Source: an optimization exercise on an open RTL-to-GDS flow (aim: small area, a short achievable clock period and few clock cycles). Production flows keep margins and buffers that such runs may drop.
Where RTL was checked, it was by simulation tests only, not by an equivalence proof against the original.
The series may have gaps, and a smaller design here may also do less where the tests do not look.
The RTL of runs 10 to 16 was laid out without a check of its function.

$ cat run.sh
#!/bin/bash
# synth_recipe.tcl (not shown) runs the flow's synth.tcl, then flattens the netlist and writes it again
# the make line also repeats each setting of config.mk as NAME=value (left out here)
make -C /OpenROAD-flow-scripts/flow DESIGN_CONFIG=/design/flow/config.mk WORK_HOME=/design/flow/orfs CLKGATE_MAP_FILE= SYNTH_SCRIPT=/design/flow/synth_recipe.tcl finish
$ cat config.mk
export PLATFORM = sky130hd
export DESIGN_NAME = path_math
export DESIGN_NICKNAME = path_math
export VERILOG_FILES = /design/flow/design.v
export SDC_FILE = /design/flow/constraint.sdc
export NUM_CORES = 4
export LEC_CHECK = 0
export CAP_MARGIN = 0
export CORE_MARGIN = 2
export CORE_UTILIZATION = 60
export SETUP_SLACK_MARGIN = 5
export SLEW_MARGIN = 0
$ cat constraint.sdc
create_clock -name core_clock -period 12.0 [get_ports {clock}]
set_input_delay 2.4000 -clock core_clock [delete_from_list [all_inputs] [get_ports {clock}]]
set_output_delay 2.4000 -clock core_clock [all_outputs]
set_load 0.01 [all_outputs]
$ cat design.v
`timescale 1ns / 1ps
module abs_diff_7(
    input [7:0] x,
    input [7:0] y,
    output [7:0] absdiff
    );
	 assign absdiff = (x>y) ? x-y : y-x;
endmodule
`timescale 1ns / 1ps
module abs_diff_9(
    input [9:0] x,
    input [9:0] y,
    output [9:0] absdiff
    );
	 assign absdiff = (x>y) ? x-y : y-x;
endmodule
`timescale 1ns / 1ps
module abs_val_8
    (input signed [8:0] v,
     output wire [7:0] absv);
     assign absv = (v[8] == 1) ? ((~v)+1) : v;
endmodule
`timescale 1ns / 1ps
module quadrant(
    input signed [8:0] x,
    input signed [8:0] y,
    output [1:0] q
    );
	 wire [1:0] x_p;
	 wire [1:0] x_n;
	 assign x_p = (y >= 0) ? 0 : 3;
	 assign x_n = (y >= 0) ? 1 : 2;
	 assign q = (x >= 0) ? x_p : x_n;
endmodule
`timescale 1ns / 1ps
module polar_to_cartesian
    (input [11:0] r_theta,  
     output reg signed [8:0] x_value,  
     output reg signed [8:0] y_value);
	parameter POS = 9'sb0_0000_0001;
	parameter NEG = 9'sb1_1111_1111;
   parameter ZERO = 9'sb0_0000_0000;
   wire [31:0] rsin_15deg;  
   wire [31:0] rsin_30deg;  
   wire [31:0] rsin_45deg;  
   wire [31:0] rsin_60deg;  
   wire [31:0] rsin_75deg;  
   assign rsin_15deg = (r_theta[7:0]*66) >> 8;  
   assign rsin_30deg = r_theta[7:0] >> 2;  
   assign rsin_45deg = (r_theta[7:0]*181) >> 8;             
   assign rsin_60deg = (r_theta[7:0]*222) >> 8;  
   assign rsin_75deg = (r_theta[7:0]*247) >> 8;
   always @(*) begin
      case (r_theta[11:8])
         4'h1: begin  
            x_value = POS*rsin_75deg[7:0]; 
            y_value = POS*rsin_15deg[7:0];
         end
         4'h2: begin  
            x_value = POS*rsin_60deg[7:0]; 
            y_value = POS*rsin_30deg[7:0];
         end
         4'h3: begin  
            x_value = POS*rsin_45deg[7:0]; 
            y_value = POS*rsin_45deg[7:0];
         end
         4'h4: begin  
            x_value = POS*rsin_30deg[7:0]; 
            y_value = POS*rsin_60deg[7:0];
         end
         4'h5: begin  
            x_value = POS*rsin_15deg[7:0]; 
            y_value = POS*rsin_75deg[7:0];
         end
         4'h6: begin  
            x_value = POS*ZERO; 
            y_value = POS*r_theta[7:0];
         end
         4'h7: begin  
            x_value = NEG*rsin_15deg[7:0]; 
            y_value = POS*rsin_75deg[7:0];
         end
         4'h8: begin  
            x_value = NEG*rsin_30deg[7:0]; 
            y_value = POS*rsin_60deg[7:0];
         end
         4'h9: begin  
            x_value = NEG*rsin_45deg[7:0]; 
            y_value = POS*rsin_45deg[7:0];
         end
         4'hA: begin  
            x_value = NEG*rsin_60deg[7:0]; 
            y_value = POS*rsin_30deg[7:0];
         end
         4'hB: begin  
            x_value = NEG*rsin_75deg[7:0]; 
            y_value = POS*rsin_15deg[7:0];
         end
         4'hC: begin  
            x_value = NEG*r_theta[7:0]; 
            y_value = ZERO;
         end
         default: begin  
            x_value = POS*r_theta[7:0]; 
            y_value = ZERO;
         end
      endcase
   end
endmodule
`timescale 1ns / 1ps
module calc_abs7rtan_00_75_15
    (input [7:0] r,
     output wire [7:0] abs7rtan_15,
     output wire [7:0] abs7rtan_30,
     output wire [7:0] abs7rtan_45,
     output wire [9:0] abs7rtan_60,
     output wire [9:0] abs7rtan_75);
		wire signed [31:0] rtan_15deg;  
		wire signed [31:0] rtan_30deg;  
		wire signed [31:0] rtan_60deg;  
		wire signed [31:0] rtan_75deg;  
		assign rtan_15deg = (r*16'sh0225) >>> 11;
		assign rtan_30deg = (r*16'sh024f) >>> 10;
		assign rtan_60deg = (r*16'sh0DDB) >>> 11;
		assign rtan_75deg = (r*16'sh1DDB) >>> 11;
		assign abs7rtan_15 = rtan_15deg[7:0];
		assign abs7rtan_30 = rtan_30deg[7:0];
		assign abs7rtan_45 = r;
		assign abs7rtan_60 = rtan_60deg[9:0];
		assign abs7rtan_75 = rtan_75deg[9:0];
endmodule
`timescale 1ns / 1ps
module find_min_5_vals_cascading(
    input [7:0] input1,
    input [7:0] input2,
    input [7:0] input3,
    input [7:0] input4,
    input [7:0] input5,
    output [2:0] output_index
    );
	wire comp1_2;
	wire comp2_3;
	wire comp3_4;
	wire comp4_5;
	assign comp1_2 = input1 >= input2;
	assign comp2_3 = input2 >= input3;
	assign comp3_4 = input3 >= input4;
	assign comp4_5 = input4 >= input5;
	wire is1;
	wire is5;
	wire is2;
	wire is4;
	assign is1 = ((!comp1_2) & (!comp2_3) & (!comp3_4) & (!comp4_5));
	assign is5 = (comp1_2 & comp2_3 & comp3_4 & comp4_5);
	assign is2 = ((!is1) & (!is5) & (!comp2_3) & (!comp3_4));
	assign is4 = ((!is1) & (!is5) & (comp2_3) & (comp3_4));
	assign output_index = is1 ? 3'h1 : (is5 ? 3'h5 : (is2 ? 3'h2 : (is4 ? 3'h4 : 3'h3)));
endmodule
`timescale 1ns / 1ps
module calc_r_y_theta(
   input [7:0] y,
   input [7:0] x,  
   input [3:0] theta,
   output reg [7:0] r);
   wire [31:0] r_15deg;  
   wire [31:0] r_30deg;  
   wire [31:0] r_45deg;  
   wire [31:0] r_60deg;  
   wire [31:0] r_75deg;  
   assign r_15deg = (y*989) >> 10;
   assign r_30deg = y >> 9;
   assign r_45deg = (y*362) >> 10;
   assign r_60deg = (y*296) >> 10;
   assign r_75deg = (y*265) >> 10;
   always @(*) begin
      case(theta)
         1: r = r_15deg[7:0];
         2: r = r_30deg[7:0];
         3: r = r_45deg[7:0];
         4: r = r_60deg[7:0];
         5: r = r_75deg[7:0];
         6: r = y;  
         default: r = x;  
      endcase
   end
endmodule
`timescale 1ns / 1ps
module orientation_math
    (input [11:0] r_theta_original,  
     input [11:0] r_theta_final,  
     input clock,
     input enable,
     input reset,
     output reg done,
     output reg [4:0] orientation);
	parameter DEG360 = 5'h18;
	parameter DEG180 = 5'h0C;
	parameter ERROR_FACTOR = 4;
	reg [3:0] state;
	parameter IDLE 			 	= 4'h0;
	parameter SHORTCUT_TEST		= 4'h1;
	parameter SHORTCUT_TEST_2	= 4'h2;
	parameter PTC					= 4'h3;
	parameter DELTAS				= 4'h4;
	parameter ABS_DELTA_QUAD 	= 4'h5;
	parameter DX_TAN				= 4'h6;
	parameter ABS_DIFF			= 4'h7;
	parameter BASE_ANGLE_CALC	= 4'h8;
	parameter CALC_ORIENTATION	= 4'h9;
	parameter REPORT			 	= 4'hF;
	reg [4:0] original_base_angle;
	reg [4:0] shortcut_quadrant_adjust;
	reg signed [8:0] x_original;
	reg signed [8:0] y_original;
	reg signed [8:0] x_final;
	reg signed [8:0] y_final;
	wire signed [8:0] x_original_t;
	wire signed [8:0] y_original_t;
	wire signed [8:0] x_final_t;
	wire signed [8:0] y_final_t;
	polar_to_cartesian ptc_original (.r_theta(r_theta_original),.x_value(x_original_t),.y_value(y_original_t));
	polar_to_cartesian ptc_final (.r_theta(r_theta_final),.x_value(x_final_t),.y_value(y_final_t));
	reg signed [8:0] delta_y;
	reg signed [8:0] delta_x;
	wire [7:0] abs_delta_x_t;
	wire [7:0] abs_delta_y_t;
	reg [7:0] abs_delta_x;
	reg [7:0] abs_delta_y;
	reg [1:0] quadrant;
	wire [1:0] quadrant_t;
	abs_val_8 absx (.v(delta_x),.absv(abs_delta_x_t));
	abs_val_8 absy (.v(delta_y),.absv(abs_delta_y_t));
	quadrant q1 (.x(delta_x),.y(delta_y),.q(quadrant_t));
	reg [7:0] abs_dx_tan15;
	reg [7:0] abs_dx_tan30;
	reg [7:0] abs_dx_tan45;
	reg [9:0] abs_dx_tan60;
	reg [9:0] abs_dx_tan75;
	wire [7:0] abs_dx_tan15_t;
	wire [7:0] abs_dx_tan30_t;
	wire [7:0] abs_dx_tan45_t;
	wire [9:0] abs_dx_tan60_t;
	wire [9:0] abs_dx_tan75_t;
	calc_abs7rtan_00_75_15 abstan(.r(abs_delta_x),.abs7rtan_15(abs_dx_tan15_t),
											 .abs7rtan_30(abs_dx_tan30_t),.abs7rtan_45(abs_dx_tan45_t),
											 .abs7rtan_60(abs_dx_tan60_t),.abs7rtan_75(abs_dx_tan75_t));
	reg [7:0] diff_15;
	reg [7:0] diff_30;
	reg [7:0] diff_45;
	reg [7:0] diff_60;
	reg [7:0] diff_75;
	wire [7:0] diff_15_t;
	wire [7:0] diff_30_t;
	wire [7:0] diff_45_t;
	wire [9:0] diff_60_t;
	wire [9:0] diff_75_t;
	abs_diff_7 abdiff15 (.y(abs_delta_y),.x(abs_dx_tan15),.absdiff(diff_15_t));
	abs_diff_7 abdiff30 (.y(abs_delta_y),.x(abs_dx_tan30),.absdiff(diff_30_t));
	abs_diff_7 abdiff45 (.y(abs_delta_y),.x(abs_dx_tan45),.absdiff(diff_45_t));
	abs_diff_9 abdiff60 (.y({2'b00,abs_delta_y}),.x(abs_dx_tan60),.absdiff(diff_60_t));
	abs_diff_9 abdiff75 (.y({2'b00,abs_delta_y}),.x(abs_dx_tan75),.absdiff(diff_75_t));
	reg [2:0] base_angle;
	wire [2:0] base_angle_t;
	find_min_5_vals_cascading min5( 	.input1(diff_15),.input2(diff_30),
												.input3(diff_45),.input4(diff_60),
												.input5(diff_75),.output_index(base_angle_t));
   always @(posedge clock) begin
      if (reset) begin
         state <= IDLE;
         done <= 0;
			orientation <= 5'h00;
      end
      else begin
         case(state)
				SHORTCUT_TEST: begin
					if (r_theta_original[11:8] == r_theta_final[11:8]) begin
						original_base_angle <= {1'b0,r_theta_original[11:8]};
						shortcut_quadrant_adjust <= (r_theta_final[7:0] >= r_theta_original[7:0]) ? 0 : 12;
						state <= SHORTCUT_TEST_2;
					end
					else begin
						state <= PTC;
					end
				end
				SHORTCUT_TEST_2: begin
					orientation <= original_base_angle + shortcut_quadrant_adjust;
					state <= REPORT;
				end
				PTC: begin
					x_original <= x_original_t;
					y_original <= y_original_t;
					x_final <= x_final_t;
					y_final <= y_final_t;
					state <= DELTAS;
				end
				DELTAS: begin
					delta_x <= x_final - x_original;
					delta_y <= y_final - y_original;
					state <= ABS_DELTA_QUAD;
				end
				ABS_DELTA_QUAD: begin
					abs_delta_x <= abs_delta_x_t;
					abs_delta_y <= abs_delta_y_t;
					quadrant <= quadrant_t;
					state <= DX_TAN;
				end
				DX_TAN: begin
					if (abs_delta_y <= ERROR_FACTOR) begin
						orientation <= 0 + (delta_x < 0 ? 12 : 0);
						state <= REPORT;
					end
					else if (abs_delta_x <= ERROR_FACTOR) begin
						orientation <= 6 + (delta_y < 0 ? 12 : 0);
						state <= REPORT;
					end
					else begin
						abs_dx_tan15 <= abs_dx_tan15_t;
						abs_dx_tan30 <= abs_dx_tan30_t;
						abs_dx_tan45 <= abs_dx_tan45_t;
						abs_dx_tan60 <= abs_dx_tan60_t;
						abs_dx_tan75 <= abs_dx_tan75_t;
						state <= ABS_DIFF;
					end
				end
				ABS_DIFF: begin
					diff_15 <= diff_15_t;
					diff_30 <= diff_30_t;
					diff_45 <= diff_45_t;
					diff_60 <= diff_60_t > 8'hFF ? 8'hFE : diff_60_t[7:0];  
					diff_75 <= diff_75_t > 8'hFF ? 8'hFF : diff_75_t[7:0];
					state <= BASE_ANGLE_CALC;
   			end
				BASE_ANGLE_CALC: begin
					base_angle <= base_angle_t;
					state <= CALC_ORIENTATION;
				end
				CALC_ORIENTATION: begin
					case(quadrant)
						1: orientation <= (DEG180 - base_angle);  
						2: orientation <= (DEG180 + base_angle);  
						3: orientation <= (DEG360 - base_angle);  
						default: orientation <= base_angle;  
					endcase
					state <= REPORT;
				end
				REPORT: begin
					done <= 1;
					state <= IDLE;
					if (orientation >= DEG360) begin
						orientation <= orientation - DEG360;
					end
				end
				default: begin
					if (enable) begin
						state <= SHORTCUT_TEST;
						done <= 0;
					end
				end
			endcase
		end
	end
endmodule
`timescale 1ns / 1ps
module path_math
    (input [11:0] location,  
     input [11:0] target,  
     input [4:0] current_orientation,  
     input clock,
     input enable,
     input reset,
     output reg done,
     output [4:0] needed_orientation,  
     output [11:0] move_command);  
   wire [7:0] xm_l, ym_l, xm_t, ym_t;
   wire       xs_l, xs_t;
   ptc_mag ptc_l (.r_theta(location), .xm(xm_l), .ym(ym_l), .xs(xs_l));
   ptc_mag ptc_t (.r_theta(target),   .xm(xm_t), .ym(ym_t), .xs(xs_t));
   wire       xsame = (xs_t == xs_l);
   wire [9:0] ex_s = {1'b0, xm_t, xsame} + {xsame, xm_l ^ {8{xsame}}, xsame};
   wire [9:0] dy_s = {1'b0, ym_t, 1'b1} + {1'b1, ~ym_l, 1'b1};
   wire [8:0] ex_t = ex_s[9:1];
   wire [8:0] dy_t = dy_s[9:1];
   reg [8:0] ex, dy;
   reg       exneg, busy;
   always @(posedge clock) begin
      ex <= ex_t;
      dy <= dy_t;
      exneg <= xs_t;
      busy <= enable & ~reset;
   end
   wire       ex_nz = |ex;
   wire       dxneg = exneg ? ((ex_nz & ~ex[8]) | (ex == 9'h100)) : ex[8];
   wire       dyneg = dy[8];
   wire [1:0] quad = {dyneg, dxneg ^ dyneg};  
   wire       sx = ex[8];
   wire       sy = dy[8];
   wire [7:0] ac = ex[7:0] ^ {8{sx}};
   wire [7:0] yc = dy[7:0] ^ {8{sy}};
   wire [7:0] y, a;
   pm_abs ab (.ac(ac), .sx(sx), .yc(yc), .sy(sy), .y(y), .a(a));
   wire ysmall = dy[8] ? (dy[7:0] >= 8'hFC) : (dy[7:0] <= 8'd4);
   wire asmall = ex[8] ? ((ex[7:0] >= 8'hFC) || (ex[7:0] == 8'h00)) : (ex[7:0] <= 8'd4);
   wire c12, c23, c34, c45;
   pm_compare cmp (.a(a), .y(y), .c12(c12), .c23(c23), .c34(c34), .c45(c45));
   wire       same = (location[11:8] == target[11:8]);
   wire [4:0] sum_s = {1'b0, location[11:8]} + ((target[7:0] >= location[7:0]) ? 5'd0 : 5'd12);
   wire [4:0] need_s_t = (sum_s >= 5'd24) ? sum_s - 5'd24 : sum_s;
   reg  [2:0] ba_s_t;
   always @(*) begin
      case (quad)
         2'd1: ba_s_t = 3'd4 - need_s_t[2:0];
         2'd2: ba_s_t = need_s_t[2:0] + 3'd4;
         2'd3: ba_s_t = 3'd0 - need_s_t[2:0];
         default: ba_s_t = need_s_t[2:0];
      endcase
   end
   wire use_a = same ? (ba_s_t == 3'd0 || ba_s_t == 3'd7) : ysmall;
   reg       r_c12, r_c23, r_c34, r_c45, r_ysmall, r_asmall, r_same;
   reg [1:0] r_quad;
   reg [4:0] need_s, cur;
   reg [7:0] ry;
   always @(posedge clock) begin
      if (reset) begin
         done <= 1'b0;
      end else if (busy) begin
         done <= 1'b1;
      end else if (enable) begin
         done <= 1'b0;
      end
      if (busy) begin
         r_c12 <= c12;
         r_c23 <= c23;
         r_c34 <= c34;
         r_c45 <= c45;
         r_ysmall <= ysmall;
         r_asmall <= asmall;
         r_same <= same;
         r_quad <= quad;
         need_s <= need_s_t;
         cur <= current_orientation;
         ry <= use_a ? a : y;
      end
   end
   wire is1 = ~r_c12 & ~r_c23 & ~r_c34 & ~r_c45;
   wire is5 = r_c12 & r_c23 & r_c34 & r_c45;
   wire is2 = ~is1 & ~is5 & ~r_c23 & ~r_c34;
   wire is4 = ~is1 & ~is5 & r_c23 & r_c34;
   wire [2:0] b = is1 ? 3'd1 : (is5 ? 3'd5 : (is2 ? 3'd2 : (is4 ? 3'd4 : 3'd3)));
   wire o_dyneg = r_quad[1];
   wire o_dxneg = r_quad[1] ^ r_quad[0];
   reg [4:0] need_n;
   always @(*) begin
      if (r_ysmall) need_n = o_dxneg ? 5'd12 : 5'd0;
      else if (r_asmall) need_n = o_dyneg ? 5'd18 : 5'd6;
      else case (r_quad)
         2'd1: need_n = 5'd12 - b;
         2'd2: need_n = 5'd12 + b;
         2'd3: need_n = 5'd24 - b;
         default: need_n = {2'b00, b};
      endcase
   end
   reg [2:0] ba_s;
   always @(*) begin
      case (r_quad)
         2'd1: ba_s = 3'd4 - need_s[2:0];
         2'd2: ba_s = need_s[2:0] + 3'd4;
         2'd3: ba_s = 3'd0 - need_s[2:0];
         default: ba_s = need_s[2:0];
      endcase
   end
   wire [4:0] need = r_same ? need_s : need_n;
   wire [2:0] ba = r_same ? ba_s : (r_ysmall ? 3'd0 : (r_asmall ? 3'd6 : b));
   wire [6:0] d1, d3, d4, d5;
   pm_distance dd (.y(ry), .d1(d1), .d3(d3), .d4(d4), .d5(d5));
   reg  [6:0]  dist_v;
   always @(*) begin
      case (ba)
         3'd1: dist_v = d1;
         3'd2: dist_v = 7'd0;
         3'd3: dist_v = d3;
         3'd4: dist_v = d4;
         3'd5: dist_v = d5;
         default: dist_v = ry[6:0];   
      endcase
   end
   wire [4:0] angle = need - cur + ((cur > need) ? 5'd24 : 5'd0);
   assign needed_orientation = need;
   assign move_command = {angle, dist_v};
endmodule
module ptc_mag
    (input [11:0] r_theta,
     output reg [7:0] xm,
     output reg [7:0] ym,
     output xs);
   wire [7:0] r = r_theta[7:0];
   wire [3:0] t = r_theta[11:8];
   wire [6:0] m15;                    
   wire [7:0] m30 = {2'b00, r[7:2]};
   wire [7:0] m45, m60, m75;          
   pm_ptc_products pp (.r(r), .m15(m15), .m45(m45), .m60(m60), .m75(m75));
   wire [2:0] k = (t <= 4'd6) ? t[2:0] : ((t <= 4'd12) ? 3'd4 - t[2:0] : 3'd0);
   assign xs = (t >= 4'd7) && (t <= 4'd12);
   wire j1 = (k == 3'd1) | (k == 3'd5);
   wire j2 = (k == 3'd2) | (k == 3'd4);
   wire j3 = (k == 3'd3);
   wire j0 = ~(j1 | j2 | j3);
   wire [7:0] sm = ({8{j1}} & {1'b0, m15}) | ({8{j2}} & m30) | ({8{j3}} & m45);
   wire [7:0] lg = ({8{j1}} & m75) | ({8{j2}} & m60) | ({8{j3}} & m45) | ({8{j0}} & r);
   wire swap = (k >= 3'd4);
   always @(*) begin
      xm = swap ? sm : lg;
      ym = swap ? lg : sm;
   end
endmodule
module pm_ptc_products
   (input [7:0] r,
    output [6:0] m15,
    output [7:0] m45,
    output [7:0] m60,
    output [7:0] m75);
   wire p_1;
   wire p_2;
   wire p_3;
   wire p_4;
   wire p_5;
   wire p_6;
   wire p_7;
   wire p_8;
   wire p_9;
   wire p_10;
   wire p_11;
   wire p_12;
   wire p_13;
   wire p_14;
   wire p_15;
   wire p_16;
   wire p_17;
   wire p_18;
   wire p_19;
   wire p_20;
   wire p_21;
   wire p_22;
   wire p_23;
   wire p_24;
   wire p_25;
   wire p_26;
   wire p_27;
   wire p_28;
   wire p_29;
   wire p_30;
   wire p_31;
   wire p_32;
   wire p_33;
   wire p_34;
   wire p_35;
   wire p_36;
   wire p_37;
   wire p_38;
   wire p_40;
   wire p_41;
   wire p_42;
   wire p_43;
   wire p_44;
   wire p_45;
   wire p_46;
   wire p_47;
   wire p_48;
   wire p_49;
   wire p_50;
   wire p_51;
   wire p_52;
   wire p_53;
   wire p_54;
   wire p_55;
   wire p_56;
   wire p_57;
   wire p_58;
   wire p_59;
   wire p_60;
   wire p_61;
   wire p_62;
   wire p_63;
   wire p_64;
   wire p_65;
   wire p_66;
   wire p_67;
   wire p_68;
   wire p_69;
   wire p_70;
   wire p_71;
   wire p_73;
   wire p_74;
   wire p_75;
   wire p_76;
   wire p_77;
   wire p_78;
   wire p_79;
   wire p_80;
   wire p_81;
   wire p_82;
   wire p_83;
   wire p_84;
   wire p_85;
   wire p_86;
   wire p_87;
   wire p_88;
   wire p_89;
   wire p_90;
   wire p_91;
   wire p_92;
   wire p_93;
   wire p_94;
   wire p_95;
   wire p_96;
   wire p_97;
   wire p_98;
   wire p_99;
   wire p_100;
   wire p_101;
   wire p_102;
   wire p_103;
   wire p_104;
   wire [13:0] p_s0 = {1'b0, r[7], r[6], r[5], r[4], r[3], r[2], r[1], r[0], r[4], r[3], r[2], r[1], r[0]} + {1'b0, 1'b0, 1'b0, 1'b0, 1'b0, 1'b0, r[7], r[6], r[5], 1'b0, 1'b0, 1'b0, 1'b0, 1'b0};
   assign p_1 = r[7] ^ r[5];
   assign p_2 = r[7] & r[5];
   assign p_3 = r[6] ^ r[4];
   assign p_4 = r[6] & r[4];
   assign p_5 = r[7] ^ r[5];
   assign p_6 = r[7] & r[5];
   assign p_7 = r[5] ^ r[3];
   assign p_8 = r[5] & r[3];
   assign p_9 = r[6] ^ r[4] ^ r[2];
   assign p_10 = (r[6] & r[4]) | (r[6] & r[2]) | (r[4] & r[2]);
   assign p_11 = p_1 ^ r[3] ^ r[2];
   assign p_12 = (p_1 & r[3]) | (p_1 & r[2]) | (r[3] & r[2]);
   assign p_13 = p_3 ^ r[3] ^ r[1];
   assign p_14 = (p_3 & r[3]) | (p_3 & r[1]) | (r[3] & r[1]);
   assign p_15 = p_5 ^ r[4] ^ r[2];
   assign p_16 = (p_5 & r[4]) | (p_5 & r[2]) | (r[4] & r[2]);
   assign p_17 = r[6] ^ r[5] ^ r[3];
   assign p_18 = (r[6] & r[5]) | (r[6] & r[3]) | (r[5] & r[3]);
   assign p_19 = r[7] ^ r[6];
   assign p_20 = r[7] & r[6];
   assign p_21 = r[4] ^ r[2];
   assign p_22 = r[4] & r[2];
   assign p_23 = p_7 ^ r[1] ^ r[0];
   assign p_24 = (p_7 & r[1]) | (p_7 & r[0]) | (r[1] & r[0]);
   assign p_25 = p_9 ^ r[1] ^ p_8;
   assign p_26 = (p_9 & r[1]) | (p_9 & p_8) | (r[1] & p_8);
   assign p_27 = p_11 ^ r[0] ^ p_10;
   assign p_28 = (p_11 & r[0]) | (p_11 & p_10) | (r[0] & p_10);
   assign p_29 = p_13 ^ p_2 ^ p_12;
   assign p_30 = (p_13 & p_2) | (p_13 & p_12) | (p_2 & p_12);
   assign p_31 = p_15 ^ p_4 ^ p_14;
   assign p_32 = (p_15 & p_4) | (p_15 & p_14) | (p_4 & p_14);
   assign p_33 = p_17 ^ p_6 ^ p_16;
   assign p_34 = (p_17 & p_6) | (p_17 & p_16) | (p_6 & p_16);
   assign p_35 = p_19 ^ r[4] ^ p_18;
   assign p_36 = (p_19 & r[4]) | (p_19 & p_18) | (r[4] & p_18);
   assign p_37 = r[7] ^ r[5] ^ p_20;
   assign p_38 = (r[7] & r[5]) | (r[7] & p_20) | (r[5] & p_20);
   wire [15:0] p_s39 = {1'b0, r[7], r[6], p_37, p_35, p_33, p_31, p_29, p_27, p_25, p_23, p_21, r[3], r[2], r[1], r[0]} + {1'b0, 1'b0, p_38, p_36, p_34, p_32, p_30, p_28, p_26, p_24, p_22, r[0], r[1], r[0], 1'b0, 1'b0};
   assign p_40 = ~r[0];
   assign p_41 = ~r[1];
   assign p_42 = ~r[2];
   assign p_43 = ~r[3];
   assign p_44 = ~r[4];
   assign p_45 = ~r[0];
   assign p_46 = ~r[5];
   assign p_47 = ~r[1];
   assign p_48 = ~r[6];
   assign p_49 = ~r[2];
   assign p_50 = ~r[7];
   assign p_51 = ~r[3];
   assign p_52 = ~r[4];
   assign p_53 = ~r[5];
   assign p_54 = ~r[6];
   assign p_55 = ~r[7];
   assign p_56 = p_44 ^ p_45;
   assign p_57 = p_44 & p_45;
   assign p_58 = p_46 ^ p_47;
   assign p_59 = p_46 & p_47;
   assign p_60 = p_48 ^ p_49;
   assign p_61 = p_48 & p_49;
   assign p_62 = p_50 ^ p_51 ^ r[0];
   assign p_63 = (p_50 & p_51) | (p_50 & r[0]) | (p_51 & r[0]);
   assign p_64 = p_52 ^ r[1] ^ 1'b1;
   assign p_65 = (p_52 & r[1]) | (p_52 & 1'b1) | (r[1] & 1'b1);
   assign p_66 = p_53 ^ r[2] ^ 1'b1;
   assign p_67 = (p_53 & r[2]) | (p_53 & 1'b1) | (r[2] & 1'b1);
   assign p_68 = p_54 ^ r[3] ^ 1'b1;
   assign p_69 = (p_54 & r[3]) | (p_54 & 1'b1) | (r[3] & 1'b1);
   assign p_70 = p_55 ^ r[4] ^ 1'b1;
   assign p_71 = (p_55 & r[4]) | (p_55 & 1'b1) | (r[4] & 1'b1);
   wire [14:0] p_s72 = {r[7], r[6], r[5], p_70, p_68, p_66, p_64, p_62, p_60, p_58, p_56, p_43, p_42, p_41, p_40} + {1'b1, 1'b1, p_71, p_69, p_67, p_65, p_63, p_61, p_59, p_57, 1'b1, 1'b0, 1'b0, 1'b0, 1'b1};
   assign p_73 = ~r[0];
   assign p_74 = ~r[1];
   assign p_75 = ~r[2];
   assign p_76 = ~r[3];
   assign p_77 = ~r[0];
   assign p_78 = ~r[4];
   assign p_79 = ~r[1];
   assign p_80 = ~r[5];
   assign p_81 = ~r[2];
   assign p_82 = ~r[6];
   assign p_83 = ~r[3];
   assign p_84 = ~r[7];
   assign p_85 = ~r[4];
   assign p_86 = ~r[5];
   assign p_87 = ~r[6];
   assign p_88 = ~r[7];
   assign p_89 = p_76 ^ p_77;
   assign p_90 = p_76 & p_77;
   assign p_91 = p_78 ^ p_79;
   assign p_92 = p_78 & p_79;
   assign p_93 = p_80 ^ p_81;
   assign p_94 = p_80 & p_81;
   assign p_95 = p_82 ^ p_83;
   assign p_96 = p_82 & p_83;
   assign p_97 = p_84 ^ p_85;
   assign p_98 = p_84 & p_85;
   assign p_99 = p_86 ^ r[0] ^ 1'b1;
   assign p_100 = (p_86 & r[0]) | (p_86 & 1'b1) | (r[0] & 1'b1);
   assign p_101 = p_87 ^ r[1] ^ 1'b1;
   assign p_102 = (p_87 & r[1]) | (p_87 & 1'b1) | (r[1] & 1'b1);
   assign p_103 = p_88 ^ r[2] ^ 1'b1;
   assign p_104 = (p_88 & r[2]) | (p_88 & 1'b1) | (r[2] & 1'b1);
   wire [15:0] p_s105 = {r[7], r[6], r[5], r[4], r[3], p_103, p_101, p_99, p_97, p_95, p_93, p_91, p_89, p_75, p_74, p_73} + {1'b1, 1'b1, 1'b1, 1'b1, p_104, p_102, p_100, p_98, p_96, p_94, p_92, p_90, 1'b1, 1'b0, 1'b0, 1'b1};
   assign m15 = {p_s0[13], p_s0[12], p_s0[11], p_s0[10], p_s0[9], p_s0[8], p_s0[7]};
   assign m45 = {p_s39[15], p_s39[14], p_s39[13], p_s39[12], p_s39[11], p_s39[10], p_s39[9], p_s39[8]};
   assign m60 = {p_s72[14], p_s72[13], p_s72[12], p_s72[11], p_s72[10], p_s72[9], p_s72[8], p_s72[7]};
   assign m75 = {p_s105[15], p_s105[14], p_s105[13], p_s105[12], p_s105[11], p_s105[10], p_s105[9], p_s105[8]};
endmodule
module pm_compare
   (input [7:0] a,
    input [7:0] y,
    output c12,
    output c23,
    output c34,
    output c45);
   wire c_0;
   wire c_1;
   wire c_2;
   wire c_3;
   wire c_4;
   wire c_5;
   wire c_6;
   wire c_7;
   wire c_8;
   wire c_9;
   wire c_10;
   wire c_11;
   wire c_12;
   wire c_13;
   wire c_14;
   wire c_15;
   wire c_17;
   wire c_18;
   wire c_19;
   wire c_20;
   wire c_21;
   wire c_22;
   wire c_23;
   wire c_24;
   wire c_25;
   wire c_26;
   wire c_27;
   wire c_28;
   wire c_29;
   wire c_30;
   wire c_31;
   wire c_32;
   wire c_33;
   wire c_34;
   wire c_35;
   wire c_36;
   wire c_37;
   wire c_38;
   wire c_39;
   wire c_40;
   wire c_41;
   wire c_42;
   wire c_43;
   wire c_44;
   wire c_45;
   wire c_46;
   wire c_47;
   wire c_48;
   wire c_49;
   wire c_50;
   wire c_51;
   wire c_52;
   wire c_53;
   wire c_54;
   wire c_55;
   wire c_56;
   wire c_58;
   wire c_59;
   wire c_60;
   wire c_61;
   wire c_62;
   wire c_63;
   wire c_64;
   wire c_66;
   wire c_67;
   wire c_68;
   wire c_69;
   wire c_70;
   wire c_71;
   wire c_72;
   wire c_73;
   wire c_74;
   wire c_75;
   wire c_76;
   wire c_77;
   wire c_78;
   wire c_79;
   wire c_80;
   wire c_81;
   wire c_82;
   wire c_83;
   wire c_84;
   wire c_85;
   wire c_86;
   wire c_87;
   wire c_88;
   wire c_89;
   wire c_90;
   wire c_91;
   wire c_92;
   wire c_93;
   wire c_94;
   wire c_95;
   wire c_96;
   wire c_98;
   wire c_99;
   wire c_100;
   wire c_101;
   wire c_102;
   wire c_103;
   wire c_104;
   wire c_105;
   wire c_107;
   wire c_108;
   wire c_109;
   wire c_110;
   wire c_111;
   wire c_112;
   wire c_113;
   wire c_114;
   wire c_115;
   wire c_116;
   wire c_117;
   wire c_118;
   wire c_119;
   wire c_120;
   wire c_121;
   wire c_122;
   wire c_123;
   wire c_124;
   wire c_125;
   wire c_126;
   wire c_127;
   wire c_128;
   wire c_129;
   wire c_130;
   wire c_131;
   wire c_132;
   wire c_133;
   wire c_134;
   wire c_135;
   wire c_136;
   wire c_137;
   wire c_139;
   wire c_140;
   wire c_141;
   wire c_142;
   wire c_143;
   wire c_144;
   wire c_145;
   wire c_146;
   wire c_147;
   wire c_148;
   wire c_149;
   wire c_150;
   wire c_151;
   wire c_152;
   wire c_153;
   wire c_154;
   wire c_155;
   wire c_156;
   wire c_157;
   wire c_158;
   wire c_159;
   wire c_160;
   wire c_161;
   wire c_162;
   wire c_163;
   wire c_164;
   wire c_165;
   wire c_166;
   wire c_167;
   wire c_168;
   wire c_169;
   wire c_170;
   wire c_172;
   wire c_173;
   wire c_174;
   wire c_175;
   wire c_176;
   wire c_177;
   wire c_178;
   wire c_179;
   wire c_180;
   wire c_181;
   wire c_182;
   wire c_184;
   wire c_185;
   wire c_186;
   wire c_187;
   wire c_188;
   wire c_189;
   wire c_190;
   wire c_191;
   wire c_192;
   wire c_193;
   wire c_194;
   wire c_195;
   wire c_196;
   wire c_197;
   wire c_198;
   wire c_199;
   wire c_200;
   wire c_201;
   wire c_202;
   wire c_203;
   wire c_204;
   wire c_205;
   wire c_206;
   wire c_207;
   wire c_208;
   wire c_209;
   wire c_210;
   wire c_212;
   wire c_213;
   wire c_214;
   wire c_215;
   wire c_216;
   wire c_217;
   wire c_218;
   wire c_219;
   assign c_0 = a[5] ^ a[3];
   assign c_1 = a[5] & a[3];
   assign c_2 = a[6] ^ a[4] ^ a[1];
   assign c_3 = (a[6] & a[4]) | (a[6] & a[1]) | (a[4] & a[1]);
   assign c_4 = a[7] ^ a[5] ^ a[2];
   assign c_5 = (a[7] & a[5]) | (a[7] & a[2]) | (a[5] & a[2]);
   assign c_6 = a[6] ^ a[3];
   assign c_7 = a[6] & a[3];
   assign c_8 = a[7] ^ a[4] ^ a[0];
   assign c_9 = (a[7] & a[4]) | (a[7] & a[0]) | (a[4] & a[0]);
   assign c_10 = a[5] ^ a[1];
   assign c_11 = a[5] & a[1];
   assign c_12 = a[6] ^ a[2];
   assign c_13 = a[6] & a[2];
   assign c_14 = a[7] ^ a[3];
   assign c_15 = a[7] & a[3];
   wire [17:0] c_s16 = {1'b0, a[7], a[6], a[5], a[4], c_14, c_12, c_10, c_8, c_6, c_4, c_2, c_0, a[4], a[3], a[2], a[1], a[0]} + {1'b0, 1'b0, 1'b0, 1'b0, c_15, c_13, c_11, c_9, c_7, c_5, c_3, c_1, a[0], a[2], a[1], a[0], 1'b0, 1'b0};
   assign c_17 = ~a[0];
   assign c_18 = ~a[1];
   assign c_19 = ~a[2];
   assign c_20 = ~a[3];
   assign c_21 = ~a[4];
   assign c_22 = ~a[5];
   assign c_23 = ~a[6];
   assign c_24 = ~a[7];
   assign c_25 = a[5] ^ a[3];
   assign c_26 = a[5] & a[3];
   assign c_27 = a[6] ^ a[4] ^ a[1];
   assign c_28 = (a[6] & a[4]) | (a[6] & a[1]) | (a[4] & a[1]);
   assign c_29 = a[7] ^ a[5] ^ a[2];
   assign c_30 = (a[7] & a[5]) | (a[7] & a[2]) | (a[5] & a[2]);
   assign c_31 = a[6] ^ a[3];
   assign c_32 = a[6] & a[3];
   assign c_33 = a[7] ^ a[4];
   assign c_34 = a[7] & a[4];
   assign c_35 = c_23 ^ a[2];
   assign c_36 = c_23 & a[2];
   assign c_37 = c_24 ^ a[3] ^ a[1];
   assign c_38 = (c_24 & a[3]) | (c_24 & a[1]) | (a[3] & a[1]);
   assign c_39 = a[4] ^ a[2] ^ 1'b1;
   assign c_40 = (a[4] & a[2]) | (a[4] & 1'b1) | (a[2] & 1'b1);
   assign c_41 = c_25 ^ a[0] ^ 1'b1;
   assign c_42 = (c_25 & a[0]) | (c_25 & 1'b1) | (a[0] & 1'b1);
   assign c_43 = c_27 ^ 1'b1 ^ c_26;
   assign c_44 = (c_27 & 1'b1) | (c_27 & c_26) | (1'b1 & c_26);
   assign c_45 = c_29 ^ 1'b1 ^ c_28;
   assign c_46 = (c_29 & 1'b1) | (c_29 & c_28) | (1'b1 & c_28);
   assign c_47 = c_31 ^ 1'b1 ^ c_30;
   assign c_48 = (c_31 & 1'b1) | (c_31 & c_30) | (1'b1 & c_30);
   assign c_49 = c_33 ^ 1'b1 ^ c_32;
   assign c_50 = (c_33 & 1'b1) | (c_33 & c_32) | (1'b1 & c_32);
   assign c_51 = a[5] ^ 1'b1 ^ c_34;
   assign c_52 = (a[5] & 1'b1) | (a[5] & c_34) | (1'b1 & c_34);
   assign c_53 = a[6] ^ 1'b1;
   assign c_54 = a[6] & 1'b1;
   assign c_55 = a[7] ^ 1'b1;
   assign c_56 = a[7] & 1'b1;
   wire [17:0] c_s57 = {1'b1, c_55, c_53, c_51, c_49, c_47, c_45, c_43, c_41, c_39, c_37, c_35, c_22, c_21, c_20, c_19, c_18, c_17} + {c_56, c_54, c_52, c_50, c_48, c_46, c_44, c_42, c_40, c_38, c_36, a[0], a[1], a[0], 1'b0, 1'b0, 1'b0, 1'b1};
   assign c_58 = ~c_s16[11];
   assign c_59 = ~c_s16[12];
   assign c_60 = ~c_s16[13];
   assign c_61 = ~c_s16[14];
   assign c_62 = ~c_s16[15];
   assign c_63 = ~c_s16[16];
   assign c_64 = ~c_s16[17];
   wire [9:0] c_s65 = {1'b1, a[7], a[6], a[5], a[4], a[3], a[2], a[1], a[0], c_58} + {1'b0, 1'b1, 1'b1, c_64, c_63, c_62, c_61, c_60, c_59, 1'b1};
   assign c_66 = ~a[0];
   assign c_67 = ~c_s16[11];
   assign c_68 = ~a[1];
   assign c_69 = ~c_s16[12];
   assign c_70 = ~a[2];
   assign c_71 = ~c_s16[13];
   assign c_72 = ~a[3];
   assign c_73 = ~c_s16[14];
   assign c_74 = ~a[4];
   assign c_75 = ~c_s16[15];
   assign c_76 = ~a[5];
   assign c_77 = ~c_s16[16];
   assign c_78 = ~a[6];
   assign c_79 = ~c_s16[17];
   assign c_80 = ~a[7];
   assign c_81 = c_66 ^ c_67;
   assign c_82 = c_66 & c_67;
   assign c_83 = c_68 ^ c_69;
   assign c_84 = c_68 & c_69;
   assign c_85 = c_70 ^ a[0] ^ c_71;
   assign c_86 = (c_70 & a[0]) | (c_70 & c_71) | (a[0] & c_71);
   assign c_87 = c_72 ^ a[1] ^ c_73;
   assign c_88 = (c_72 & a[1]) | (c_72 & c_73) | (a[1] & c_73);
   assign c_89 = c_74 ^ a[2] ^ c_75;
   assign c_90 = (c_74 & a[2]) | (c_74 & c_75) | (a[2] & c_75);
   assign c_91 = c_76 ^ a[3] ^ c_77;
   assign c_92 = (c_76 & a[3]) | (c_76 & c_77) | (a[3] & c_77);
   assign c_93 = c_78 ^ a[4] ^ c_79;
   assign c_94 = (c_78 & a[4]) | (c_78 & c_79) | (a[4] & c_79);
   assign c_95 = c_80 ^ a[5] ^ 1'b1;
   assign c_96 = (c_80 & a[5]) | (c_80 & 1'b1) | (a[5] & 1'b1);
   wire [10:0] c_s97 = {1'b1, a[7], a[6], c_95, c_93, c_91, c_89, c_87, c_85, c_83, c_81} + {1'b0, 1'b1, c_96, c_94, c_92, c_90, c_88, c_86, c_84, c_82, 1'b1};
   assign c_98 = ~c_s57[10];
   assign c_99 = ~c_s57[11];
   assign c_100 = ~c_s57[12];
   assign c_101 = ~c_s57[13];
   assign c_102 = ~c_s57[14];
   assign c_103 = ~c_s57[15];
   assign c_104 = ~c_s57[16];
   assign c_105 = ~c_s57[17];
   wire [10:0] c_s106 = {1'b1, 1'b1, y[7], y[6], y[5], y[4], y[3], y[2], y[1], y[0], c_98} + {1'b0, 1'b0, 1'b1, c_105, c_104, c_103, c_102, c_101, c_100, c_99, 1'b1};
   assign c_107 = ~c_s16[11];
   assign c_108 = ~c_s16[12];
   assign c_109 = ~c_s16[13];
   assign c_110 = ~c_s16[14];
   assign c_111 = ~c_s16[15];
   assign c_112 = ~c_s16[16];
   assign c_113 = ~c_s16[17];
   assign c_114 = c_s106[0] ^ c_107;
   assign c_115 = c_s106[0] & c_107;
   assign c_116 = c_s106[1] ^ c_108;
   assign c_117 = c_s106[1] & c_108;
   assign c_118 = c_s106[2] ^ c_109;
   assign c_119 = c_s106[2] & c_109;
   assign c_120 = c_s106[3] ^ c_110;
   assign c_121 = c_s106[3] & c_110;
   assign c_122 = c_s106[4] ^ c_111;
   assign c_123 = c_s106[4] & c_111;
   assign c_124 = c_s106[5] ^ c_112;
   assign c_125 = c_s106[5] & c_112;
   assign c_126 = c_s106[6] ^ c_113;
   assign c_127 = c_s106[6] & c_113;
   assign c_128 = c_s106[7] ^ 1'b1;
   assign c_129 = c_s106[7] & 1'b1;
   assign c_130 = c_s106[8] ^ 1'b1;
   assign c_131 = c_s106[8] & 1'b1;
   assign c_132 = c_s106[9] ^ 1'b1;
   assign c_133 = c_s106[9] & 1'b1;
   assign c_134 = c_s106[10] ^ 1'b1;
   assign c_135 = c_s106[10] & 1'b1;
   assign c_136 = c_s106[10] ^ 1'b1;
   assign c_137 = c_s106[10] & 1'b1;
   wire [11:0] c_s138 = {c_136, c_134, c_132, c_130, c_128, c_126, c_124, c_122, c_120, c_118, c_116, c_114} + {c_135, c_133, c_131, c_129, c_127, c_125, c_123, c_121, c_119, c_117, c_115, 1'b1};
   assign c_139 = ~a[0];
   assign c_140 = ~a[1];
   assign c_141 = ~a[2];
   assign c_142 = ~a[3];
   assign c_143 = ~a[4];
   assign c_144 = ~a[5];
   assign c_145 = ~a[6];
   assign c_146 = ~a[7];
   assign c_147 = c_s106[0] ^ c_139;
   assign c_148 = c_s106[0] & c_139;
   assign c_149 = c_s106[1] ^ c_140;
   assign c_150 = c_s106[1] & c_140;
   assign c_151 = c_s106[2] ^ c_141;
   assign c_152 = c_s106[2] & c_141;
   assign c_153 = c_s106[3] ^ c_142;
   assign c_154 = c_s106[3] & c_142;
   assign c_155 = c_s106[4] ^ c_143;
   assign c_156 = c_s106[4] & c_143;
   assign c_157 = c_s106[5] ^ c_144;
   assign c_158 = c_s106[5] & c_144;
   assign c_159 = c_s106[6] ^ c_145;
   assign c_160 = c_s106[6] & c_145;
   assign c_161 = c_s106[7] ^ c_146;
   assign c_162 = c_s106[7] & c_146;
   assign c_163 = c_s106[8] ^ 1'b1;
   assign c_164 = c_s106[8] & 1'b1;
   assign c_165 = c_s106[9] ^ 1'b1;
   assign c_166 = c_s106[9] & 1'b1;
   assign c_167 = c_s106[10] ^ 1'b1;
   assign c_168 = c_s106[10] & 1'b1;
   assign c_169 = c_s106[10] ^ 1'b1;
   assign c_170 = c_s106[10] & 1'b1;
   wire [11:0] c_s171 = {c_169, c_167, c_165, c_163, c_161, c_159, c_157, c_155, c_153, c_151, c_149, c_147} + {c_168, c_166, c_164, c_162, c_160, c_158, c_156, c_154, c_152, c_150, c_148, 1'b1};
   assign c_172 = ~c_s97[0];
   assign c_173 = ~c_s97[1];
   assign c_174 = ~c_s97[2];
   assign c_175 = ~c_s97[3];
   assign c_176 = ~c_s97[4];
   assign c_177 = ~c_s97[5];
   assign c_178 = ~c_s97[6];
   assign c_179 = ~c_s97[7];
   assign c_180 = ~c_s97[8];
   assign c_181 = ~c_s97[9];
   assign c_182 = ~c_s97[10];
   wire [11:0] c_s183 = {1'b1, c_182, c_181, y[7], y[6], y[5], y[4], y[3], y[2], y[1], y[0], c_172} + {1'b0, 1'b0, 1'b0, c_180, c_179, c_178, c_177, c_176, c_175, c_174, c_173, 1'b1};
   assign c_184 = ~c_s97[0];
   assign c_185 = ~c_s97[1];
   assign c_186 = ~c_s97[2];
   assign c_187 = ~c_s97[3];
   assign c_188 = ~c_s97[4];
   assign c_189 = ~c_s97[5];
   assign c_190 = ~c_s97[6];
   assign c_191 = ~c_s97[7];
   assign c_192 = ~c_s97[8];
   assign c_193 = ~c_s97[9];
   assign c_194 = ~c_s97[10];
   assign c_195 = y[0] ^ c_184;
   assign c_196 = y[0] & c_184;
   assign c_197 = y[1] ^ c_185;
   assign c_198 = y[1] & c_185;
   assign c_199 = y[2] ^ c_186;
   assign c_200 = y[2] & c_186;
   assign c_201 = y[3] ^ c_187;
   assign c_202 = y[3] & c_187;
   assign c_203 = y[4] ^ c_188;
   assign c_204 = y[4] & c_188;
   assign c_205 = y[5] ^ c_189;
   assign c_206 = y[5] & c_189;
   assign c_207 = y[6] ^ c_190;
   assign c_208 = y[6] & c_190;
   assign c_209 = y[7] ^ c_191;
   assign c_210 = y[7] & c_191;
   wire [11:0] c_s211 = {1'b1, c_194, c_193, c_192, c_209, c_207, c_205, c_203, c_201, c_199, c_197, c_195} + {1'b0, 1'b0, 1'b0, c_210, c_208, c_206, c_204, c_202, c_200, c_198, c_196, 1'b1};
   assign c_212 = c_s65[0] ^ y[0];
   assign c_213 = c_s65[1] ^ y[1];
   assign c_214 = c_s65[2] ^ y[2];
   assign c_215 = c_s65[3] ^ y[3];
   assign c_216 = c_s65[4] ^ y[4];
   assign c_217 = c_s65[5] ^ y[5];
   assign c_218 = c_s65[6] ^ y[6];
   assign c_219 = c_s65[7] ^ y[7];
   assign c12 = ~c_s138[11];
   assign c23 = ~c_s171[11];
   assign c34 = ~c_s183[11];
   assign c45 = ~c_s211[11] | (~c_s65[9] & c_s65[8] & ~(c_212 | c_213 | c_214 | c_215 | c_216 | c_217 | c_218 | c_219));
endmodule
module pm_distance
   (input [7:0] y,
    output [6:0] d1,
    output [6:0] d3,
    output [6:0] d4,
    output [6:0] d5);
   wire q_1;
   wire q_2;
   wire q_3;
   wire q_4;
   wire q_5;
   wire q_6;
   wire q_7;
   wire q_8;
   wire q_9;
   wire q_10;
   wire q_11;
   wire q_12;
   wire q_13;
   wire q_14;
   wire q_15;
   wire q_16;
   wire q_17;
   wire q_18;
   wire q_19;
   wire q_20;
   wire q_21;
   wire q_22;
   wire q_23;
   wire q_24;
   wire q_26;
   wire q_27;
   wire q_28;
   wire q_29;
   wire q_30;
   wire q_31;
   wire q_32;
   wire q_33;
   wire q_34;
   wire q_35;
   wire q_36;
   wire q_37;
   wire q_38;
   wire q_39;
   wire q_40;
   wire q_41;
   wire q_42;
   wire q_43;
   wire q_44;
   wire q_45;
   wire [11:0] q_s0 = {1'b0, y[7], y[6], y[5], y[4], y[3], y[2], y[1], y[0], y[2], y[1], y[0]} + {1'b0, 1'b0, 1'b0, 1'b0, y[7], y[6], y[5], y[4], y[3], 1'b0, 1'b0, 1'b0};
   assign q_1 = ~q_s0[0];
   assign q_2 = ~q_s0[1];
   assign q_3 = ~q_s0[2];
   assign q_4 = ~q_s0[3];
   assign q_5 = ~q_s0[4];
   assign q_6 = ~q_s0[5];
   assign q_7 = ~q_s0[6];
   assign q_8 = ~q_s0[7];
   assign q_9 = ~q_s0[8];
   assign q_10 = ~q_s0[9];
   assign q_11 = ~q_s0[10];
   assign q_12 = ~q_s0[11];
   assign q_13 = q_1 ^ y[2];
   assign q_14 = q_1 & y[2];
   assign q_15 = q_2 ^ y[3];
   assign q_16 = q_2 & y[3];
   assign q_17 = q_3 ^ y[4];
   assign q_18 = q_3 & y[4];
   assign q_19 = q_4 ^ y[5];
   assign q_20 = q_4 & y[5];
   assign q_21 = q_5 ^ y[6];
   assign q_22 = q_5 & y[6];
   assign q_23 = q_6 ^ y[7];
   assign q_24 = q_6 & y[7];
   wire [16:0] q_s25 = {y[6], y[5], y[4], y[3], y[2], y[1], y[0], q_8, q_7, q_23, q_21, q_19, q_17, q_15, q_13, y[1], y[0]} + {1'b1, 1'b1, 1'b1, q_12, q_11, q_10, q_9, 1'b0, q_24, q_22, q_20, q_18, q_16, q_14, 1'b1, 1'b0, 1'b0};
   assign q_26 = q_s0[0] ^ q_s0[2];
   assign q_27 = q_s0[0] & q_s0[2];
   assign q_28 = q_s0[1] ^ q_s0[3] ^ y[5];
   assign q_29 = (q_s0[1] & q_s0[3]) | (q_s0[1] & y[5]) | (q_s0[3] & y[5]);
   assign q_30 = q_s0[2] ^ q_s0[4] ^ y[6];
   assign q_31 = (q_s0[2] & q_s0[4]) | (q_s0[2] & y[6]) | (q_s0[4] & y[6]);
   assign q_32 = q_s0[3] ^ q_s0[5] ^ y[7];
   assign q_33 = (q_s0[3] & q_s0[5]) | (q_s0[3] & y[7]) | (q_s0[5] & y[7]);
   assign q_34 = q_s0[4] ^ q_s0[6];
   assign q_35 = q_s0[4] & q_s0[6];
   assign q_36 = q_s0[5] ^ q_s0[7];
   assign q_37 = q_s0[5] & q_s0[7];
   assign q_38 = q_s0[6] ^ q_s0[8];
   assign q_39 = q_s0[6] & q_s0[8];
   assign q_40 = q_s0[7] ^ q_s0[9];
   assign q_41 = q_s0[7] & q_s0[9];
   assign q_42 = q_s0[8] ^ q_s0[10];
   assign q_43 = q_s0[8] & q_s0[10];
   assign q_44 = q_s0[9] ^ q_s0[11];
   assign q_45 = q_s0[9] & q_s0[11];
   wire [15:0] q_s46 = {q_s0[11], q_s0[10], q_44, q_42, q_40, q_38, q_36, q_34, q_32, q_30, q_28, q_26, q_s0[1], q_s0[0], y[1], y[0]} + {1'b0, q_45, q_43, q_41, q_39, q_37, q_35, q_33, q_31, q_29, q_27, y[4], y[3], y[2], 1'b0, 1'b0};
   wire [13:0] q_s47 = {q_s0[11], q_s0[10], q_s0[9], q_s0[8], q_s0[7], q_s0[6], q_s0[5], q_s0[4], q_s0[3], q_s0[2], q_s0[1], q_s0[0], y[1], y[0]} + {1'b0, 1'b0, 1'b0, 1'b0, 1'b0, 1'b0, y[7], y[6], y[5], y[4], y[3], y[2], 1'b0, 1'b0};
   wire [16:0] q_s48 = {1'b0, y[7], y[6], y[5], y[4], y[3], y[2], y[1], y[0], q_s0[7], q_s0[6], q_s0[5], q_s0[4], q_s0[3], q_s0[2], q_s0[1], q_s0[0]} + {1'b0, 1'b0, 1'b0, 1'b0, 1'b0, q_s0[11], q_s0[10], q_s0[9], q_s0[8], 1'b0, 1'b0, 1'b0, 1'b0, 1'b0, 1'b0, 1'b0, 1'b0};
   assign d1 = {q_s25[16], q_s25[15], q_s25[14], q_s25[13], q_s25[12], q_s25[11], q_s25[10]};
   assign d3 = {q_s46[15], q_s46[14], q_s46[13], q_s46[12], q_s46[11], q_s46[10], q_s46[9]};
   assign d4 = {q_s47[13], q_s47[12], q_s47[11], q_s47[10], q_s47[9], q_s47[8], q_s47[7]};
   assign d5 = {q_s48[16], q_s48[15], q_s48[14], q_s48[13], q_s48[12], q_s48[11], q_s48[10]};
endmodule
module pm_abs
   (input [7:0] ac,
    input sx,
    input [7:0] yc,
    input sy,
    output [7:0] y,
    output [7:0] a);
   wire [7:0] i_s0 = {yc[7], yc[6], yc[5], yc[4], yc[3], yc[2], yc[1], yc[0]} + {1'b0, 1'b0, 1'b0, 1'b0, 1'b0, 1'b0, 1'b0, sy};
   wire [7:0] i_s1 = {ac[7], ac[6], ac[5], ac[4], ac[3], ac[2], ac[1], ac[0]} + {1'b0, 1'b0, 1'b0, 1'b0, 1'b0, 1'b0, 1'b0, sx};
   assign y = {i_s0[7], i_s0[6], i_s0[5], i_s0[4], i_s0[3], i_s0[2], i_s0[1], i_s0[0]};
   assign a = {i_s1[7], i_s1[6], i_s1[5], i_s1[4], i_s1[3], i_s1[2], i_s1[1], i_s1[0]};
endmodule
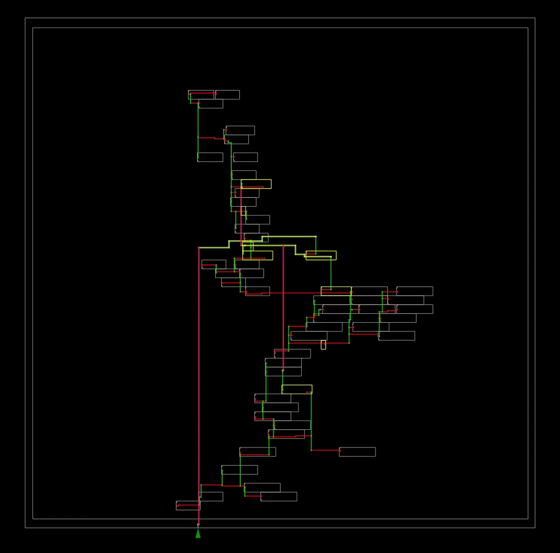
**Above:** run 1 (clock nets).
# clk buffers: 6
total clock sinks: 48
seq_cells: 48

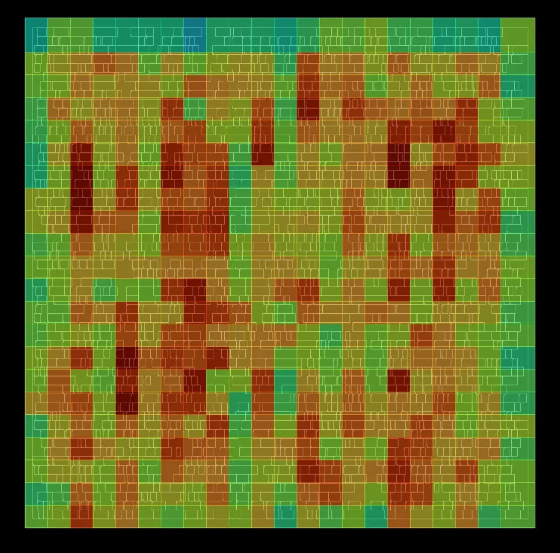
**Above:** run 1 (congestion heat map).
DR WL/cell: 17.1 microns
Global Route met1 Usage: 36.9%

==> flow_summary.yaml, run 1 <==
job:
  cap_violations: 0
global_route:
  antenna_found_initial: 1
  first_global_vias: 12265
  gr-total-overflow: 0
  grt_usage_pct: 29.1
setup_path:
  cpMostUsedCell: "o21a_1"
  r2r_start: "ex[4]$_DFF_P_"
  path_delay_family: "adder cells"
  crit_type: "in2reg"
  cp_slowest_cell: "fa_1"
  cp_data_required_time_ps: 12220
  cp_data_arrival_time_ps: 7070
  r2r-end: "r_c45$_DFFE_PP_"
  cp-start-kind: "input port"
timing:
  drv_slew: 0
  hold_viol: 0
  final.min_clock_period_ps: 6850
logic_synthesis:
  synth-seq-cells: 48
  synth_area_leader_cell: "ha_1"
  synth_compound_area_share_pct: 21.4
  yosys_warnings: 2
  synth_ff_type: "edfxtp_1"
  synth.area.mux_share_pct: 1.79
  syn_area_sq_mm: 0.0137
  synth_xor_area_share_pct: 10.3
  synth_area_per_cell_sq_um: 8.04
  yosys.area.top_type_share_pct: 29.6
  yosys-top-cells-count: "ha_1 (325), inv_1 (197), a21oi_1 (132), nor2_1 (107), xnor2_1 (101)"
clock_tree:
  ctsHtreeMaxLevel: 2
  cts_max_path_buffers: 2
  cts_resized: 104
cells_and_area:
  fill_cells: 1903
  multiInputGateArea_sq_mm: 0.0123
placed_design:
  pre_cts_ws_ps: 3590
  hpwl_microns: 27900
  gp_congestion: 0.932
  io_buffers: 49
floorplanning:
  die_area_sq_mm: 0.0241
  rows: 55
  boundaryPins: 50
route:
  vias: 12495
  ant_nets: 0
  drt_iter0_drc: 763
  via_per_inst: 5.98
  highest_layer: "met5"
worst_hold_path:
  min_path_cells: 2
  hold_end: "done$_SDFFE_PP0P_"
  hp-start: "busy$_DFF_P_"
outcome:
  status: "complete, no violations"
Testbench counts for the RTL of run 1, summed over its fixed seeds: cycles 32,000.
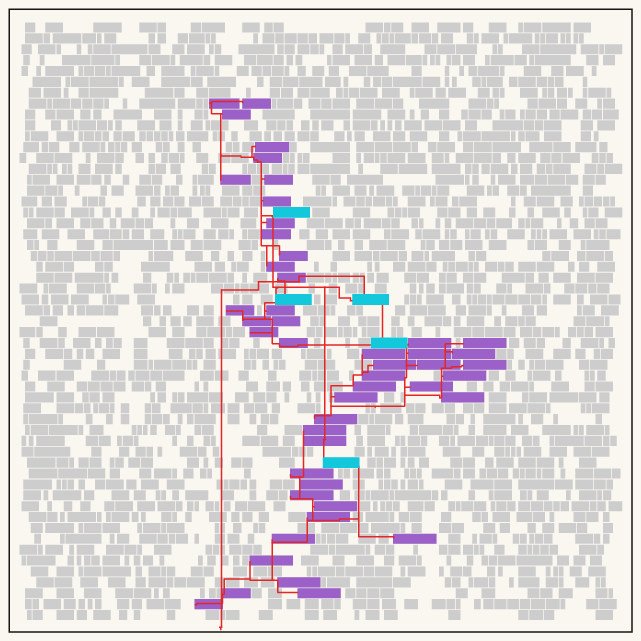
**Above:** run 1 (clock wires, drivers and flops).
(4 px per micron)
[flip-flops] purple | count: 48
[cells driving clock nets] cyan | count: 5
[clock wires] red | length: 666 microns
routed clock nets: 6
worst clock skew: 9.15 ps
Clock Latency Late Sink: 290 ps

run 1: cell type report:
| cell class | instances | area share (%) |
|---|---|---|
| Multi-Input combinational cell | 1414 | 77.3 |
| Inverter | 201 | 4.99 |
| Clock buffer | 6 | 0.811 |
| Sequential cell | 48 | 7.80 |
| Timing Repair Buffer | 132 | 6.74 |
| Tap cell | 285 | 2.24 |
| Clock inverter | 2 | 0.0788 |
run 1: state kept, by name, indices dropped and copies added (netlist names), 2 cells and up:
register,count
cur,5
dy,9
ex,9
need_s,5
r_quad,2
ry,8
run 1: metal layers:
| layer | up-vias | track usage, % |
|---|---|---|
| li1 | 6249 | - |
| met1 | 5878 | 36.9 |
| met2 | 300 | 52.6 |
| met3 | 66 | 1.92 |
| met4 | 2 | 9.48 |
| met5 | - | 0 |
run 1: through the flow:
step / util (%) / area [sq um] / cells / hold WS, ps
floorplan: - / 13700 / 1709 / 525
global placement: 64.1 / 14500 / 2007 / 461
detailed placement: 64.1 / 14500 / 2007 / 465
CTS: 66.7 / 15100 / 2049 / 481
global route: 70.4 / 15900 / 2088 / 522
finish: 70.4 / 15900 / 2088 / 480
run 1: cell usage in the layout (no fill, tap or decap), types with 7 or more instances in the layout:
master,netlist,layout
fa_1,41,40
o21a_1,19,19
nand3_1,41,39
o21ai_0,92,73
o21ai_1,5,15
a221oi_1,9,7
and2_1,11,10
nand2_1,82,79
nor3_1,41,39
o22ai_1,10,10
nor2_1,107,98
edfxtp_1,27,27
buf_4,0,84
or3_1,13,12
a31o_2,7,7
and3_1,13,13
xor2_1,55,48
o211ai_1,11,11
dfxtp_1,21,17
a22oi_1,8,8
clkdlybuf4s50_1,0,29
nor2b_1,29,29
o21bai_1,14,11
ha_4,0,12
a31oi_1,18,14
clkinvlp_4,0,7
o21ai_2,0,7
ha_1,325,309
a211oi_1,16,12
o31ai_1,9,8
a21oi_1,132,104
nand2b_1,36,36
nor2_2,0,9
inv_1,197,188
xnor2_1,101,95
a21o_1,36,36
mux2i_1,19,17
a21oi_2,0,26
==> run 2, diff against run 1 <==
==> flow/run.sh (new file) <==
#!/bin/bash
set -euo pipefail
sed -E 's/SETUP_SLACK_MARGIN=[0-9.]+/SETUP_SLACK_MARGIN=5.6/' standard.sh > standard_margin.sh
bash standard_margin.sh > orfs_make.log 2>&1
==> standard.sh (new file) <==
#!/bin/bash
# synth_recipe.tcl (not shown) runs the flow's synth.tcl, then flattens the netlist and writes it again
# the make line also repeats each setting of config.mk as NAME=value (left out here)
make -C /OpenROAD-flow-scripts/flow DESIGN_CONFIG=/design/flow/config.mk WORK_HOME=/design/flow/orfs CLKGATE_MAP_FILE= SYNTH_SCRIPT=/design/flow/synth_recipe.tcl "${@:-finish}"
--- a/config.mk
+++ b/config.mk
@@ -5,8 +5,8 @@
 export SDC_FILE = /design/flow/constraint.sdc
 export NUM_CORES = 4
 export LEC_CHECK = 0
-export CAP_MARGIN = 0
+export CAP_MARGIN = 5
 export CORE_MARGIN = 2
 export CORE_UTILIZATION = 60
 export SETUP_SLACK_MARGIN = 5
-export SLEW_MARGIN = 0
+export SLEW_MARGIN = 5
removed: run.sh
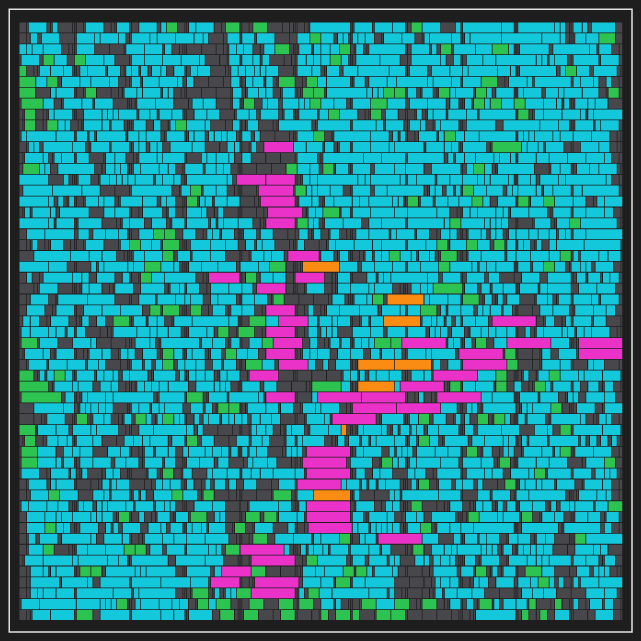
**Above:** run 2 (cell classes on the final placement).
(4 px per micron) Fill, decap, tap and diode cells in grey.
[clock drivers and dummy loads] orange | cells: 8
[other buffers and delay cells] green | cells: 197
[all other logic] cyan | cells: 1615
[flip-flops] magenta | cells: 48
fraction of area in registers: 7.13%
Site Rows: 55
final instance area: 0.0175 sq mm
core area: 0.0226 sq mm

==> flow_summary.yaml, run 2 <==
timing:
  drv_slew: 0
  tns_ps: 0
  fin_skew_ps: 7.75
  fin_hold_ws_ps: 508
  hold_viol: 0
  final.min_clock_period_ps: 6800
  max_freq_mhz: 147
clock_tree:
  cts_max_path_buffers: 2
  ctsHtreeMaxLevel: 2
  cts_buffers: 5
  path_clk_slew_ps: 70
  clk_latency_ps: 290
  clock_sinks: 48
placed_design:
  postPlaceCellArea_sq_mm: 0.0146
  io_buffers: 49
  hpwl_microns: 27900
  gp_congestion: 0.916
route:
  ant_nets: 0
  vias: 13081
  post_drt_wl_per_cell_microns: 18.2
  via_per_inst: 6.08
  drt_iter0_drc: 735
floorplanning:
  start_util_pct: 60.9
  die_area_sq_mm: 0.0241
  boundaryPins: 50
setup_path:
  path_delay_family: "adder cells"
  cp_data_arrival_time_ps: 6840
  cp_data_required_time_ps: 12040
  r2r_setup_slack_ps: 5200
  cp_slowest_cell: "fa_1"
  crit_type: "reg2reg"
  cp-start-kind: "flip-flop"
  path_buf_inv: 3
logic_synthesis:
  synth_ff_type: "edfxtp_1"
  synth-seq-cells: 48
  yosys_warnings: 2
  yosys.area.top_type_share_pct: 29.6
  synthCells: 1709
  async_flop_share_pct: 0
  synth.area.top_cells: "ha_1 (30%), xnor2_1 (6.4%), fa_1 (6.0%)"
  yosys-top-cells-count: "ha_1 (325), inv_1 (197), a21oi_1 (132), nor2_1 (107), xnor2_1 (101)"
  synth_area_leader_cell: "ha_1"
  synth_area_per_cell_sq_um: 8.04
  syn_area_sq_mm: 0.0137
global_route:
  gr-total-overflow: 0
  grt_pass1_wl_microns: 60300
  grt_usage_pct: 30.3
  first_global_vias: 12456
  antenna_found_initial: 0
cells_and_area:
  top_regs: "dy x9, ex x9, ry x8"
  final_util_pct: 77.3
  layout_commonest_cell: "ha_1"
  layout_common_cells: "ha_1 (287), inv_1 (175), buf_4 (126)"
  drive_above_1_share_pct: 24.4
  fill_cells: 1581
  multiInputGateArea_sq_mm: 0.0131
job:
  cap_violations: 0
worst_hold_path:
  hold_path_class: "reg2reg"
outcome:
  status: "complete, no violations"
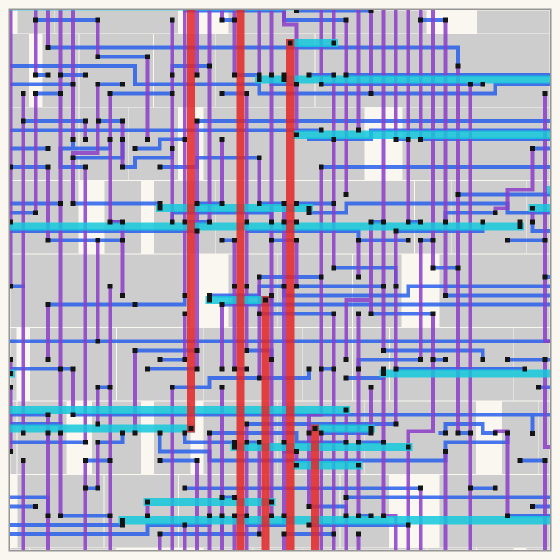
**Above:** run 2 (layout detail).
Region (106, 106) to (126, 126) microns. Cells in grey, sequential cells in the stronger grey; small squares are vias.
[met1] blue
[met3] cyan
[met2] purple
[met4] red
most frequent: ha_1 (4), buf_4 (4)
sequential cells in the window: 0
cells with their middle in the window: 41

-- run 2: stage by stage --
| stage | setup slack [ps] | instances |
|---|---|---|
| 3_3_place_gp | 3940 | 2003 |
| 6_report | 5200 | 2153 |
| 5_1_grt | 5010 | 2153 |
| 3_5_place_dp | 3830 | 2003 |
| 2_1_floorplan | 5490 | 1709 |
| 4_1_cts | 5220 | 2110 |
-- run 2: layout make-up --
type	instances	share of cell area, %
Clock buffer	8	1.03
Inverter	201	4.62
Multi-Input combinational cell	1414	75.3
Sequential cell	48	7.13
Tap cell	285	2.04
Timing Repair Buffer	197	9.85
-- run 2: logic make-up (layout without fill, tap and decap cells) --
kind of cell / count (synthesis) / after routing / share of synthesized area [%]
adders and majority gates: 366 / 366 / 35.6
muxes: 23 / 23 / 1.79
and+or+nand+nor: 414 / 414 / 15.0
AOI/OAI and AO/OA: 453 / 453 / 21.4
DFF: 48 / 48 / 8.96
buffers and inverters: 247 / 406 / 6.98
xor gates and xnor gates: 158 / 158 / 10.3
-- run 2: timing repair --
action,in CTS,in global routing
pin swaps,123,141
setup endpoints to repair,38,33
buffers inserted,99,43
resized for setup,301,148
hold buffers,0,0
-- run 2: metal layers --
metal / global-route usage, % / vias up / share of wire, %
met1: 37.8 / 6272 / 43
met4: 8.48 / 0 / 2.5
met3: 1.81 / 78 / 3.3
met5: 0 / - / 0
met2: 56.2 / 325 / 51
li1: - / 6406 / -
-- run 2: worst paths after layout --
| path | depth (start not counted) | start | end |
|---|---|---|---|
| setup / recovery | 33 | ex[4]$_DFF_P_ | r_c45$_DFFE_PP_ |
| hold / removal | 2 | done$_SDFFE_PP0P_ | done$_SDFFE_PP0P_ |
| setup reg to reg | 33 | ex[4]$_DFF_P_ | r_c45$_DFFE_PP_ |
| hold reg to reg | 2 | done$_SDFFE_PP0P_ | done$_SDFFE_PP0P_ |
-- run 2: tightest hold or removal path, delay by kind of cell, from the launching register on --
family	cells	cell delay, ps
AOI/OAI and AO/OA	1	70
and+or+nand+nor	1	70
DFF	1	330
==> run 3, diff against run 2 <==
--- a/design.v
+++ b/design.v
@@ -376,10 +376,8 @@
    ptc_mag ptc_l (.r_theta(location), .xm(xm_l), .ym(ym_l), .xs(xs_l));
    ptc_mag ptc_t (.r_theta(target),   .xm(xm_t), .ym(ym_t), .xs(xs_t));
    wire       xsame = (xs_t == xs_l);
-   wire [9:0] ex_s = {1'b0, xm_t, xsame} + {xsame, xm_l ^ {8{xsame}}, xsame};
-   wire [9:0] dy_s = {1'b0, ym_t, 1'b1} + {1'b1, ~ym_l, 1'b1};
-   wire [8:0] ex_t = ex_s[9:1];
-   wire [8:0] dy_t = dy_s[9:1];
+   wire [8:0] ex_t = {1'b0, xm_t} + ({1'b0, xm_l} ^ {9{xsame}}) + {8'd0, xsame};
+   wire [8:0] dy_t = {1'b0, ym_t} - {1'b0, ym_l};
    reg [8:0] ex, dy;
    reg       exneg, busy;
    always @(posedge clock) begin
@@ -500,16 +498,16 @@
    pm_ptc_products pp (.r(r), .m15(m15), .m45(m45), .m60(m60), .m75(m75));
    wire [2:0] k = (t <= 4'd6) ? t[2:0] : ((t <= 4'd12) ? 3'd4 - t[2:0] : 3'd0);
    assign xs = (t >= 4'd7) && (t <= 4'd12);
-   wire j1 = (k == 3'd1) | (k == 3'd5);
-   wire j2 = (k == 3'd2) | (k == 3'd4);
-   wire j3 = (k == 3'd3);
-   wire j0 = ~(j1 | j2 | j3);
-   wire [7:0] sm = ({8{j1}} & {1'b0, m15}) | ({8{j2}} & m30) | ({8{j3}} & m45);
-   wire [7:0] lg = ({8{j1}} & m75) | ({8{j2}} & m60) | ({8{j3}} & m45) | ({8{j0}} & r);
-   wire swap = (k >= 3'd4);
    always @(*) begin
-      xm = swap ? sm : lg;
-      ym = swap ? lg : sm;
+      case (k)
+        3'd1: begin xm = m75; ym = {1'b0, m15}; end
+        3'd2: begin xm = m60; ym = m30; end
+        3'd3: begin xm = m45; ym = m45; end
+        3'd4: begin xm = m30; ym = m60; end
+        3'd5: begin xm = {1'b0, m15}; ym = m75; end
+        3'd6: begin xm = 8'd0; ym = r; end
+        default: begin xm = r; ym = 8'd0; end
+      endcase
    end
 endmodule
 module pm_ptc_products
==> run.sh (new file) <==
#!/bin/bash
# synth_recipe.tcl (not shown) runs the flow's synth.tcl, then flattens the netlist and writes it again
# the make line also repeats each setting of config.mk as NAME=value (left out here)
make -C /OpenROAD-flow-scripts/flow DESIGN_CONFIG=/design/flow/config.mk WORK_HOME=/design/flow/orfs CLKGATE_MAP_FILE= SYNTH_SCRIPT=/design/flow/synth_recipe.tcl finish
removed: flow/run.sh
removed: standard.sh
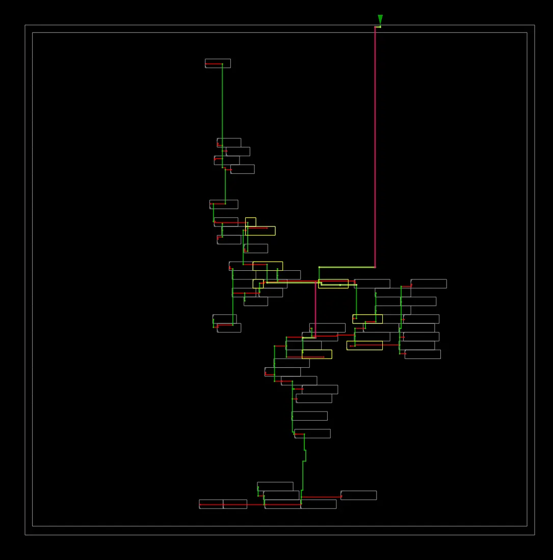
**Above:** run 3 (clock nets).
worst clock skew: 10.8 ps
Inserted Clock Buffers: 5

==> flow_summary.yaml, run 3 <==
logic_synthesis:
  synth_ff_type: "edfxtp_1"
  synth_nets: 2203
  synth.distinct_cells: 89
  yosys_warnings: 2
  yosys-top-cells-count: "ha_1 (324), inv_1 (202), a21oi_1 (154), nor2_1 (121), o21ai_0 (117)"
  synth_area_leader_cell: "ha_1"
  syn_area_sq_mm: 0.0141
  synth_area_per_cell_sq_um: 7.82
  synth-seq-cells: 48
  synth-edff-count: 27
  synth.most_common_cell: "ha_1"
  async_flop_share_pct: 0
  synth.area.top_cells: "ha_1 (29%), xnor2_1 (6.2%), fa_1 (6.0%)"
  synthCells: 1805
  yosys.area.top_type_share_pct: 28.7
  seq_area_frac_synth_pct: 8.72
setup_path:
  end_kind: "output port"
  cp_data_arrival_time_ps: 4480
  r2r_setup_slack_ps: 5340
  cp_data_required_time_ps: 9600
  cp-start-kind: "flip-flop"
  cp_slowest_cell: "fa_1"
  path_max_fanout: 4
  crit_chain: "ha_4 -> inv_4 -> ha_4 -> xor2_1 -> o21ai_1 -> a21oi_1 -> a311o_1 -> a221oi_2 -> a21oi_2 -> ha_1 -> o21a_1 -> o21ai_1 -> nand2b_1 -> a21oi_2 -> a31oi_2 -> fa_1 -> ha_4 -> a21oi_4 -> xnor2_2 -> xnor2_1 -> buf_2"
  slowest_delay_ps: 610
  crit_type: "reg2out"
  cpMostUsedCell: "ha_4"
clock_tree:
  clock_sinks: 48
  ctsRootBufferMaster: "clkbuf_16"
  cts_tree: "built"
  post_cts_hold_buffer_count: 0
  path_clk_slew_ps: 70
  ctsHtreeMaxLevel: 2
  cts_max_path_buffers: 2
  clk_latency_ps: 290
timing:
  max_freq_mhz: 145
  rsz0062_at_grt: "yes"
  tns_ps: 0
  final.min_clock_period_ps: 6880
  slew_headroom_pct: 39.0
  worstMarginPinSlew_ps: 915
  drv_slew: 0
  fin_hold_ws_ps: 487
  period_share_pct: 57.3
  hold_viol: 0
  setup_viol: 0
  fin_ws_ps: 5120
global_route:
  first_global_vias: 12552
  antenna_found_initial: 0
  gr-total-overflow: 0
  grt_pass1_wl_microns: 60800
  grt_max_degree: 28
cells_and_area:
  final_cells: 2225
  fill_cells: 1977
  diodes: 0
  top_regs: "dy x9, ex x9, ry x8"
  seqCellArea_sq_mm: 0.00124
  layout_common_cells: "ha_1 (312), inv_1 (192), a21oi_1 (130)"
  syn2layout_area_growth_pct: 15.4
  nets: 2303
  drive_above_1_share_pct: 13.3
  layout_commonest_cell: "ha_1"
  multiInputGateArea_sq_mm: 0.0125
placed_design:
  gp_congestion: 0.943
  hpwl_microns: 29400
  io_buffers: 49
  pre_cts_ws_ps: 3550
  dp_cells: 2142
floorplanning:
  die_area_sq_mm: 0.0248
  dieWidth_microns: 157
  boundaryPins: 50
  start_util_pct: 60.7
  die_height_microns: 157
  rows: 56
  coreArea_sq_mm: 0.0233
route:
  wirelength_microns: 38300
  m1WireLength_microns: 16800
  drc_errors: 0
  drt-pass1-iter-count: 6
  drt_iter0_drc: 976
  vias: 13290
  ant_nets: 0
  highest_layer: "met4"
  wl_met2_microns: 19000
  via_per_inst: 5.97
  wl_met3_microns: 1590
worst_hold_path:
  hold_path_class: "reg2reg"
outcome:
  status: "complete, no violations"
job:
  cap_violations: 0
Testbench counts for the RTL of run 3, summed over its fixed seeds: cycles 32,000.
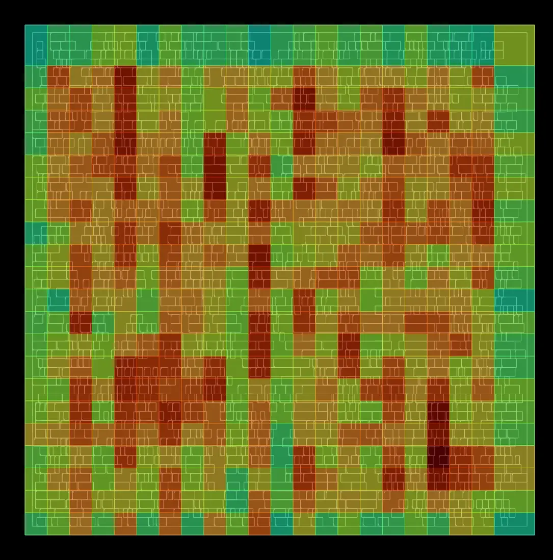
**Above:** run 3 (congestion heat map).
Global Route met1 Usage: 38.4%
DR WL/cell: 17.2 microns
Tot GR Track Use: 30.0%
grt met3 use: 1.84%
GRT busiest layer: met2

-- run 3: kinds of logic after synthesis --
| kind of cell | count (synthesis) | share of synthesized area (%) |
|---|---|---|
| DFF | 48 | 8.72 |
| adders and majority gates | 369 | 34.9 |
| and+or+nand+nor | 466 | 16.5 |
| AOI/OAI and AO/OA | 505 | 22.6 |
| xor gates and xnor gates | 154 | 9.66 |
| buffers and inverters | 254 | 6.91 |
| muxes | 9 | 0.683 |
-- run 3: what timing repair did --
item,in CTS,in global routing
endpoints found under the setup margin,34,27
resized for setup,114,126
setup buffers,33,42
pin swaps,14,38
-- run 3: worst paths after layout --
check | cells after the start | startpoint | to
hold reg to reg | 2 | busy$_DFF_P_ | done$_SDFFE_PP0P_
hold / removal | 2 | busy$_DFF_P_ | done$_SDFFE_PP0P_
setup reg to reg | 32 | ex[0]$_DFF_P_ | r_c45$_DFFE_PP_
setup / recovery | 21 | r_quad[0]$_DFFE_PP_ | move_command[11]
-- run 3: final cells by class --
type                            instances  share of cell area (%)
Multi-Input combinational cell       1503                    77.0
Sequential cell                        48                    7.60
Timing Repair Buffer                  137                    6.88
Inverter                              210                    5.03
Tap cell                              319                    2.45
Clock buffer                            5                   0.769
Clock inverter                          3                   0.292
-- run 3: stage by stage --
stage          util (%)  cell area, sq um
6_report           70.0             16300
3_5_place_dp       64.1             14900
5_1_grt            70.0             16300
3_3_place_gp       64.1             14900
2_1_floorplan         -             14100
4_1_cts            66.9             15600
-- run 3: worst max-delay path, delay by kind of cell (launching register included) --
family                   cells  cell delay, ps
adder cells (fa/ha/maj)      5            1590
AND/OR/NAND/NOR              1              80
XOR/XNOR                     3             420
AO/OA/AOI/OAI               10            1390
flip-flops                   1             470
buffers and inverters        2             220
-- run 3: per-layer routing --
| layer | up-vias | GRT usage [%] |
|---|---|---|
| li1 | 6635 | - |
| met1 | 6234 | 38.4 |
| met4 | 0 | 7.97 |
| met5 | - | 0 |
| met2 | 351 | 54.6 |
| met3 | 70 | 1.84 |
==> run 4, diff against run 3 <==
--- a/config.mk
+++ b/config.mk
@@ -7,6 +7,6 @@
 export LEC_CHECK = 0
 export CAP_MARGIN = 5
 export CORE_MARGIN = 2
-export CORE_UTILIZATION = 60
+export CORE_UTILIZATION = 40
 export SETUP_SLACK_MARGIN = 5
 export SLEW_MARGIN = 5
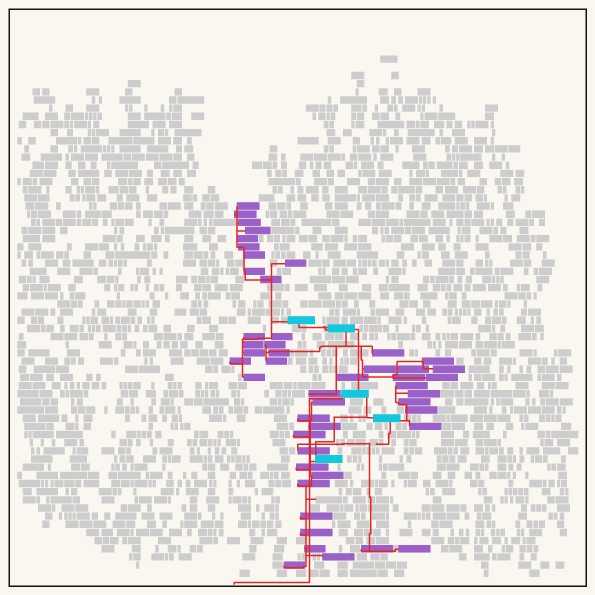
**Above:** run 4 (clock wires, drivers and flops).
(3 px per micron)
[cells driving clock nets] cyan | count: 5
[clock wires] red | length: 658 microns
[flip-flops] purple | count: 48
routed clock nets: 6
worst clock skew: 3.70 ps

==> flow_summary.yaml, run 4 <==
outcome:
  status: "complete, no violations"
clock_tree:
  path_clk_slew_ps: 70
  clk_latency_ps: 290
  cts_max_path_buffers: 2
  ctsRootBufferMaster: "clkbuf_16"
  cts_buffers: 5
  clock_sinks: 48
  cts_tree: "built"
  ctsHtreeMaxLevel: 2
timing:
  final.min_clock_period_ps: 6890
  fin_hold_ws_ps: 503
  rsz0062_at_grt: "yes"
  period_share_pct: 57.4
  hold_viol: 0
  tns_ps: 0
  max_freq_mhz: 145
  drv_slew: 0
  setup_viol: 0
  worstMarginPinSlew_ps: 1190
  slew_headroom_pct: 20.6
route:
  wirelength_microns: 39800
  drt_iter0_drc: 933
  drt-pass1-iter-count: 6
  vias: 13316
  ant_nets: 0
  post_drt_wl_per_cell_microns: 16.8
  drc_errors: 0
  via_per_inst: 5.62
global_route:
  grt_usage_pct: 21.3
  grt_use_met3_pct: 1.63
  first_global_vias: 12820
  grt_max_degree: 29
  busiest_layer: "met2"
  gr-total-overflow: 0
  grt_util_met1_pct: 27.7
  antenna_found_initial: 0
  grt_pass1_wl_microns: 64100
  gr-usage-met2_pct: 38.0
cells_and_area:
  final_util_pct: 48.1
  layout_commonest_cell: "ha_1"
  top_regs: "dy x9, ex x9, ry x8"
  diodes: 0
  layout_common_cells: "ha_1 (307), inv_1 (188), a21oi_1 (122)"
  fill_cells: 3363
  syn2layout_area_growth_pct: 18.1
  nets: 2310
  final_cells: 2368
  drive_above_1_share_pct: 14.5
setup_path:
  crit_type: "in2reg"
  crit_chain: "buf_4 -> fa_1 -> inv_1 -> fa_1 -> inv_1 -> ha_1 -> and3_1 -> a221o_1 -> a21oi_2 -> o21bai_2 -> buf_4 -> a21oi_4 -> o21ai_0 -> nand3b_1 -> nand4_1 -> ha_1 -> nand3_1 -> nand2_1 -> a41o_1 -> o31a_1 -> o21a_1 -> nor2_1 -> xnor2_1"
  slowest_delay_ps: 520
  cp_data_arrival_time_ps: 7110
  cp-start-kind: "input port"
  path_max_fanout: 15
  cp_data_required_time_ps: 12220
  end_kind: "flip-flop"
  cp_slowest_cell: "fa_1"
logic_synthesis:
  synthCells: 1805
  yosys_warnings: 2
  synth.distinct_cells: 89
  synth.most_common_cell: "ha_1"
  async_flop_share_pct: 0
  syn_area_sq_mm: 0.0141
  seq_area_frac_synth_pct: 8.72
  synth-seq-cells: 48
  synth_area_leader_cell: "ha_1"
  synth.area.top_cells: "ha_1 (29%), xnor2_1 (6.2%), fa_1 (6.0%)"
  synth_ff_type: "edfxtp_1"
  yosys-top-cells-count: "ha_1 (324), inv_1 (202), a21oi_1 (154), nor2_1 (121), o21ai_0 (117)"
  synth_nets: 2203
  yosys.area.top_type_share_pct: 28.7
  synth-edff-count: 27
  synth_area_per_cell_sq_um: 7.82
placed_design:
  hpwl_microns: 30900
  gp_congestion: 0.949
  dp_cells: 2281
  io_buffers: 49
job:
  cap_violations: 0
floorplanning:
  boundaryPins: 50
  die_area_sq_mm: 0.0368
  coreArea_sq_mm: 0.0346
  start_util_pct: 40.8
  rows: 68
  dieWidth_microns: 192
  die_height_microns: 192
worst_hold_path:
  hold_path_class: "reg2reg"
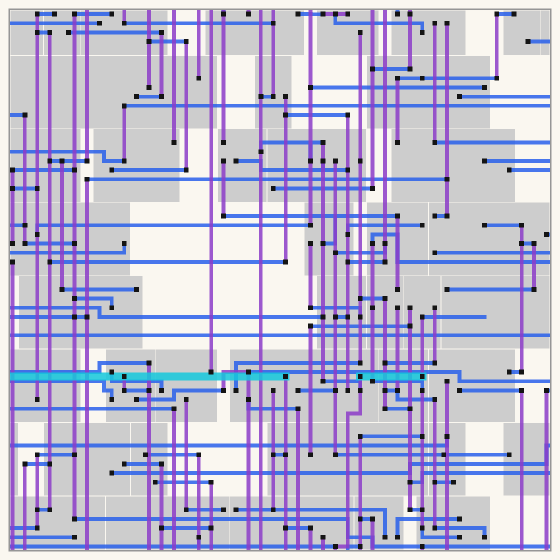
**Above:** run 4 (layout detail).
Region (134, 134) to (154, 154) microns. Cells in grey, sequential cells in the stronger grey; small squares are vias.
[met2] purple
[met3] cyan
[met1] blue
most frequent: ha_1 (8), inv_1 (4)
sequential cells in the window: 0
cells with their middle in the window: 37

==> run 4: per-layer routing <==
metal / vias up / part of all wire, %
met5: - / 0
met4: 0 / 2.2
met3: 60 / 4.0
met2: 349 / 49
met1: 6252 / 45
li1: 6655 / -
==> run 4: final timing paths <==
path	startpoint	endpoint	slack [ps]	cells after the start
worst min register to register	done$_SDFFE_PP0P_	done$_SDFFE_PP0P_	500	2
worst max-delay path	target[4]	ex[7]$_DFF_P_	5110	23
worst max register to register	ex[8]$_DFF_P_	r_c45$_DFFE_PP_	5330	33
worst min-delay path	done$_SDFFE_PP0P_	done$_SDFFE_PP0P_	500	2
==> run 4: what timing repair did <==
item | in CTS | in global routing
pin swaps | 31 | 69
gates cloned | 1 | 0
gates resized for setup | 112 | 151
endpoints found under the setup margin | 34 | 29
hold buffers | 0 | 0
setup buffers | 31 | 47
==> run 4: kinds of logic after synthesis <==
kind of cell	Yosys count	share of synthesized area (%)
compound gates	505	22.6
xor+xnor	154	9.66
fa+ha+maj	369	34.9
buf+inv	254	6.91
flops	48	8.72
mux	9	0.683
simple gates	466	16.5
==> run 4: critical path, delay by kind of cell <==
| kind | cells | cell delay, ps |
|---|---|---|
| compound gates | 8 | 1580 |
| xor+xnor | 1 | 120 |
| fa+ha+maj | 4 | 1710 |
| buf+inv | 4 | 450 |
| simple gates | 6 | 850 |
==> run 4: metrics by stage <==
step / area [sq um] / setup WS, ps
after detailed placement: 15100 / 3630
final: 16700 / 5110
after CTS: 15800 / 4940
after global placement: 15100 / 3830
after floorplan: 14100 / 5220
after global routing: 16700 / 4970
==> run 4: final cells by class <==
type | instances | area (sq um) | area share [%]
clock buffer | 7 | 175 | 1.05
clock inverter | 1 | 8.76 | 0.0525
inverter | 210 | 827 | 4.96
multi-input combinational | 1503 | 12600 | 75.6
sequential | 48 | 1240 | 7.43
tap | 455 | 569 | 3.42
timing repair buffer | 144 | 1250 | 7.48
==> run 5, diff against run 4 <==
--- a/config.mk
+++ b/config.mk
@@ -8,5 +8,6 @@
 export CAP_MARGIN = 5
 export CORE_MARGIN = 2
 export CORE_UTILIZATION = 40
+export PLACE_DENSITY = 0.8
 export SETUP_SLACK_MARGIN = 5
 export SLEW_MARGIN = 5
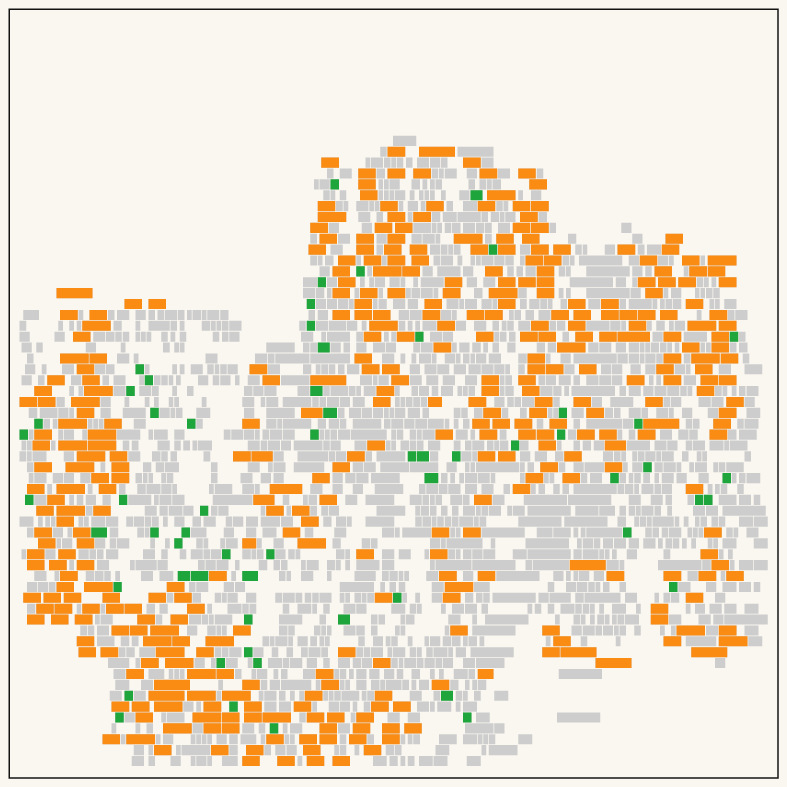
**Above:** run 5 (selected gate families).
(4 px per micron)
[adder and majority cells] orange | cells: 369
[AND and OR gates] green | cells: 60
multi-input gate share of total cell area: 76.1%
commonest non-fill, non-tap cell in the layout: ha_1

==> flow_summary.yaml, run 5 <==
outcome:
  status: "complete, no violations"
floorplanning:
  die_height_microns: 192
  start_util_pct: 40.8
setup_path:
  slowest_delay_ps: 600
  path_max_fanout: 3
  cp_slowest_cell: "fa_1"
  cp_data_arrival_time_ps: 4530
  cp_data_required_time_ps: 9600
  crit_chain: "nor2_1 -> nand2_1 -> nand2_4 -> ha_4 -> xor2_1 -> o21ai_1 -> a21oi_1 -> a311o_1 -> a221oi_2 -> a21oi_2 -> ha_1 -> o21a_1 -> o21ai_1 -> nand2b_1 -> a21oi_2 -> a31oi_4 -> fa_1 -> ha_4 -> a21oi_2 -> xnor2_1 -> xnor2_1 -> buf_2"
  cp-start-kind: "flip-flop"
clock_tree:
  ctsHtreeMaxLevel: 2
  cts_tree: "built"
  path_clk_slew_ps: 80
logic_synthesis:
  yosys_warnings: 2
  synthCells: 1805
  async_flop_share_pct: 0
  synth_area_leader_cell: "ha_1"
  synth_area_per_cell_sq_um: 7.82
  syn_area_sq_mm: 0.0141
  synth.most_common_cell: "ha_1"
  yosys.area.top_type_share_pct: 28.7
  seq_area_frac_synth_pct: 8.72
  synth-seq-cells: 48
  synth.distinct_cells: 89
placed_design:
  hpwl_microns: 31500
  pre_cts_ws_ps: 3530
  gp_congestion: 0.976
  postPlaceCellArea_sq_mm: 0.0151
  io_buffers: 49
timing:
  slew_headroom_pct: 42.8
  final.min_clock_period_ps: 6930
  hold_viol: 0
  setup_viol: 0
  worstMarginPinSlew_ps: 851
  period_share_pct: 57.7
  max_freq_mhz: 144
  fin_ws_ps: 5070
route:
  via_per_inst: 5.90
  drc_errors: 0
  post_drt_wl_per_cell_microns: 17.6
  vias: 13953
  drt-pass1-iter-count: 7
worst_hold_path:
  hold_path_class: "reg2reg"
cells_and_area:
  drive_above_1_share_pct: 12.9
  syn2layout_area_growth_pct: 16.4
  fill_cells: 3216
global_route:
  gr-total-overflow: 0
  antenna_found_initial: 1
  grt_max_degree: 28
  first_global_vias: 13587
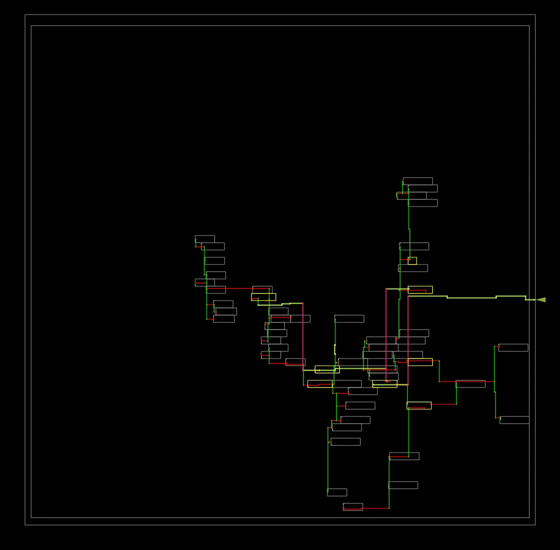
**Above:** run 5 (clock nets).
worst clock skew: 13.0 ps
Clock Latency Late Sink: 310 ps
# clk buffers: 7

run 5: worst reg2reg max path, delay by kind of cell (launching register included):
family	cells	cell delay, ps
AOI/OAI and AO/OA	12	1860
xor gates and xnor gates	2	420
adders and majority gates	6	2200
buffers and inverters	4	690
DFF	1	460
and+or+nand+nor	7	910
run 5: timing repair:
| action | CTS | global route |
|---|---|---|
| setup buffers | 31 | 43 |
| hold buffers | 0 | 0 |
| pin swaps | 11 | 46 |
| endpoints found under the hold margin | 0 | 0 |
| resized for setup | 113 | 123 |
| endpoints found under the setup margin | 27 | 20 |
run 5: worst paths after layout:
kind	slack [ps]	from	cells past startpoint	to
setup / recovery	5070	r_c34$_DFFE_PP_	22	move_command[11]
setup reg to reg	5240	ex[4]$_DFF_P_	31	r_c45$_DFFE_PP_
hold reg to reg	460	busy$_DFF_P_	2	done$_SDFFE_PP0P_
hold / removal	460	busy$_DFF_P_	2	done$_SDFFE_PP0P_
run 5: area by class of cell:
type	count	area [sq um]	area share, %
Sequential cell	48	1240	7.53
Antenna cell	1	2.50	0.0152
Multi-Input combinational cell	1503	12500	76.1
Tap cell	455	569	3.46
Clock inverter	1	8.76	0.0533
Inverter	210	816	4.96
Clock buffer	7	175	1.07
Timing Repair Buffer	138	1120	6.83
run 5: layer usage:
metal | part of all wire, % | global-route usage [%] | vias up
met4 | 3.5 | 7.28 | 2
met1 | 41 | 26.2 | 6615
met5 | 0.036 | 0 | -
met3 | 6.5 | 3.27 | 125
li1 | - | - | 6634
met2 | 49 | 39.3 | 577
run 5: through the flow:
step,utilization [%],instances
finish,47.5,2363
global route,47.4,2362
CTS,45.3,2319
detailed placement,43.6,2280
global placement,43.6,2280
floorplan,-,1805
run 5: cell families after synthesis:
family,count (synthesis),share of synthesized area (%)
compound gates,505,22.6
simple gates,466,16.5
fa+ha+maj,369,34.9
buf+inv,254,6.91
xor+xnor,154,9.66
flops,48,8.72
mux,9,0.683
==> run 6, diff against run 5 <==
--- a/config.mk
+++ b/config.mk
@@ -7,7 +7,7 @@
 export LEC_CHECK = 0
 export CAP_MARGIN = 5
 export CORE_MARGIN = 2
-export CORE_UTILIZATION = 40
+export CORE_UTILIZATION = 70
 export PLACE_DENSITY = 0.8
 export SETUP_SLACK_MARGIN = 5
 export SLEW_MARGIN = 5
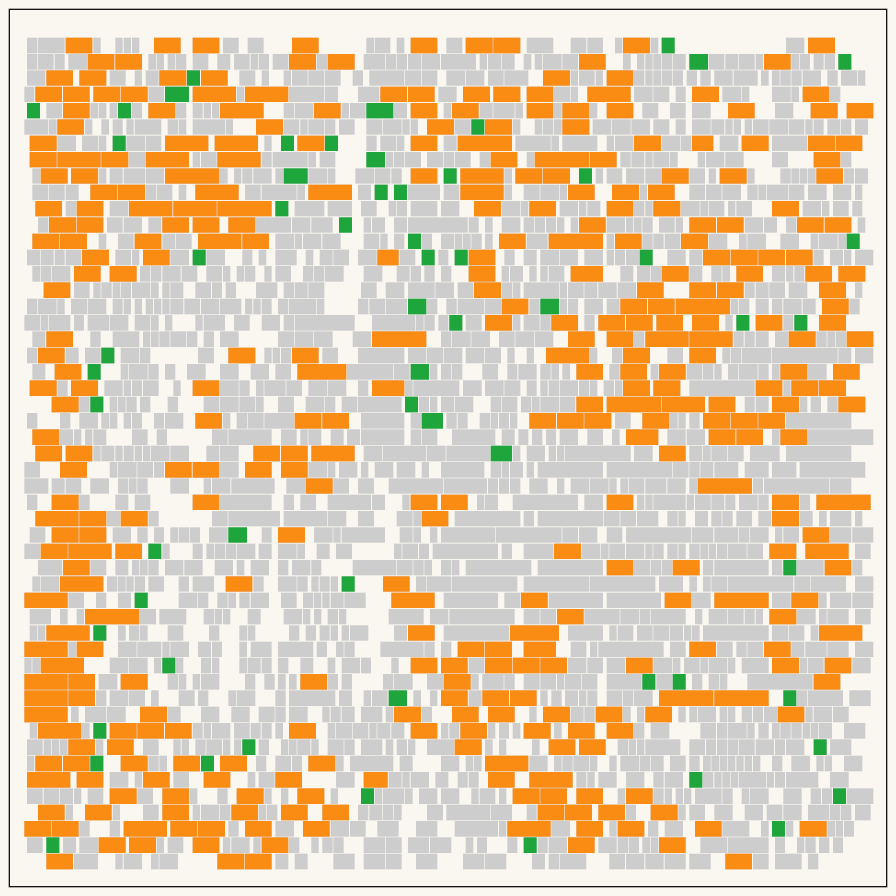
**Above:** run 6 (selected gate families).
(6 px per micron)
[AND and OR gates] green | cells: 60 | where: widely spread
[adder and majority cells] orange | cells: 369 | where: widely spread
fin cells: 2180
multi-input gate share of total cell area: 77.1%

==> flow_summary.yaml, run 6 <==
clock_tree:
  clock_sinks: 48
  cts_tree: "built"
  post_cts_hold_buffer_count: 0
  clk_latency_ps: 290
route:
  drt-pass1-iter-count: 7
  via_per_inst: 6.48
  wirelength_microns: 41200
  vias: 14133
  drt_iter0_drc: 1219
global_route:
  gr-usage-met2_pct: 63.6
  grt_usage_pct: 35.7
  busiest_layer: "met2"
  grt_util_met1_pct: 43.1
  grt_max_degree: 28
  grt_pass1_wl_microns: 63900
timing:
  worstMarginPinSlew_ps: 1010
  slew_headroom_pct: 32.4
  setup_viol: 0
  tns_ps: 0
  fin_ws_ps: 5090
  final.min_clock_period_ps: 6910
cells_and_area:
  nets: 2312
  syn2layout_area_growth_pct: 16.0
  layout_common_cells: "ha_1 (306), inv_1 (190), a21oi_1 (125)"
  fill_cells: 1255
  top_regs: "dy x9, ex x9, ry x8"
  diodes: 0
floorplanning:
  die_area_sq_mm: 0.0213
  coreArea_sq_mm: 0.0197
  rows: 51
  start_util_pct: 71.8
  dieWidth_microns: 146
logic_synthesis:
  synthCells: 1805
  synth_xor_area_share_pct: 9.66
  synth_nets: 2203
  synth.most_common_cell: "ha_1"
  synth-edff-count: 27
  synth-seq-cells: 48
placed_design:
  dp_cells: 2095
  gp_congestion: 0.948
  io_buffers: 49
outcome:
  status: "complete, no violations"
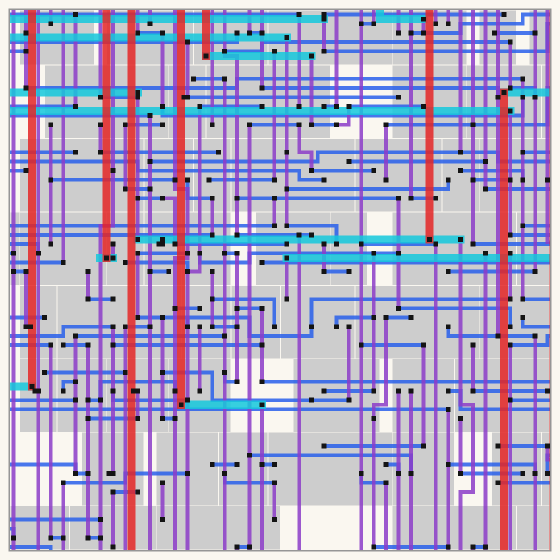
**Above:** run 6 (layout detail).
Region (99, 99) to (119, 119) microns. Cells in grey, sequential cells in the stronger grey; small squares are vias.
[met2] purple
[met4] red
[met1] blue
[met3] cyan
most frequent: ha_1 (12), inv_1 (6), nand2b_1 (4)
sequential cells in the window: 0
cells with their middle in the window: 49

-- run 6: path summary, 6_finish.rpt --
path / slack [ps] / cells past startpoint / from / to
worst min register to register: 480 / 2 / busy$_DFF_P_ / done$_SDFFE_PP0P_
worst max register to register: 5220 / 34 / ex[0]$_DFF_P_ / r_c45$_DFFE_PP_
worst max-delay path: 5090 / 16 / ry[1]$_DFFE_PP_ / move_command[1]
worst min-delay path: 480 / 2 / busy$_DFF_P_ / done$_SDFFE_PP0P_
-- run 6: layout make-up --
class | count | area [sq um] | share of cell area (%)
Multi-Input combinational cell | 1503 | 12600 | 77.1
Tap cell | 265 | 332 | 2.02
Clock inverter | 2 | 17.5 | 0.107
Sequential cell | 48 | 1240 | 7.56
Timing Repair Buffer | 146 | 1180 | 7.24
Inverter | 210 | 823 | 5.03
Clock buffer | 6 | 150 | 0.917
-- run 6: critical path, cell delays in order (launching register included) --
cell             delay, ps
edfxtp_1               460
buf_4                  190
ha_1                   300
a21o_1                 180
a21oi_2                150
buf_4                  140
xnor2_2                180
inv_1                   80
ha_1                   240
nor4_1                 300
o21ai_0                230
a41oi_2                320
nor2_1                 120
o21ai_0                200
o21ai_0                130
a221oi_1               400
clkdlybuf4s50_1        600
-- run 6: per-stage QoR --
| step | hold WS [ps] | area (sq um) | utilization [%] |
|---|---|---|---|
| floorplan | 525 | 14100 | - |
| global placement | 457 | 14900 | 75.8 |
| detailed placement | 464 | 14900 | 75.8 |
| CTS | 479 | 15600 | 79.2 |
| global route | 559 | 16400 | 83.3 |
| finish | 478 | 16400 | 83.3 |
-- run 6: what timing repair did --
item / in CTS / in global routing
buffers inserted: 33 / 44
resized for setup: 110 / 152
pin swaps: 14 / 48
endpoints found under the setup margin: 33 / 28
-- run 6: cells by family after synthesis --
logic type,after synthesis
XOR/XNOR,154
multiplexers,9
buffers and inverters,254
AND/OR/NAND/NOR,466
flip-flops,48
AO/OA/AOI/OAI,505
adder cells (fa/ha/maj),369
-- run 6: per-layer routing --
layer	up-vias	routed length [microns]
met3	185	3090
met4	0	1860
met5	-	0
li1	6652	-
met2	716	20200
met1	6580	16100
==> run 7, diff against run 6 <==
--- a/config.mk
+++ b/config.mk
@@ -7,7 +7,6 @@
 export LEC_CHECK = 0
 export CAP_MARGIN = 5
 export CORE_MARGIN = 2
-export CORE_UTILIZATION = 70
-export PLACE_DENSITY = 0.8
-export SETUP_SLACK_MARGIN = 5
+export CORE_UTILIZATION = 40
+export SETUP_SLACK_MARGIN = 4
 export SLEW_MARGIN = 5
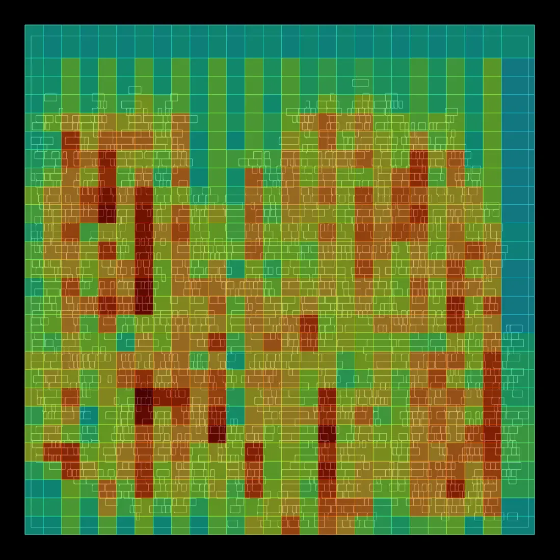
**Above:** run 7 (congestion heat map).
grt met3 use: 1.75%
DR WL/cell: 16.6 microns
Tot GR Track Use: 20.8%
utilization after layout: 44.7%
Global Route met1 Usage: 27.3%

==> flow_summary.yaml, run 7 <==
outcome:
  status: "complete, no violations"
clock_tree:
  clock_sinks: 48
  cts_max_path_buffers: 2
  cts_buffers: 5
  ctsHtreeMaxLevel: 2
  ctsRootBufferMaster: "clkbuf_16"
  post_cts_hold_buffer_count: 0
  path_clk_slew_ps: 70
  cts_tree: "built"
timing:
  drv_slew: 0
  rsz0062_at_grt: "no"
  fin_hold_ws_ps: 503
  max_freq_mhz: 130
  tns_ps: 0
  fin_ws_ps: 4290
  worstMarginPinSlew_ps: 1160
  final.min_clock_period_ps: 7710
  setup_viol: 0
  hold_viol: 0
  slew_headroom_pct: 22.5
  period_share_pct: 64.2
logic_synthesis:
  synth_ff_type: "edfxtp_1"
  yosys_warnings: 2
  synthCells: 1805
  synth.most_common_cell: "ha_1"
  seq_area_frac_synth_pct: 8.72
  synth_area_leader_cell: "ha_1"
  synth_nets: 2203
  synth-edff-count: 27
  async_flop_share_pct: 0
  yosys.area.top_type_share_pct: 28.7
  synth.area.top_cells: "ha_1 (29%), xnor2_1 (6.2%), fa_1 (6.0%)"
  synth.distinct_cells: 89
  synth-seq-cells: 48
  syn_area_sq_mm: 0.0141
  synth_area_per_cell_sq_um: 7.82
  yosys-top-cells-count: "ha_1 (324), inv_1 (202), a21oi_1 (154), nor2_1 (121), o21ai_0 (117)"
global_route:
  antenna_found_initial: 0
  gr-total-overflow: 0
  first_global_vias: 12422
  grt_max_degree: 29
  grt_pass1_wl_microns: 62500
floorplanning:
  dieWidth_microns: 192
  rows: 68
  start_util_pct: 40.8
  die_area_sq_mm: 0.0368
  die_height_microns: 192
  coreArea_sq_mm: 0.0346
  boundaryPins: 50
route:
  vias: 13010
  drt-pass1-iter-count: 5
  ant_nets: 0
  via_per_inst: 5.65
  wirelength_microns: 38200
  drc_errors: 0
  drt_iter0_drc: 773
setup_path:
  cp_data_required_time_ps: 9600
  cp_data_arrival_time_ps: 5310
  path_max_fanout: 5
  slowest_delay_ps: 570
  cp_slowest_cell: "clkdlybuf4s50_1"
  cpMostUsedCell: "a21oi_1"
  rr_worst_depth: 34
  path_depth: 21
  crit_type: "reg2out"
  crit_chain: "ha_1 -> inv_1 -> ha_1 -> xor2_1 -> o21ai_0 -> a21oi_1 -> a311o_1 -> a221oi_1 -> a21oi_1 -> ha_2 -> o21a_1 -> o21ai_0 -> nand2b_1 -> a21oi_1 -> a31oi_2 -> fa_1 -> ha_1 -> a21oi_1 -> xnor2_1 -> xnor2_1 -> clkdlybuf4s50_1"
  cp-start-kind: "flip-flop"
  end_kind: "output port"
  path_buf_inv: 2
  path_delay_family: "adder cells"
cells_and_area:
  final_cells: 2303
  nets: 2245
  layout_commonest_cell: "ha_1"
  top_regs: "dy x9, ex x9, ry x8"
  drive_above_1_share_pct: 4.27
  fin_area_sq_mm: 0.0155
  syn2layout_area_growth_pct: 9.60
  diodes: 0
  layout_common_cells: "ha_1 (322), inv_1 (201), a21oi_1 (154)"
placed_design:
  dp_cells: 2281
  gp_congestion: 0.949
  hpwl_microns: 30900
  postPlaceCellArea_sq_mm: 0.0151
  pre_cts_ws_ps: 3630
  io_buffers: 49
worst_hold_path:
  hold_path_class: "reg2reg"
  min_path_cells: 2
job:
  cap_violations: 0
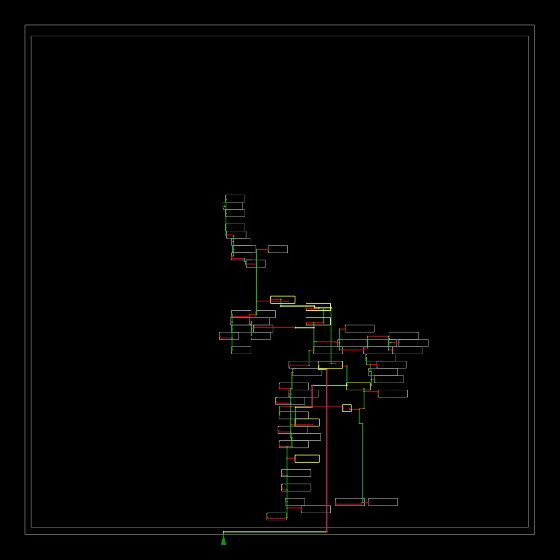
**Above:** run 7 (clock nets).
Clock Latency Late Sink: 290 ps
worst clock skew: 4.42 ps

-- run 7: changes by cell type in the layout (fill, tap and decap cells not counted), sizes merged, moves of 2 or more --
| cell | delta |
|---|---|
| clkdlybuf4s50 | +16 |
| clkbuf | -8 |
| dlygate4sd2 | -2 |
| inv | +6 |
| dlymetal6s2s | +3 |
| buf | -74 |
| clkinvlp | -7 |
-- run 7: layout make-up --
class | instances | area, sq um
multi-input cells | 1503 | 12000
clock buffers | 7 | 175
repair buffers | 79 | 733
well taps | 455 | 569
flip-flops and latches | 48 | 1230
fillers | 3472 | 19200
inverters | 210 | 792
clock inverters | 1 | 8.76
-- run 7: logic make-up after synthesis --
logic type                 Yosys count  synth area share, %
buffers and inverters              254                 6.91
DFF                                 48                 8.72
xor gates and xnor gates           154                 9.66
adders and majority gates          369                 34.9
muxes                                9                0.683
and+or+nand+nor                    466                 16.5
AOI/OAI and AO/OA                  505                 22.6
-- run 7: routing by layer --
| metal | wire length [microns] | global-route usage (%) | vias up |
|---|---|---|---|
| met5 | 0 | 0 | - |
| li1 | - | - | 6534 |
| met3 | 1540 | 1.75 | 55 |
| met4 | 835 | 5.56 | 0 |
| met2 | 18300 | 36.4 | 363 |
| met1 | 17600 | 27.3 | 6058 |
-- run 7: path summary, 6_finish.rpt --
kind | slack [ps] | from | end
worst max-delay path | 4290 | r_quad[1]$_DFFE_PP_ | move_command[11]
worst min-delay path | 500 | done$_SDFFE_PP0P_ | done$_SDFFE_PP0P_
worst max register to register | 4540 | ex[8]$_DFF_P_ | r_c23$_DFFE_PP_
worst min register to register | 500 | done$_SDFFE_PP0P_ | done$_SDFFE_PP0P_
-- run 7: worst register-to-register path, delay by kind of cell (launching register included) --
family	cells	cell delay [ps]
compound gates	11	1830
xor+xnor	4	710
fa+ha+maj	7	2240
buf+inv	4	530
flops	1	440
simple gates	8	1430
-- run 7: what timing repair did --
item	4_1_cts	5_1_grt
endpoints found under the setup margin	1	12
setup buffers	0	14
gates resized for setup	1	20
pin swaps	0	1
==> run 8, diff against run 7 <==
==> flow/run.sh (new file) <==
#!/bin/bash
set -euo pipefail
sed -E 's/SETUP_SLACK_MARGIN=[0-9.]+/SETUP_SLACK_MARGIN=6.5/' standard.sh > standard_margin.sh
bash standard_margin.sh > orfs_make.log 2>&1
==> standard.sh (new file) <==
#!/bin/bash
# synth_recipe.tcl (not shown) runs the flow's synth.tcl, then flattens the netlist and writes it again
# the make line also repeats each setting of config.mk as NAME=value (left out here)
make -C /OpenROAD-flow-scripts/flow DESIGN_CONFIG=/design/flow/config.mk WORK_HOME=/design/flow/orfs CLKGATE_MAP_FILE= SYNTH_SCRIPT=/design/flow/synth_recipe.tcl "${@:-finish}"
--- a/config.mk
+++ b/config.mk
@@ -8,5 +8,5 @@
 export CAP_MARGIN = 5
 export CORE_MARGIN = 2
 export CORE_UTILIZATION = 40
-export SETUP_SLACK_MARGIN = 4
+export SETUP_SLACK_MARGIN = 5
 export SLEW_MARGIN = 5
removed: run.sh
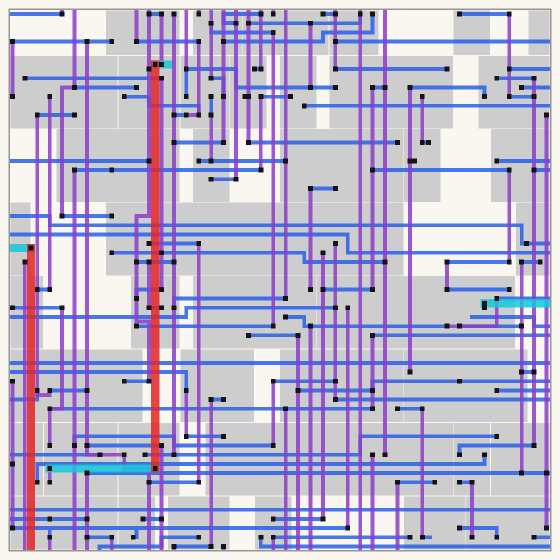
**Above:** run 8 (layout detail).
Region (134, 134) to (154, 154) microns. Cells in grey, sequential cells in the stronger grey; small squares are vias.

==> flow_summary.yaml, run 8 <==
outcome:
  status: "complete, no violations"
logic_synthesis:
  synth.area.top_cells: "ha_1 (29%), xnor2_1 (6.2%), fa_1 (6.0%)"
  yosys_warnings: 2
  synthCells: 1805
  synth_ff_type: "edfxtp_1"
  synth.most_common_cell: "ha_1"
  yosys-top-cells-count: "ha_1 (324), inv_1 (202), a21oi_1 (154), nor2_1 (121), o21ai_0 (117)"
  synth_area_leader_cell: "ha_1"
  synth_nets: 2203
  yosys.area.top_type_share_pct: 28.7
  async_flop_share_pct: 0
  synth_area_per_cell_sq_um: 7.82
  seq_area_frac_synth_pct: 8.72
  syn_area_sq_mm: 0.0141
  synth-edff-count: 27
  synth.distinct_cells: 89
clock_tree:
  cts_buffers: 5
  path_clk_slew_ps: 60
  cts_tree: "built"
  cts_max_path_buffers: 2
  ctsHtreeMaxLevel: 2
  ctsRootBufferMaster: "clkbuf_16"
  clock_sinks: 48
  clk_latency_ps: 280
worst_hold_path:
  hold_path_class: "reg2reg"
global_route:
  grt_usage_pct: 22.6
  grt_pass1_wl_microns: 67500
  gr-total-overflow: 0
  first_global_vias: 13214
  grt_max_degree: 29
timing:
  setup_viol: 0
  rsz0062_at_grt: "yes"
  hold_viol: 0
  period_share_pct: 55.9
  worstMarginPinSlew_ps: 1150
  drv_slew: 0
  final.min_clock_period_ps: 6710
  max_freq_mhz: 149
  slew_headroom_pct: 23.2
  fin_hold_ws_ps: 503
route:
  drt-pass1-iter-count: 6
  via_per_inst: 5.63
  drc_errors: 0
  ant_nets: 0
  vias: 13843
  post_drt_wl_per_cell_microns: 17.5
  wirelength_microns: 43000
placed_design:
  hpwl_microns: 31200
  gp_congestion: 0.905
  io_buffers: 49
setup_path:
  cp_data_arrival_time_ps: 6930
  cp_data_required_time_ps: 12220
  path_max_fanout: 3
  path_delay_family: "adder cells"
  end_kind: "flip-flop"
  cp-start-kind: "input port"
  cpMostUsedCell: "a21o_1"
  crit_chain: "buf_6 -> buf_8 -> ha_4 -> inv_4 -> fa_1 -> inv_2 -> fa_1 -> ha_4 -> a21o_1 -> o21ai_2 -> nand2b_1 -> a21oi_2 -> xor2_1 -> nor2_2 -> buf_6 -> a2111oi_4 -> ha_1 -> nor2b_4 -> o21ai_2 -> nand2b_1 -> a21o_1 -> a21o_1 -> a21o_1 -> a21oi_2"
  crit_type: "in2reg"
  cp_slowest_cell: "fa_1"
floorplanning:
  dieWidth_microns: 192
  coreArea_sq_mm: 0.0346
  boundaryPins: 50
  die_height_microns: 192
  rows: 68
  start_util_pct: 40.8
  die_area_sq_mm: 0.0368
cells_and_area:
  seqCellArea_sq_mm: 0.00125
  nets: 2401
  multiInputGateArea_sq_mm: 0.0138
  top_regs: "dy x9, ex x9, ry x8"
  layout_commonest_cell: "ha_1"
  layout_common_cells: "ha_1 (271), inv_1 (169), buf_4 (155)"
  diodes: 0
  syn2layout_area_growth_pct: 32.2
  fill_cells: 3187
job:
  cap_violations: 0
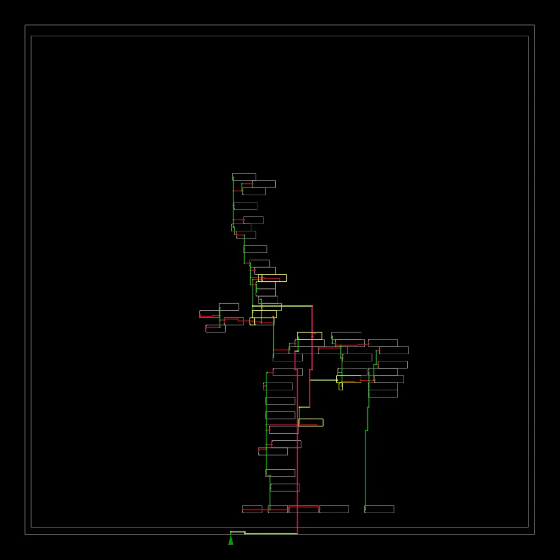
**Above:** run 8 (clock nets).
worst clock skew: 6.04 ps

==> run 8: worst min-delay path, cell delays in order (launching register included) <==
cell and delay, ps:
dfxtp_1 330, a21oi_1 60, nor2_1 80
==> run 8: path summary, 6_finish.rpt <==
check | from | to | slack, ps | depth (start not counted)
hold / removal | done$_SDFFE_PP0P_ | done$_SDFFE_PP0P_ | 500 | 2
setup / recovery | location[7] | dy[8]$_DFF_P_ | 5290 | 24
hold reg to reg | done$_SDFFE_PP0P_ | done$_SDFFE_PP0P_ | 500 | 2
setup reg to reg | ex[0]$_DFF_P_ | r_c45$_DFFE_PP_ | 5680 | 34
==> run 8: logic make-up after synthesis <==
family | Yosys count | synth area share, %
compound gates | 505 | 22.6
xor+xnor | 154 | 9.66
fa+ha+maj | 369 | 34.9
buf+inv | 254 | 6.91
flops | 48 | 8.72
mux | 9 | 0.683
simple gates | 466 | 16.5
==> run 8: layer usage <==
| layer | up-vias | GRT usage, % | part of all wire, % |
|---|---|---|---|
| met4 | 0 | 4.76 | 1.9 |
| met5 | - | 0 | 0 |
| li1 | 6829 | - | - |
| met1 | 6604 | 29.5 | 44 |
| met2 | 345 | 41.0 | 51 |
| met3 | 65 | 1.35 | 3.9 |
==> run 8: final cells by class <==
type,count,share of cell area [%]
flip-flops and latches,48,6.71
multi-input cells,1503,74.1
well taps,455,3.05
clock inverters,1,0.0268
clock buffers,7,0.711
inverters,210,4.54
repair buffers,235,10.9
==> run 8: per-stage QoR <==
step                instances  utilization, %  setup slack [ps]  area (sq um)
floorplan                1805               -              5500         14600
global placement         2281            45.1              4050         15600
detailed placement       2281            45.1              4000         15600
CTS                      2412            50.8              5310         17600
global route             2459            53.9              5050         18700
finish                   2459            53.9              5290         18700
==> run 8: what timing repair did <==
action,CTS,global route
buffers inserted,123,46
gates resized for setup,299,143
pin swaps,135,144
setup endpoints to repair,42,42
gates cloned,0,1
==> run 9, diff against run 8 <==
--- a/design.v
+++ b/design.v
@@ -402,20 +402,22 @@
    pm_compare cmp (.a(a), .y(y), .c12(c12), .c23(c23), .c34(c34), .c45(c45));
    wire       same = (location[11:8] == target[11:8]);
    wire [4:0] sum_s = {1'b0, location[11:8]} + ((target[7:0] >= location[7:0]) ? 5'd0 : 5'd12);
-   wire [4:0] need_s_t = (sum_s >= 5'd24) ? sum_s - 5'd24 : sum_s;
-   reg  [2:0] ba_s_t;
+   wire [4:0] need_s = (sum_s >= 5'd24) ? sum_s - 5'd24 : sum_s;
+   wire       pre = same | ysmall | asmall;
+   wire [4:0] need_p = same ? need_s : (ysmall ? (dxneg ? 5'd12 : 5'd0) : (dyneg ? 5'd18 : 5'd6));
+   reg  [2:0] ba_p;
    always @(*) begin
       case (quad)
-         2'd1: ba_s_t = 3'd4 - need_s_t[2:0];
-         2'd2: ba_s_t = need_s_t[2:0] + 3'd4;
-         2'd3: ba_s_t = 3'd0 - need_s_t[2:0];
-         default: ba_s_t = need_s_t[2:0];
+         2'd1: ba_p = 3'd4 - need_p[2:0];
+         2'd2: ba_p = need_p[2:0] + 3'd4;
+         2'd3: ba_p = 3'd0 - need_p[2:0];
+         default: ba_p = need_p[2:0];
       endcase
    end
-   wire use_a = same ? (ba_s_t == 3'd0 || ba_s_t == 3'd7) : ysmall;
-   reg       r_c12, r_c23, r_c34, r_c45, r_ysmall, r_asmall, r_same;
+   wire use_a = pre & ((ba_p == 3'd0) | (ba_p == 3'd7));
+   reg       r_c12, r_c23, r_c34, r_c45, r_pre;
    reg [1:0] r_quad;
-   reg [4:0] need_s, cur;
+   reg [4:0] r_need_p, cur;
    reg [7:0] ry;
    always @(posedge clock) begin
       if (reset) begin
@@ -430,11 +432,9 @@
          r_c23 <= c23;
          r_c34 <= c34;
          r_c45 <= c45;
-         r_ysmall <= ysmall;
-         r_asmall <= asmall;
-         r_same <= same;
+         r_pre <= pre;
          r_quad <= quad;
-         need_s <= need_s_t;
+         r_need_p <= need_p;
          cur <= current_orientation;
          ry <= use_a ? a : y;
       end
@@ -444,30 +444,26 @@
    wire is2 = ~is1 & ~is5 & ~r_c23 & ~r_c34;
    wire is4 = ~is1 & ~is5 & r_c23 & r_c34;
    wire [2:0] b = is1 ? 3'd1 : (is5 ? 3'd5 : (is2 ? 3'd2 : (is4 ? 3'd4 : 3'd3)));
-   wire o_dyneg = r_quad[1];
-   wire o_dxneg = r_quad[1] ^ r_quad[0];
    reg [4:0] need_n;
    always @(*) begin
-      if (r_ysmall) need_n = o_dxneg ? 5'd12 : 5'd0;
-      else if (r_asmall) need_n = o_dyneg ? 5'd18 : 5'd6;
-      else case (r_quad)
+      case (r_quad)
          2'd1: need_n = 5'd12 - b;
          2'd2: need_n = 5'd12 + b;
          2'd3: need_n = 5'd24 - b;
          default: need_n = {2'b00, b};
       endcase
    end
-   reg [2:0] ba_s;
+   wire [4:0] need = r_pre ? r_need_p : need_n;
+   reg  [2:0] ba_o;
    always @(*) begin
       case (r_quad)
-         2'd1: ba_s = 3'd4 - need_s[2:0];
-         2'd2: ba_s = need_s[2:0] + 3'd4;
-         2'd3: ba_s = 3'd0 - need_s[2:0];
-         default: ba_s = need_s[2:0];
+         2'd1: ba_o = 3'd4 - r_need_p[2:0];
+         2'd2: ba_o = r_need_p[2:0] + 3'd4;
+         2'd3: ba_o = 3'd0 - r_need_p[2:0];
+         default: ba_o = r_need_p[2:0];
       endcase
    end
-   wire [4:0] need = r_same ? need_s : need_n;
-   wire [2:0] ba = r_same ? ba_s : (r_ysmall ? 3'd0 : (r_asmall ? 3'd6 : b));
+   wire [2:0] ba = r_pre ? ba_o : b;
    wire [6:0] d1, d3, d4, d5;
    pm_distance dd (.y(ry), .d1(d1), .d3(d3), .d4(d4), .d5(d5));
    reg  [6:0]  dist_v;
==> run.sh (new file) <==
#!/bin/bash
# synth_recipe.tcl (not shown) runs the flow's synth.tcl, then flattens the netlist and writes it again
# the make line also repeats each setting of config.mk as NAME=value (left out here)
make -C /OpenROAD-flow-scripts/flow DESIGN_CONFIG=/design/flow/config.mk WORK_HOME=/design/flow/orfs CLKGATE_MAP_FILE= SYNTH_SCRIPT=/design/flow/synth_recipe.tcl finish
--- a/config.mk
+++ b/config.mk
@@ -7,6 +7,6 @@
 export LEC_CHECK = 0
 export CAP_MARGIN = 5
 export CORE_MARGIN = 2
-export CORE_UTILIZATION = 40
+export CORE_UTILIZATION = 60
 export SETUP_SLACK_MARGIN = 5
 export SLEW_MARGIN = 5
removed: flow/run.sh
removed: standard.sh
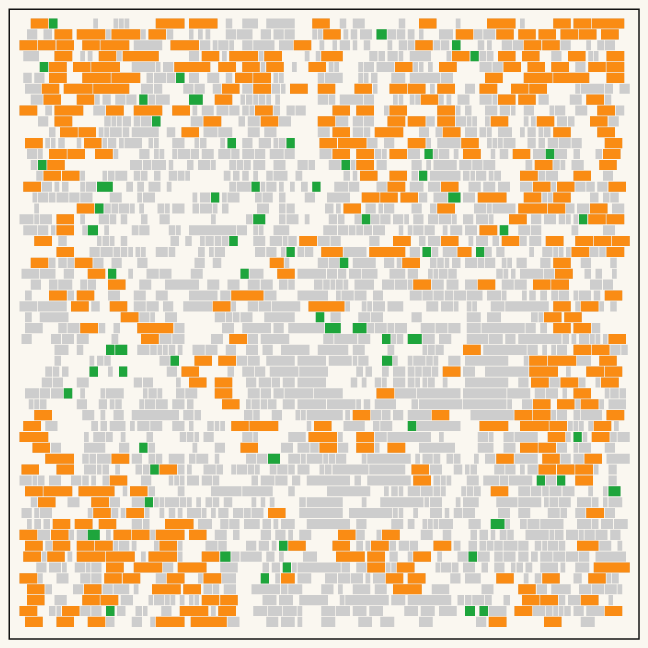
**Above:** run 9 (selected gate families).
(4 px per micron)
[adder and majority cells] orange | cells: 367 | where: widely spread
[AND and OR gates] green | cells: 65 | where: widely spread
multi-input gate share of total cell area: 76.9%
fin cells: 2175

==> flow_summary.yaml, run 9 <==
floorplanning:
  rows: 56
  start_util_pct: 60.4
  die_area_sq_mm: 0.0247
  boundaryPins: 50
  coreArea_sq_mm: 0.0233
cells_and_area:
  top_regs: "dy x9, ex x9, ry x8"
  diodes: 0
  final_util_pct: 70.3
  syn2layout_area_growth_pct: 16.4
  layout_common_cells: "ha_1 (309), inv_1 (189), a21oi_1 (117)"
  drive_above_1_share_pct: 14.3
  nets: 2251
placed_design:
  pre_cts_ws_ps: 3630
  io_buffers: 49
job:
  cap_violations: 0
timing:
  tns_ps: 0
  worstMarginPinSlew_ps: 1100
  fin_hold_ws_ps: 503
  max_freq_mhz: 143
  final.min_clock_period_ps: 7000
  period_share_pct: 58.4
  setup_viol: 0
logic_synthesis:
  yosys_warnings: 2
  synth_nets: 2158
  syn_area_sq_mm: 0.0141
  yosys-top-cells-count: "ha_1 (322), inv_1 (203), a21oi_1 (144), xnor2_1 (101), nor2_1 (100)"
  seq_area_frac_synth_pct: 8.33
  synth-seq-cells: 46
  synth_area_leader_cell: "ha_1"
  synth.distinct_cells: 95
  synthCells: 1762
  async_flop_share_pct: 0
clock_tree:
  ctsHtreeMaxLevel: 2
  ctsRootBufferMaster: "clkbuf_16"
  clk_latency_ps: 290
  cts_buffers: 5
  cts_max_path_buffers: 2
setup_path:
  cp_slowest_cell: "fa_1"
  cp_data_required_time_ps: 12170
  crit_type: "in2reg"
  end_kind: "flip-flop"
  cp_data_arrival_time_ps: 7170
  cpMostUsedCell: "a21oi_2"
  r2r_start: "ex[8]$_DFF_P_"
  slowest_delay_ps: 550
  path_max_fanout: 5
  cp-startpoint: "location[5]"
route:
  vias: 13189
  drt-pass1-iter-count: 5
  via_per_inst: 6.06
  drc_errors: 0
  drt_iter0_drc: 907
outcome:
  status: "complete, no violations"
global_route:
  grt_max_degree: 27
  grt_pass1_wl_microns: 61700
  first_global_vias: 12598
worst_hold_path:
  hold_path_class: "reg2reg"
Testbench counts for the RTL of run 9, summed over its fixed seeds: cycles 32,000.
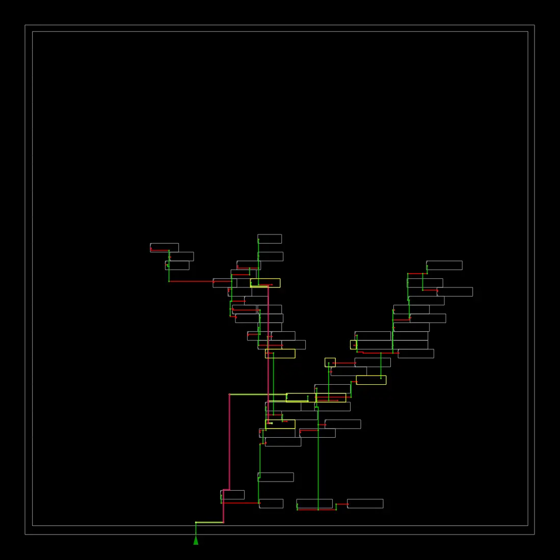
**Above:** run 9 (clock nets).
seq_cells: 46
total clock sinks: 46

[run 9: timing repair]
action	4_1_cts	5_1_grt
resized for setup	124	112
gates cloned	2	0
hold endpoints to repair	0	0
pin swaps	29	54
buffers inserted	36	35
setup endpoints to repair	27	28
[run 9: per-stage QoR]
stage                     area [sq um]  cells
after floorplan                  14100   1762
after global placement           14800   2094
after detailed placement         14800   2094
after CTS                        15700   2140
after global routing             16400   2175
final                            16400   2175
[run 9: logic make-up (layout without fill, tap and decap cells)]
kind of cell             Yosys count  count (layout)  share of synthesized area [%]
AO/OA/AOI/OAI                    493             493                           23.1
XOR/XNOR                         156             156                           9.77
adder cells (fa/ha/maj)          367             367                           34.9
multiplexers                      18              18                           1.37
AND/OR/NAND/NOR                  427             427                           15.7
flip-flops                        46              46                           8.33
buffers and inverters            255             349                           6.92
[run 9: cell type report]
cell class / count / area (sq um)
inverter: 205 / 798
sequential: 46 / 1180
tap: 319 / 399
clock inverter: 2 / 13.8
clock buffer: 6 / 150
timing repair buffer: 136 / 1240
fill: 1941 / 6910
multi-input combinational: 1461 / 12600
[run 9: worst max-delay path: cells and delay by family]
kind / cells / cell delay [ps]
xor gates and xnor gates: 2 / 250
AOI/OAI and AO/OA: 10 / 1380
buffers and inverters: 5 / 360
adders and majority gates: 5 / 1990
and+or+nand+nor: 3 / 780
[run 9: layer usage]
layer | track usage (%) | routed length, microns
met2 | 54.3 | 18900
met5 | 0 | 0
met1 | 38.7 | 16800
met4 | 8.79 | 1040
met3 | 3.39 | 1810
[run 9: worst paths after layout]
kind / endpoint / slack (ps) / depth (start not counted)
worst min-delay path: done$_SDFFE_PP0P_ / 500 / 2
worst max-delay path: ex[8]$_DFF_P_ / 5000 / 25
worst min register to register: done$_SDFFE_PP0P_ / 500 / 2
worst max register to register: r_c45$_DFFE_PP_ / 5250 / 29
==> run 10, diff against run 9 <==
--- a/design.v
+++ b/design.v
@@ -376,16 +376,30 @@
    ptc_mag ptc_l (.r_theta(location), .xm(xm_l), .ym(ym_l), .xs(xs_l));
    ptc_mag ptc_t (.r_theta(target),   .xm(xm_t), .ym(ym_t), .xs(xs_t));
    wire       xsame = (xs_t == xs_l);
-   wire [8:0] ex_t = {1'b0, xm_t} + ({1'b0, xm_l} ^ {9{xsame}}) + {8'd0, xsame};
-   wire [8:0] dy_t = {1'b0, ym_t} - {1'b0, ym_l};
-   reg [8:0] ex, dy;
+   wire [8:0] ex_a = {1'b0, xm_t};
+   wire [8:0] ex_b = {1'b0, xm_l} ^ {9{xsame}};
+   wire [8:0] dy_a = {1'b0, ym_t};
+   wire [8:0] dy_b = ~{1'b0, ym_l};
+   wire [4:0] ex_lo_t = {1'b0, ex_a[3:0]} + {1'b0, ex_b[3:0]} + {4'd0, xsame};
+   wire [4:0] dy_lo_t = {1'b0, dy_a[3:0]} + {1'b0, dy_b[3:0]} + 5'd1;
+   reg [4:0] ex_lo, dy_lo;
+   reg [3:0] exa_hi, dya_hi;
+   reg [4:0] exb_hi, dyb_hi;
    reg       exneg, busy;
    always @(posedge clock) begin
-      ex <= ex_t;
-      dy <= dy_t;
+      ex_lo <= ex_lo_t;
+      dy_lo <= dy_lo_t;
+      exa_hi <= ex_a[7:4];
+      exb_hi <= ex_b[8:4];
+      dya_hi <= dy_a[7:4];
+      dyb_hi <= dy_b[8:4];
       exneg <= xs_t;
       busy <= enable & ~reset;
    end
+   wire [4:0] ex_hi = {1'b0, exa_hi} + exb_hi + {4'd0, ex_lo[4]};
+   wire [4:0] dy_hi = {1'b0, dya_hi} + dyb_hi + {4'd0, dy_lo[4]};
+   wire [8:0] ex = {ex_hi, ex_lo[3:0]};
+   wire [8:0] dy = {dy_hi, dy_lo[3:0]};
    wire       ex_nz = |ex;
    wire       dxneg = exneg ? ((ex_nz & ~ex[8]) | (ex == 9'h100)) : ex[8];
    wire       dyneg = dy[8];
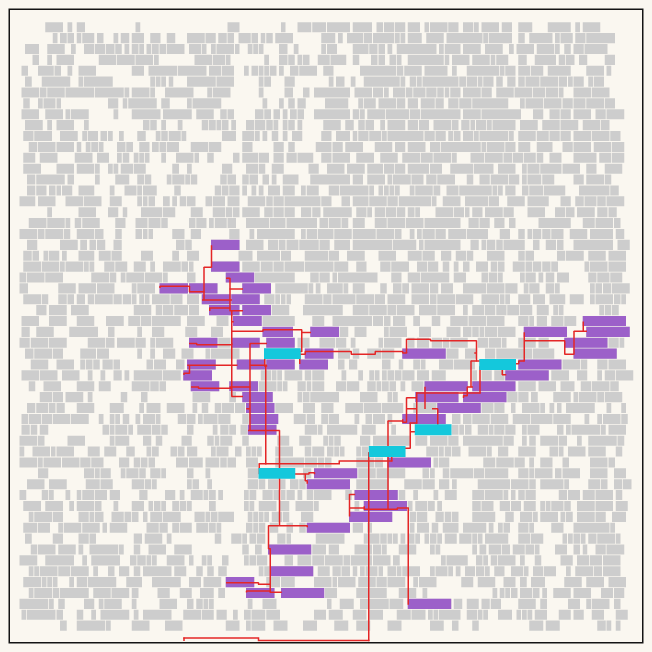
**Above:** run 10 (clock wires, drivers and flops).
(4 px per micron)
[clock wires] red | length: 700 microns
[flip-flops] purple | count: 55
[cells driving clock nets] cyan | count: 5
routed clock nets: 6
Clock Latency Late Sink: 300 ps
worst clock skew: 6.66 ps

==> flow_summary.yaml, run 10 <==
logic_synthesis:
  yosys_warnings: 2
  synthCells: 1762
  synth_area_per_cell_sq_um: 8.07
  seq_area_frac_synth_pct: 9.50
  synth-edff-count: 25
  synth.area.top_cells: "ha_1 (28%), xnor2_1 (6.9%), fa_1 (6.5%)"
  async_flop_share_pct: 0
  synth_area_leader_cell: "ha_1"
  synth-seq-cells: 55
  synth_nets: 2162
  synth.distinct_cells: 93
cells_and_area:
  nets: 2288
  final_cells: 2208
  largest_reg_flops: 8
  diodes: 0
  largest_register: "ry"
  layout_commonest_cell: "ha_1"
  syn2layout_area_growth_pct: 18.2
  drive_above_1_share_pct: 15.9
  layout_common_cells: "ha_1 (302), inv_1 (180), nand2_1 (117)"
placed_design:
  io_buffers: 49
  gp_congestion: 0.930
  hpwl_microns: 29300
setup_path:
  cp_slowest_cell: "fa_1"
  r2r_setup_slack_ps: 4640
  path_buf_inv: 4
  rr_worst_depth: 36
  path_max_fanout: 7
  r2r_start: "ex_lo[4]$_DFF_P_"
  path_delay_family: "compound AO/OA/AOI/OAI gates"
  slowest_delay_ps: 500
  cp_data_required_time_ps: 12050
  cp-start-kind: "flip-flop"
  end_kind: "flip-flop"
route:
  wirelength_microns: 39200
  drt_iter0_drc: 954
  ant_nets: 0
  drt-pass1-iter-count: 7
  via_per_inst: 6.04
  drc_errors: 0
  vias: 13332
global_route:
  gr-usage-met2_pct: 54.7
  busiest_layer: "met2"
  antenna_found_initial: 1
  grt_pass1_wl_microns: 61500
  grt_max_degree: 27
  grt_use_met3_pct: 3.04
  grt_util_met1_pct: 37.8
  first_global_vias: 12615
clock_tree:
  path_clk_slew_ps: 80
  cts_tree: "built"
  cts_buffers: 5
  post_cts_hold_buffer_count: 0
  ctsRootBufferMaster: "clkbuf_16"
outcome:
  status: "complete, no violations"
floorplanning:
  coreArea_sq_mm: 0.0234
  dieWidth_microns: 158
  die_height_microns: 158
  boundaryPins: 50
worst_hold_path:
  hold_end: "done$_SDFFE_PP0P_"
  hp-start: "done$_SDFFE_PP0P_"
  min_path_cells: 2
timing:
  worstMarginPinSlew_ps: 1150
  rsz0062_at_grt: "yes"
  tns_ps: 0
  drv_slew: 0
  setup_viol: 0
  final.min_clock_period_ps: 7360
  slew_headroom_pct: 23.4
  fin_ws_ps: 4640
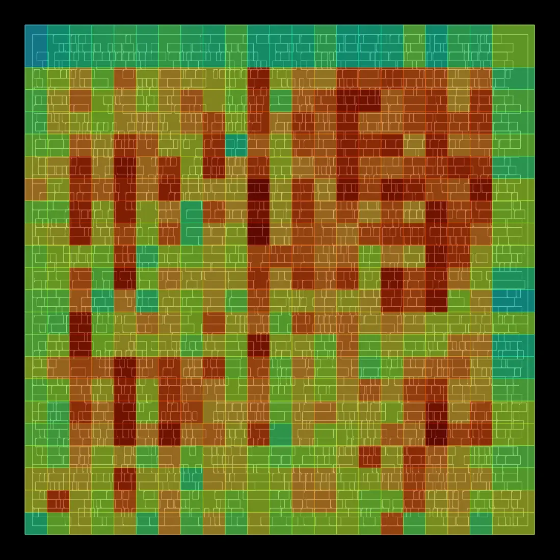
**Above:** run 10 (congestion heat map).
utilization after layout: 71.9%
DR WL/cell: 17.8 microns

run 10: cell types whose count changed after synthesis, moves of 7 or more:
cell	change
inv_1	-8
o21a_1	-8
o21ai_0	+23
xor2_1	-14
dfxtp_1	+9
xnor2_1	+11
nor2_1	+20
a22oi_1	-9
mux2i_1	-7
o31ai_1	-7
a21oi_1	-11
nand2_1	+29
buf_2	-9
run 10: cells by family after synthesis:
logic type               Yosys count  synth area share [%]
AO/OA/AOI/OAI                    477                  22.4
AND/OR/NAND/NOR                  446                  15.2
adder cells (fa/ha/maj)          372                  35.1
buffers and inverters            241                  6.55
XOR/XNOR                         157                  10.1
flip-flops                        55                  9.50
multiplexers                      14                  1.26
run 10: per-stage QoR:
step           util, %  instance area, sq um
6_report          71.9                 16800
5_1_grt           71.9                 16800
4_1_cts           69.3                 16200
3_5_place_dp      65.0                 15200
3_3_place_gp      65.0                 15200
2_1_floorplan        -                 14400
run 10: worst max-delay path by stage:
stage,startpoint,end,slack [ps],depth (start not counted)
2_1_floorplan,exb_hi[0]$_DFF_P_,r_c45$_DFFE_PP_,4520,33
3_5_place_dp,exb_hi[0]$_DFF_P_,r_c45$_DFFE_PP_,3690,34
6_report,ex_lo[4]$_DFF_P_,r_c45$_DFFE_PP_,4640,36
4_1_cts,ex_lo[4]$_DFF_P_,r_c23$_DFFE_PP_,4900,37
5_1_grt,ex_lo[4]$_DFF_P_,r_c45$_DFFE_PP_,4340,37
3_3_place_gp,exb_hi[0]$_DFF_P_,r_c45$_DFFE_PP_,3850,29
run 10: what timing repair did:
item / 4_1_cts / 5_1_grt
endpoints found under the setup margin: 27 / 21
gates resized for setup: 103 / 95
setup buffers: 55 / 39
pin swaps: 53 / 37
run 10: area by class of cell:
| type | count | area, sq um |
|---|---|---|
| Multi-Input combinational cell | 1466 | 12800 |
| Clock buffer | 5 | 125 |
| Clock inverter | 3 | 33.8 |
| Timing Repair Buffer | 158 | 1320 |
| Inverter | 202 | 796 |
| Sequential cell | 55 | 1360 |
| Tap cell | 319 | 399 |
| Fill cell | 1851 | 6580 |
run 10: metal layers:
layer / part of all wire (%) / up-vias
met1: 42 / 6304
met4: 3.3 / 2
met2: 50 / 371
met3: 4.2 / 96
li1: - / 6559
met5: 0.028 / -
==> run 11, diff against run 10 <==
--- a/design.v
+++ b/design.v
@@ -376,30 +376,18 @@
    ptc_mag ptc_l (.r_theta(location), .xm(xm_l), .ym(ym_l), .xs(xs_l));
    ptc_mag ptc_t (.r_theta(target),   .xm(xm_t), .ym(ym_t), .xs(xs_t));
    wire       xsame = (xs_t == xs_l);
-   wire [8:0] ex_a = {1'b0, xm_t};
-   wire [8:0] ex_b = {1'b0, xm_l} ^ {9{xsame}};
-   wire [8:0] dy_a = {1'b0, ym_t};
-   wire [8:0] dy_b = ~{1'b0, ym_l};
-   wire [4:0] ex_lo_t = {1'b0, ex_a[3:0]} + {1'b0, ex_b[3:0]} + {4'd0, xsame};
-   wire [4:0] dy_lo_t = {1'b0, dy_a[3:0]} + {1'b0, dy_b[3:0]} + 5'd1;
-   reg [4:0] ex_lo, dy_lo;
-   reg [3:0] exa_hi, dya_hi;
-   reg [4:0] exb_hi, dyb_hi;
+   wire [9:0] ex_s = {1'b0, xm_t, xsame} + {xsame, xm_l ^ {8{xsame}}, xsame};
+   wire [9:0] dy_s = {1'b0, ym_t, 1'b1} + {1'b1, ~ym_l, 1'b1};
+   wire [8:0] ex_t = ex_s[9:1];
+   wire [8:0] dy_t = dy_s[9:1];
+   reg [8:0] ex, dy;
    reg       exneg, busy;
    always @(posedge clock) begin
-      ex_lo <= ex_lo_t;
-      dy_lo <= dy_lo_t;
-      exa_hi <= ex_a[7:4];
-      exb_hi <= ex_b[8:4];
-      dya_hi <= dy_a[7:4];
-      dyb_hi <= dy_b[8:4];
+      ex <= ex_t;
+      dy <= dy_t;
       exneg <= xs_t;
       busy <= enable & ~reset;
    end
-   wire [4:0] ex_hi = {1'b0, exa_hi} + exb_hi + {4'd0, ex_lo[4]};
-   wire [4:0] dy_hi = {1'b0, dya_hi} + dyb_hi + {4'd0, dy_lo[4]};
-   wire [8:0] ex = {ex_hi, ex_lo[3:0]};
-   wire [8:0] dy = {dy_hi, dy_lo[3:0]};
    wire       ex_nz = |ex;
    wire       dxneg = exneg ? ((ex_nz & ~ex[8]) | (ex == 9'h100)) : ex[8];
    wire       dyneg = dy[8];
@@ -508,16 +496,16 @@
    pm_ptc_products pp (.r(r), .m15(m15), .m45(m45), .m60(m60), .m75(m75));
    wire [2:0] k = (t <= 4'd6) ? t[2:0] : ((t <= 4'd12) ? 3'd4 - t[2:0] : 3'd0);
    assign xs = (t >= 4'd7) && (t <= 4'd12);
+   wire j1 = (k == 3'd1) | (k == 3'd5);
+   wire j2 = (k == 3'd2) | (k == 3'd4);
+   wire j3 = (k == 3'd3);
+   wire j0 = ~(j1 | j2 | j3);
+   wire [7:0] sm = ({8{j1}} & {1'b0, m15}) | ({8{j2}} & m30) | ({8{j3}} & m45);
+   wire [7:0] lg = ({8{j1}} & m75) | ({8{j2}} & m60) | ({8{j3}} & m45) | ({8{j0}} & r);
+   wire swap = (k >= 3'd4);
    always @(*) begin
-      case (k)
-        3'd1: begin xm = m75; ym = {1'b0, m15}; end
-        3'd2: begin xm = m60; ym = m30; end
-        3'd3: begin xm = m45; ym = m45; end
-        3'd4: begin xm = m30; ym = m60; end
-        3'd5: begin xm = {1'b0, m15}; ym = m75; end
-        3'd6: begin xm = 8'd0; ym = r; end
-        default: begin xm = r; ym = 8'd0; end
-      endcase
+      xm = swap ? sm : lg;
+      ym = swap ? lg : sm;
    end
 endmodule
 module pm_ptc_products
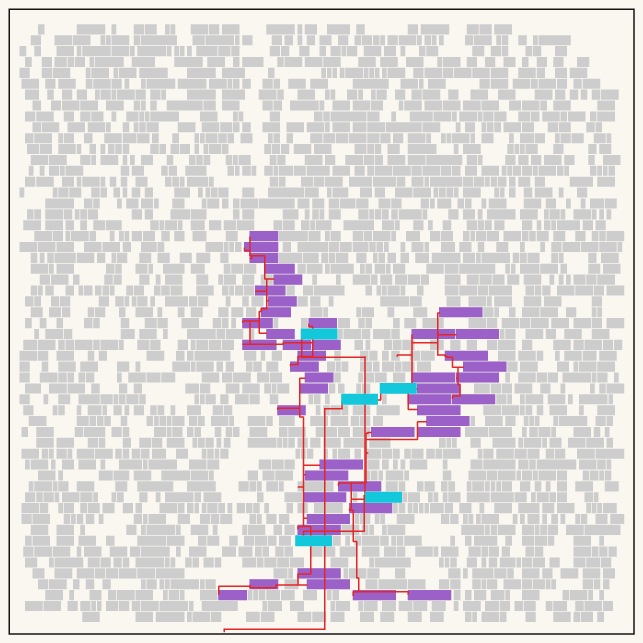
**Above:** run 11 (clock wires, drivers and flops).
(4 px per micron)
[clock wires] red | length: 534 microns
[flip-flops] purple | count: 46
[cells driving clock nets] cyan | count: 5
routed clock nets: 6
worst clock skew: 6.20 ps
Clock Latency Late Sink: 290 ps

==> flow_summary.yaml, run 11 <==
timing:
  max_freq_mhz: 145
  period_share_pct: 57.7
  rsz0062_at_grt: "yes"
  hold_viol: 0
  setup_viol: 0
  drv_slew: 0
  fin_ws_ps: 5080
  tns_ps: 0
  slew_headroom_pct: 26.0
setup_path:
  cp_data_arrival_time_ps: 7130
  r2r_start: "ex[0]$_DFF_P_"
  path_max_fanout: 12
  cp_data_required_time_ps: 12210
  cp-start-kind: "input port"
  end_kind: "flip-flop"
  crit_type: "in2reg"
placed_design:
  io_buffers: 49
  pre_cts_ws_ps: 3640
  gp_congestion: 0.964
cells_and_area:
  layout_commonest_cell: "ha_1"
  final_util_pct: 70.2
  syn2layout_area_growth_pct: 15.0
  multiInputGateArea_sq_mm: 0.0124
  diodes: 0
  nets: 2205
  layout_common_cells: "ha_1 (307), inv_1 (190), nand2_1 (101)"
logic_synthesis:
  synth_area_leader_cell: "ha_1"
  async_flop_share_pct: 0
  synth.most_common_cell: "ha_1"
  synth_nets: 2117
  yosys.area.top_type_share_pct: 29.2
  synth.distinct_cells: 86
  syn_area_sq_mm: 0.0138
  synth.area.top_cells: "ha_1 (29%), xnor2_1 (6.3%), fa_1 (5.9%)"
  synth-seq-cells: 46
  synthCells: 1721
route:
  via_per_inst: 6.03
  vias: 12635
  post_drt_wl_per_cell_microns: 17.1
  drt-pass1-iter-count: 8
  ant_nets: 0
  drc_errors: 0
worst_hold_path:
  hold_path_class: "reg2reg"
  hold_end: "done$_SDFFE_PP0P_"
  min_path_cells: 2
clock_tree:
  cts_resized: 127
  clock_sinks: 46
  cts_buffers: 5
  cts_tree: "built"
  ctsHtreeMaxLevel: 2
global_route:
  antenna_found_initial: 0
  grt_pass1_wl_microns: 58100
  first_global_vias: 12010
job:
  cap_violations: 0
outcome:
  status: "complete, no violations"
floorplanning:
  rows: 55
  start_util_pct: 61.1
  die_height_microns: 156
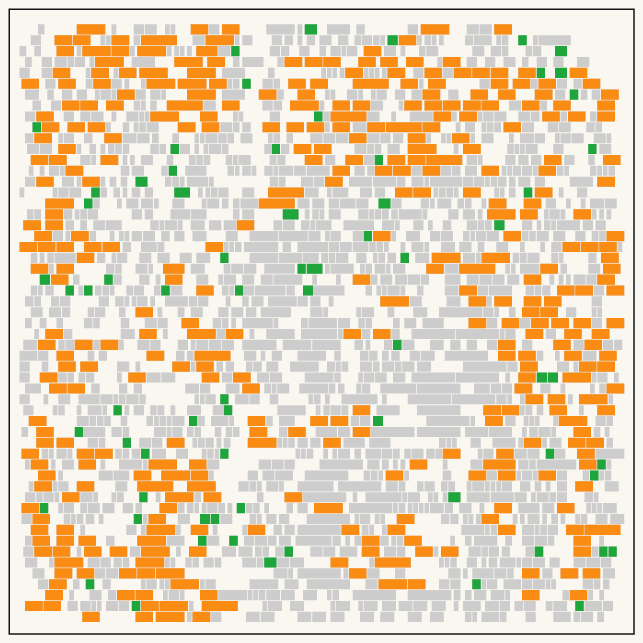
**Above:** run 11 (selected gate families).
(4 px per micron)
[AND and OR gates] green | cells: 69 | where: widely spread
[adder and majority cells] orange | cells: 364 | where: widely spread
fin cells: 2095
multi-input gate share of total cell area: 77.7%

run 11: cell types whose count changed after synthesis, moves of 9 or more:
cell	delta
nor2_1	-31
a21oi_1	-23
mux2i_1	+18
nand2_1	-14
nand3_1	+14
o21a_1	+13
xnor2_1	-13
nor3_1	-11
dfxtp_1	-9
run 11: layout make-up:
| cell class | count | area share [%] |
|---|---|---|
| tap | 285 | 2.24 |
| sequential | 46 | 7.45 |
| multi-input combinational | 1428 | 77.7 |
| timing repair buffer | 122 | 6.42 |
| inverter | 206 | 5.12 |
| clock inverter | 2 | 0.110 |
| clock buffer | 6 | 0.945 |
run 11: kinds of logic (layout without fill, tap and decap cells):
kind of cell	count (synthesis)	after routing	share of synthesized area, %
xor gates and xnor gates	148	148	9.63
muxes	32	32	2.43
adders and majority gates	364	364	35.2
buffers and inverters	247	336	6.92
and+or+nand+nor	429	429	15.8
AOI/OAI and AO/OA	455	455	21.6
DFF	46	46	8.47
run 11: critical path, cell delays in order:
cell	delay (ps)
buf_2	300
clkinvlp_4	270
ha_1	350
ha_1	200
or4_1	520
a221oi_2	320
o21bai_1	220
a41oi_1	350
and4_1	310
nor2_1	50
o311ai_0	480
a221oi_1	180
xor2_1	190
ha_1	340
and3_1	210
a211oi_2	260
xor2_1	160
run 11: per-layer routing:
layer	share of wire, %	routed length [microns]	track usage [%]
met4	2.8	1000	8.21
met1	44	15900	36.8
met5	0	0	0
met3	3.2	1140	1.53
met2	50	17800	53.1
run 11: worst max-delay path by stage:
stage | cells after the start | slack (ps) | startpoint | to
final | 17 | 5080 | location[4] | ex[8]$_DFF_P_
after global placement | 21 | 3790 | target[5] | ex[8]$_DFF_P_
after detailed placement | 21 | 3640 | target[5] | ex[8]$_DFF_P_
after CTS | 21 | 4930 | target[7] | ex[8]$_DFF_P_
after global routing | 17 | 4880 | location[4] | ex[8]$_DFF_P_
after floorplan | 31 | 5050 | ex[8]$_DFF_P_ | r_c45$_DFFE_PP_
run 11: per-stage QoR:
stage | cells | hold slack, ps
after floorplan | 1721 | 522
after global placement | 2024 | 472
after detailed placement | 2024 | 480
after CTS | 2064 | 497
after global routing | 2095 | 524
final | 2095 | 492
--- run 12 (changed files replaced; the others as in run 11) ---
==> design.v <==
`timescale 1ns / 1ps
module abs_diff_7(
    input [7:0] x,
    input [7:0] y,
    output [7:0] absdiff
    );
	 assign absdiff = (x>y) ? x-y : y-x;
endmodule
`timescale 1ns / 1ps
module abs_diff_9(
    input [9:0] x,
    input [9:0] y,
    output [9:0] absdiff
    );
	 assign absdiff = (x>y) ? x-y : y-x;
endmodule
`timescale 1ns / 1ps
module abs_val_8
    (input signed [8:0] v,
     output wire [7:0] absv);
     assign absv = (v[8] == 1) ? ((~v)+1) : v;
endmodule
`timescale 1ns / 1ps
module quadrant(
    input signed [8:0] x,
    input signed [8:0] y,
    output [1:0] q
    );
	 wire [1:0] x_p;
	 wire [1:0] x_n;
	 assign x_p = (y >= 0) ? 0 : 3;
	 assign x_n = (y >= 0) ? 1 : 2;
	 assign q = (x >= 0) ? x_p : x_n;
endmodule
`timescale 1ns / 1ps
module polar_to_cartesian
    (input [11:0] r_theta,  
     output reg signed [8:0] x_value,  
     output reg signed [8:0] y_value);
	parameter POS = 9'sb0_0000_0001;
	parameter NEG = 9'sb1_1111_1111;
   parameter ZERO = 9'sb0_0000_0000;
   wire [31:0] rsin_15deg;  
   wire [31:0] rsin_30deg;  
   wire [31:0] rsin_45deg;  
   wire [31:0] rsin_60deg;  
   wire [31:0] rsin_75deg;  
   assign rsin_15deg = (r_theta[7:0]*66) >> 8;  
   assign rsin_30deg = r_theta[7:0] >> 2;  
   assign rsin_45deg = (r_theta[7:0]*181) >> 8;             
   assign rsin_60deg = (r_theta[7:0]*222) >> 8;  
   assign rsin_75deg = (r_theta[7:0]*247) >> 8;
   always @(*) begin
      case (r_theta[11:8])
         4'h1: begin  
            x_value = POS*rsin_75deg[7:0]; 
            y_value = POS*rsin_15deg[7:0];
         end
         4'h2: begin  
            x_value = POS*rsin_60deg[7:0]; 
            y_value = POS*rsin_30deg[7:0];
         end
         4'h3: begin  
            x_value = POS*rsin_45deg[7:0]; 
            y_value = POS*rsin_45deg[7:0];
         end
         4'h4: begin  
            x_value = POS*rsin_30deg[7:0]; 
            y_value = POS*rsin_60deg[7:0];
         end
         4'h5: begin  
            x_value = POS*rsin_15deg[7:0]; 
            y_value = POS*rsin_75deg[7:0];
         end
         4'h6: begin  
            x_value = POS*ZERO; 
            y_value = POS*r_theta[7:0];
         end
         4'h7: begin  
            x_value = NEG*rsin_15deg[7:0]; 
            y_value = POS*rsin_75deg[7:0];
         end
         4'h8: begin  
            x_value = NEG*rsin_30deg[7:0]; 
            y_value = POS*rsin_60deg[7:0];
         end
         4'h9: begin  
            x_value = NEG*rsin_45deg[7:0]; 
            y_value = POS*rsin_45deg[7:0];
         end
         4'hA: begin  
            x_value = NEG*rsin_60deg[7:0]; 
            y_value = POS*rsin_30deg[7:0];
         end
         4'hB: begin  
            x_value = NEG*rsin_75deg[7:0]; 
            y_value = POS*rsin_15deg[7:0];
         end
         4'hC: begin  
            x_value = NEG*r_theta[7:0]; 
            y_value = ZERO;
         end
         default: begin  
            x_value = POS*r_theta[7:0]; 
            y_value = ZERO;
         end
      endcase
   end
endmodule
`timescale 1ns / 1ps
module calc_abs7rtan_00_75_15
    (input [7:0] r,
     output wire [7:0] abs7rtan_15,
     output wire [7:0] abs7rtan_30,
     output wire [7:0] abs7rtan_45,
     output wire [9:0] abs7rtan_60,
     output wire [9:0] abs7rtan_75);
		wire signed [31:0] rtan_15deg;  
		wire signed [31:0] rtan_30deg;  
		wire signed [31:0] rtan_60deg;  
		wire signed [31:0] rtan_75deg;  
		assign rtan_15deg = (r*16'sh0225) >>> 11;
		assign rtan_30deg = (r*16'sh024f) >>> 10;
		assign rtan_60deg = (r*16'sh0DDB) >>> 11;
		assign rtan_75deg = (r*16'sh1DDB) >>> 11;
		assign abs7rtan_15 = rtan_15deg[7:0];
		assign abs7rtan_30 = rtan_30deg[7:0];
		assign abs7rtan_45 = r;
		assign abs7rtan_60 = rtan_60deg[9:0];
		assign abs7rtan_75 = rtan_75deg[9:0];
endmodule
`timescale 1ns / 1ps
module find_min_5_vals_cascading(
    input [7:0] input1,
    input [7:0] input2,
    input [7:0] input3,
    input [7:0] input4,
    input [7:0] input5,
    output [2:0] output_index
    );
	wire comp1_2;
	wire comp2_3;
	wire comp3_4;
	wire comp4_5;
	assign comp1_2 = input1 >= input2;
	assign comp2_3 = input2 >= input3;
	assign comp3_4 = input3 >= input4;
	assign comp4_5 = input4 >= input5;
	wire is1;
	wire is5;
	wire is2;
	wire is4;
	assign is1 = ((!comp1_2) & (!comp2_3) & (!comp3_4) & (!comp4_5));
	assign is5 = (comp1_2 & comp2_3 & comp3_4 & comp4_5);
	assign is2 = ((!is1) & (!is5) & (!comp2_3) & (!comp3_4));
	assign is4 = ((!is1) & (!is5) & (comp2_3) & (comp3_4));
	assign output_index = is1 ? 3'h1 : (is5 ? 3'h5 : (is2 ? 3'h2 : (is4 ? 3'h4 : 3'h3)));
endmodule
`timescale 1ns / 1ps
module calc_r_y_theta(
   input [7:0] y,
   input [7:0] x,  
   input [3:0] theta,
   output reg [7:0] r);
   wire [31:0] r_15deg;  
   wire [31:0] r_30deg;  
   wire [31:0] r_45deg;  
   wire [31:0] r_60deg;  
   wire [31:0] r_75deg;  
   assign r_15deg = (y*989) >> 10;
   assign r_30deg = y >> 9;
   assign r_45deg = (y*362) >> 10;
   assign r_60deg = (y*296) >> 10;
   assign r_75deg = (y*265) >> 10;
   always @(*) begin
      case(theta)
         1: r = r_15deg[7:0];
         2: r = r_30deg[7:0];
         3: r = r_45deg[7:0];
         4: r = r_60deg[7:0];
         5: r = r_75deg[7:0];
         6: r = y;  
         default: r = x;  
      endcase
   end
endmodule
`timescale 1ns / 1ps
module orientation_math
    (input [11:0] r_theta_original,  
     input [11:0] r_theta_final,  
     input clock,
     input enable,
     input reset,
     output reg done,
     output reg [4:0] orientation);
	parameter DEG360 = 5'h18;
	parameter DEG180 = 5'h0C;
	parameter ERROR_FACTOR = 4;
	reg [3:0] state;
	parameter IDLE 			 	= 4'h0;
	parameter SHORTCUT_TEST		= 4'h1;
	parameter SHORTCUT_TEST_2	= 4'h2;
	parameter PTC					= 4'h3;
	parameter DELTAS				= 4'h4;
	parameter ABS_DELTA_QUAD 	= 4'h5;
	parameter DX_TAN				= 4'h6;
	parameter ABS_DIFF			= 4'h7;
	parameter BASE_ANGLE_CALC	= 4'h8;
	parameter CALC_ORIENTATION	= 4'h9;
	parameter REPORT			 	= 4'hF;
	reg [4:0] original_base_angle;
	reg [4:0] shortcut_quadrant_adjust;
	reg signed [8:0] x_original;
	reg signed [8:0] y_original;
	reg signed [8:0] x_final;
	reg signed [8:0] y_final;
	wire signed [8:0] x_original_t;
	wire signed [8:0] y_original_t;
	wire signed [8:0] x_final_t;
	wire signed [8:0] y_final_t;
	polar_to_cartesian ptc_original (.r_theta(r_theta_original),.x_value(x_original_t),.y_value(y_original_t));
	polar_to_cartesian ptc_final (.r_theta(r_theta_final),.x_value(x_final_t),.y_value(y_final_t));
	reg signed [8:0] delta_y;
	reg signed [8:0] delta_x;
	wire [7:0] abs_delta_x_t;
	wire [7:0] abs_delta_y_t;
	reg [7:0] abs_delta_x;
	reg [7:0] abs_delta_y;
	reg [1:0] quadrant;
	wire [1:0] quadrant_t;
	abs_val_8 absx (.v(delta_x),.absv(abs_delta_x_t));
	abs_val_8 absy (.v(delta_y),.absv(abs_delta_y_t));
	quadrant q1 (.x(delta_x),.y(delta_y),.q(quadrant_t));
	reg [7:0] abs_dx_tan15;
	reg [7:0] abs_dx_tan30;
	reg [7:0] abs_dx_tan45;
	reg [9:0] abs_dx_tan60;
	reg [9:0] abs_dx_tan75;
	wire [7:0] abs_dx_tan15_t;
	wire [7:0] abs_dx_tan30_t;
	wire [7:0] abs_dx_tan45_t;
	wire [9:0] abs_dx_tan60_t;
	wire [9:0] abs_dx_tan75_t;
	calc_abs7rtan_00_75_15 abstan(.r(abs_delta_x),.abs7rtan_15(abs_dx_tan15_t),
											 .abs7rtan_30(abs_dx_tan30_t),.abs7rtan_45(abs_dx_tan45_t),
											 .abs7rtan_60(abs_dx_tan60_t),.abs7rtan_75(abs_dx_tan75_t));
	reg [7:0] diff_15;
	reg [7:0] diff_30;
	reg [7:0] diff_45;
	reg [7:0] diff_60;
	reg [7:0] diff_75;
	wire [7:0] diff_15_t;
	wire [7:0] diff_30_t;
	wire [7:0] diff_45_t;
	wire [9:0] diff_60_t;
	wire [9:0] diff_75_t;
	abs_diff_7 abdiff15 (.y(abs_delta_y),.x(abs_dx_tan15),.absdiff(diff_15_t));
	abs_diff_7 abdiff30 (.y(abs_delta_y),.x(abs_dx_tan30),.absdiff(diff_30_t));
	abs_diff_7 abdiff45 (.y(abs_delta_y),.x(abs_dx_tan45),.absdiff(diff_45_t));
	abs_diff_9 abdiff60 (.y({2'b00,abs_delta_y}),.x(abs_dx_tan60),.absdiff(diff_60_t));
	abs_diff_9 abdiff75 (.y({2'b00,abs_delta_y}),.x(abs_dx_tan75),.absdiff(diff_75_t));
	reg [2:0] base_angle;
	wire [2:0] base_angle_t;
	find_min_5_vals_cascading min5( 	.input1(diff_15),.input2(diff_30),
												.input3(diff_45),.input4(diff_60),
												.input5(diff_75),.output_index(base_angle_t));
   always @(posedge clock) begin
      if (reset) begin
         state <= IDLE;
         done <= 0;
			orientation <= 5'h00;
      end
      else begin
         case(state)
				SHORTCUT_TEST: begin
					if (r_theta_original[11:8] == r_theta_final[11:8]) begin
						original_base_angle <= {1'b0,r_theta_original[11:8]};
						shortcut_quadrant_adjust <= (r_theta_final[7:0] >= r_theta_original[7:0]) ? 0 : 12;
						state <= SHORTCUT_TEST_2;
					end
					else begin
						state <= PTC;
					end
				end
				SHORTCUT_TEST_2: begin
					orientation <= original_base_angle + shortcut_quadrant_adjust;
					state <= REPORT;
				end
				PTC: begin
					x_original <= x_original_t;
					y_original <= y_original_t;
					x_final <= x_final_t;
					y_final <= y_final_t;
					state <= DELTAS;
				end
				DELTAS: begin
					delta_x <= x_final - x_original;
					delta_y <= y_final - y_original;
					state <= ABS_DELTA_QUAD;
				end
				ABS_DELTA_QUAD: begin
					abs_delta_x <= abs_delta_x_t;
					abs_delta_y <= abs_delta_y_t;
					quadrant <= quadrant_t;
					state <= DX_TAN;
				end
				DX_TAN: begin
					if (abs_delta_y <= ERROR_FACTOR) begin
						orientation <= 0 + (delta_x < 0 ? 12 : 0);
						state <= REPORT;
					end
					else if (abs_delta_x <= ERROR_FACTOR) begin
						orientation <= 6 + (delta_y < 0 ? 12 : 0);
						state <= REPORT;
					end
					else begin
						abs_dx_tan15 <= abs_dx_tan15_t;
						abs_dx_tan30 <= abs_dx_tan30_t;
						abs_dx_tan45 <= abs_dx_tan45_t;
						abs_dx_tan60 <= abs_dx_tan60_t;
						abs_dx_tan75 <= abs_dx_tan75_t;
						state <= ABS_DIFF;
					end
				end
				ABS_DIFF: begin
					diff_15 <= diff_15_t;
					diff_30 <= diff_30_t;
					diff_45 <= diff_45_t;
					diff_60 <= diff_60_t > 8'hFF ? 8'hFE : diff_60_t[7:0];  
					diff_75 <= diff_75_t > 8'hFF ? 8'hFF : diff_75_t[7:0];
					state <= BASE_ANGLE_CALC;
   			end
				BASE_ANGLE_CALC: begin
					base_angle <= base_angle_t;
					state <= CALC_ORIENTATION;
				end
				CALC_ORIENTATION: begin
					case(quadrant)
						1: orientation <= (DEG180 - base_angle);  
						2: orientation <= (DEG180 + base_angle);  
						3: orientation <= (DEG360 - base_angle);  
						default: orientation <= base_angle;  
					endcase
					state <= REPORT;
				end
				REPORT: begin
					done <= 1;
					state <= IDLE;
					if (orientation >= DEG360) begin
						orientation <= orientation - DEG360;
					end
				end
				default: begin
					if (enable) begin
						state <= SHORTCUT_TEST;
						done <= 0;
					end
				end
			endcase
		end
	end
endmodule
`timescale 1ns / 1ps
module path_math
    (input [11:0] location,  
     input [11:0] target,  
     input [4:0] current_orientation,  
     input clock,
     input enable,
     input reset,
     output reg done,
     output [4:0] needed_orientation,  
     output [11:0] move_command);  
   wire [7:0] xm_l, ym_l, xm_t, ym_t;
   wire       xs_l, xs_t;
   ptc_mag ptc_l (.r_theta(location), .xm(xm_l), .ym(ym_l), .xs(xs_l));
   ptc_mag ptc_t (.r_theta(target),   .xm(xm_t), .ym(ym_t), .xs(xs_t));
   wire       xsame = (xs_t == xs_l);
   wire [8:0] ex_a = {1'b0, xm_t};
   wire [8:0] ex_b = {1'b0, xm_l} ^ {9{xsame}};
   wire [8:0] dy_a = {1'b0, ym_t};
   wire [8:0] dy_b = ~{1'b0, ym_l};
   wire [4:0] ex_lo_t = {1'b0, ex_a[3:0]} + {1'b0, ex_b[3:0]} + {4'd0, xsame};
   wire [4:0] dy_lo_t = {1'b0, dy_a[3:0]} + {1'b0, dy_b[3:0]} + 5'd1;
   reg [4:0] ex_lo, dy_lo;
   reg [3:0] exa_hi, dya_hi;
   reg [4:0] exb_hi, dyb_hi;
   reg       exneg, busy;
   always @(posedge clock) begin
      ex_lo <= ex_lo_t;
      dy_lo <= dy_lo_t;
      exa_hi <= ex_a[7:4];
      exb_hi <= ex_b[8:4];
      dya_hi <= dy_a[7:4];
      dyb_hi <= dy_b[8:4];
      exneg <= xs_t;
      busy <= enable & ~reset;
   end
   wire [4:0] ex_hi = {1'b0, exa_hi} + exb_hi + {4'd0, ex_lo[4]};
   wire [4:0] dy_hi = {1'b0, dya_hi} + dyb_hi + {4'd0, dy_lo[4]};
   wire [8:0] ex = {ex_hi, ex_lo[3:0]};
   wire [8:0] dy = {dy_hi, dy_lo[3:0]};
   wire       ex_nz = |ex;
   wire       dxneg = exneg ? ((ex_nz & ~ex[8]) | (ex == 9'h100)) : ex[8];
   wire       dyneg = dy[8];
   wire [1:0] quad = {dyneg, dxneg ^ dyneg};  
   wire       sx = ex[8];
   wire       sy = dy[8];
   wire [7:0] ac = ex[7:0] ^ {8{sx}};
   wire [7:0] yc = dy[7:0] ^ {8{sy}};
   wire [7:0] y, a;
   pm_abs ab (.ac(ac), .sx(sx), .yc(yc), .sy(sy), .y(y), .a(a));
   wire ysmall = dy[8] ? (dy[7:0] >= 8'hFC) : (dy[7:0] <= 8'd4);
   wire asmall = ex[8] ? ((ex[7:0] >= 8'hFC) || (ex[7:0] == 8'h00)) : (ex[7:0] <= 8'd4);
   wire c12, c23, c34, c45;
   pm_compare cmp (.ac(ac), .sx(sx), .a(a), .y(y), .c12(c12), .c23(c23), .c34(c34), .c45(c45));
   wire       same = (location[11:8] == target[11:8]);
   wire [4:0] sum_s = {1'b0, location[11:8]} + ((target[7:0] >= location[7:0]) ? 5'd0 : 5'd12);
   wire [4:0] need_s = (sum_s >= 5'd24) ? sum_s - 5'd24 : sum_s;
   wire       pre = same | ysmall | asmall;
   wire [4:0] need_p = same ? need_s : (ysmall ? (dxneg ? 5'd12 : 5'd0) : (dyneg ? 5'd18 : 5'd6));
   reg  [2:0] ba_p;
   always @(*) begin
      case (quad)
         2'd1: ba_p = 3'd4 - need_p[2:0];
         2'd2: ba_p = need_p[2:0] + 3'd4;
         2'd3: ba_p = 3'd0 - need_p[2:0];
         default: ba_p = need_p[2:0];
      endcase
   end
   wire use_a = pre & ((ba_p == 3'd0) | (ba_p == 3'd7));
   reg       r_c12, r_c23, r_c34, r_c45, r_pre;
   reg [1:0] r_quad;
   reg [4:0] r_need_p, cur;
   reg [7:0] ry;
   always @(posedge clock) begin
      if (reset) begin
         done <= 1'b0;
      end else if (busy) begin
         done <= 1'b1;
      end else if (enable) begin
         done <= 1'b0;
      end
      if (busy) begin
         r_c12 <= c12;
         r_c23 <= c23;
         r_c34 <= c34;
         r_c45 <= c45;
         r_pre <= pre;
         r_quad <= quad;
         r_need_p <= need_p;
         cur <= current_orientation;
         ry <= use_a ? a : y;
      end
   end
   wire is1 = ~r_c12 & ~r_c23 & ~r_c34 & ~r_c45;
   wire is5 = r_c12 & r_c23 & r_c34 & r_c45;
   wire is2 = ~is1 & ~is5 & ~r_c23 & ~r_c34;
   wire is4 = ~is1 & ~is5 & r_c23 & r_c34;
   wire [2:0] b = is1 ? 3'd1 : (is5 ? 3'd5 : (is2 ? 3'd2 : (is4 ? 3'd4 : 3'd3)));
   reg [4:0] need_n;
   always @(*) begin
      case (r_quad)
         2'd1: need_n = 5'd12 - b;
         2'd2: need_n = 5'd12 + b;
         2'd3: need_n = 5'd24 - b;
         default: need_n = {2'b00, b};
      endcase
   end
   wire [4:0] need = r_pre ? r_need_p : need_n;
   reg  [2:0] ba_o;
   always @(*) begin
      case (r_quad)
         2'd1: ba_o = 3'd4 - r_need_p[2:0];
         2'd2: ba_o = r_need_p[2:0] + 3'd4;
         2'd3: ba_o = 3'd0 - r_need_p[2:0];
         default: ba_o = r_need_p[2:0];
      endcase
   end
   wire [2:0] ba = r_pre ? ba_o : b;
   wire [6:0] d1, d3, d4, d5;
   pm_distance dd (.y(ry), .d1(d1), .d3(d3), .d4(d4), .d5(d5));
   reg  [6:0]  dist_v;
   always @(*) begin
      case (ba)
         3'd1: dist_v = d1;
         3'd2: dist_v = 7'd0;
         3'd3: dist_v = d3;
         3'd4: dist_v = d4;
         3'd5: dist_v = d5;
         default: dist_v = ry[6:0];   
      endcase
   end
   wire [4:0] angle = need - cur + ((cur > need) ? 5'd24 : 5'd0);
   assign needed_orientation = need;
   assign move_command = {angle, dist_v};
endmodule
module ptc_mag
    (input [11:0] r_theta,
     output reg [7:0] xm,
     output reg [7:0] ym,
     output xs);
   wire [7:0] r = r_theta[7:0];
   wire [3:0] t = r_theta[11:8];
   wire [6:0] m15;                    
   wire [7:0] m30 = {2'b00, r[7:2]};
   wire [7:0] m45, m60, m75;          
   pm_ptc_products pp (.r(r), .m15(m15), .m45(m45), .m60(m60), .m75(m75));
   wire [2:0] k = (t <= 4'd6) ? t[2:0] : ((t <= 4'd12) ? 3'd4 - t[2:0] : 3'd0);
   assign xs = (t >= 4'd7) && (t <= 4'd12);
   always @(*) begin
      case (k)
        3'd1: begin xm = m75; ym = {1'b0, m15}; end
        3'd2: begin xm = m60; ym = m30; end
        3'd3: begin xm = m45; ym = m45; end
        3'd4: begin xm = m30; ym = m60; end
        3'd5: begin xm = {1'b0, m15}; ym = m75; end
        3'd6: begin xm = 8'd0; ym = r; end
        default: begin xm = r; ym = 8'd0; end
      endcase
   end
endmodule
module pm_ptc_products
   (input [7:0] r,
    output [6:0] m15,
    output [7:0] m45,
    output [7:0] m60,
    output [7:0] m75);
   wire p_1;
   wire p_2;
   wire p_3;
   wire p_4;
   wire p_5;
   wire p_6;
   wire p_7;
   wire p_8;
   wire p_9;
   wire p_10;
   wire p_11;
   wire p_12;
   wire p_13;
   wire p_14;
   wire p_15;
   wire p_16;
   wire p_17;
   wire p_18;
   wire p_19;
   wire p_20;
   wire p_21;
   wire p_22;
   wire p_23;
   wire p_24;
   wire p_25;
   wire p_26;
   wire p_27;
   wire p_28;
   wire p_29;
   wire p_30;
   wire p_31;
   wire p_32;
   wire p_33;
   wire p_34;
   wire p_35;
   wire p_36;
   wire p_37;
   wire p_38;
   wire p_40;
   wire p_41;
   wire p_42;
   wire p_43;
   wire p_44;
   wire p_45;
   wire p_46;
   wire p_47;
   wire p_48;
   wire p_49;
   wire p_50;
   wire p_51;
   wire p_52;
   wire p_53;
   wire p_54;
   wire p_55;
   wire p_56;
   wire p_57;
   wire p_58;
   wire p_59;
   wire p_60;
   wire p_61;
   wire p_62;
   wire p_63;
   wire p_64;
   wire p_65;
   wire p_66;
   wire p_67;
   wire p_68;
   wire p_69;
   wire p_70;
   wire p_71;
   wire p_73;
   wire p_74;
   wire p_75;
   wire p_76;
   wire p_77;
   wire p_78;
   wire p_79;
   wire p_80;
   wire p_81;
   wire p_82;
   wire p_83;
   wire p_84;
   wire p_85;
   wire p_86;
   wire p_87;
   wire p_88;
   wire p_89;
   wire p_90;
   wire p_91;
   wire p_92;
   wire p_93;
   wire p_94;
   wire p_95;
   wire p_96;
   wire p_97;
   wire p_98;
   wire p_99;
   wire p_100;
   wire p_101;
   wire p_102;
   wire p_103;
   wire p_104;
   wire [13:0] p_s0 = {1'b0, r[7], r[6], r[5], r[4], r[3], r[2], r[1], r[0], r[4], r[3], r[2], r[1], r[0]} + {1'b0, 1'b0, 1'b0, 1'b0, 1'b0, 1'b0, r[7], r[6], r[5], 1'b0, 1'b0, 1'b0, 1'b0, 1'b0};
   assign p_1 = r[7] ^ r[5];
   assign p_2 = r[7] & r[5];
   assign p_3 = r[6] ^ r[4];
   assign p_4 = r[6] & r[4];
   assign p_5 = r[7] ^ r[5];
   assign p_6 = r[7] & r[5];
   assign p_7 = r[5] ^ r[3];
   assign p_8 = r[5] & r[3];
   assign p_9 = r[6] ^ r[4] ^ r[2];
   assign p_10 = (r[6] & r[4]) | (r[6] & r[2]) | (r[4] & r[2]);
   assign p_11 = p_1 ^ r[3] ^ r[2];
   assign p_12 = (p_1 & r[3]) | (p_1 & r[2]) | (r[3] & r[2]);
   assign p_13 = p_3 ^ r[3] ^ r[1];
   assign p_14 = (p_3 & r[3]) | (p_3 & r[1]) | (r[3] & r[1]);
   assign p_15 = p_5 ^ r[4] ^ r[2];
   assign p_16 = (p_5 & r[4]) | (p_5 & r[2]) | (r[4] & r[2]);
   assign p_17 = r[6] ^ r[5] ^ r[3];
   assign p_18 = (r[6] & r[5]) | (r[6] & r[3]) | (r[5] & r[3]);
   assign p_19 = r[7] ^ r[6];
   assign p_20 = r[7] & r[6];
   assign p_21 = r[4] ^ r[2];
   assign p_22 = r[4] & r[2];
   assign p_23 = p_7 ^ r[1] ^ r[0];
   assign p_24 = (p_7 & r[1]) | (p_7 & r[0]) | (r[1] & r[0]);
   assign p_25 = p_9 ^ r[1] ^ p_8;
   assign p_26 = (p_9 & r[1]) | (p_9 & p_8) | (r[1] & p_8);
   assign p_27 = p_11 ^ r[0] ^ p_10;
   assign p_28 = (p_11 & r[0]) | (p_11 & p_10) | (r[0] & p_10);
   assign p_29 = p_13 ^ p_2 ^ p_12;
   assign p_30 = (p_13 & p_2) | (p_13 & p_12) | (p_2 & p_12);
   assign p_31 = p_15 ^ p_4 ^ p_14;
   assign p_32 = (p_15 & p_4) | (p_15 & p_14) | (p_4 & p_14);
   assign p_33 = p_17 ^ p_6 ^ p_16;
   assign p_34 = (p_17 & p_6) | (p_17 & p_16) | (p_6 & p_16);
   assign p_35 = p_19 ^ r[4] ^ p_18;
   assign p_36 = (p_19 & r[4]) | (p_19 & p_18) | (r[4] & p_18);
   assign p_37 = r[7] ^ r[5] ^ p_20;
   assign p_38 = (r[7] & r[5]) | (r[7] & p_20) | (r[5] & p_20);
   wire [15:0] p_s39 = {1'b0, r[7], r[6], p_37, p_35, p_33, p_31, p_29, p_27, p_25, p_23, p_21, r[3], r[2], r[1], r[0]} + {1'b0, 1'b0, p_38, p_36, p_34, p_32, p_30, p_28, p_26, p_24, p_22, r[0], r[1], r[0], 1'b0, 1'b0};
   assign p_40 = ~r[0];
   assign p_41 = ~r[1];
   assign p_42 = ~r[2];
   assign p_43 = ~r[3];
   assign p_44 = ~r[4];
   assign p_45 = ~r[0];
   assign p_46 = ~r[5];
   assign p_47 = ~r[1];
   assign p_48 = ~r[6];
   assign p_49 = ~r[2];
   assign p_50 = ~r[7];
   assign p_51 = ~r[3];
   assign p_52 = ~r[4];
   assign p_53 = ~r[5];
   assign p_54 = ~r[6];
   assign p_55 = ~r[7];
   assign p_56 = p_44 ^ p_45;
   assign p_57 = p_44 & p_45;
   assign p_58 = p_46 ^ p_47;
   assign p_59 = p_46 & p_47;
   assign p_60 = p_48 ^ p_49;
   assign p_61 = p_48 & p_49;
   assign p_62 = p_50 ^ p_51 ^ r[0];
   assign p_63 = (p_50 & p_51) | (p_50 & r[0]) | (p_51 & r[0]);
   assign p_64 = p_52 ^ r[1] ^ 1'b1;
   assign p_65 = (p_52 & r[1]) | (p_52 & 1'b1) | (r[1] & 1'b1);
   assign p_66 = p_53 ^ r[2] ^ 1'b1;
   assign p_67 = (p_53 & r[2]) | (p_53 & 1'b1) | (r[2] & 1'b1);
   assign p_68 = p_54 ^ r[3] ^ 1'b1;
   assign p_69 = (p_54 & r[3]) | (p_54 & 1'b1) | (r[3] & 1'b1);
   assign p_70 = p_55 ^ r[4] ^ 1'b1;
   assign p_71 = (p_55 & r[4]) | (p_55 & 1'b1) | (r[4] & 1'b1);
   wire [14:0] p_s72 = {r[7], r[6], r[5], p_70, p_68, p_66, p_64, p_62, p_60, p_58, p_56, p_43, p_42, p_41, p_40} + {1'b1, 1'b1, p_71, p_69, p_67, p_65, p_63, p_61, p_59, p_57, 1'b1, 1'b0, 1'b0, 1'b0, 1'b1};
   assign p_73 = ~r[0];
   assign p_74 = ~r[1];
   assign p_75 = ~r[2];
   assign p_76 = ~r[3];
   assign p_77 = ~r[0];
   assign p_78 = ~r[4];
   assign p_79 = ~r[1];
   assign p_80 = ~r[5];
   assign p_81 = ~r[2];
   assign p_82 = ~r[6];
   assign p_83 = ~r[3];
   assign p_84 = ~r[7];
   assign p_85 = ~r[4];
   assign p_86 = ~r[5];
   assign p_87 = ~r[6];
   assign p_88 = ~r[7];
   assign p_89 = p_76 ^ p_77;
   assign p_90 = p_76 & p_77;
   assign p_91 = p_78 ^ p_79;
   assign p_92 = p_78 & p_79;
   assign p_93 = p_80 ^ p_81;
   assign p_94 = p_80 & p_81;
   assign p_95 = p_82 ^ p_83;
   assign p_96 = p_82 & p_83;
   assign p_97 = p_84 ^ p_85;
   assign p_98 = p_84 & p_85;
   assign p_99 = p_86 ^ r[0] ^ 1'b1;
   assign p_100 = (p_86 & r[0]) | (p_86 & 1'b1) | (r[0] & 1'b1);
   assign p_101 = p_87 ^ r[1] ^ 1'b1;
   assign p_102 = (p_87 & r[1]) | (p_87 & 1'b1) | (r[1] & 1'b1);
   assign p_103 = p_88 ^ r[2] ^ 1'b1;
   assign p_104 = (p_88 & r[2]) | (p_88 & 1'b1) | (r[2] & 1'b1);
   wire [15:0] p_s105 = {r[7], r[6], r[5], r[4], r[3], p_103, p_101, p_99, p_97, p_95, p_93, p_91, p_89, p_75, p_74, p_73} + {1'b1, 1'b1, 1'b1, 1'b1, p_104, p_102, p_100, p_98, p_96, p_94, p_92, p_90, 1'b1, 1'b0, 1'b0, 1'b1};
   assign m15 = {p_s0[13], p_s0[12], p_s0[11], p_s0[10], p_s0[9], p_s0[8], p_s0[7]};
   assign m45 = {p_s39[15], p_s39[14], p_s39[13], p_s39[12], p_s39[11], p_s39[10], p_s39[9], p_s39[8]};
   assign m60 = {p_s72[14], p_s72[13], p_s72[12], p_s72[11], p_s72[10], p_s72[9], p_s72[8], p_s72[7]};
   assign m75 = {p_s105[15], p_s105[14], p_s105[13], p_s105[12], p_s105[11], p_s105[10], p_s105[9], p_s105[8]};
endmodule
module pm_compare
   (input [7:0] ac,
    input sx,
    input [7:0] a,
    input [7:0] y,
    output c12,
    output c23,
    output c34,
    output c45);
   wire c_0;
   wire c_1;
   wire c_2;
   wire c_3;
   wire c_4;
   wire c_5;
   wire c_6;
   wire c_7;
   wire c_8;
   wire c_9;
   wire c_10;
   wire c_11;
   wire c_12;
   wire c_13;
   wire c_14;
   wire c_15;
   wire c_16;
   wire c_17;
   wire c_18;
   wire c_19;
   wire c_20;
   wire c_21;
   wire c_22;
   wire c_23;
   wire c_24;
   wire c_25;
   wire c_26;
   wire c_27;
   wire c_28;
   wire c_29;
   wire c_31;
   wire c_32;
   wire c_33;
   wire c_34;
   wire c_35;
   wire c_36;
   wire c_37;
   wire c_38;
   wire c_39;
   wire c_40;
   wire c_41;
   wire c_42;
   wire c_43;
   wire c_44;
   wire c_45;
   wire c_46;
   wire c_47;
   wire c_48;
   wire c_49;
   wire c_50;
   wire c_51;
   wire c_52;
   wire c_53;
   wire c_54;
   wire c_55;
   wire c_56;
   wire c_57;
   wire c_58;
   wire c_59;
   wire c_60;
   wire c_61;
   wire c_62;
   wire c_63;
   wire c_64;
   wire c_65;
   wire c_66;
   wire c_67;
   wire c_68;
   wire c_69;
   wire c_70;
   wire c_71;
   wire c_72;
   wire c_73;
   wire c_74;
   wire c_75;
   wire c_76;
   wire c_77;
   wire c_78;
   wire c_79;
   wire c_80;
   wire c_81;
   wire c_82;
   wire c_83;
   wire c_84;
   wire c_85;
   wire c_86;
   wire c_87;
   wire c_89;
   wire c_90;
   wire c_91;
   wire c_92;
   wire c_93;
   wire c_94;
   wire c_95;
   wire c_97;
   wire c_98;
   wire c_99;
   wire c_100;
   wire c_101;
   wire c_102;
   wire c_103;
   wire c_104;
   wire c_105;
   wire c_106;
   wire c_107;
   wire c_108;
   wire c_109;
   wire c_110;
   wire c_111;
   wire c_112;
   wire c_113;
   wire c_114;
   wire c_115;
   wire c_116;
   wire c_117;
   wire c_118;
   wire c_119;
   wire c_120;
   wire c_121;
   wire c_122;
   wire c_123;
   wire c_124;
   wire c_125;
   wire c_126;
   wire c_127;
   wire c_129;
   wire c_130;
   wire c_131;
   wire c_132;
   wire c_133;
   wire c_134;
   wire c_135;
   wire c_136;
   wire c_138;
   wire c_139;
   wire c_140;
   wire c_141;
   wire c_142;
   wire c_143;
   wire c_144;
   wire c_145;
   wire c_146;
   wire c_147;
   wire c_148;
   wire c_149;
   wire c_150;
   wire c_151;
   wire c_152;
   wire c_153;
   wire c_154;
   wire c_155;
   wire c_156;
   wire c_157;
   wire c_158;
   wire c_159;
   wire c_160;
   wire c_161;
   wire c_162;
   wire c_163;
   wire c_164;
   wire c_165;
   wire c_166;
   wire c_167;
   wire c_168;
   wire c_170;
   wire c_171;
   wire c_172;
   wire c_173;
   wire c_174;
   wire c_175;
   wire c_176;
   wire c_177;
   wire c_178;
   wire c_179;
   wire c_180;
   wire c_181;
   wire c_182;
   wire c_183;
   wire c_184;
   wire c_185;
   wire c_186;
   wire c_187;
   wire c_188;
   wire c_189;
   wire c_190;
   wire c_191;
   wire c_192;
   wire c_193;
   wire c_194;
   wire c_195;
   wire c_196;
   wire c_197;
   wire c_198;
   wire c_199;
   wire c_200;
   wire c_201;
   wire c_203;
   wire c_204;
   wire c_205;
   wire c_206;
   wire c_207;
   wire c_208;
   wire c_209;
   wire c_210;
   wire c_211;
   wire c_212;
   wire c_213;
   wire c_215;
   wire c_216;
   wire c_217;
   wire c_218;
   wire c_219;
   wire c_220;
   wire c_221;
   wire c_222;
   wire c_223;
   wire c_224;
   wire c_225;
   wire c_226;
   wire c_227;
   wire c_228;
   wire c_229;
   wire c_230;
   wire c_231;
   wire c_232;
   wire c_233;
   wire c_234;
   wire c_235;
   wire c_236;
   wire c_237;
   wire c_238;
   wire c_239;
   wire c_240;
   wire c_241;
   wire c_243;
   wire c_244;
   wire c_245;
   wire c_246;
   wire c_247;
   wire c_248;
   wire c_249;
   wire c_250;
   assign c_0 = ac[5] ^ ac[3];
   assign c_1 = ac[5] & ac[3];
   assign c_2 = ac[6] ^ ac[4];
   assign c_3 = ac[6] & ac[4];
   assign c_4 = ac[7] ^ ac[5];
   assign c_5 = ac[7] & ac[5];
   assign c_6 = ac[7] ^ ac[4];
   assign c_7 = ac[7] & ac[4];
   assign c_8 = ac[2] ^ ac[0];
   assign c_9 = ac[2] & ac[0];
   assign c_10 = ac[3] ^ ac[1];
   assign c_11 = ac[3] & ac[1];
   assign c_12 = ac[4] ^ ac[2];
   assign c_13 = ac[4] & ac[2];
   assign c_14 = c_0 ^ ac[0] ^ sx;
   assign c_15 = (c_0 & ac[0]) | (c_0 & sx) | (ac[0] & sx);
   assign c_16 = c_2 ^ ac[1] ^ c_1;
   assign c_17 = (c_2 & ac[1]) | (c_2 & c_1) | (ac[1] & c_1);
   assign c_18 = c_4 ^ ac[2] ^ c_3;
   assign c_19 = (c_4 & ac[2]) | (c_4 & c_3) | (ac[2] & c_3);
   assign c_20 = ac[6] ^ ac[3] ^ c_5;
   assign c_21 = (ac[6] & ac[3]) | (ac[6] & c_5) | (ac[3] & c_5);
   assign c_22 = c_6 ^ ac[0] ^ sx;
   assign c_23 = (c_6 & ac[0]) | (c_6 & sx) | (ac[0] & sx);
   assign c_24 = ac[5] ^ ac[1] ^ c_7;
   assign c_25 = (ac[5] & ac[1]) | (ac[5] & c_7) | (ac[1] & c_7);
   assign c_26 = ac[6] ^ ac[2];
   assign c_27 = ac[6] & ac[2];
   assign c_28 = ac[7] ^ ac[3];
   assign c_29 = ac[7] & ac[3];
   wire [17:0] c_s30 = {1'b0, ac[7], ac[6], ac[5], ac[4], c_28, c_26, c_24, c_22, c_20, c_18, c_16, c_14, c_12, c_10, c_8, ac[1], ac[0]} + {1'b0, 1'b0, 1'b0, 1'b0, c_29, c_27, c_25, c_23, c_21, c_19, c_17, c_15, c_13, c_11, c_9, sx, 1'b0, sx};
   assign c_31 = ~ac[0];
   assign c_32 = ~sx;
   assign c_33 = ~ac[1];
   assign c_34 = ~ac[2];
   assign c_35 = ~ac[3];
   assign c_36 = ~ac[4];
   assign c_37 = ~ac[5];
   assign c_38 = ~ac[6];
   assign c_39 = ~ac[7];
   assign c_40 = ac[5] ^ ac[3];
   assign c_41 = ac[5] & ac[3];
   assign c_42 = ac[6] ^ ac[4];
   assign c_43 = ac[6] & ac[4];
   assign c_44 = ac[7] ^ ac[5];
   assign c_45 = ac[7] & ac[5];
   assign c_46 = c_38 ^ ac[2];
   assign c_47 = c_38 & ac[2];
   assign c_48 = c_39 ^ ac[3];
   assign c_49 = c_39 & ac[3];
   assign c_50 = ac[4] ^ ac[2];
   assign c_51 = ac[4] & ac[2];
   assign c_52 = c_40 ^ ac[0] ^ sx;
   assign c_53 = (c_40 & ac[0]) | (c_40 & sx) | (ac[0] & sx);
   assign c_54 = c_42 ^ ac[1] ^ 1'b1;
   assign c_55 = (c_42 & ac[1]) | (c_42 & 1'b1) | (ac[1] & 1'b1);
   assign c_56 = c_44 ^ ac[2] ^ 1'b1;
   assign c_57 = (c_44 & ac[2]) | (c_44 & 1'b1) | (ac[2] & 1'b1);
   assign c_58 = ac[6] ^ ac[3] ^ 1'b1;
   assign c_59 = (ac[6] & ac[3]) | (ac[6] & 1'b1) | (ac[3] & 1'b1);
   assign c_60 = ac[7] ^ ac[4];
   assign c_61 = ac[7] & ac[4];
   assign c_62 = c_36 ^ ac[0];
   assign c_63 = c_36 & ac[0];
   assign c_64 = c_37 ^ ac[1];
   assign c_65 = c_37 & ac[1];
   assign c_66 = c_46 ^ ac[0] ^ sx;
   assign c_67 = (c_46 & ac[0]) | (c_46 & sx) | (ac[0] & sx);
   assign c_68 = c_48 ^ ac[1] ^ c_47;
   assign c_69 = (c_48 & ac[1]) | (c_48 & c_47) | (ac[1] & c_47);
   assign c_70 = c_50 ^ 1'b1 ^ c_49;
   assign c_71 = (c_50 & 1'b1) | (c_50 & c_49) | (1'b1 & c_49);
   assign c_72 = c_52 ^ 1'b1 ^ c_51;
   assign c_73 = (c_52 & 1'b1) | (c_52 & c_51) | (1'b1 & c_51);
   assign c_74 = c_54 ^ c_41 ^ c_53;
   assign c_75 = (c_54 & c_41) | (c_54 & c_53) | (c_41 & c_53);
   assign c_76 = c_56 ^ c_43 ^ c_55;
   assign c_77 = (c_56 & c_43) | (c_56 & c_55) | (c_43 & c_55);
   assign c_78 = c_58 ^ c_45 ^ c_57;
   assign c_79 = (c_58 & c_45) | (c_58 & c_57) | (c_45 & c_57);
   assign c_80 = c_60 ^ 1'b1 ^ c_59;
   assign c_81 = (c_60 & 1'b1) | (c_60 & c_59) | (1'b1 & c_59);
   assign c_82 = ac[5] ^ 1'b1 ^ c_61;
   assign c_83 = (ac[5] & 1'b1) | (ac[5] & c_61) | (1'b1 & c_61);
   assign c_84 = ac[6] ^ 1'b1;
   assign c_85 = ac[6] & 1'b1;
   assign c_86 = ac[7] ^ 1'b1;
   assign c_87 = ac[7] & 1'b1;
   wire [17:0] c_s88 = {1'b1, c_86, c_84, c_82, c_80, c_78, c_76, c_74, c_72, c_70, c_68, c_66, c_64, c_62, c_35, c_34, c_33, c_31} + {c_87, c_85, c_83, c_81, c_79, c_77, c_75, c_73, c_71, c_69, c_67, c_65, c_63, sx, 1'b0, 1'b0, 1'b0, c_32};
   assign c_89 = ~c_s30[11];
   assign c_90 = ~c_s30[12];
   assign c_91 = ~c_s30[13];
   assign c_92 = ~c_s30[14];
   assign c_93 = ~c_s30[15];
   assign c_94 = ~c_s30[16];
   assign c_95 = ~c_s30[17];
   wire [9:0] c_s96 = {1'b1, a[7], a[6], a[5], a[4], a[3], a[2], a[1], a[0], c_89} + {1'b0, 1'b1, 1'b1, c_95, c_94, c_93, c_92, c_91, c_90, 1'b1};
   assign c_97 = ~a[0];
   assign c_98 = ~c_s30[11];
   assign c_99 = ~a[1];
   assign c_100 = ~c_s30[12];
   assign c_101 = ~a[2];
   assign c_102 = ~c_s30[13];
   assign c_103 = ~a[3];
   assign c_104 = ~c_s30[14];
   assign c_105 = ~a[4];
   assign c_106 = ~c_s30[15];
   assign c_107 = ~a[5];
   assign c_108 = ~c_s30[16];
   assign c_109 = ~a[6];
   assign c_110 = ~c_s30[17];
   assign c_111 = ~a[7];
   assign c_112 = c_97 ^ c_98;
   assign c_113 = c_97 & c_98;
   assign c_114 = c_99 ^ c_100;
   assign c_115 = c_99 & c_100;
   assign c_116 = c_101 ^ a[0] ^ c_102;
   assign c_117 = (c_101 & a[0]) | (c_101 & c_102) | (a[0] & c_102);
   assign c_118 = c_103 ^ a[1] ^ c_104;
   assign c_119 = (c_103 & a[1]) | (c_103 & c_104) | (a[1] & c_104);
   assign c_120 = c_105 ^ a[2] ^ c_106;
   assign c_121 = (c_105 & a[2]) | (c_105 & c_106) | (a[2] & c_106);
   assign c_122 = c_107 ^ a[3] ^ c_108;
   assign c_123 = (c_107 & a[3]) | (c_107 & c_108) | (a[3] & c_108);
   assign c_124 = c_109 ^ a[4] ^ c_110;
   assign c_125 = (c_109 & a[4]) | (c_109 & c_110) | (a[4] & c_110);
   assign c_126 = c_111 ^ a[5] ^ 1'b1;
   assign c_127 = (c_111 & a[5]) | (c_111 & 1'b1) | (a[5] & 1'b1);
   wire [10:0] c_s128 = {1'b1, a[7], a[6], c_126, c_124, c_122, c_120, c_118, c_116, c_114, c_112} + {1'b0, 1'b1, c_127, c_125, c_123, c_121, c_119, c_117, c_115, c_113, 1'b1};
   assign c_129 = ~c_s88[10];
   assign c_130 = ~c_s88[11];
   assign c_131 = ~c_s88[12];
   assign c_132 = ~c_s88[13];
   assign c_133 = ~c_s88[14];
   assign c_134 = ~c_s88[15];
   assign c_135 = ~c_s88[16];
   assign c_136 = ~c_s88[17];
   wire [10:0] c_s137 = {1'b1, 1'b1, y[7], y[6], y[5], y[4], y[3], y[2], y[1], y[0], c_129} + {1'b0, 1'b0, 1'b1, c_136, c_135, c_134, c_133, c_132, c_131, c_130, 1'b1};
   assign c_138 = ~c_s30[11];
   assign c_139 = ~c_s30[12];
   assign c_140 = ~c_s30[13];
   assign c_141 = ~c_s30[14];
   assign c_142 = ~c_s30[15];
   assign c_143 = ~c_s30[16];
   assign c_144 = ~c_s30[17];
   assign c_145 = c_s137[0] ^ c_138;
   assign c_146 = c_s137[0] & c_138;
   assign c_147 = c_s137[1] ^ c_139;
   assign c_148 = c_s137[1] & c_139;
   assign c_149 = c_s137[2] ^ c_140;
   assign c_150 = c_s137[2] & c_140;
   assign c_151 = c_s137[3] ^ c_141;
   assign c_152 = c_s137[3] & c_141;
   assign c_153 = c_s137[4] ^ c_142;
   assign c_154 = c_s137[4] & c_142;
   assign c_155 = c_s137[5] ^ c_143;
   assign c_156 = c_s137[5] & c_143;
   assign c_157 = c_s137[6] ^ c_144;
   assign c_158 = c_s137[6] & c_144;
   assign c_159 = c_s137[7] ^ 1'b1;
   assign c_160 = c_s137[7] & 1'b1;
   assign c_161 = c_s137[8] ^ 1'b1;
   assign c_162 = c_s137[8] & 1'b1;
   assign c_163 = c_s137[9] ^ 1'b1;
   assign c_164 = c_s137[9] & 1'b1;
   assign c_165 = c_s137[10] ^ 1'b1;
   assign c_166 = c_s137[10] & 1'b1;
   assign c_167 = c_s137[10] ^ 1'b1;
   assign c_168 = c_s137[10] & 1'b1;
   wire [11:0] c_s169 = {c_167, c_165, c_163, c_161, c_159, c_157, c_155, c_153, c_151, c_149, c_147, c_145} + {c_166, c_164, c_162, c_160, c_158, c_156, c_154, c_152, c_150, c_148, c_146, 1'b1};
   assign c_170 = ~a[0];
   assign c_171 = ~a[1];
   assign c_172 = ~a[2];
   assign c_173 = ~a[3];
   assign c_174 = ~a[4];
   assign c_175 = ~a[5];
   assign c_176 = ~a[6];
   assign c_177 = ~a[7];
   assign c_178 = c_s137[0] ^ c_170;
   assign c_179 = c_s137[0] & c_170;
   assign c_180 = c_s137[1] ^ c_171;
   assign c_181 = c_s137[1] & c_171;
   assign c_182 = c_s137[2] ^ c_172;
   assign c_183 = c_s137[2] & c_172;
   assign c_184 = c_s137[3] ^ c_173;
   assign c_185 = c_s137[3] & c_173;
   assign c_186 = c_s137[4] ^ c_174;
   assign c_187 = c_s137[4] & c_174;
   assign c_188 = c_s137[5] ^ c_175;
   assign c_189 = c_s137[5] & c_175;
   assign c_190 = c_s137[6] ^ c_176;
   assign c_191 = c_s137[6] & c_176;
   assign c_192 = c_s137[7] ^ c_177;
   assign c_193 = c_s137[7] & c_177;
   assign c_194 = c_s137[8] ^ 1'b1;
   assign c_195 = c_s137[8] & 1'b1;
   assign c_196 = c_s137[9] ^ 1'b1;
   assign c_197 = c_s137[9] & 1'b1;
   assign c_198 = c_s137[10] ^ 1'b1;
   assign c_199 = c_s137[10] & 1'b1;
   assign c_200 = c_s137[10] ^ 1'b1;
   assign c_201 = c_s137[10] & 1'b1;
   wire [11:0] c_s202 = {c_200, c_198, c_196, c_194, c_192, c_190, c_188, c_186, c_184, c_182, c_180, c_178} + {c_199, c_197, c_195, c_193, c_191, c_189, c_187, c_185, c_183, c_181, c_179, 1'b1};
   assign c_203 = ~c_s128[0];
   assign c_204 = ~c_s128[1];
   assign c_205 = ~c_s128[2];
   assign c_206 = ~c_s128[3];
   assign c_207 = ~c_s128[4];
   assign c_208 = ~c_s128[5];
   assign c_209 = ~c_s128[6];
   assign c_210 = ~c_s128[7];
   assign c_211 = ~c_s128[8];
   assign c_212 = ~c_s128[9];
   assign c_213 = ~c_s128[10];
   wire [11:0] c_s214 = {1'b1, c_213, c_212, y[7], y[6], y[5], y[4], y[3], y[2], y[1], y[0], c_203} + {1'b0, 1'b0, 1'b0, c_211, c_210, c_209, c_208, c_207, c_206, c_205, c_204, 1'b1};
   assign c_215 = ~c_s128[0];
   assign c_216 = ~c_s128[1];
   assign c_217 = ~c_s128[2];
   assign c_218 = ~c_s128[3];
   assign c_219 = ~c_s128[4];
   assign c_220 = ~c_s128[5];
   assign c_221 = ~c_s128[6];
   assign c_222 = ~c_s128[7];
   assign c_223 = ~c_s128[8];
   assign c_224 = ~c_s128[9];
   assign c_225 = ~c_s128[10];
   assign c_226 = y[0] ^ c_215;
   assign c_227 = y[0] & c_215;
   assign c_228 = y[1] ^ c_216;
   assign c_229 = y[1] & c_216;
   assign c_230 = y[2] ^ c_217;
   assign c_231 = y[2] & c_217;
   assign c_232 = y[3] ^ c_218;
   assign c_233 = y[3] & c_218;
   assign c_234 = y[4] ^ c_219;
   assign c_235 = y[4] & c_219;
   assign c_236 = y[5] ^ c_220;
   assign c_237 = y[5] & c_220;
   assign c_238 = y[6] ^ c_221;
   assign c_239 = y[6] & c_221;
   assign c_240 = y[7] ^ c_222;
   assign c_241 = y[7] & c_222;
   wire [11:0] c_s242 = {1'b1, c_225, c_224, c_223, c_240, c_238, c_236, c_234, c_232, c_230, c_228, c_226} + {1'b0, 1'b0, 1'b0, c_241, c_239, c_237, c_235, c_233, c_231, c_229, c_227, 1'b1};
   assign c_243 = c_s96[0] ^ y[0];
   assign c_244 = c_s96[1] ^ y[1];
   assign c_245 = c_s96[2] ^ y[2];
   assign c_246 = c_s96[3] ^ y[3];
   assign c_247 = c_s96[4] ^ y[4];
   assign c_248 = c_s96[5] ^ y[5];
   assign c_249 = c_s96[6] ^ y[6];
   assign c_250 = c_s96[7] ^ y[7];
   assign c12 = ~c_s169[11];
   assign c23 = ~c_s202[11];
   assign c34 = ~c_s214[11];
   assign c45 = ~c_s242[11] | (~c_s96[9] & c_s96[8] & ~(c_243 | c_244 | c_245 | c_246 | c_247 | c_248 | c_249 | c_250));
endmodule
module pm_distance
   (input [7:0] y,
    output [6:0] d1,
    output [6:0] d3,
    output [6:0] d4,
    output [6:0] d5);
   wire q_1;
   wire q_2;
   wire q_3;
   wire q_4;
   wire q_5;
   wire q_6;
   wire q_7;
   wire q_8;
   wire q_9;
   wire q_10;
   wire q_11;
   wire q_12;
   wire q_13;
   wire q_14;
   wire q_15;
   wire q_16;
   wire q_17;
   wire q_18;
   wire q_19;
   wire q_20;
   wire q_21;
   wire q_22;
   wire q_23;
   wire q_24;
   wire q_26;
   wire q_27;
   wire q_28;
   wire q_29;
   wire q_30;
   wire q_31;
   wire q_32;
   wire q_33;
   wire q_34;
   wire q_35;
   wire q_36;
   wire q_37;
   wire q_38;
   wire q_39;
   wire q_40;
   wire q_41;
   wire q_42;
   wire q_43;
   wire q_44;
   wire q_45;
   wire [11:0] q_s0 = {1'b0, y[7], y[6], y[5], y[4], y[3], y[2], y[1], y[0], y[2], y[1], y[0]} + {1'b0, 1'b0, 1'b0, 1'b0, y[7], y[6], y[5], y[4], y[3], 1'b0, 1'b0, 1'b0};
   assign q_1 = ~q_s0[0];
   assign q_2 = ~q_s0[1];
   assign q_3 = ~q_s0[2];
   assign q_4 = ~q_s0[3];
   assign q_5 = ~q_s0[4];
   assign q_6 = ~q_s0[5];
   assign q_7 = ~q_s0[6];
   assign q_8 = ~q_s0[7];
   assign q_9 = ~q_s0[8];
   assign q_10 = ~q_s0[9];
   assign q_11 = ~q_s0[10];
   assign q_12 = ~q_s0[11];
   assign q_13 = q_1 ^ y[2];
   assign q_14 = q_1 & y[2];
   assign q_15 = q_2 ^ y[3];
   assign q_16 = q_2 & y[3];
   assign q_17 = q_3 ^ y[4];
   assign q_18 = q_3 & y[4];
   assign q_19 = q_4 ^ y[5];
   assign q_20 = q_4 & y[5];
   assign q_21 = q_5 ^ y[6];
   assign q_22 = q_5 & y[6];
   assign q_23 = q_6 ^ y[7];
   assign q_24 = q_6 & y[7];
   wire [16:0] q_s25 = {y[6], y[5], y[4], y[3], y[2], y[1], y[0], q_8, q_7, q_23, q_21, q_19, q_17, q_15, q_13, y[1], y[0]} + {1'b1, 1'b1, 1'b1, q_12, q_11, q_10, q_9, 1'b0, q_24, q_22, q_20, q_18, q_16, q_14, 1'b1, 1'b0, 1'b0};
   assign q_26 = q_s0[0] ^ q_s0[2];
   assign q_27 = q_s0[0] & q_s0[2];
   assign q_28 = q_s0[1] ^ q_s0[3] ^ y[5];
   assign q_29 = (q_s0[1] & q_s0[3]) | (q_s0[1] & y[5]) | (q_s0[3] & y[5]);
   assign q_30 = q_s0[2] ^ q_s0[4] ^ y[6];
   assign q_31 = (q_s0[2] & q_s0[4]) | (q_s0[2] & y[6]) | (q_s0[4] & y[6]);
   assign q_32 = q_s0[3] ^ q_s0[5] ^ y[7];
   assign q_33 = (q_s0[3] & q_s0[5]) | (q_s0[3] & y[7]) | (q_s0[5] & y[7]);
   assign q_34 = q_s0[4] ^ q_s0[6];
   assign q_35 = q_s0[4] & q_s0[6];
   assign q_36 = q_s0[5] ^ q_s0[7];
   assign q_37 = q_s0[5] & q_s0[7];
   assign q_38 = q_s0[6] ^ q_s0[8];
   assign q_39 = q_s0[6] & q_s0[8];
   assign q_40 = q_s0[7] ^ q_s0[9];
   assign q_41 = q_s0[7] & q_s0[9];
   assign q_42 = q_s0[8] ^ q_s0[10];
   assign q_43 = q_s0[8] & q_s0[10];
   assign q_44 = q_s0[9] ^ q_s0[11];
   assign q_45 = q_s0[9] & q_s0[11];
   wire [15:0] q_s46 = {q_s0[11], q_s0[10], q_44, q_42, q_40, q_38, q_36, q_34, q_32, q_30, q_28, q_26, q_s0[1], q_s0[0], y[1], y[0]} + {1'b0, q_45, q_43, q_41, q_39, q_37, q_35, q_33, q_31, q_29, q_27, y[4], y[3], y[2], 1'b0, 1'b0};
   wire [13:0] q_s47 = {q_s0[11], q_s0[10], q_s0[9], q_s0[8], q_s0[7], q_s0[6], q_s0[5], q_s0[4], q_s0[3], q_s0[2], q_s0[1], q_s0[0], y[1], y[0]} + {1'b0, 1'b0, 1'b0, 1'b0, 1'b0, 1'b0, y[7], y[6], y[5], y[4], y[3], y[2], 1'b0, 1'b0};
   wire [16:0] q_s48 = {1'b0, y[7], y[6], y[5], y[4], y[3], y[2], y[1], y[0], q_s0[7], q_s0[6], q_s0[5], q_s0[4], q_s0[3], q_s0[2], q_s0[1], q_s0[0]} + {1'b0, 1'b0, 1'b0, 1'b0, 1'b0, q_s0[11], q_s0[10], q_s0[9], q_s0[8], 1'b0, 1'b0, 1'b0, 1'b0, 1'b0, 1'b0, 1'b0, 1'b0};
   assign d1 = {q_s25[16], q_s25[15], q_s25[14], q_s25[13], q_s25[12], q_s25[11], q_s25[10]};
   assign d3 = {q_s46[15], q_s46[14], q_s46[13], q_s46[12], q_s46[11], q_s46[10], q_s46[9]};
   assign d4 = {q_s47[13], q_s47[12], q_s47[11], q_s47[10], q_s47[9], q_s47[8], q_s47[7]};
   assign d5 = {q_s48[16], q_s48[15], q_s48[14], q_s48[13], q_s48[12], q_s48[11], q_s48[10]};
endmodule
module pm_abs
   (input [7:0] ac,
    input sx,
    input [7:0] yc,
    input sy,
    output [7:0] y,
    output [7:0] a);
   wire [7:0] i_s0 = {yc[7], yc[6], yc[5], yc[4], yc[3], yc[2], yc[1], yc[0]} + {1'b0, 1'b0, 1'b0, 1'b0, 1'b0, 1'b0, 1'b0, sy};
   wire [7:0] i_s1 = {ac[7], ac[6], ac[5], ac[4], ac[3], ac[2], ac[1], ac[0]} + {1'b0, 1'b0, 1'b0, 1'b0, 1'b0, 1'b0, 1'b0, sx};
   assign y = {i_s0[7], i_s0[6], i_s0[5], i_s0[4], i_s0[3], i_s0[2], i_s0[1], i_s0[0]};
   assign a = {i_s1[7], i_s1[6], i_s1[5], i_s1[4], i_s1[3], i_s1[2], i_s1[1], i_s1[0]};
endmodule
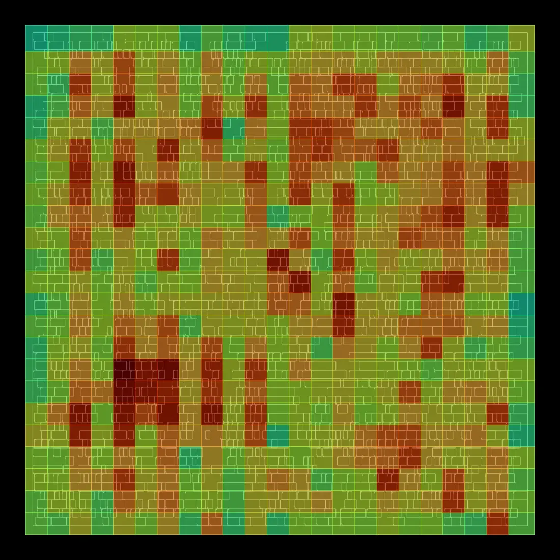
**Above:** run 12 (congestion heat map).
DR WL/cell: 17.0 microns
Tot GR Track Use: 28.9%
Global Route met1 Usage: 37.3%

==> flow_summary.yaml, run 12 <==
logic_synthesis:
  yosys.area.top_type_share_pct: 27.5
  synth.area.top_cells: "ha_1 (28%), xnor2_1 (7.1%), fa_1 (6.9%)"
  syn_area_sq_mm: 0.0146
  synth-seq-cells: 55
  synth-edff-count: 25
  synth.distinct_cells: 99
  seq_area_frac_synth_pct: 9.26
  synthCells: 1815
  synth.most_common_cell: "ha_1"
  async_flop_share_pct: 0
  synth_nets: 2218
  synth_area_per_cell_sq_um: 8.04
  synth_area_leader_cell: "ha_1"
  yosys-top-cells-count: "ha_1 (321), inv_1 (210), a21oi_1 (139), nand2_1 (118), xnor2_1 (118)"
  yosys_warnings: 2
  synth_ff_type: "dfxtp_1"
setup_path:
  end_kind: "flip-flop"
  cp_data_required_time_ps: 12070
  cp-start-kind: "flip-flop"
  crit_type: "reg2reg"
  path_buf_inv: 6
  r2r_start: "ex_lo[4]$_DFF_P_"
  path_depth: 38
  path_max_fanout: 6
  endpoint: "r_c45$_DFFE_PP_"
  cp_slowest_cell: "fa_1"
  r2r-end: "r_c45$_DFFE_PP_"
  slowest_delay_ps: 450
  r2r_setup_slack_ps: 4770
  cp-startpoint: "ex_lo[4]$_DFF_P_"
  path_delay_family: "adder cells"
  rr_worst_depth: 38
clock_tree:
  cts_tree: "built"
  post_cts_hold_buffer_count: 0
  clk_latency_ps: 310
  ctsHtreeMaxLevel: 2
  path_clk_slew_ps: 80
  cts_buffers: 5
  ctsRootBufferMaster: "clkbuf_16"
  clock_sinks: 55
  cts_max_path_buffers: 2
placed_design:
  io_buffers: 49
  hpwl_microns: 29400
  gp_congestion: 0.942
job:
  cap_violations: 0
timing:
  drv_slew: 0
  setup_viol: 0
  tns_ps: 0
  rsz0062_at_grt: "yes"
  period_share_pct: 60.2
  slew_headroom_pct: 21.1
  hold_viol: 0
  worstMarginPinSlew_ps: 1180
  fin_skew_ps: 13.9
  final.min_clock_period_ps: 7230
  max_freq_mhz: 138
cells_and_area:
  seqCellArea_sq_mm: 0.00135
  fill_cells: 2097
  syn2layout_area_growth_pct: 11.9
  multiInputGateArea_sq_mm: 0.0127
  drive_above_1_share_pct: 9.54
  diodes: 0
  largest_register: "ry"
  nets: 2278
  layout_common_cells: "ha_1 (311), inv_1 (202), a21oi_1 (125)"
floorplanning:
  die_area_sq_mm: 0.0256
  die_height_microns: 160
  boundaryPins: 50
  start_util_pct: 60.5
route:
  drt-pass1-iter-count: 5
  via_per_inst: 5.94
  drc_errors: 0
  vias: 13076
  drt_iter0_drc: 842
  ant_nets: 0
worst_hold_path:
  hold_path_class: "reg2reg"
global_route:
  grt_max_degree: 27
  gr-total-overflow: 0
  first_global_vias: 12634
  grt_pass1_wl_microns: 61600
outcome:
  status: "complete, no violations"
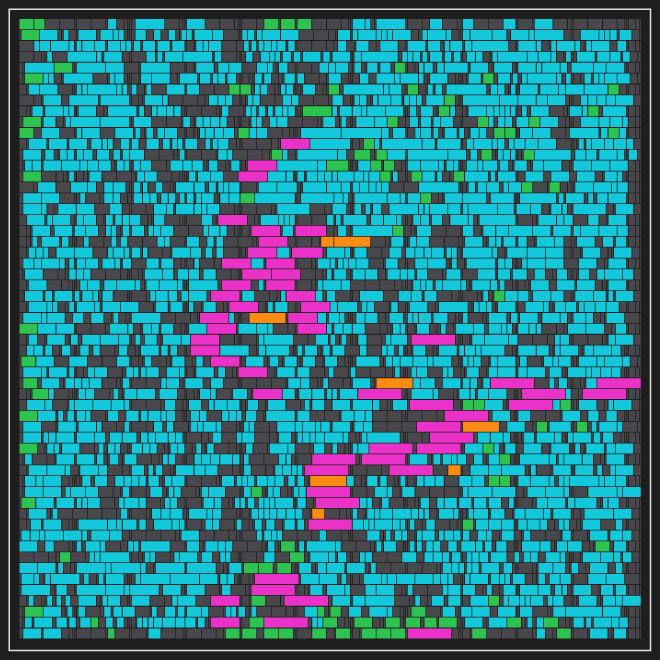
**Above:** run 12 (cell classes on the final placement).
(4 px per micron) Fill, decap, tap and diode cells in grey.
final instance area: 0.0163 sq mm
fraction of area in registers: 8.29%
core area: 0.0241 sq mm
Site Rows: 57
utilization after layout: 67.7%

==> run 12: cell types whose count changed in the layout (fill, tap and decap cells not counted), sizes merged, moves of 11 or more <==
cell / change
a21o: +13
a21oi: +32
buf: -31
inv: +14
nand2: +15
nor2: +19
nor4: -11
o21a: -12
xnor2: +27
==> run 12: final cells by class <==
type                    count  share of cell area (%)
repair buffers            100                    5.59
flip-flops and latches     55                    8.29
clock inverters             3                   0.161
inverters                 215                    5.04
multi-input cells        1498                    77.7
clock buffers               5                   0.767
well taps                 324                    2.48
==> run 12: metrics by stage <==
step	utilization (%)	setup WS, ps	hold WS [ps]	cells	area (sq um)
floorplan	-	4950	525	1815	14700
CTS	66.6	4820	498	2189	16100
global placement	64.2	4170	474	2149	15500
finish	67.7	4770	494	2200	16300
detailed placement	64.2	3940	481	2149	15500
global route	67.7	4570	540	2200	16300
==> run 12: worst min-delay path by stage <==
stage	start	to	slack (ps)	depth (start not counted)
6_report	done$_SDFFE_PP0P_	done$_SDFFE_PP0P_	490	2
5_1_grt	done$_SDFFE_PP0P_	done$_SDFFE_PP0P_	540	2
4_1_cts	done$_SDFFE_PP0P_	done$_SDFFE_PP0P_	500	2
3_5_place_dp	done$_SDFFE_PP0P_	done$_SDFFE_PP0P_	480	2
3_3_place_gp	done$_SDFFE_PP0P_	done$_SDFFE_PP0P_	470	2
2_1_floorplan	done$_SDFFE_PP0P_	done$_SDFFE_PP0P_	530	2
==> run 12: timing repair <==
action	CTS	global route
pin swaps	22	27
resized for setup	50	53
endpoints found under the setup margin	15	20
buffers inserted	32	11
==> run 12: per-layer routing <==
metal / up-vias / GRT usage [%] / wire, microns / part of all wire (%)
met5: - / 0 / 17 / 0.045
met4: 2 / 8.64 / 935 / 2.5
met3: 69 / 2.05 / 1400 / 3.7
met2: 333 / 51.8 / 18400 / 49
met1: 6159 / 37.3 / 16700 / 44
li1: 6513 / - / - / -
==> run 12: kinds of logic after synthesis <==
logic type	after synthesis	share of synthesized area [%]
buffers and inverters	262	6.95
AO/OA/AOI/OAI	481	21.2
flip-flops	55	9.26
adder cells (fa/ha/maj)	372	34.5
multiplexers	18	1.51
AND/OR/NAND/NOR	452	15.2
XOR/XNOR	175	11.5
==> run 13, diff against run 12 <==
--- a/design.v
+++ b/design.v
@@ -376,30 +376,18 @@
    ptc_mag ptc_l (.r_theta(location), .xm(xm_l), .ym(ym_l), .xs(xs_l));
    ptc_mag ptc_t (.r_theta(target),   .xm(xm_t), .ym(ym_t), .xs(xs_t));
    wire       xsame = (xs_t == xs_l);
-   wire [8:0] ex_a = {1'b0, xm_t};
-   wire [8:0] ex_b = {1'b0, xm_l} ^ {9{xsame}};
-   wire [8:0] dy_a = {1'b0, ym_t};
-   wire [8:0] dy_b = ~{1'b0, ym_l};
-   wire [4:0] ex_lo_t = {1'b0, ex_a[3:0]} + {1'b0, ex_b[3:0]} + {4'd0, xsame};
-   wire [4:0] dy_lo_t = {1'b0, dy_a[3:0]} + {1'b0, dy_b[3:0]} + 5'd1;
-   reg [4:0] ex_lo, dy_lo;
-   reg [3:0] exa_hi, dya_hi;
-   reg [4:0] exb_hi, dyb_hi;
+   wire [9:0] ex_s = {1'b0, xm_t, xsame} + {xsame, xm_l ^ {8{xsame}}, xsame};
+   wire [9:0] dy_s = {1'b0, ym_t, 1'b1} + {1'b1, ~ym_l, 1'b1};
+   wire [8:0] ex_t = ex_s[9:1];
+   wire [8:0] dy_t = dy_s[9:1];
+   reg [8:0] ex, dy;
    reg       exneg, busy;
    always @(posedge clock) begin
-      ex_lo <= ex_lo_t;
-      dy_lo <= dy_lo_t;
-      exa_hi <= ex_a[7:4];
-      exb_hi <= ex_b[8:4];
-      dya_hi <= dy_a[7:4];
-      dyb_hi <= dy_b[8:4];
+      ex <= ex_t;
+      dy <= dy_t;
       exneg <= xs_t;
       busy <= enable & ~reset;
    end
-   wire [4:0] ex_hi = {1'b0, exa_hi} + exb_hi + {4'd0, ex_lo[4]};
-   wire [4:0] dy_hi = {1'b0, dya_hi} + dyb_hi + {4'd0, dy_lo[4]};
-   wire [8:0] ex = {ex_hi, ex_lo[3:0]};
-   wire [8:0] dy = {dy_hi, dy_lo[3:0]};
    wire       ex_nz = |ex;
    wire       dxneg = exneg ? ((ex_nz & ~ex[8]) | (ex == 9'h100)) : ex[8];
    wire       dyneg = dy[8];
@@ -416,22 +404,20 @@
    pm_compare cmp (.ac(ac), .sx(sx), .a(a), .y(y), .c12(c12), .c23(c23), .c34(c34), .c45(c45));
    wire       same = (location[11:8] == target[11:8]);
    wire [4:0] sum_s = {1'b0, location[11:8]} + ((target[7:0] >= location[7:0]) ? 5'd0 : 5'd12);
-   wire [4:0] need_s = (sum_s >= 5'd24) ? sum_s - 5'd24 : sum_s;
-   wire       pre = same | ysmall | asmall;
-   wire [4:0] need_p = same ? need_s : (ysmall ? (dxneg ? 5'd12 : 5'd0) : (dyneg ? 5'd18 : 5'd6));
-   reg  [2:0] ba_p;
+   wire [4:0] need_s_t = (sum_s >= 5'd24) ? sum_s - 5'd24 : sum_s;
+   reg  [2:0] ba_s_t;
    always @(*) begin
       case (quad)
-         2'd1: ba_p = 3'd4 - need_p[2:0];
-         2'd2: ba_p = need_p[2:0] + 3'd4;
-         2'd3: ba_p = 3'd0 - need_p[2:0];
-         default: ba_p = need_p[2:0];
+         2'd1: ba_s_t = 3'd4 - need_s_t[2:0];
+         2'd2: ba_s_t = need_s_t[2:0] + 3'd4;
+         2'd3: ba_s_t = 3'd0 - need_s_t[2:0];
+         default: ba_s_t = need_s_t[2:0];
       endcase
    end
-   wire use_a = pre & ((ba_p == 3'd0) | (ba_p == 3'd7));
-   reg       r_c12, r_c23, r_c34, r_c45, r_pre;
+   wire use_a = same ? (ba_s_t == 3'd0 || ba_s_t == 3'd7) : ysmall;
+   reg       r_c12, r_c23, r_c34, r_c45, r_ysmall, r_asmall, r_same;
    reg [1:0] r_quad;
-   reg [4:0] r_need_p, cur;
+   reg [4:0] need_s, cur;
    reg [7:0] ry;
    always @(posedge clock) begin
       if (reset) begin
@@ -446,9 +432,11 @@
          r_c23 <= c23;
          r_c34 <= c34;
          r_c45 <= c45;
-         r_pre <= pre;
+         r_ysmall <= ysmall;
+         r_asmall <= asmall;
+         r_same <= same;
          r_quad <= quad;
-         r_need_p <= need_p;
+         need_s <= need_s_t;
          cur <= current_orientation;
          ry <= use_a ? a : y;
       end
@@ -458,26 +446,30 @@
    wire is2 = ~is1 & ~is5 & ~r_c23 & ~r_c34;
    wire is4 = ~is1 & ~is5 & r_c23 & r_c34;
    wire [2:0] b = is1 ? 3'd1 : (is5 ? 3'd5 : (is2 ? 3'd2 : (is4 ? 3'd4 : 3'd3)));
+   wire o_dyneg = r_quad[1];
+   wire o_dxneg = r_quad[1] ^ r_quad[0];
    reg [4:0] need_n;
    always @(*) begin
-      case (r_quad)
+      if (r_ysmall) need_n = o_dxneg ? 5'd12 : 5'd0;
+      else if (r_asmall) need_n = o_dyneg ? 5'd18 : 5'd6;
+      else case (r_quad)
          2'd1: need_n = 5'd12 - b;
          2'd2: need_n = 5'd12 + b;
          2'd3: need_n = 5'd24 - b;
          default: need_n = {2'b00, b};
       endcase
    end
-   wire [4:0] need = r_pre ? r_need_p : need_n;
-   reg  [2:0] ba_o;
+   reg [2:0] ba_s;
    always @(*) begin
       case (r_quad)
-         2'd1: ba_o = 3'd4 - r_need_p[2:0];
-         2'd2: ba_o = r_need_p[2:0] + 3'd4;
-         2'd3: ba_o = 3'd0 - r_need_p[2:0];
-         default: ba_o = r_need_p[2:0];
+         2'd1: ba_s = 3'd4 - need_s[2:0];
+         2'd2: ba_s = need_s[2:0] + 3'd4;
+         2'd3: ba_s = 3'd0 - need_s[2:0];
+         default: ba_s = need_s[2:0];
       endcase
    end
-   wire [2:0] ba = r_pre ? ba_o : b;
+   wire [4:0] need = r_same ? need_s : need_n;
+   wire [2:0] ba = r_same ? ba_s : (r_ysmall ? 3'd0 : (r_asmall ? 3'd6 : b));
    wire [6:0] d1, d3, d4, d5;
    pm_distance dd (.y(ry), .d1(d1), .d3(d3), .d4(d4), .d5(d5));
    reg  [6:0]  dist_v;
@@ -508,16 +500,16 @@
    pm_ptc_products pp (.r(r), .m15(m15), .m45(m45), .m60(m60), .m75(m75));
    wire [2:0] k = (t <= 4'd6) ? t[2:0] : ((t <= 4'd12) ? 3'd4 - t[2:0] : 3'd0);
    assign xs = (t >= 4'd7) && (t <= 4'd12);
+   wire j1 = (k == 3'd1) | (k == 3'd5);
+   wire j2 = (k == 3'd2) | (k == 3'd4);
+   wire j3 = (k == 3'd3);
+   wire j0 = ~(j1 | j2 | j3);
+   wire [7:0] sm = ({8{j1}} & {1'b0, m15}) | ({8{j2}} & m30) | ({8{j3}} & m45);
+   wire [7:0] lg = ({8{j1}} & m75) | ({8{j2}} & m60) | ({8{j3}} & m45) | ({8{j0}} & r);
+   wire swap = (k >= 3'd4);
    always @(*) begin
-      case (k)
-        3'd1: begin xm = m75; ym = {1'b0, m15}; end
-        3'd2: begin xm = m60; ym = m30; end
-        3'd3: begin xm = m45; ym = m45; end
-        3'd4: begin xm = m30; ym = m60; end
-        3'd5: begin xm = {1'b0, m15}; ym = m75; end
-        3'd6: begin xm = 8'd0; ym = r; end
-        default: begin xm = r; ym = 8'd0; end
-      endcase
+      xm = swap ? sm : lg;
+      ym = swap ? lg : sm;
    end
 endmodule
 module pm_ptc_products
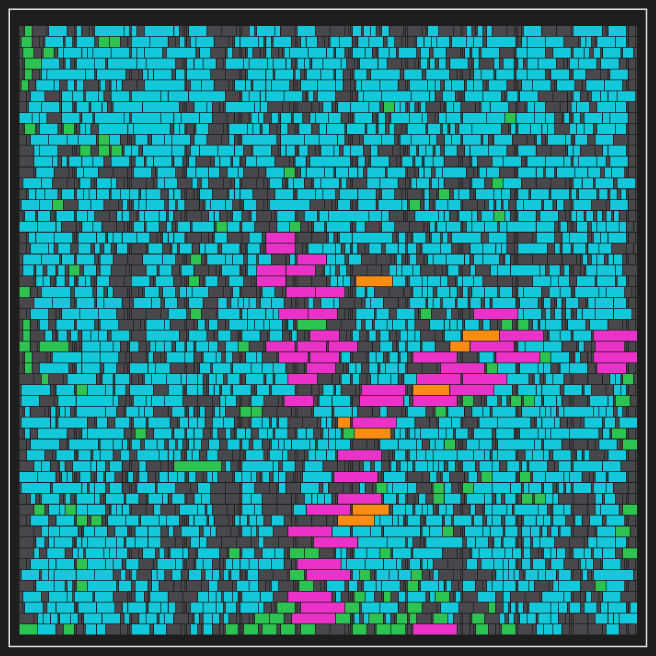
**Above:** run 13 (cell classes on the final placement).
(4 px per micron) Fill, decap, tap and diode cells in grey.
[clock drivers and dummy loads] orange | cells: 8
[all other logic] cyan | cells: 1703
[other buffers and delay cells] green | cells: 114
[flip-flops] magenta | cells: 48
core area: 0.0235 sq mm
fraction of area in registers: 7.56%

==> flow_summary.yaml, run 13 <==
global_route:
  grt_max_degree: 29
  gr-total-overflow: 0
  first_global_vias: 12667
  grt_pass1_wl_microns: 61600
outcome:
  status: "complete, no violations"
logic_synthesis:
  synth.distinct_cells: 94
  synthSimpleGateAreaFrac_pct: 15.1
  synth_nets: 2212
  yosys-top-cells-count: "ha_1 (336), inv_1 (221), a21oi_1 (142), xnor2_1 (107), nor2_1 (99)"
  synth_ff_type: "edfxtp_1"
  synth.most_common_cell: "ha_1"
  seq_area_frac_synth_pct: 8.55
  synth-edff-count: 27
  synth_xor_area_share_pct: 10.4
  synthCells: 1800
  async_flop_share_pct: 0
  synth_compound_area_share_pct: 21.9
  yosys_warnings: 2
  synth-seq-cells: 48
  syn_area_sq_mm: 0.0144
timing:
  fin_ws_ps: 5010
  final.min_clock_period_ps: 6990
  worstMarginPinSlew_ps: 958
  drv_slew: 0
  period_share_pct: 58.2
  max_freq_mhz: 143
  hold_viol: 0
  tns_ps: 0
  setup_viol: 0
route:
  wirelength_microns: 37500
  post_drt_wl_per_cell_microns: 17.1
  ant_nets: 0
  drt-pass1-iter-count: 5
setup_path:
  cp-start-kind: "flip-flop"
  cp_slowest_cell: "or4_4"
  cpMostUsedCell: "a21oi_2"
  path_delay_family: "adder cells"
  r2r_setup_slack_ps: 5340
  cp_data_required_time_ps: 9600
  crit_chain: "or4_4 -> nand2_4 -> ha_4 -> xnor2_2 -> nor2_1 -> a21oi_1 -> nor2_1 -> a211o_1 -> a221oi_2 -> a21oi_2 -> ha_1 -> inv_2 -> nor2_2 -> o21ai_1 -> nand2b_1 -> a21oi_2 -> a31oi_2 -> fa_1 -> ha_4 -> a21oi_2 -> xnor2_1 -> xnor2_1 -> buf_2"
  path_max_fanout: 3
  crit_type: "reg2out"
  rr_worst_depth: 30
  r2r-end: "r_c45$_DFFE_PP_"
placed_design:
  hpwl_microns: 29700
  gp_congestion: 0.948
  pre_cts_ws_ps: 3720
  io_buffers: 49
clock_tree:
  path_clk_slew_ps: 60
  ctsHtreeMaxLevel: 2
  ctsRootBufferMaster: "clkbuf_16"
  clk_latency_ps: 290
  cts_tree: "built"
  clock_sinks: 48
job:
  cap_violations: 0
cells_and_area:
  multiInputGateArea_sq_mm: 0.0126
  nets: 2284
  diodes: 0
  seqCellArea_sq_mm: 0.00123
  layout_commonest_cell: "ha_1"
  final_cells: 2192
  fill_cells: 2040
floorplanning:
  die_area_sq_mm: 0.0253
  rows: 56
  dieWidth_microns: 159
  boundaryPins: 50
  start_util_pct: 61.2
worst_hold_path:
  hold_end: "done$_SDFFE_PP0P_"
  hold_path_class: "reg2reg"
  min_path_cells: 2
  hp-start: "done$_SDFFE_PP0P_"
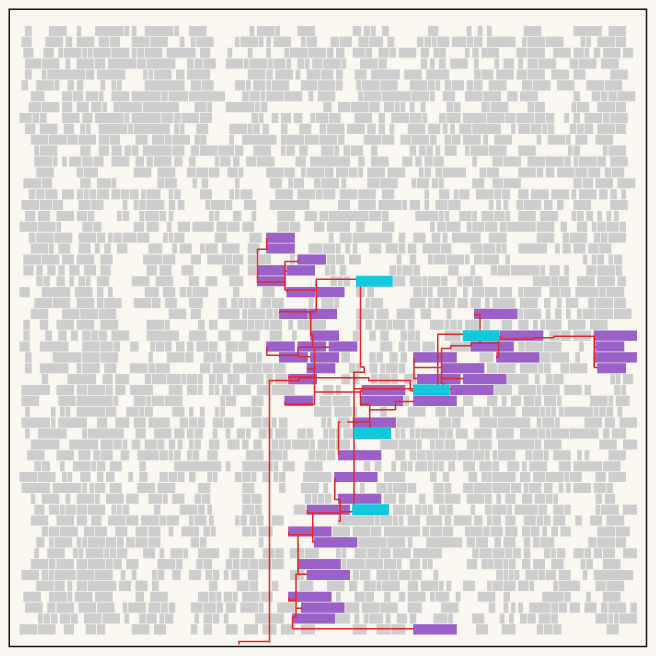
**Above:** run 13 (clock wires, drivers and flops).
(4 px per micron)
worst clock skew: 2.53 ps

run 13: cell count changes in the layout (fill, tap and decap cells not counted), sizes merged, moves of 9 or more:
cell          before  now
a221oi            12   22
o21ai            117  106
dlymetal6s2s      11    2
ha               321  336
xnor2            126  109
nand2            119   87
nor2             108   99
buf               51   73
dfxtp             30   21
nor3              37   48
a21o              58   44
run 13: what timing repair did:
action | in CTS | in global routing
resized for setup | 112 | 95
setup buffers | 31 | 21
pin swaps | 25 | 34
endpoints found under the setup margin | 25 | 18
gates cloned | 1 | 0
endpoints found under the hold margin | 0 | 0
run 13: metal layers:
layer | routed length, microns | track usage [%] | vias to the layer above
li1 | - | - | 6550
met2 | 18600 | 53.5 | 319
met3 | 1230 | 1.67 | 69
met1 | 16600 | 36.2 | 6163
met5 | 0 | 0 | -
met4 | 1060 | 8.43 | 0
run 13: worst max path at each step:
stage / from / to / cells past startpoint
after floorplan: location[4] / ex[7]$_DFF_P_ / 20
after global placement: location[5] / ex[7]$_DFF_P_ / 23
after detailed placement: location[5] / ex[7]$_DFF_P_ / 23
after CTS: target[5] / ex[7]$_DFF_P_ / 25
after global routing: r_c45$_DFFE_PP_ / move_command[11] / 23
final: r_c45$_DFFE_PP_ / move_command[11] / 23
run 13: final cells by class:
cell class	count	area share, %
Clock buffer	7	1.01
Clock inverter	1	0.0538
Sequential cell	48	7.56
Tap cell	319	2.45
Inverter	228	5.43
Multi-Input combinational cell	1475	77.6
Timing Repair Buffer	114	5.90
run 13: metrics by stage:
stage               instance area (sq um)  util [%]
finish                              16300      69.2
global route                        16300      69.2
CTS                                 15900      67.4
detailed placement                  15200      64.5
global placement                    15200      64.5
floorplan                           14400         -
run 13: worst register-to-register path, delay by kind of cell (launching register included):
kind / cells / cell delay, ps
AND/OR/NAND/NOR: 6 / 710
XOR/XNOR: 3 / 640
adder cells (fa/ha/maj): 6 / 2250
flip-flops: 1 / 330
AO/OA/AOI/OAI: 12 / 1990
buffers and inverters: 3 / 510
--- run 14: outline of the changes from run 13 ---
design.v: 1356 -> 1501 lines; modules unchanged: 11
  path_math: edited, 126 -> 124 lines
  ptc_mag: edited, 25 -> 25 lines
  pm_compare: edited, 507 -> 559 lines
  pm_distance: edited, 104 -> 199 lines
==> module ptc_mag as of run 14 <==
module ptc_mag
    (input [11:0] r_theta,
     output reg [7:0] xm,
     output reg [7:0] ym,
     output xs);
   wire [7:0] r = r_theta[7:0];
   wire [3:0] t = r_theta[11:8];
   wire [6:0] m15;                    
   wire [7:0] m30 = {2'b00, r[7:2]};
   wire [7:0] m45, m60, m75;          
   pm_ptc_products pp (.r(r), .m15(m15), .m45(m45), .m60(m60), .m75(m75));
   wire [2:0] k = (t <= 4'd6) ? t[2:0] : ((t <= 4'd12) ? 3'd4 - t[2:0] : 3'd0);
   assign xs = (t >= 4'd7) && (t <= 4'd12);
   always @(*) begin
      case (k)
        3'd1: begin xm = m75; ym = {1'b0, m15}; end
        3'd2: begin xm = m60; ym = m30; end
        3'd3: begin xm = m45; ym = m45; end
        3'd4: begin xm = m30; ym = m60; end
        3'd5: begin xm = {1'b0, m15}; ym = m75; end
        3'd6: begin xm = 8'd0; ym = r; end
        default: begin xm = r; ym = 8'd0; end
      endcase
   end
endmodule
==> module path_math as of run 14 <==
module path_math
    (input [11:0] location,  
     input [11:0] target,  
     input [4:0] current_orientation,  
     input clock,
     input enable,
     input reset,
     output reg done,
     output [4:0] needed_orientation,  
     output [11:0] move_command);  
   wire [7:0] xm_l, ym_l, xm_t, ym_t;
   wire       xs_l, xs_t;
   ptc_mag ptc_l (.r_theta(location), .xm(xm_l), .ym(ym_l), .xs(xs_l));
   ptc_mag ptc_t (.r_theta(target),   .xm(xm_t), .ym(ym_t), .xs(xs_t));
   wire       xsame = (xs_t == xs_l);
   wire [8:0] ex_t = {1'b0, xm_t} + ({1'b0, xm_l} ^ {9{xsame}}) + {8'd0, xsame};
   wire [8:0] dy_t = {1'b0, ym_t} - {1'b0, ym_l};
   reg [8:0] ex, dy;
   reg       exneg, busy;
   always @(posedge clock) begin
      ex <= ex_t;
      dy <= dy_t;
      exneg <= xs_t;
      busy <= enable & ~reset;
   end
   wire       ex_nz = |ex;
   wire       dxneg = exneg ? ((ex_nz & ~ex[8]) | (ex == 9'h100)) : ex[8];
   wire       dyneg = dy[8];
   wire [1:0] quad = {dyneg, dxneg ^ dyneg};  
   wire       sx = ex[8];
   wire       sy = dy[8];
   wire [7:0] ac = ex[7:0] ^ {8{sx}};
   wire [7:0] yc = dy[7:0] ^ {8{sy}};
   wire [7:0] y, a;
   pm_abs ab (.ac(ac), .sx(sx), .yc(yc), .sy(sy), .y(y), .a(a));
   wire ysmall = dy[8] ? (dy[7:0] >= 8'hFC) : (dy[7:0] <= 8'd4);
   wire asmall = ex[8] ? ((ex[7:0] >= 8'hFC) || (ex[7:0] == 8'h00)) : (ex[7:0] <= 8'd4);
   wire c12, c23, c34, c45;
   pm_compare cmp (.a(a), .y(y), .c12(c12), .c23(c23), .c34(c34), .c45(c45));
   wire       same = (location[11:8] == target[11:8]);
   wire [4:0] sum_s = {1'b0, location[11:8]} + ((target[7:0] >= location[7:0]) ? 5'd0 : 5'd12);
   wire [4:0] need_s_t = (sum_s >= 5'd24) ? sum_s - 5'd24 : sum_s;
   reg  [2:0] ba_s_t;
   always @(*) begin
      case (quad)
         2'd1: ba_s_t = 3'd4 - need_s_t[2:0];
         2'd2: ba_s_t = need_s_t[2:0] + 3'd4;
         2'd3: ba_s_t = 3'd0 - need_s_t[2:0];
         default: ba_s_t = need_s_t[2:0];
      endcase
   end
   wire use_a = same ? (ba_s_t == 3'd0 || ba_s_t == 3'd7) : ysmall;
   reg       r_c12, r_c23, r_c34, r_c45, r_ysmall, r_asmall, r_same;
   reg [1:0] r_quad;
   reg [4:0] need_s, cur;
   reg [7:0] ry;
   always @(posedge clock) begin
      if (reset) begin
         done <= 1'b0;
      end else if (busy) begin
         done <= 1'b1;
      end else if (enable) begin
         done <= 1'b0;
      end
      if (busy) begin
         r_c12 <= c12;
         r_c23 <= c23;
         r_c34 <= c34;
         r_c45 <= c45;
         r_ysmall <= ysmall;
         r_asmall <= asmall;
         r_same <= same;
         r_quad <= quad;
         need_s <= need_s_t;
         cur <= current_orientation;
         ry <= use_a ? a : y;
      end
   end
   wire is1 = ~r_c12 & ~r_c23 & ~r_c34 & ~r_c45;
   wire is5 = r_c12 & r_c23 & r_c34 & r_c45;
   wire is2 = ~is1 & ~is5 & ~r_c23 & ~r_c34;
   wire is4 = ~is1 & ~is5 & r_c23 & r_c34;
   wire [2:0] b = is1 ? 3'd1 : (is5 ? 3'd5 : (is2 ? 3'd2 : (is4 ? 3'd4 : 3'd3)));
   wire o_dyneg = r_quad[1];
   wire o_dxneg = r_quad[1] ^ r_quad[0];
   reg [4:0] need_n;
   always @(*) begin
      if (r_ysmall) need_n = o_dxneg ? 5'd12 : 5'd0;
      else if (r_asmall) need_n = o_dyneg ? 5'd18 : 5'd6;
      else case (r_quad)
         2'd1: need_n = 5'd12 - b;
         2'd2: need_n = 5'd12 + b;
         2'd3: need_n = 5'd24 - b;
         default: need_n = {2'b00, b};
      endcase
   end
   reg [2:0] ba_s;
   always @(*) begin
      case (r_quad)
         2'd1: ba_s = 3'd4 - need_s[2:0];
         2'd2: ba_s = need_s[2:0] + 3'd4;
         2'd3: ba_s = 3'd0 - need_s[2:0];
         default: ba_s = need_s[2:0];
      endcase
   end
   wire [4:0] need = r_same ? need_s : need_n;
   wire [2:0] ba = r_same ? ba_s : (r_ysmall ? 3'd0 : (r_asmall ? 3'd6 : b));
   wire [6:0] d1, d3, d4, d5;
   pm_distance dd (.y(ry), .d1(d1), .d3(d3), .d4(d4), .d5(d5));
   reg  [6:0]  dist_v;
   always @(*) begin
      case (ba)
         3'd1: dist_v = d1;
         3'd2: dist_v = 7'd0;
         3'd3: dist_v = d3;
         3'd4: dist_v = d4;
         3'd5: dist_v = d5;
         default: dist_v = ry[6:0];   
      endcase
   end
   wire [4:0] angle = need - cur + ((cur > need) ? 5'd24 : 5'd0);
   assign needed_orientation = need;
   assign move_command = {angle, dist_v};
endmodule
--- a/config.mk
+++ b/config.mk
@@ -8,5 +8,5 @@
 export CAP_MARGIN = 5
 export CORE_MARGIN = 2
-export CORE_UTILIZATION = 60
-export SETUP_SLACK_MARGIN = 5
+export CORE_UTILIZATION = 40
+export SETUP_SLACK_MARGIN = 4
 export SLEW_MARGIN = 5
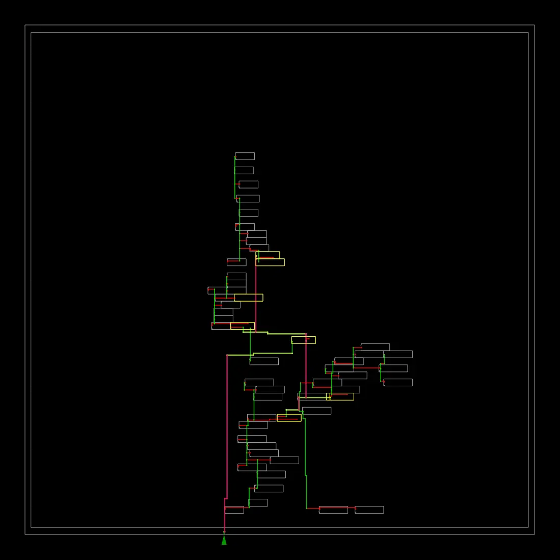
**Above:** run 14 (clock nets).
total clock sinks: 48
worst clock skew: 12.0 ps
seq_cells: 48

==> flow_summary.yaml, run 14 <==
outcome:
  status: "complete, no violations"
placed_design:
  hpwl_microns: 31900
  io_buffers: 49
  gp_congestion: 0.922
route:
  highest_layer: "met5"
  drt_iter0_drc: 788
  via_per_inst: 5.67
  drc_errors: 0
  vias: 13247
  wl_met2_microns: 19300
  ant_nets: 0
  m1WireLength_microns: 17900
  post_drt_wl_per_cell_microns: 17.0
  wirelength_microns: 39700
  drt-pass1-iter-count: 5
floorplanning:
  boundaryPins: 50
  rows: 70
  start_util_pct: 40.5
  dieWidth_microns: 196
  die_height_microns: 196
global_route:
  first_global_vias: 13160
  grt_pass1_wl_microns: 65800
  gr-total-overflow: 0
  antenna_found_initial: 1
  grt_max_degree: 29
cells_and_area:
  fill_cells: 3639
  multiInputGateArea_sq_mm: 0.0124
  syn2layout_area_growth_pct: 9.44
  layout_commonest_cell: "ha_1"
  drive_above_1_share_pct: 4.71
  fin_area_sq_mm: 0.0161
  diodes: 0
  seqCellArea_sq_mm: 0.00124
  final_util_pct: 44.3
logic_synthesis:
  syn_area_sq_mm: 0.0147
  yosys.area.top_type_share_pct: 27.7
  synth_xor_area_share_pct: 8.58
  seq_area_frac_synth_pct: 8.35
  synth.distinct_cells: 89
  yosys_warnings: 2
  synth_top_family_by_area: "adder cells"
  synth-edff-count: 27
  yosys-top-cells-count: "ha_1 (326), inv_1 (259), a21oi_1 (131), nor2_1 (102), xnor2_1 (93)"
  synth_area_per_cell_sq_um: 8.07
  synth_nets: 2255
  synth-seq-cells: 48
  synth.area.top_cells: "ha_1 (28%), fa_1 (9.4%), inv_1 (6.6%)"
  synthSimpleGateAreaFrac_pct: 14.7
  async_flop_share_pct: 0
  synth_fa_ha_area_share_pct: 37.6
  synthCells: 1828
  synth_compound_area_share_pct: 22.2
  synth_ff_type: "edfxtp_1"
setup_path:
  r2r-end: "r_c34$_DFFE_PP_"
  r2r_start: "ex[8]$_DFF_P_"
  cp_data_required_time_ps: 9600
  path_max_fanout: 4
  end_kind: "output port"
  cp_data_arrival_time_ps: 5250
  cp-start-kind: "flip-flop"
timing:
  slew_headroom_pct: 20.0
  hold_viol: 0
  setup_viol: 0
  max_freq_mhz: 131
  period_share_pct: 63.8
  final.min_clock_period_ps: 7650
  rsz0062_at_grt: "yes"
  worstMarginPinSlew_ps: 1200
  tns_ps: 0
worst_hold_path:
  hp-start: "done$_SDFFE_PP0P_"
  min_path_cells: 2
  hold_path_class: "reg2reg"
clock_tree:
  path_clk_slew_ps: 70
  ctsHtreeMaxLevel: 2
  cts_buffers: 5
  ctsRootBufferMaster: "clkbuf_16"
  cts_tree: "built"
  cts_max_path_buffers: 2
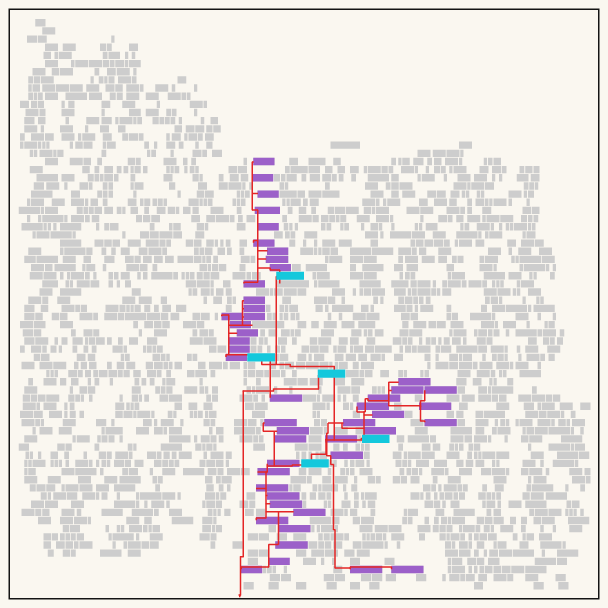
**Above:** run 14 (clock wires, drivers and flops).
(3 px per micron)
Clock Latency Late Sink: 300 ps

[run 14: final cells by class]
cell class | instances | share of cell area, %
multi-input cells | 1472 | 76.9
flip-flops and latches | 48 | 7.66
inverters | 262 | 6.12
repair buffers | 79 | 4.49
well taps | 468 | 3.63
clock buffers | 6 | 0.798
clock inverters | 2 | 0.372
[run 14: routing by layer]
layer  GRT usage (%)  vias to the layer above
li1                -                     6572
met1            26.6                     6316
met3            1.01                       71
met2            37.2                      286
met5               0                        -
met4            6.29                        2
[run 14: how the worst max path moves through the flow]
stage,depth (start not counted),from,to,slack (ps)
floorplan,34,ex[8]$_DFF_P_,r_c34$_DFFE_PP_,4260
global placement,23,target[3],dy[7]$_DFF_P_,3640
detailed placement,23,target[3],dy[7]$_DFF_P_,3520
CTS,24,target[7],dy[7]$_DFF_P_,3930
global route,23,location[3],dy[7]$_DFF_P_,3980
finish,22,r_c23$_DFFE_PP_,move_command[11],4350
[run 14: critical path, cell delays in order (launching register included)]
cell	delay (ps)
edfxtp_1	450
or4_1	550
nand2_1	130
ha_1	170
xnor2_1	120
o21ai_0	90
o21ai_0	160
nand2_1	100
a221oi_2	230
a21oi_1	120
ha_1	420
o21ai_0	130
nand2b_1	90
a21oi_1	60
nor2b_1	130
o22ai_2	110
fa_1	490
inv_1	40
ha_1	310
a21oi_1	170
xnor2_1	150
xnor2_1	140
clkdlybuf4s50_1	560
[run 14: cells by family (layout without fill, tap and decap cells)]
group,count (synthesis),count (layout)
mux,8,8
flops,48,48
fa+ha+maj,404,404
compound gates,489,489
xor+xnor,141,141
simple gates,430,430
buf+inv,308,349
[run 14: through the flow]
stage / setup slack [ps] / hold slack (ps) / cells
2_1_floorplan: 4260 / 489 / 1828
3_3_place_gp: 3640 / 474 / 2315
3_5_place_dp: 3520 / 483 / 2315
4_1_cts: 3930 / 498 / 2323
5_1_grt: 3980 / 527 / 2337
6_report: 4350 / 494 / 2337
[run 14: what timing repair did]
item / CTS / global route
resized for setup: 4 / 27
pin swaps: 0 / 2
buffers inserted: 0 / 14
endpoints found under the setup margin: 5 / 13
==> run 15, diff against run 14 <==
--- a/config.mk
+++ b/config.mk
@@ -5,6 +5,7 @@
 export SDC_FILE = /design/flow/constraint.sdc
 export NUM_CORES = 4
 export LEC_CHECK = 0
+export ABC_CLOCK_PERIOD_IN_PS = 6000
 export CAP_MARGIN = 5
 export CORE_MARGIN = 2
 export CORE_UTILIZATION = 40
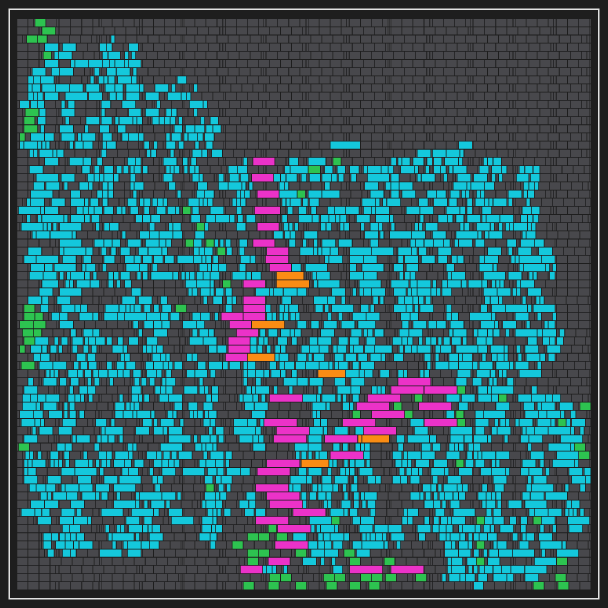
**Above:** run 15 (cell classes on the final placement).
(3 px per micron) Fill, decap, tap and diode cells in grey.
[other buffers and delay cells] green | cells: 79
[flip-flops] magenta | cells: 48
[clock drivers and dummy loads] orange | cells: 8
[all other logic] cyan | cells: 1734
utilization after layout: 44.3%
core area: 0.0364 sq mm
final instance area: 0.0161 sq mm

==> flow_summary.yaml, run 15 <==
outcome:
  status: "complete, no violations"
logic_synthesis:
  synth.area.top_cells: "ha_1 (28%), fa_1 (9.4%), inv_1 (6.6%)"
  synth-seq-cells: 48
  synthCells: 1828
  syn_area_sq_mm: 0.0147
  synth-edff-count: 27
setup_path:
  end_kind: "output port"
  r2r_setup_slack_ps: 4460
  cp_data_arrival_time_ps: 5250
  cp-startpoint: "r_c23$_DFFE_PP_"
  cp-start-kind: "flip-flop"
  cp_data_required_time_ps: 9600
clock_tree:
  path_clk_slew_ps: 70
  post_cts_hold_buffer_count: 0
  post_cts_buffers: 0
  cts_buffers: 5
timing:
  fin_ws_ps: 4350
  slew_headroom_pct: 20.0
  fin_skew_ps: 12.0
  period_share_pct: 63.8
route:
  via_per_inst: 5.67
  wirelength_microns: 39700
  post_drt_wl_per_cell_microns: 17.0
floorplanning:
  boundaryPins: 50
  n_tap_cell: 468
placed_design:
  gp_congestion: 0.922
  io_buffers: 49
  hpwl_microns: 31900
  pre_cts_ws_ps: 3520
cells_and_area:
  seq_cells: 48
  clock_buffers: 6
  multiInputGateArea_sq_mm: 0.0124
  top_regs: "dy x9, ex x9, ry x8"
  syn2layout_area_growth_pct: 9.44
  fill_cells: 3639
  drive_above_1_share_pct: 4.71
  nMultiInputCombCells: 1472
job:
  cap_violations: 0
worst_hold_path:
  min_path_cells: 2
  hold_end: "done$_SDFFE_PP0P_"
global_route:
  grt_max_degree: 29
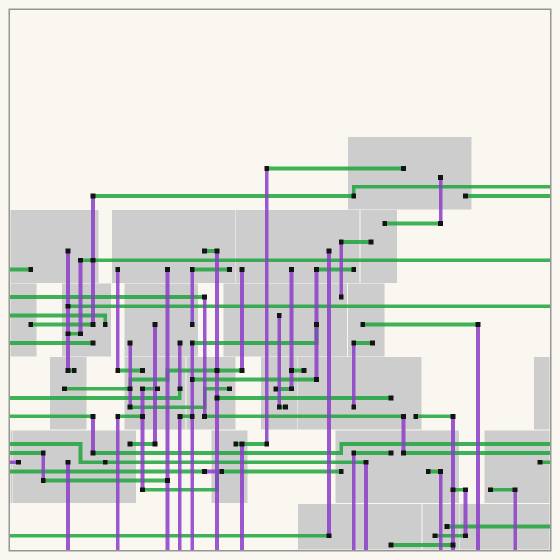
**Above:** run 15 (layout detail).
Region (137, 137) to (157, 157) microns. Cells in grey, sequential cells in the stronger grey; small squares are vias.
[met1] green
[met2] purple
most frequent: ha_1 (11), inv_1 (6), a21oi_1 (2)
sequential cells in the window: 0
cells with their middle in the window: 21

[run 15: routing by layer]
layer	GRT usage [%]	vias to the layer above	wire length, microns
li1	-	6572	-
met1	26.6	6316	17900
met2	37.2	286	19300
met3	1.01	71	1330
met4	6.29	2	1090
met5	0	-	14
[run 15: cell families after synthesis]
| kind of cell | count (synthesis) | share of synthesized area (%) |
|---|---|---|
| AOI/OAI and AO/OA | 489 | 22.2 |
| muxes | 8 | 0.568 |
| adders and majority gates | 404 | 37.6 |
| buffers and inverters | 308 | 7.97 |
| xor gates and xnor gates | 141 | 8.58 |
| and+or+nand+nor | 430 | 14.7 |
| DFF | 48 | 8.35 |
[run 15: worst max-delay path by stage]
stage / to / slack, ps / cells after the start
3_5_place_dp: dy[7]$_DFF_P_ / 3520 / 23
2_1_floorplan: r_c34$_DFFE_PP_ / 4260 / 34
5_1_grt: dy[7]$_DFF_P_ / 3980 / 23
4_1_cts: dy[7]$_DFF_P_ / 3930 / 24
3_3_place_gp: dy[7]$_DFF_P_ / 3640 / 23
6_report: move_command[11] / 4350 / 22
[run 15: stage by stage]
stage | instances | instance area [sq um] | hold slack, ps
5_1_grt | 2337 | 16100 | 527
4_1_cts | 2323 | 16000 | 498
3_5_place_dp | 2315 | 15800 | 483
6_report | 2337 | 16100 | 494
3_3_place_gp | 2315 | 15800 | 474
2_1_floorplan | 1828 | 14700 | 489
[run 15: critical path, cell delays in order, from the launching register on]
cell and delay [ps]:
edfxtp_1 450, or4_1 550, nand2_1 130, ha_1 170
xnor2_1 120, o21ai_0 90, o21ai_0 160, nand2_1 100
a221oi_2 230, a21oi_1 120, ha_1 420, o21ai_0 130
nand2b_1 90, a21oi_1 60, nor2b_1 130, o22ai_2 110
fa_1 490, inv_1 40, ha_1 310, a21oi_1 170
xnor2_1 150, xnor2_1 140, clkdlybuf4s50_1 560
==> run 16, diff against run 15 <==
--- a/design.v
+++ b/design.v
@@ -375,9 +375,9 @@
    wire       xs_l, xs_t;
    ptc_mag ptc_l (.r_theta(location), .xm(xm_l), .ym(ym_l), .xs(xs_l));
    ptc_mag ptc_t (.r_theta(target),   .xm(xm_t), .ym(ym_t), .xs(xs_t));
-   wire       xsame = (xs_t == xs_l);
-   wire [8:0] ex_t = {1'b0, xm_t} + ({1'b0, xm_l} ^ {9{xsame}}) + {8'd0, xsame};
-   wire [8:0] dy_t = {1'b0, ym_t} - {1'b0, ym_l};
+   wire [8:0] ex_t, dy_t;
+   pm_deltas dl (.xm_t(xm_t), .xm_l(xm_l), .xsame(xs_t == xs_l), .ym_t(ym_t), .ym_l(ym_l),
+                 .ex(ex_t), .dy(dy_t));
    reg [8:0] ex, dy;
    reg       exneg, busy;
    always @(posedge clock) begin
@@ -729,6 +729,115 @@
    assign m60 = {p_s72[14], p_s72[13], p_s72[12], p_s72[11], p_s72[10], p_s72[9], p_s72[8], p_s72[7]};
    assign m75 = {p_s105[15], p_s105[14], p_s105[13], p_s105[12], p_s105[11], p_s105[10], p_s105[9], p_s105[8]};
 endmodule
+module pm_deltas
+   (input [7:0] xm_t,
+    input [7:0] xm_l,
+    input xsame,
+    input [7:0] ym_t,
+    input [7:0] ym_l,
+    output [8:0] ex,
+    output [8:0] dy);
+   wire d_0;
+   wire d_1;
+   wire d_2;
+   wire d_3;
+   wire d_4;
+   wire d_5;
+   wire d_6;
+   wire d_7;
+   wire d_8;
+   wire d_9;
+   wire d_10;
+   wire d_11;
+   wire d_12;
+   wire d_13;
+   wire d_14;
+   wire d_15;
+   wire d_16;
+   wire d_17;
+   wire d_18;
+   wire d_19;
+   wire d_20;
+   wire d_21;
+   wire d_22;
+   wire d_23;
+   wire d_25;
+   wire d_26;
+   wire d_27;
+   wire d_28;
+   wire d_29;
+   wire d_30;
+   wire d_31;
+   wire d_32;
+   wire d_33;
+   wire d_34;
+   wire d_35;
+   wire d_36;
+   wire d_37;
+   wire d_38;
+   wire d_39;
+   wire d_40;
+   wire d_41;
+   wire d_42;
+   wire d_43;
+   wire d_44;
+   wire d_45;
+   wire d_46;
+   wire d_47;
+   wire d_48;
+   assign d_0 = xm_l[0] ^ xsame;
+   assign d_1 = xm_l[1] ^ xsame;
+   assign d_2 = xm_l[2] ^ xsame;
+   assign d_3 = xm_l[3] ^ xsame;
+   assign d_4 = xm_l[4] ^ xsame;
+   assign d_5 = xm_l[5] ^ xsame;
+   assign d_6 = xm_l[6] ^ xsame;
+   assign d_7 = xm_l[7] ^ xsame;
+   assign d_8 = xm_t[0] ^ d_0;
+   assign d_9 = xm_t[0] & d_0;
+   assign d_10 = xm_t[1] ^ d_1;
+   assign d_11 = xm_t[1] & d_1;
+   assign d_12 = xm_t[2] ^ d_2;
+   assign d_13 = xm_t[2] & d_2;
+   assign d_14 = xm_t[3] ^ d_3;
+   assign d_15 = xm_t[3] & d_3;
+   assign d_16 = xm_t[4] ^ d_4;
+   assign d_17 = xm_t[4] & d_4;
+   assign d_18 = xm_t[5] ^ d_5;
+   assign d_19 = xm_t[5] & d_5;
+   assign d_20 = xm_t[6] ^ d_6;
+   assign d_21 = xm_t[6] & d_6;
+   assign d_22 = xm_t[7] ^ d_7;
+   assign d_23 = xm_t[7] & d_7;
+   wire [8:0] d_s24 = {xsame, d_22, d_20, d_18, d_16, d_14, d_12, d_10, d_8} + {d_23, d_21, d_19, d_17, d_15, d_13, d_11, d_9, xsame};
+   assign d_25 = ~ym_l[0];
+   assign d_26 = ~ym_l[1];
+   assign d_27 = ~ym_l[2];
+   assign d_28 = ~ym_l[3];
+   assign d_29 = ~ym_l[4];
+   assign d_30 = ~ym_l[5];
+   assign d_31 = ~ym_l[6];
+   assign d_32 = ~ym_l[7];
+   assign d_33 = ym_t[0] ^ d_25;
+   assign d_34 = ym_t[0] & d_25;
+   assign d_35 = ym_t[1] ^ d_26;
+   assign d_36 = ym_t[1] & d_26;
+   assign d_37 = ym_t[2] ^ d_27;
+   assign d_38 = ym_t[2] & d_27;
+   assign d_39 = ym_t[3] ^ d_28;
+   assign d_40 = ym_t[3] & d_28;
+   assign d_41 = ym_t[4] ^ d_29;
+   assign d_42 = ym_t[4] & d_29;
+   assign d_43 = ym_t[5] ^ d_30;
+   assign d_44 = ym_t[5] & d_30;
+   assign d_45 = ym_t[6] ^ d_31;
+   assign d_46 = ym_t[6] & d_31;
+   assign d_47 = ym_t[7] ^ d_32;
+   assign d_48 = ym_t[7] & d_32;
+   wire [8:0] d_s49 = {1'b1, d_47, d_45, d_43, d_41, d_39, d_37, d_35, d_33} + {d_48, d_46, d_44, d_42, d_40, d_38, d_36, d_34, 1'b1};
+   assign ex = {d_s24[8], d_s24[7], d_s24[6], d_s24[5], d_s24[4], d_s24[3], d_s24[2], d_s24[1], d_s24[0]};
+   assign dy = {d_s49[8], d_s49[7], d_s49[6], d_s49[5], d_s49[4], d_s49[3], d_s49[2], d_s49[1], d_s49[0]};
+endmodule
 module pm_compare
    (input [7:0] a,
     input [7:0] y,
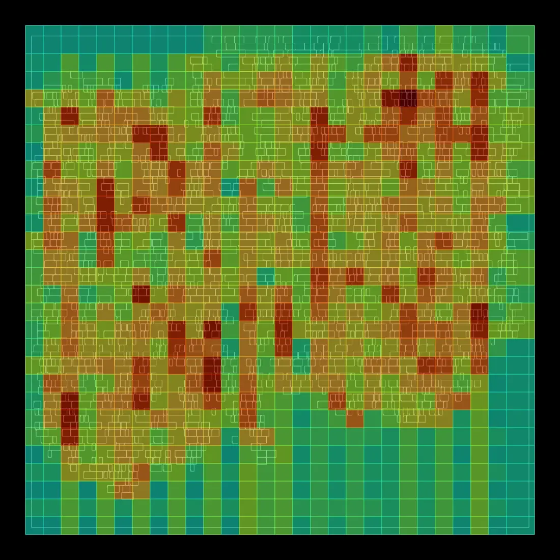
**Above:** run 16 (congestion heat map).
met2 Usage GRT: 36.3%
Global Route met1 Usage: 27.7%
DR WL/cell: 16.9 microns

==> flow_summary.yaml, run 16 <==
floorplanning:
  boundaryPins: 50
  start_util_pct: 40.7
  die_height_microns: 197
  rows: 70
logic_synthesis:
  synth_area_leader_cell: "ha_1"
  synth.area.top_cells: "ha_1 (29%), fa_1 (9.3%), inv_1 (6.2%)"
  synthSimpleGateAreaFrac_pct: 14.9
  yosys-top-cells-count: "ha_1 (344), inv_1 (247), a21oi_1 (140), nor2_1 (122), xnor2_1 (105)"
  synth.area.mux_share_pct: 0.771
  seq_area_frac_synth_pct: 8.25
  synth.most_common_cell: "ha_1"
  synth_compound_area_share_pct: 21.2
  yosys.area.top_type_share_pct: 28.8
  synth-edff-count: 27
  synth_nets: 2289
  synth_ff_type: "edfxtp_1"
  synth_xor_area_share_pct: 8.74
  synth_fa_ha_area_share_pct: 38.5
placed_design:
  gp_congestion: 0.919
  hpwl_microns: 32000
  dp_cells: 2335
  io_buffers: 49
job:
  cap_violations: 0
route:
  drt-pass1-iter-count: 6
  vias: 13290
  drc_errors: 0
  wirelength_microns: 39700
  ant_nets: 0
timing:
  slew_headroom_pct: 23.4
  tns_ps: 0
  rsz0062_at_grt: "yes"
  final.min_clock_period_ps: 7780
  period_share_pct: 64.8
  max_freq_mhz: 129
  hold_viol: 0
global_route:
  antenna_found_initial: 1
  grt_max_degree: 29
  gr-total-overflow: 0
  grt_pass1_wl_microns: 66500
setup_path:
  cp-start-kind: "input port"
  crit_type: "in2reg"
  path_max_fanout: 11
  end_kind: "flip-flop"
  crit_chain: "clkdlybuf4s50_1 -> inv_1 -> ha_1 -> ha_1 -> nor4b_1 -> o311a_1 -> or2_2 -> nor2_1 -> o21bai_1 -> xor2_1 -> a221o_1 -> a211oi_1 -> xnor2_1 -> ha_1 -> ha_1 -> a21o_1 -> a21oi_1 -> nor2b_1 -> o21ai_0 -> nand2_1 -> a21oi_1 -> o21bai_1 -> xnor2_1"
  path_buf_inv: 2
cells_and_area:
  layout_common_cells: "ha_1 (343), inv_1 (244), a21oi_1 (139)"
  fill_cells: 3680
  nets: 2329
  top_regs: "dy x9, ex x9, ry x8"
  final_cells: 2353
clock_tree:
  ctsRootBufferMaster: "clkbuf_16"
  path_clk_slew_ps: 70
  clock_sinks: 48
  post_cts_hold_buffer_count: 0
  cts_tree: "built"
  clk_latency_ps: 300
  ctsHtreeMaxLevel: 2
outcome:
  status: "complete, no violations"
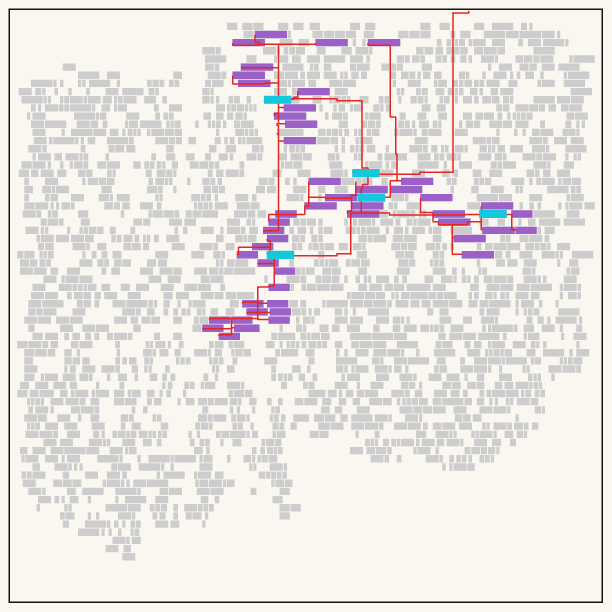
**Above:** run 16 (clock wires, drivers and flops).
(3 px per micron)
worst clock skew: 8.17 ps

## run 16: changes by cell type after synthesis, sizes merged, moves of 9 or more
| cell | delta |
|---|---|
| a21o | -12 |
| a21oi | +9 |
| ha | +18 |
| inv | -12 |
| nor2 | +20 |
| nor3 | -9 |
| xnor2 | +12 |
| xor2 | -10 |
## run 16: worst register-to-register path: cells and delay by family (launching register included)
family / cells / cell delay (ps)
compound gates: 14 / 2530
xor+xnor: 2 / 450
fa+ha+maj: 8 / 2700
buf+inv: 2 / 440
flops: 1 / 470
mux: 1 / 120
simple gates: 3 / 510
## run 16: worst paths after layout
check	from	end	slack (ps)	depth (start not counted)
setup / recovery	location[0]	ex[8]$_DFF_P_	4220	23
hold / removal	done$_SDFFE_PP0P_	done$_SDFFE_PP0P_	510	2
setup reg to reg	ex[8]$_DFF_P_	r_c34$_DFFE_PP_	4530	30
hold reg to reg	done$_SDFFE_PP0P_	done$_SDFFE_PP0P_	510	2
## run 16: metrics by stage
step | setup WS (ps) | hold slack, ps | cell area [sq um] | utilization (%)
CTS | 4000 | 511 | 16100 | 44.0
global route | 3810 | 559 | 16300 | 44.3
global placement | 3560 | 489 | 16000 | 43.5
detailed placement | 3470 | 496 | 16000 | 43.5
finish | 4220 | 507 | 16300 | 44.3
floorplan | 4900 | 490 | 14900 | -
## run 16: metal layers
metal | GRT usage [%] | up-vias | routed length (microns)
met5 | 0 | - | 11
met4 | 5.01 | 2 | 845
met3 | 1.86 | 54 | 1510
met2 | 36.3 | 314 | 19100
met1 | 27.7 | 6293 | 18300
li1 | - | 6627 | -
## run 16: layout make-up
type                    instances  area [sq um]  area share (%)
clock inverters                 2          15.0          0.0923
clock buffers                   6           150           0.923
multi-input cells            1501         12600            77.6
repair buffers                 78           698            4.29
well taps                     468           586            3.60
inverters                     250           952            5.85
flip-flops and latches         48          1230            7.59
## run 16: kinds of logic after synthesis
group                      Yosys count
DFF                                 48
AOI/OAI and AO/OA                  476
and+or+nand+nor                    450
adders and majority gates          420
xor gates and xnor gates           144
buffers and inverters              295
muxes                               11

==> notes/layouts.md <==
Pictures saved along the way, in no particular order.

Selected gate families.
(4 px per micron)
Plate I
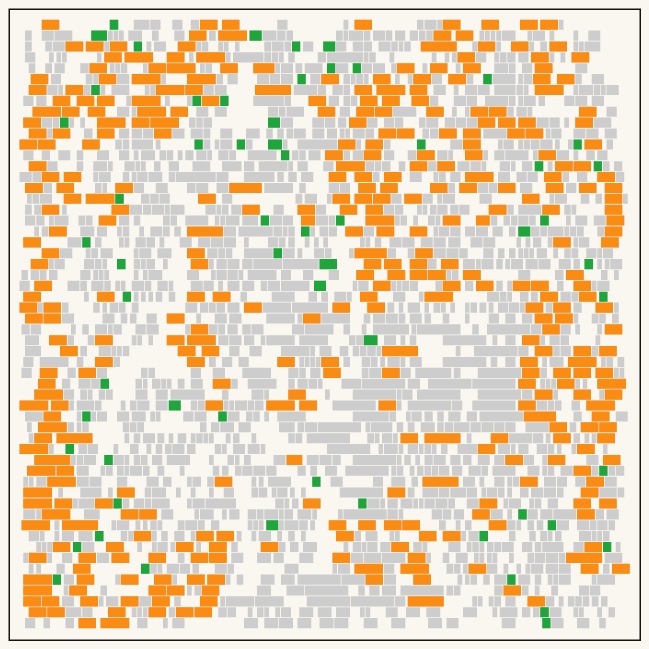
Plate II
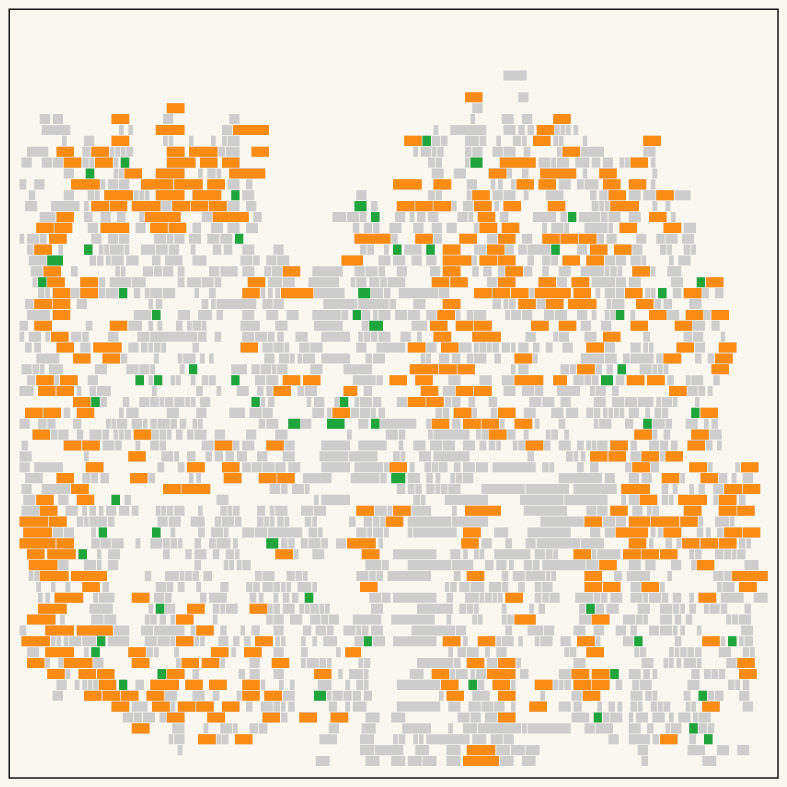
Plate III
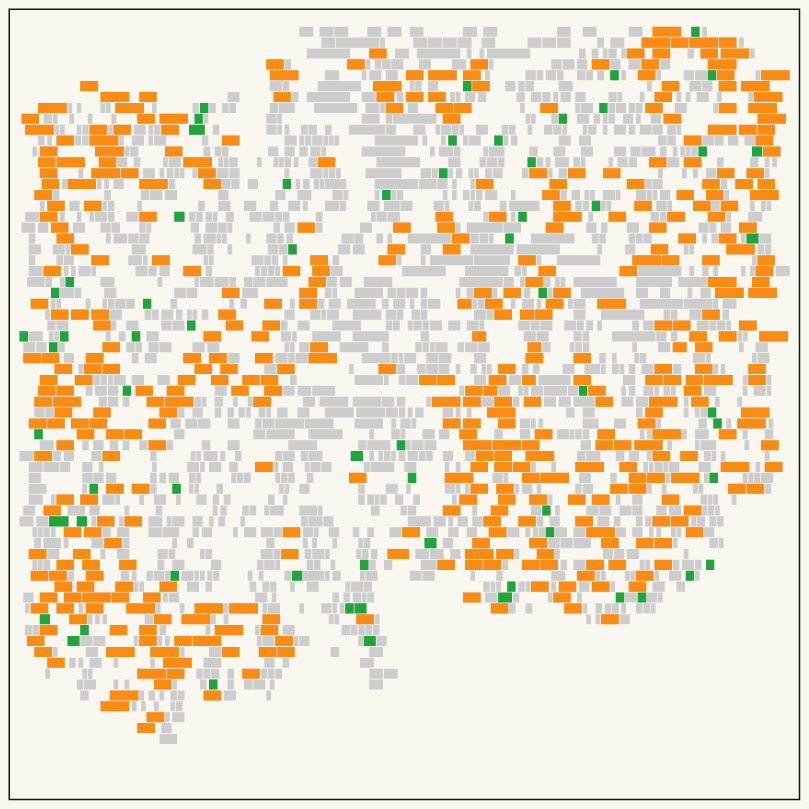
Plate IV
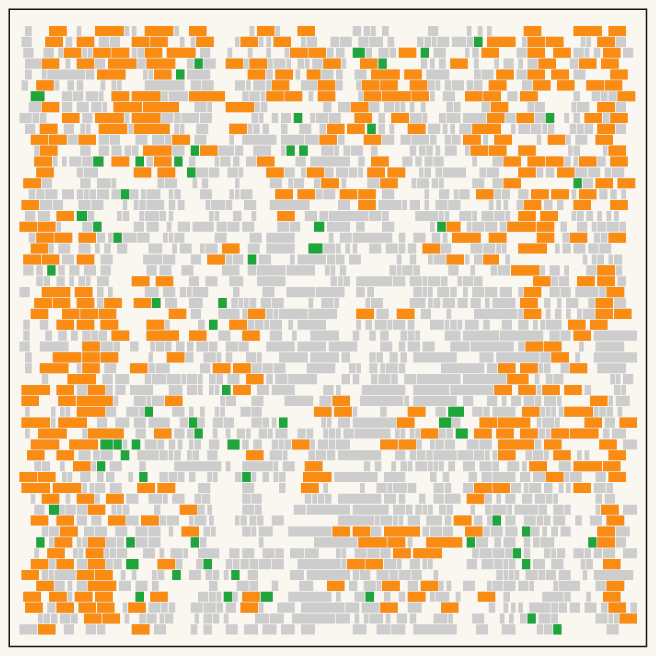
Plate V
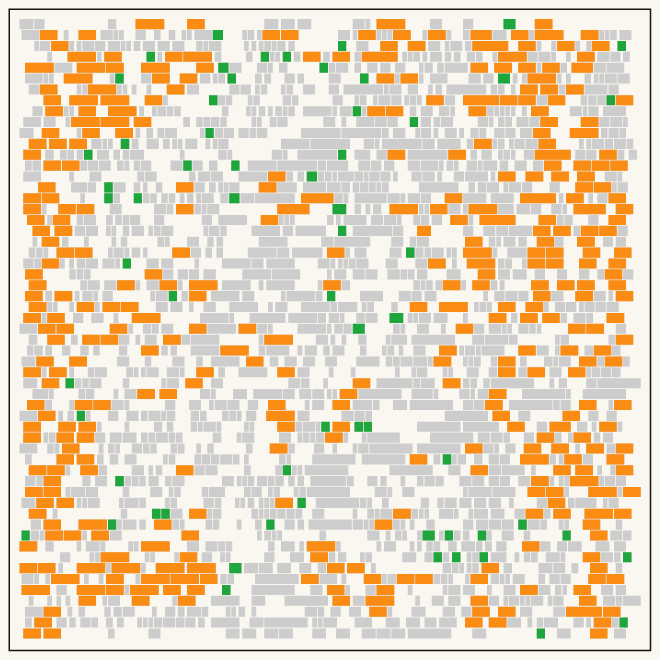
Plate V is run 12.
Plate IV is run 13.
Plate I is run 3.
Plate II is run 4.
Plate III is run 16.


==> gallery <==
Congestion heat map.
panel A
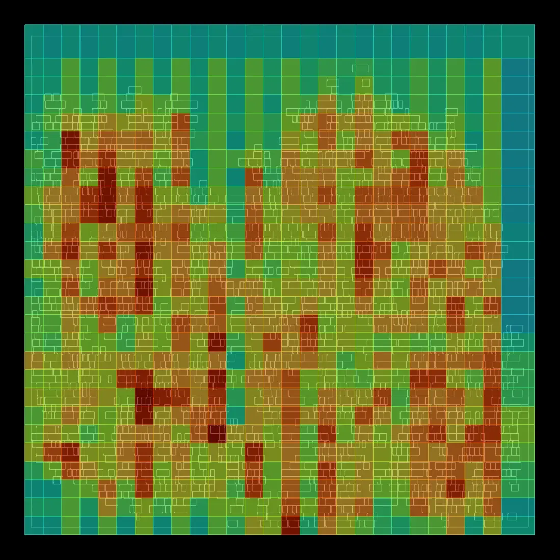
panel B
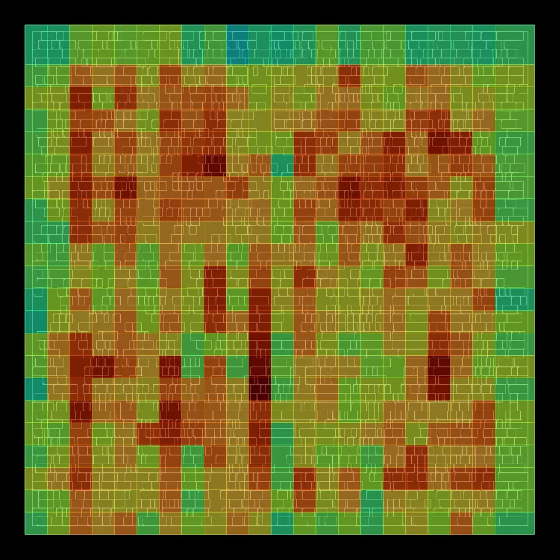
panel C
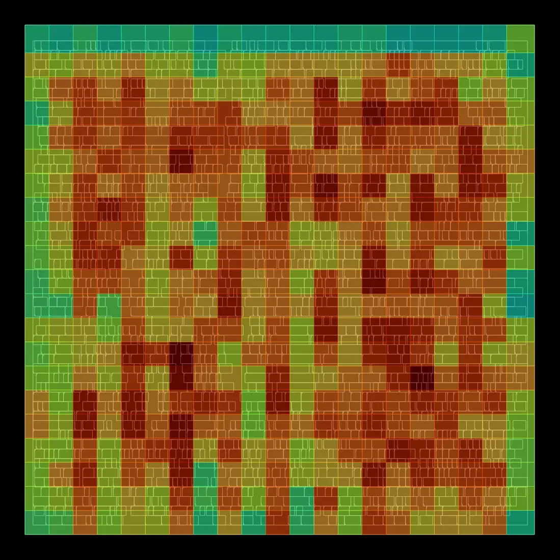
- highest track usage: panel C
- lowest utilization: panel A
Run 6 is panel C.
Run 4 is panel A.
Run 9 is panel B.

[re-timing with driven ports]
No port has a modelled driver above. Below, the same layouts with a new extraction and two added sets of constraints.
Step 1, drivers: a clkbuf_16 drives clock and a buf_2 each remaining input, both assumed.
Step 2 times the ports against the registers' clock, not the clock port: input delays grow and output delays shrink by t, the midpoint of the rising clock arrivals with the driver on.
Three values: no drivers, after step 1, after step 2; two values: the first two.
run | shift t [ns] | slack for setup (ns) | clock arrival spread, ns | worst register clock-pin slew, ns | cell pins on the clock port's net
run 1 | 0.335 | 5.150 / 5.110 / 4.842 | 0.010 / 0.010 | 0.07 / 0.07 | 1
run 2 | 0.330 | 5.197 / 5.197 / 4.902 | 0.008 / 0.008 | 0.07 / 0.07 | 1
run 3 | 0.327 | 5.118 / 5.079 / 4.863 | 0.010 / 0.011 | 0.07 / 0.07 | 1
run 4 | 0.324 | 5.106 / 5.124 / 4.800 | 0.003 / 0.004 | 0.07 / 0.07 | 1
run 5 | 0.341 | 5.073 / 5.031 / 4.809 | 0.016 / 0.015 | 0.08 / 0.08 | 1
run 6 | 0.323 | 5.087 / 5.051 / 4.817 | 0.005 / 0.005 | 0.07 / 0.07 | 1
run 7 | 0.327 | 4.291 / 4.250 / 4.034 | 0.006 / 0.006 | 0.07 / 0.07 | 1
run 8 | 0.319 | 5.286 / 5.293 / 4.974 | 0.006 / 0.006 | 0.06 / 0.06 | 1
run 9 | 0.318 | 4.995 / 4.989 / 4.671 | 0.006 / 0.006 | 0.07 / 0.07 | 1
run 10 | 0.333 | 4.635 / 4.635 / 4.635 | 0.007 / 0.007 | 0.08 / 0.08 | 1
run 11 | 0.320 | 5.082 / 5.095 / 4.775 | 0.007 / 0.007 | 0.07 / 0.07 | 1
run 12 | 0.351 | 4.775 / 4.775 / 4.775 | 0.014 / 0.014 | 0.08 / 0.08 | 1
run 13 | 0.327 | 5.014 / 4.972 / 4.806 | 0.002 / 0.003 | 0.06 / 0.06 | 1
run 14 | 0.328 | 4.348 / 4.310 / 4.072 | 0.013 / 0.013 | 0.07 / 0.07 | 1
run 15 | 0.328 | 4.348 / 4.310 / 4.072 | 0.013 / 0.013 | 0.07 / 0.07 | 1
run 16 | 0.336 | 4.220 / 4.235 / 3.899 | 0.008 / 0.008 | 0.07 / 0.07 | 1
After both steps setup and hold are still met in every run listed. For run 9, which loses most, drivers alone change the setup slack by -0.006 ns; drivers and shift together by -0.324 ns.
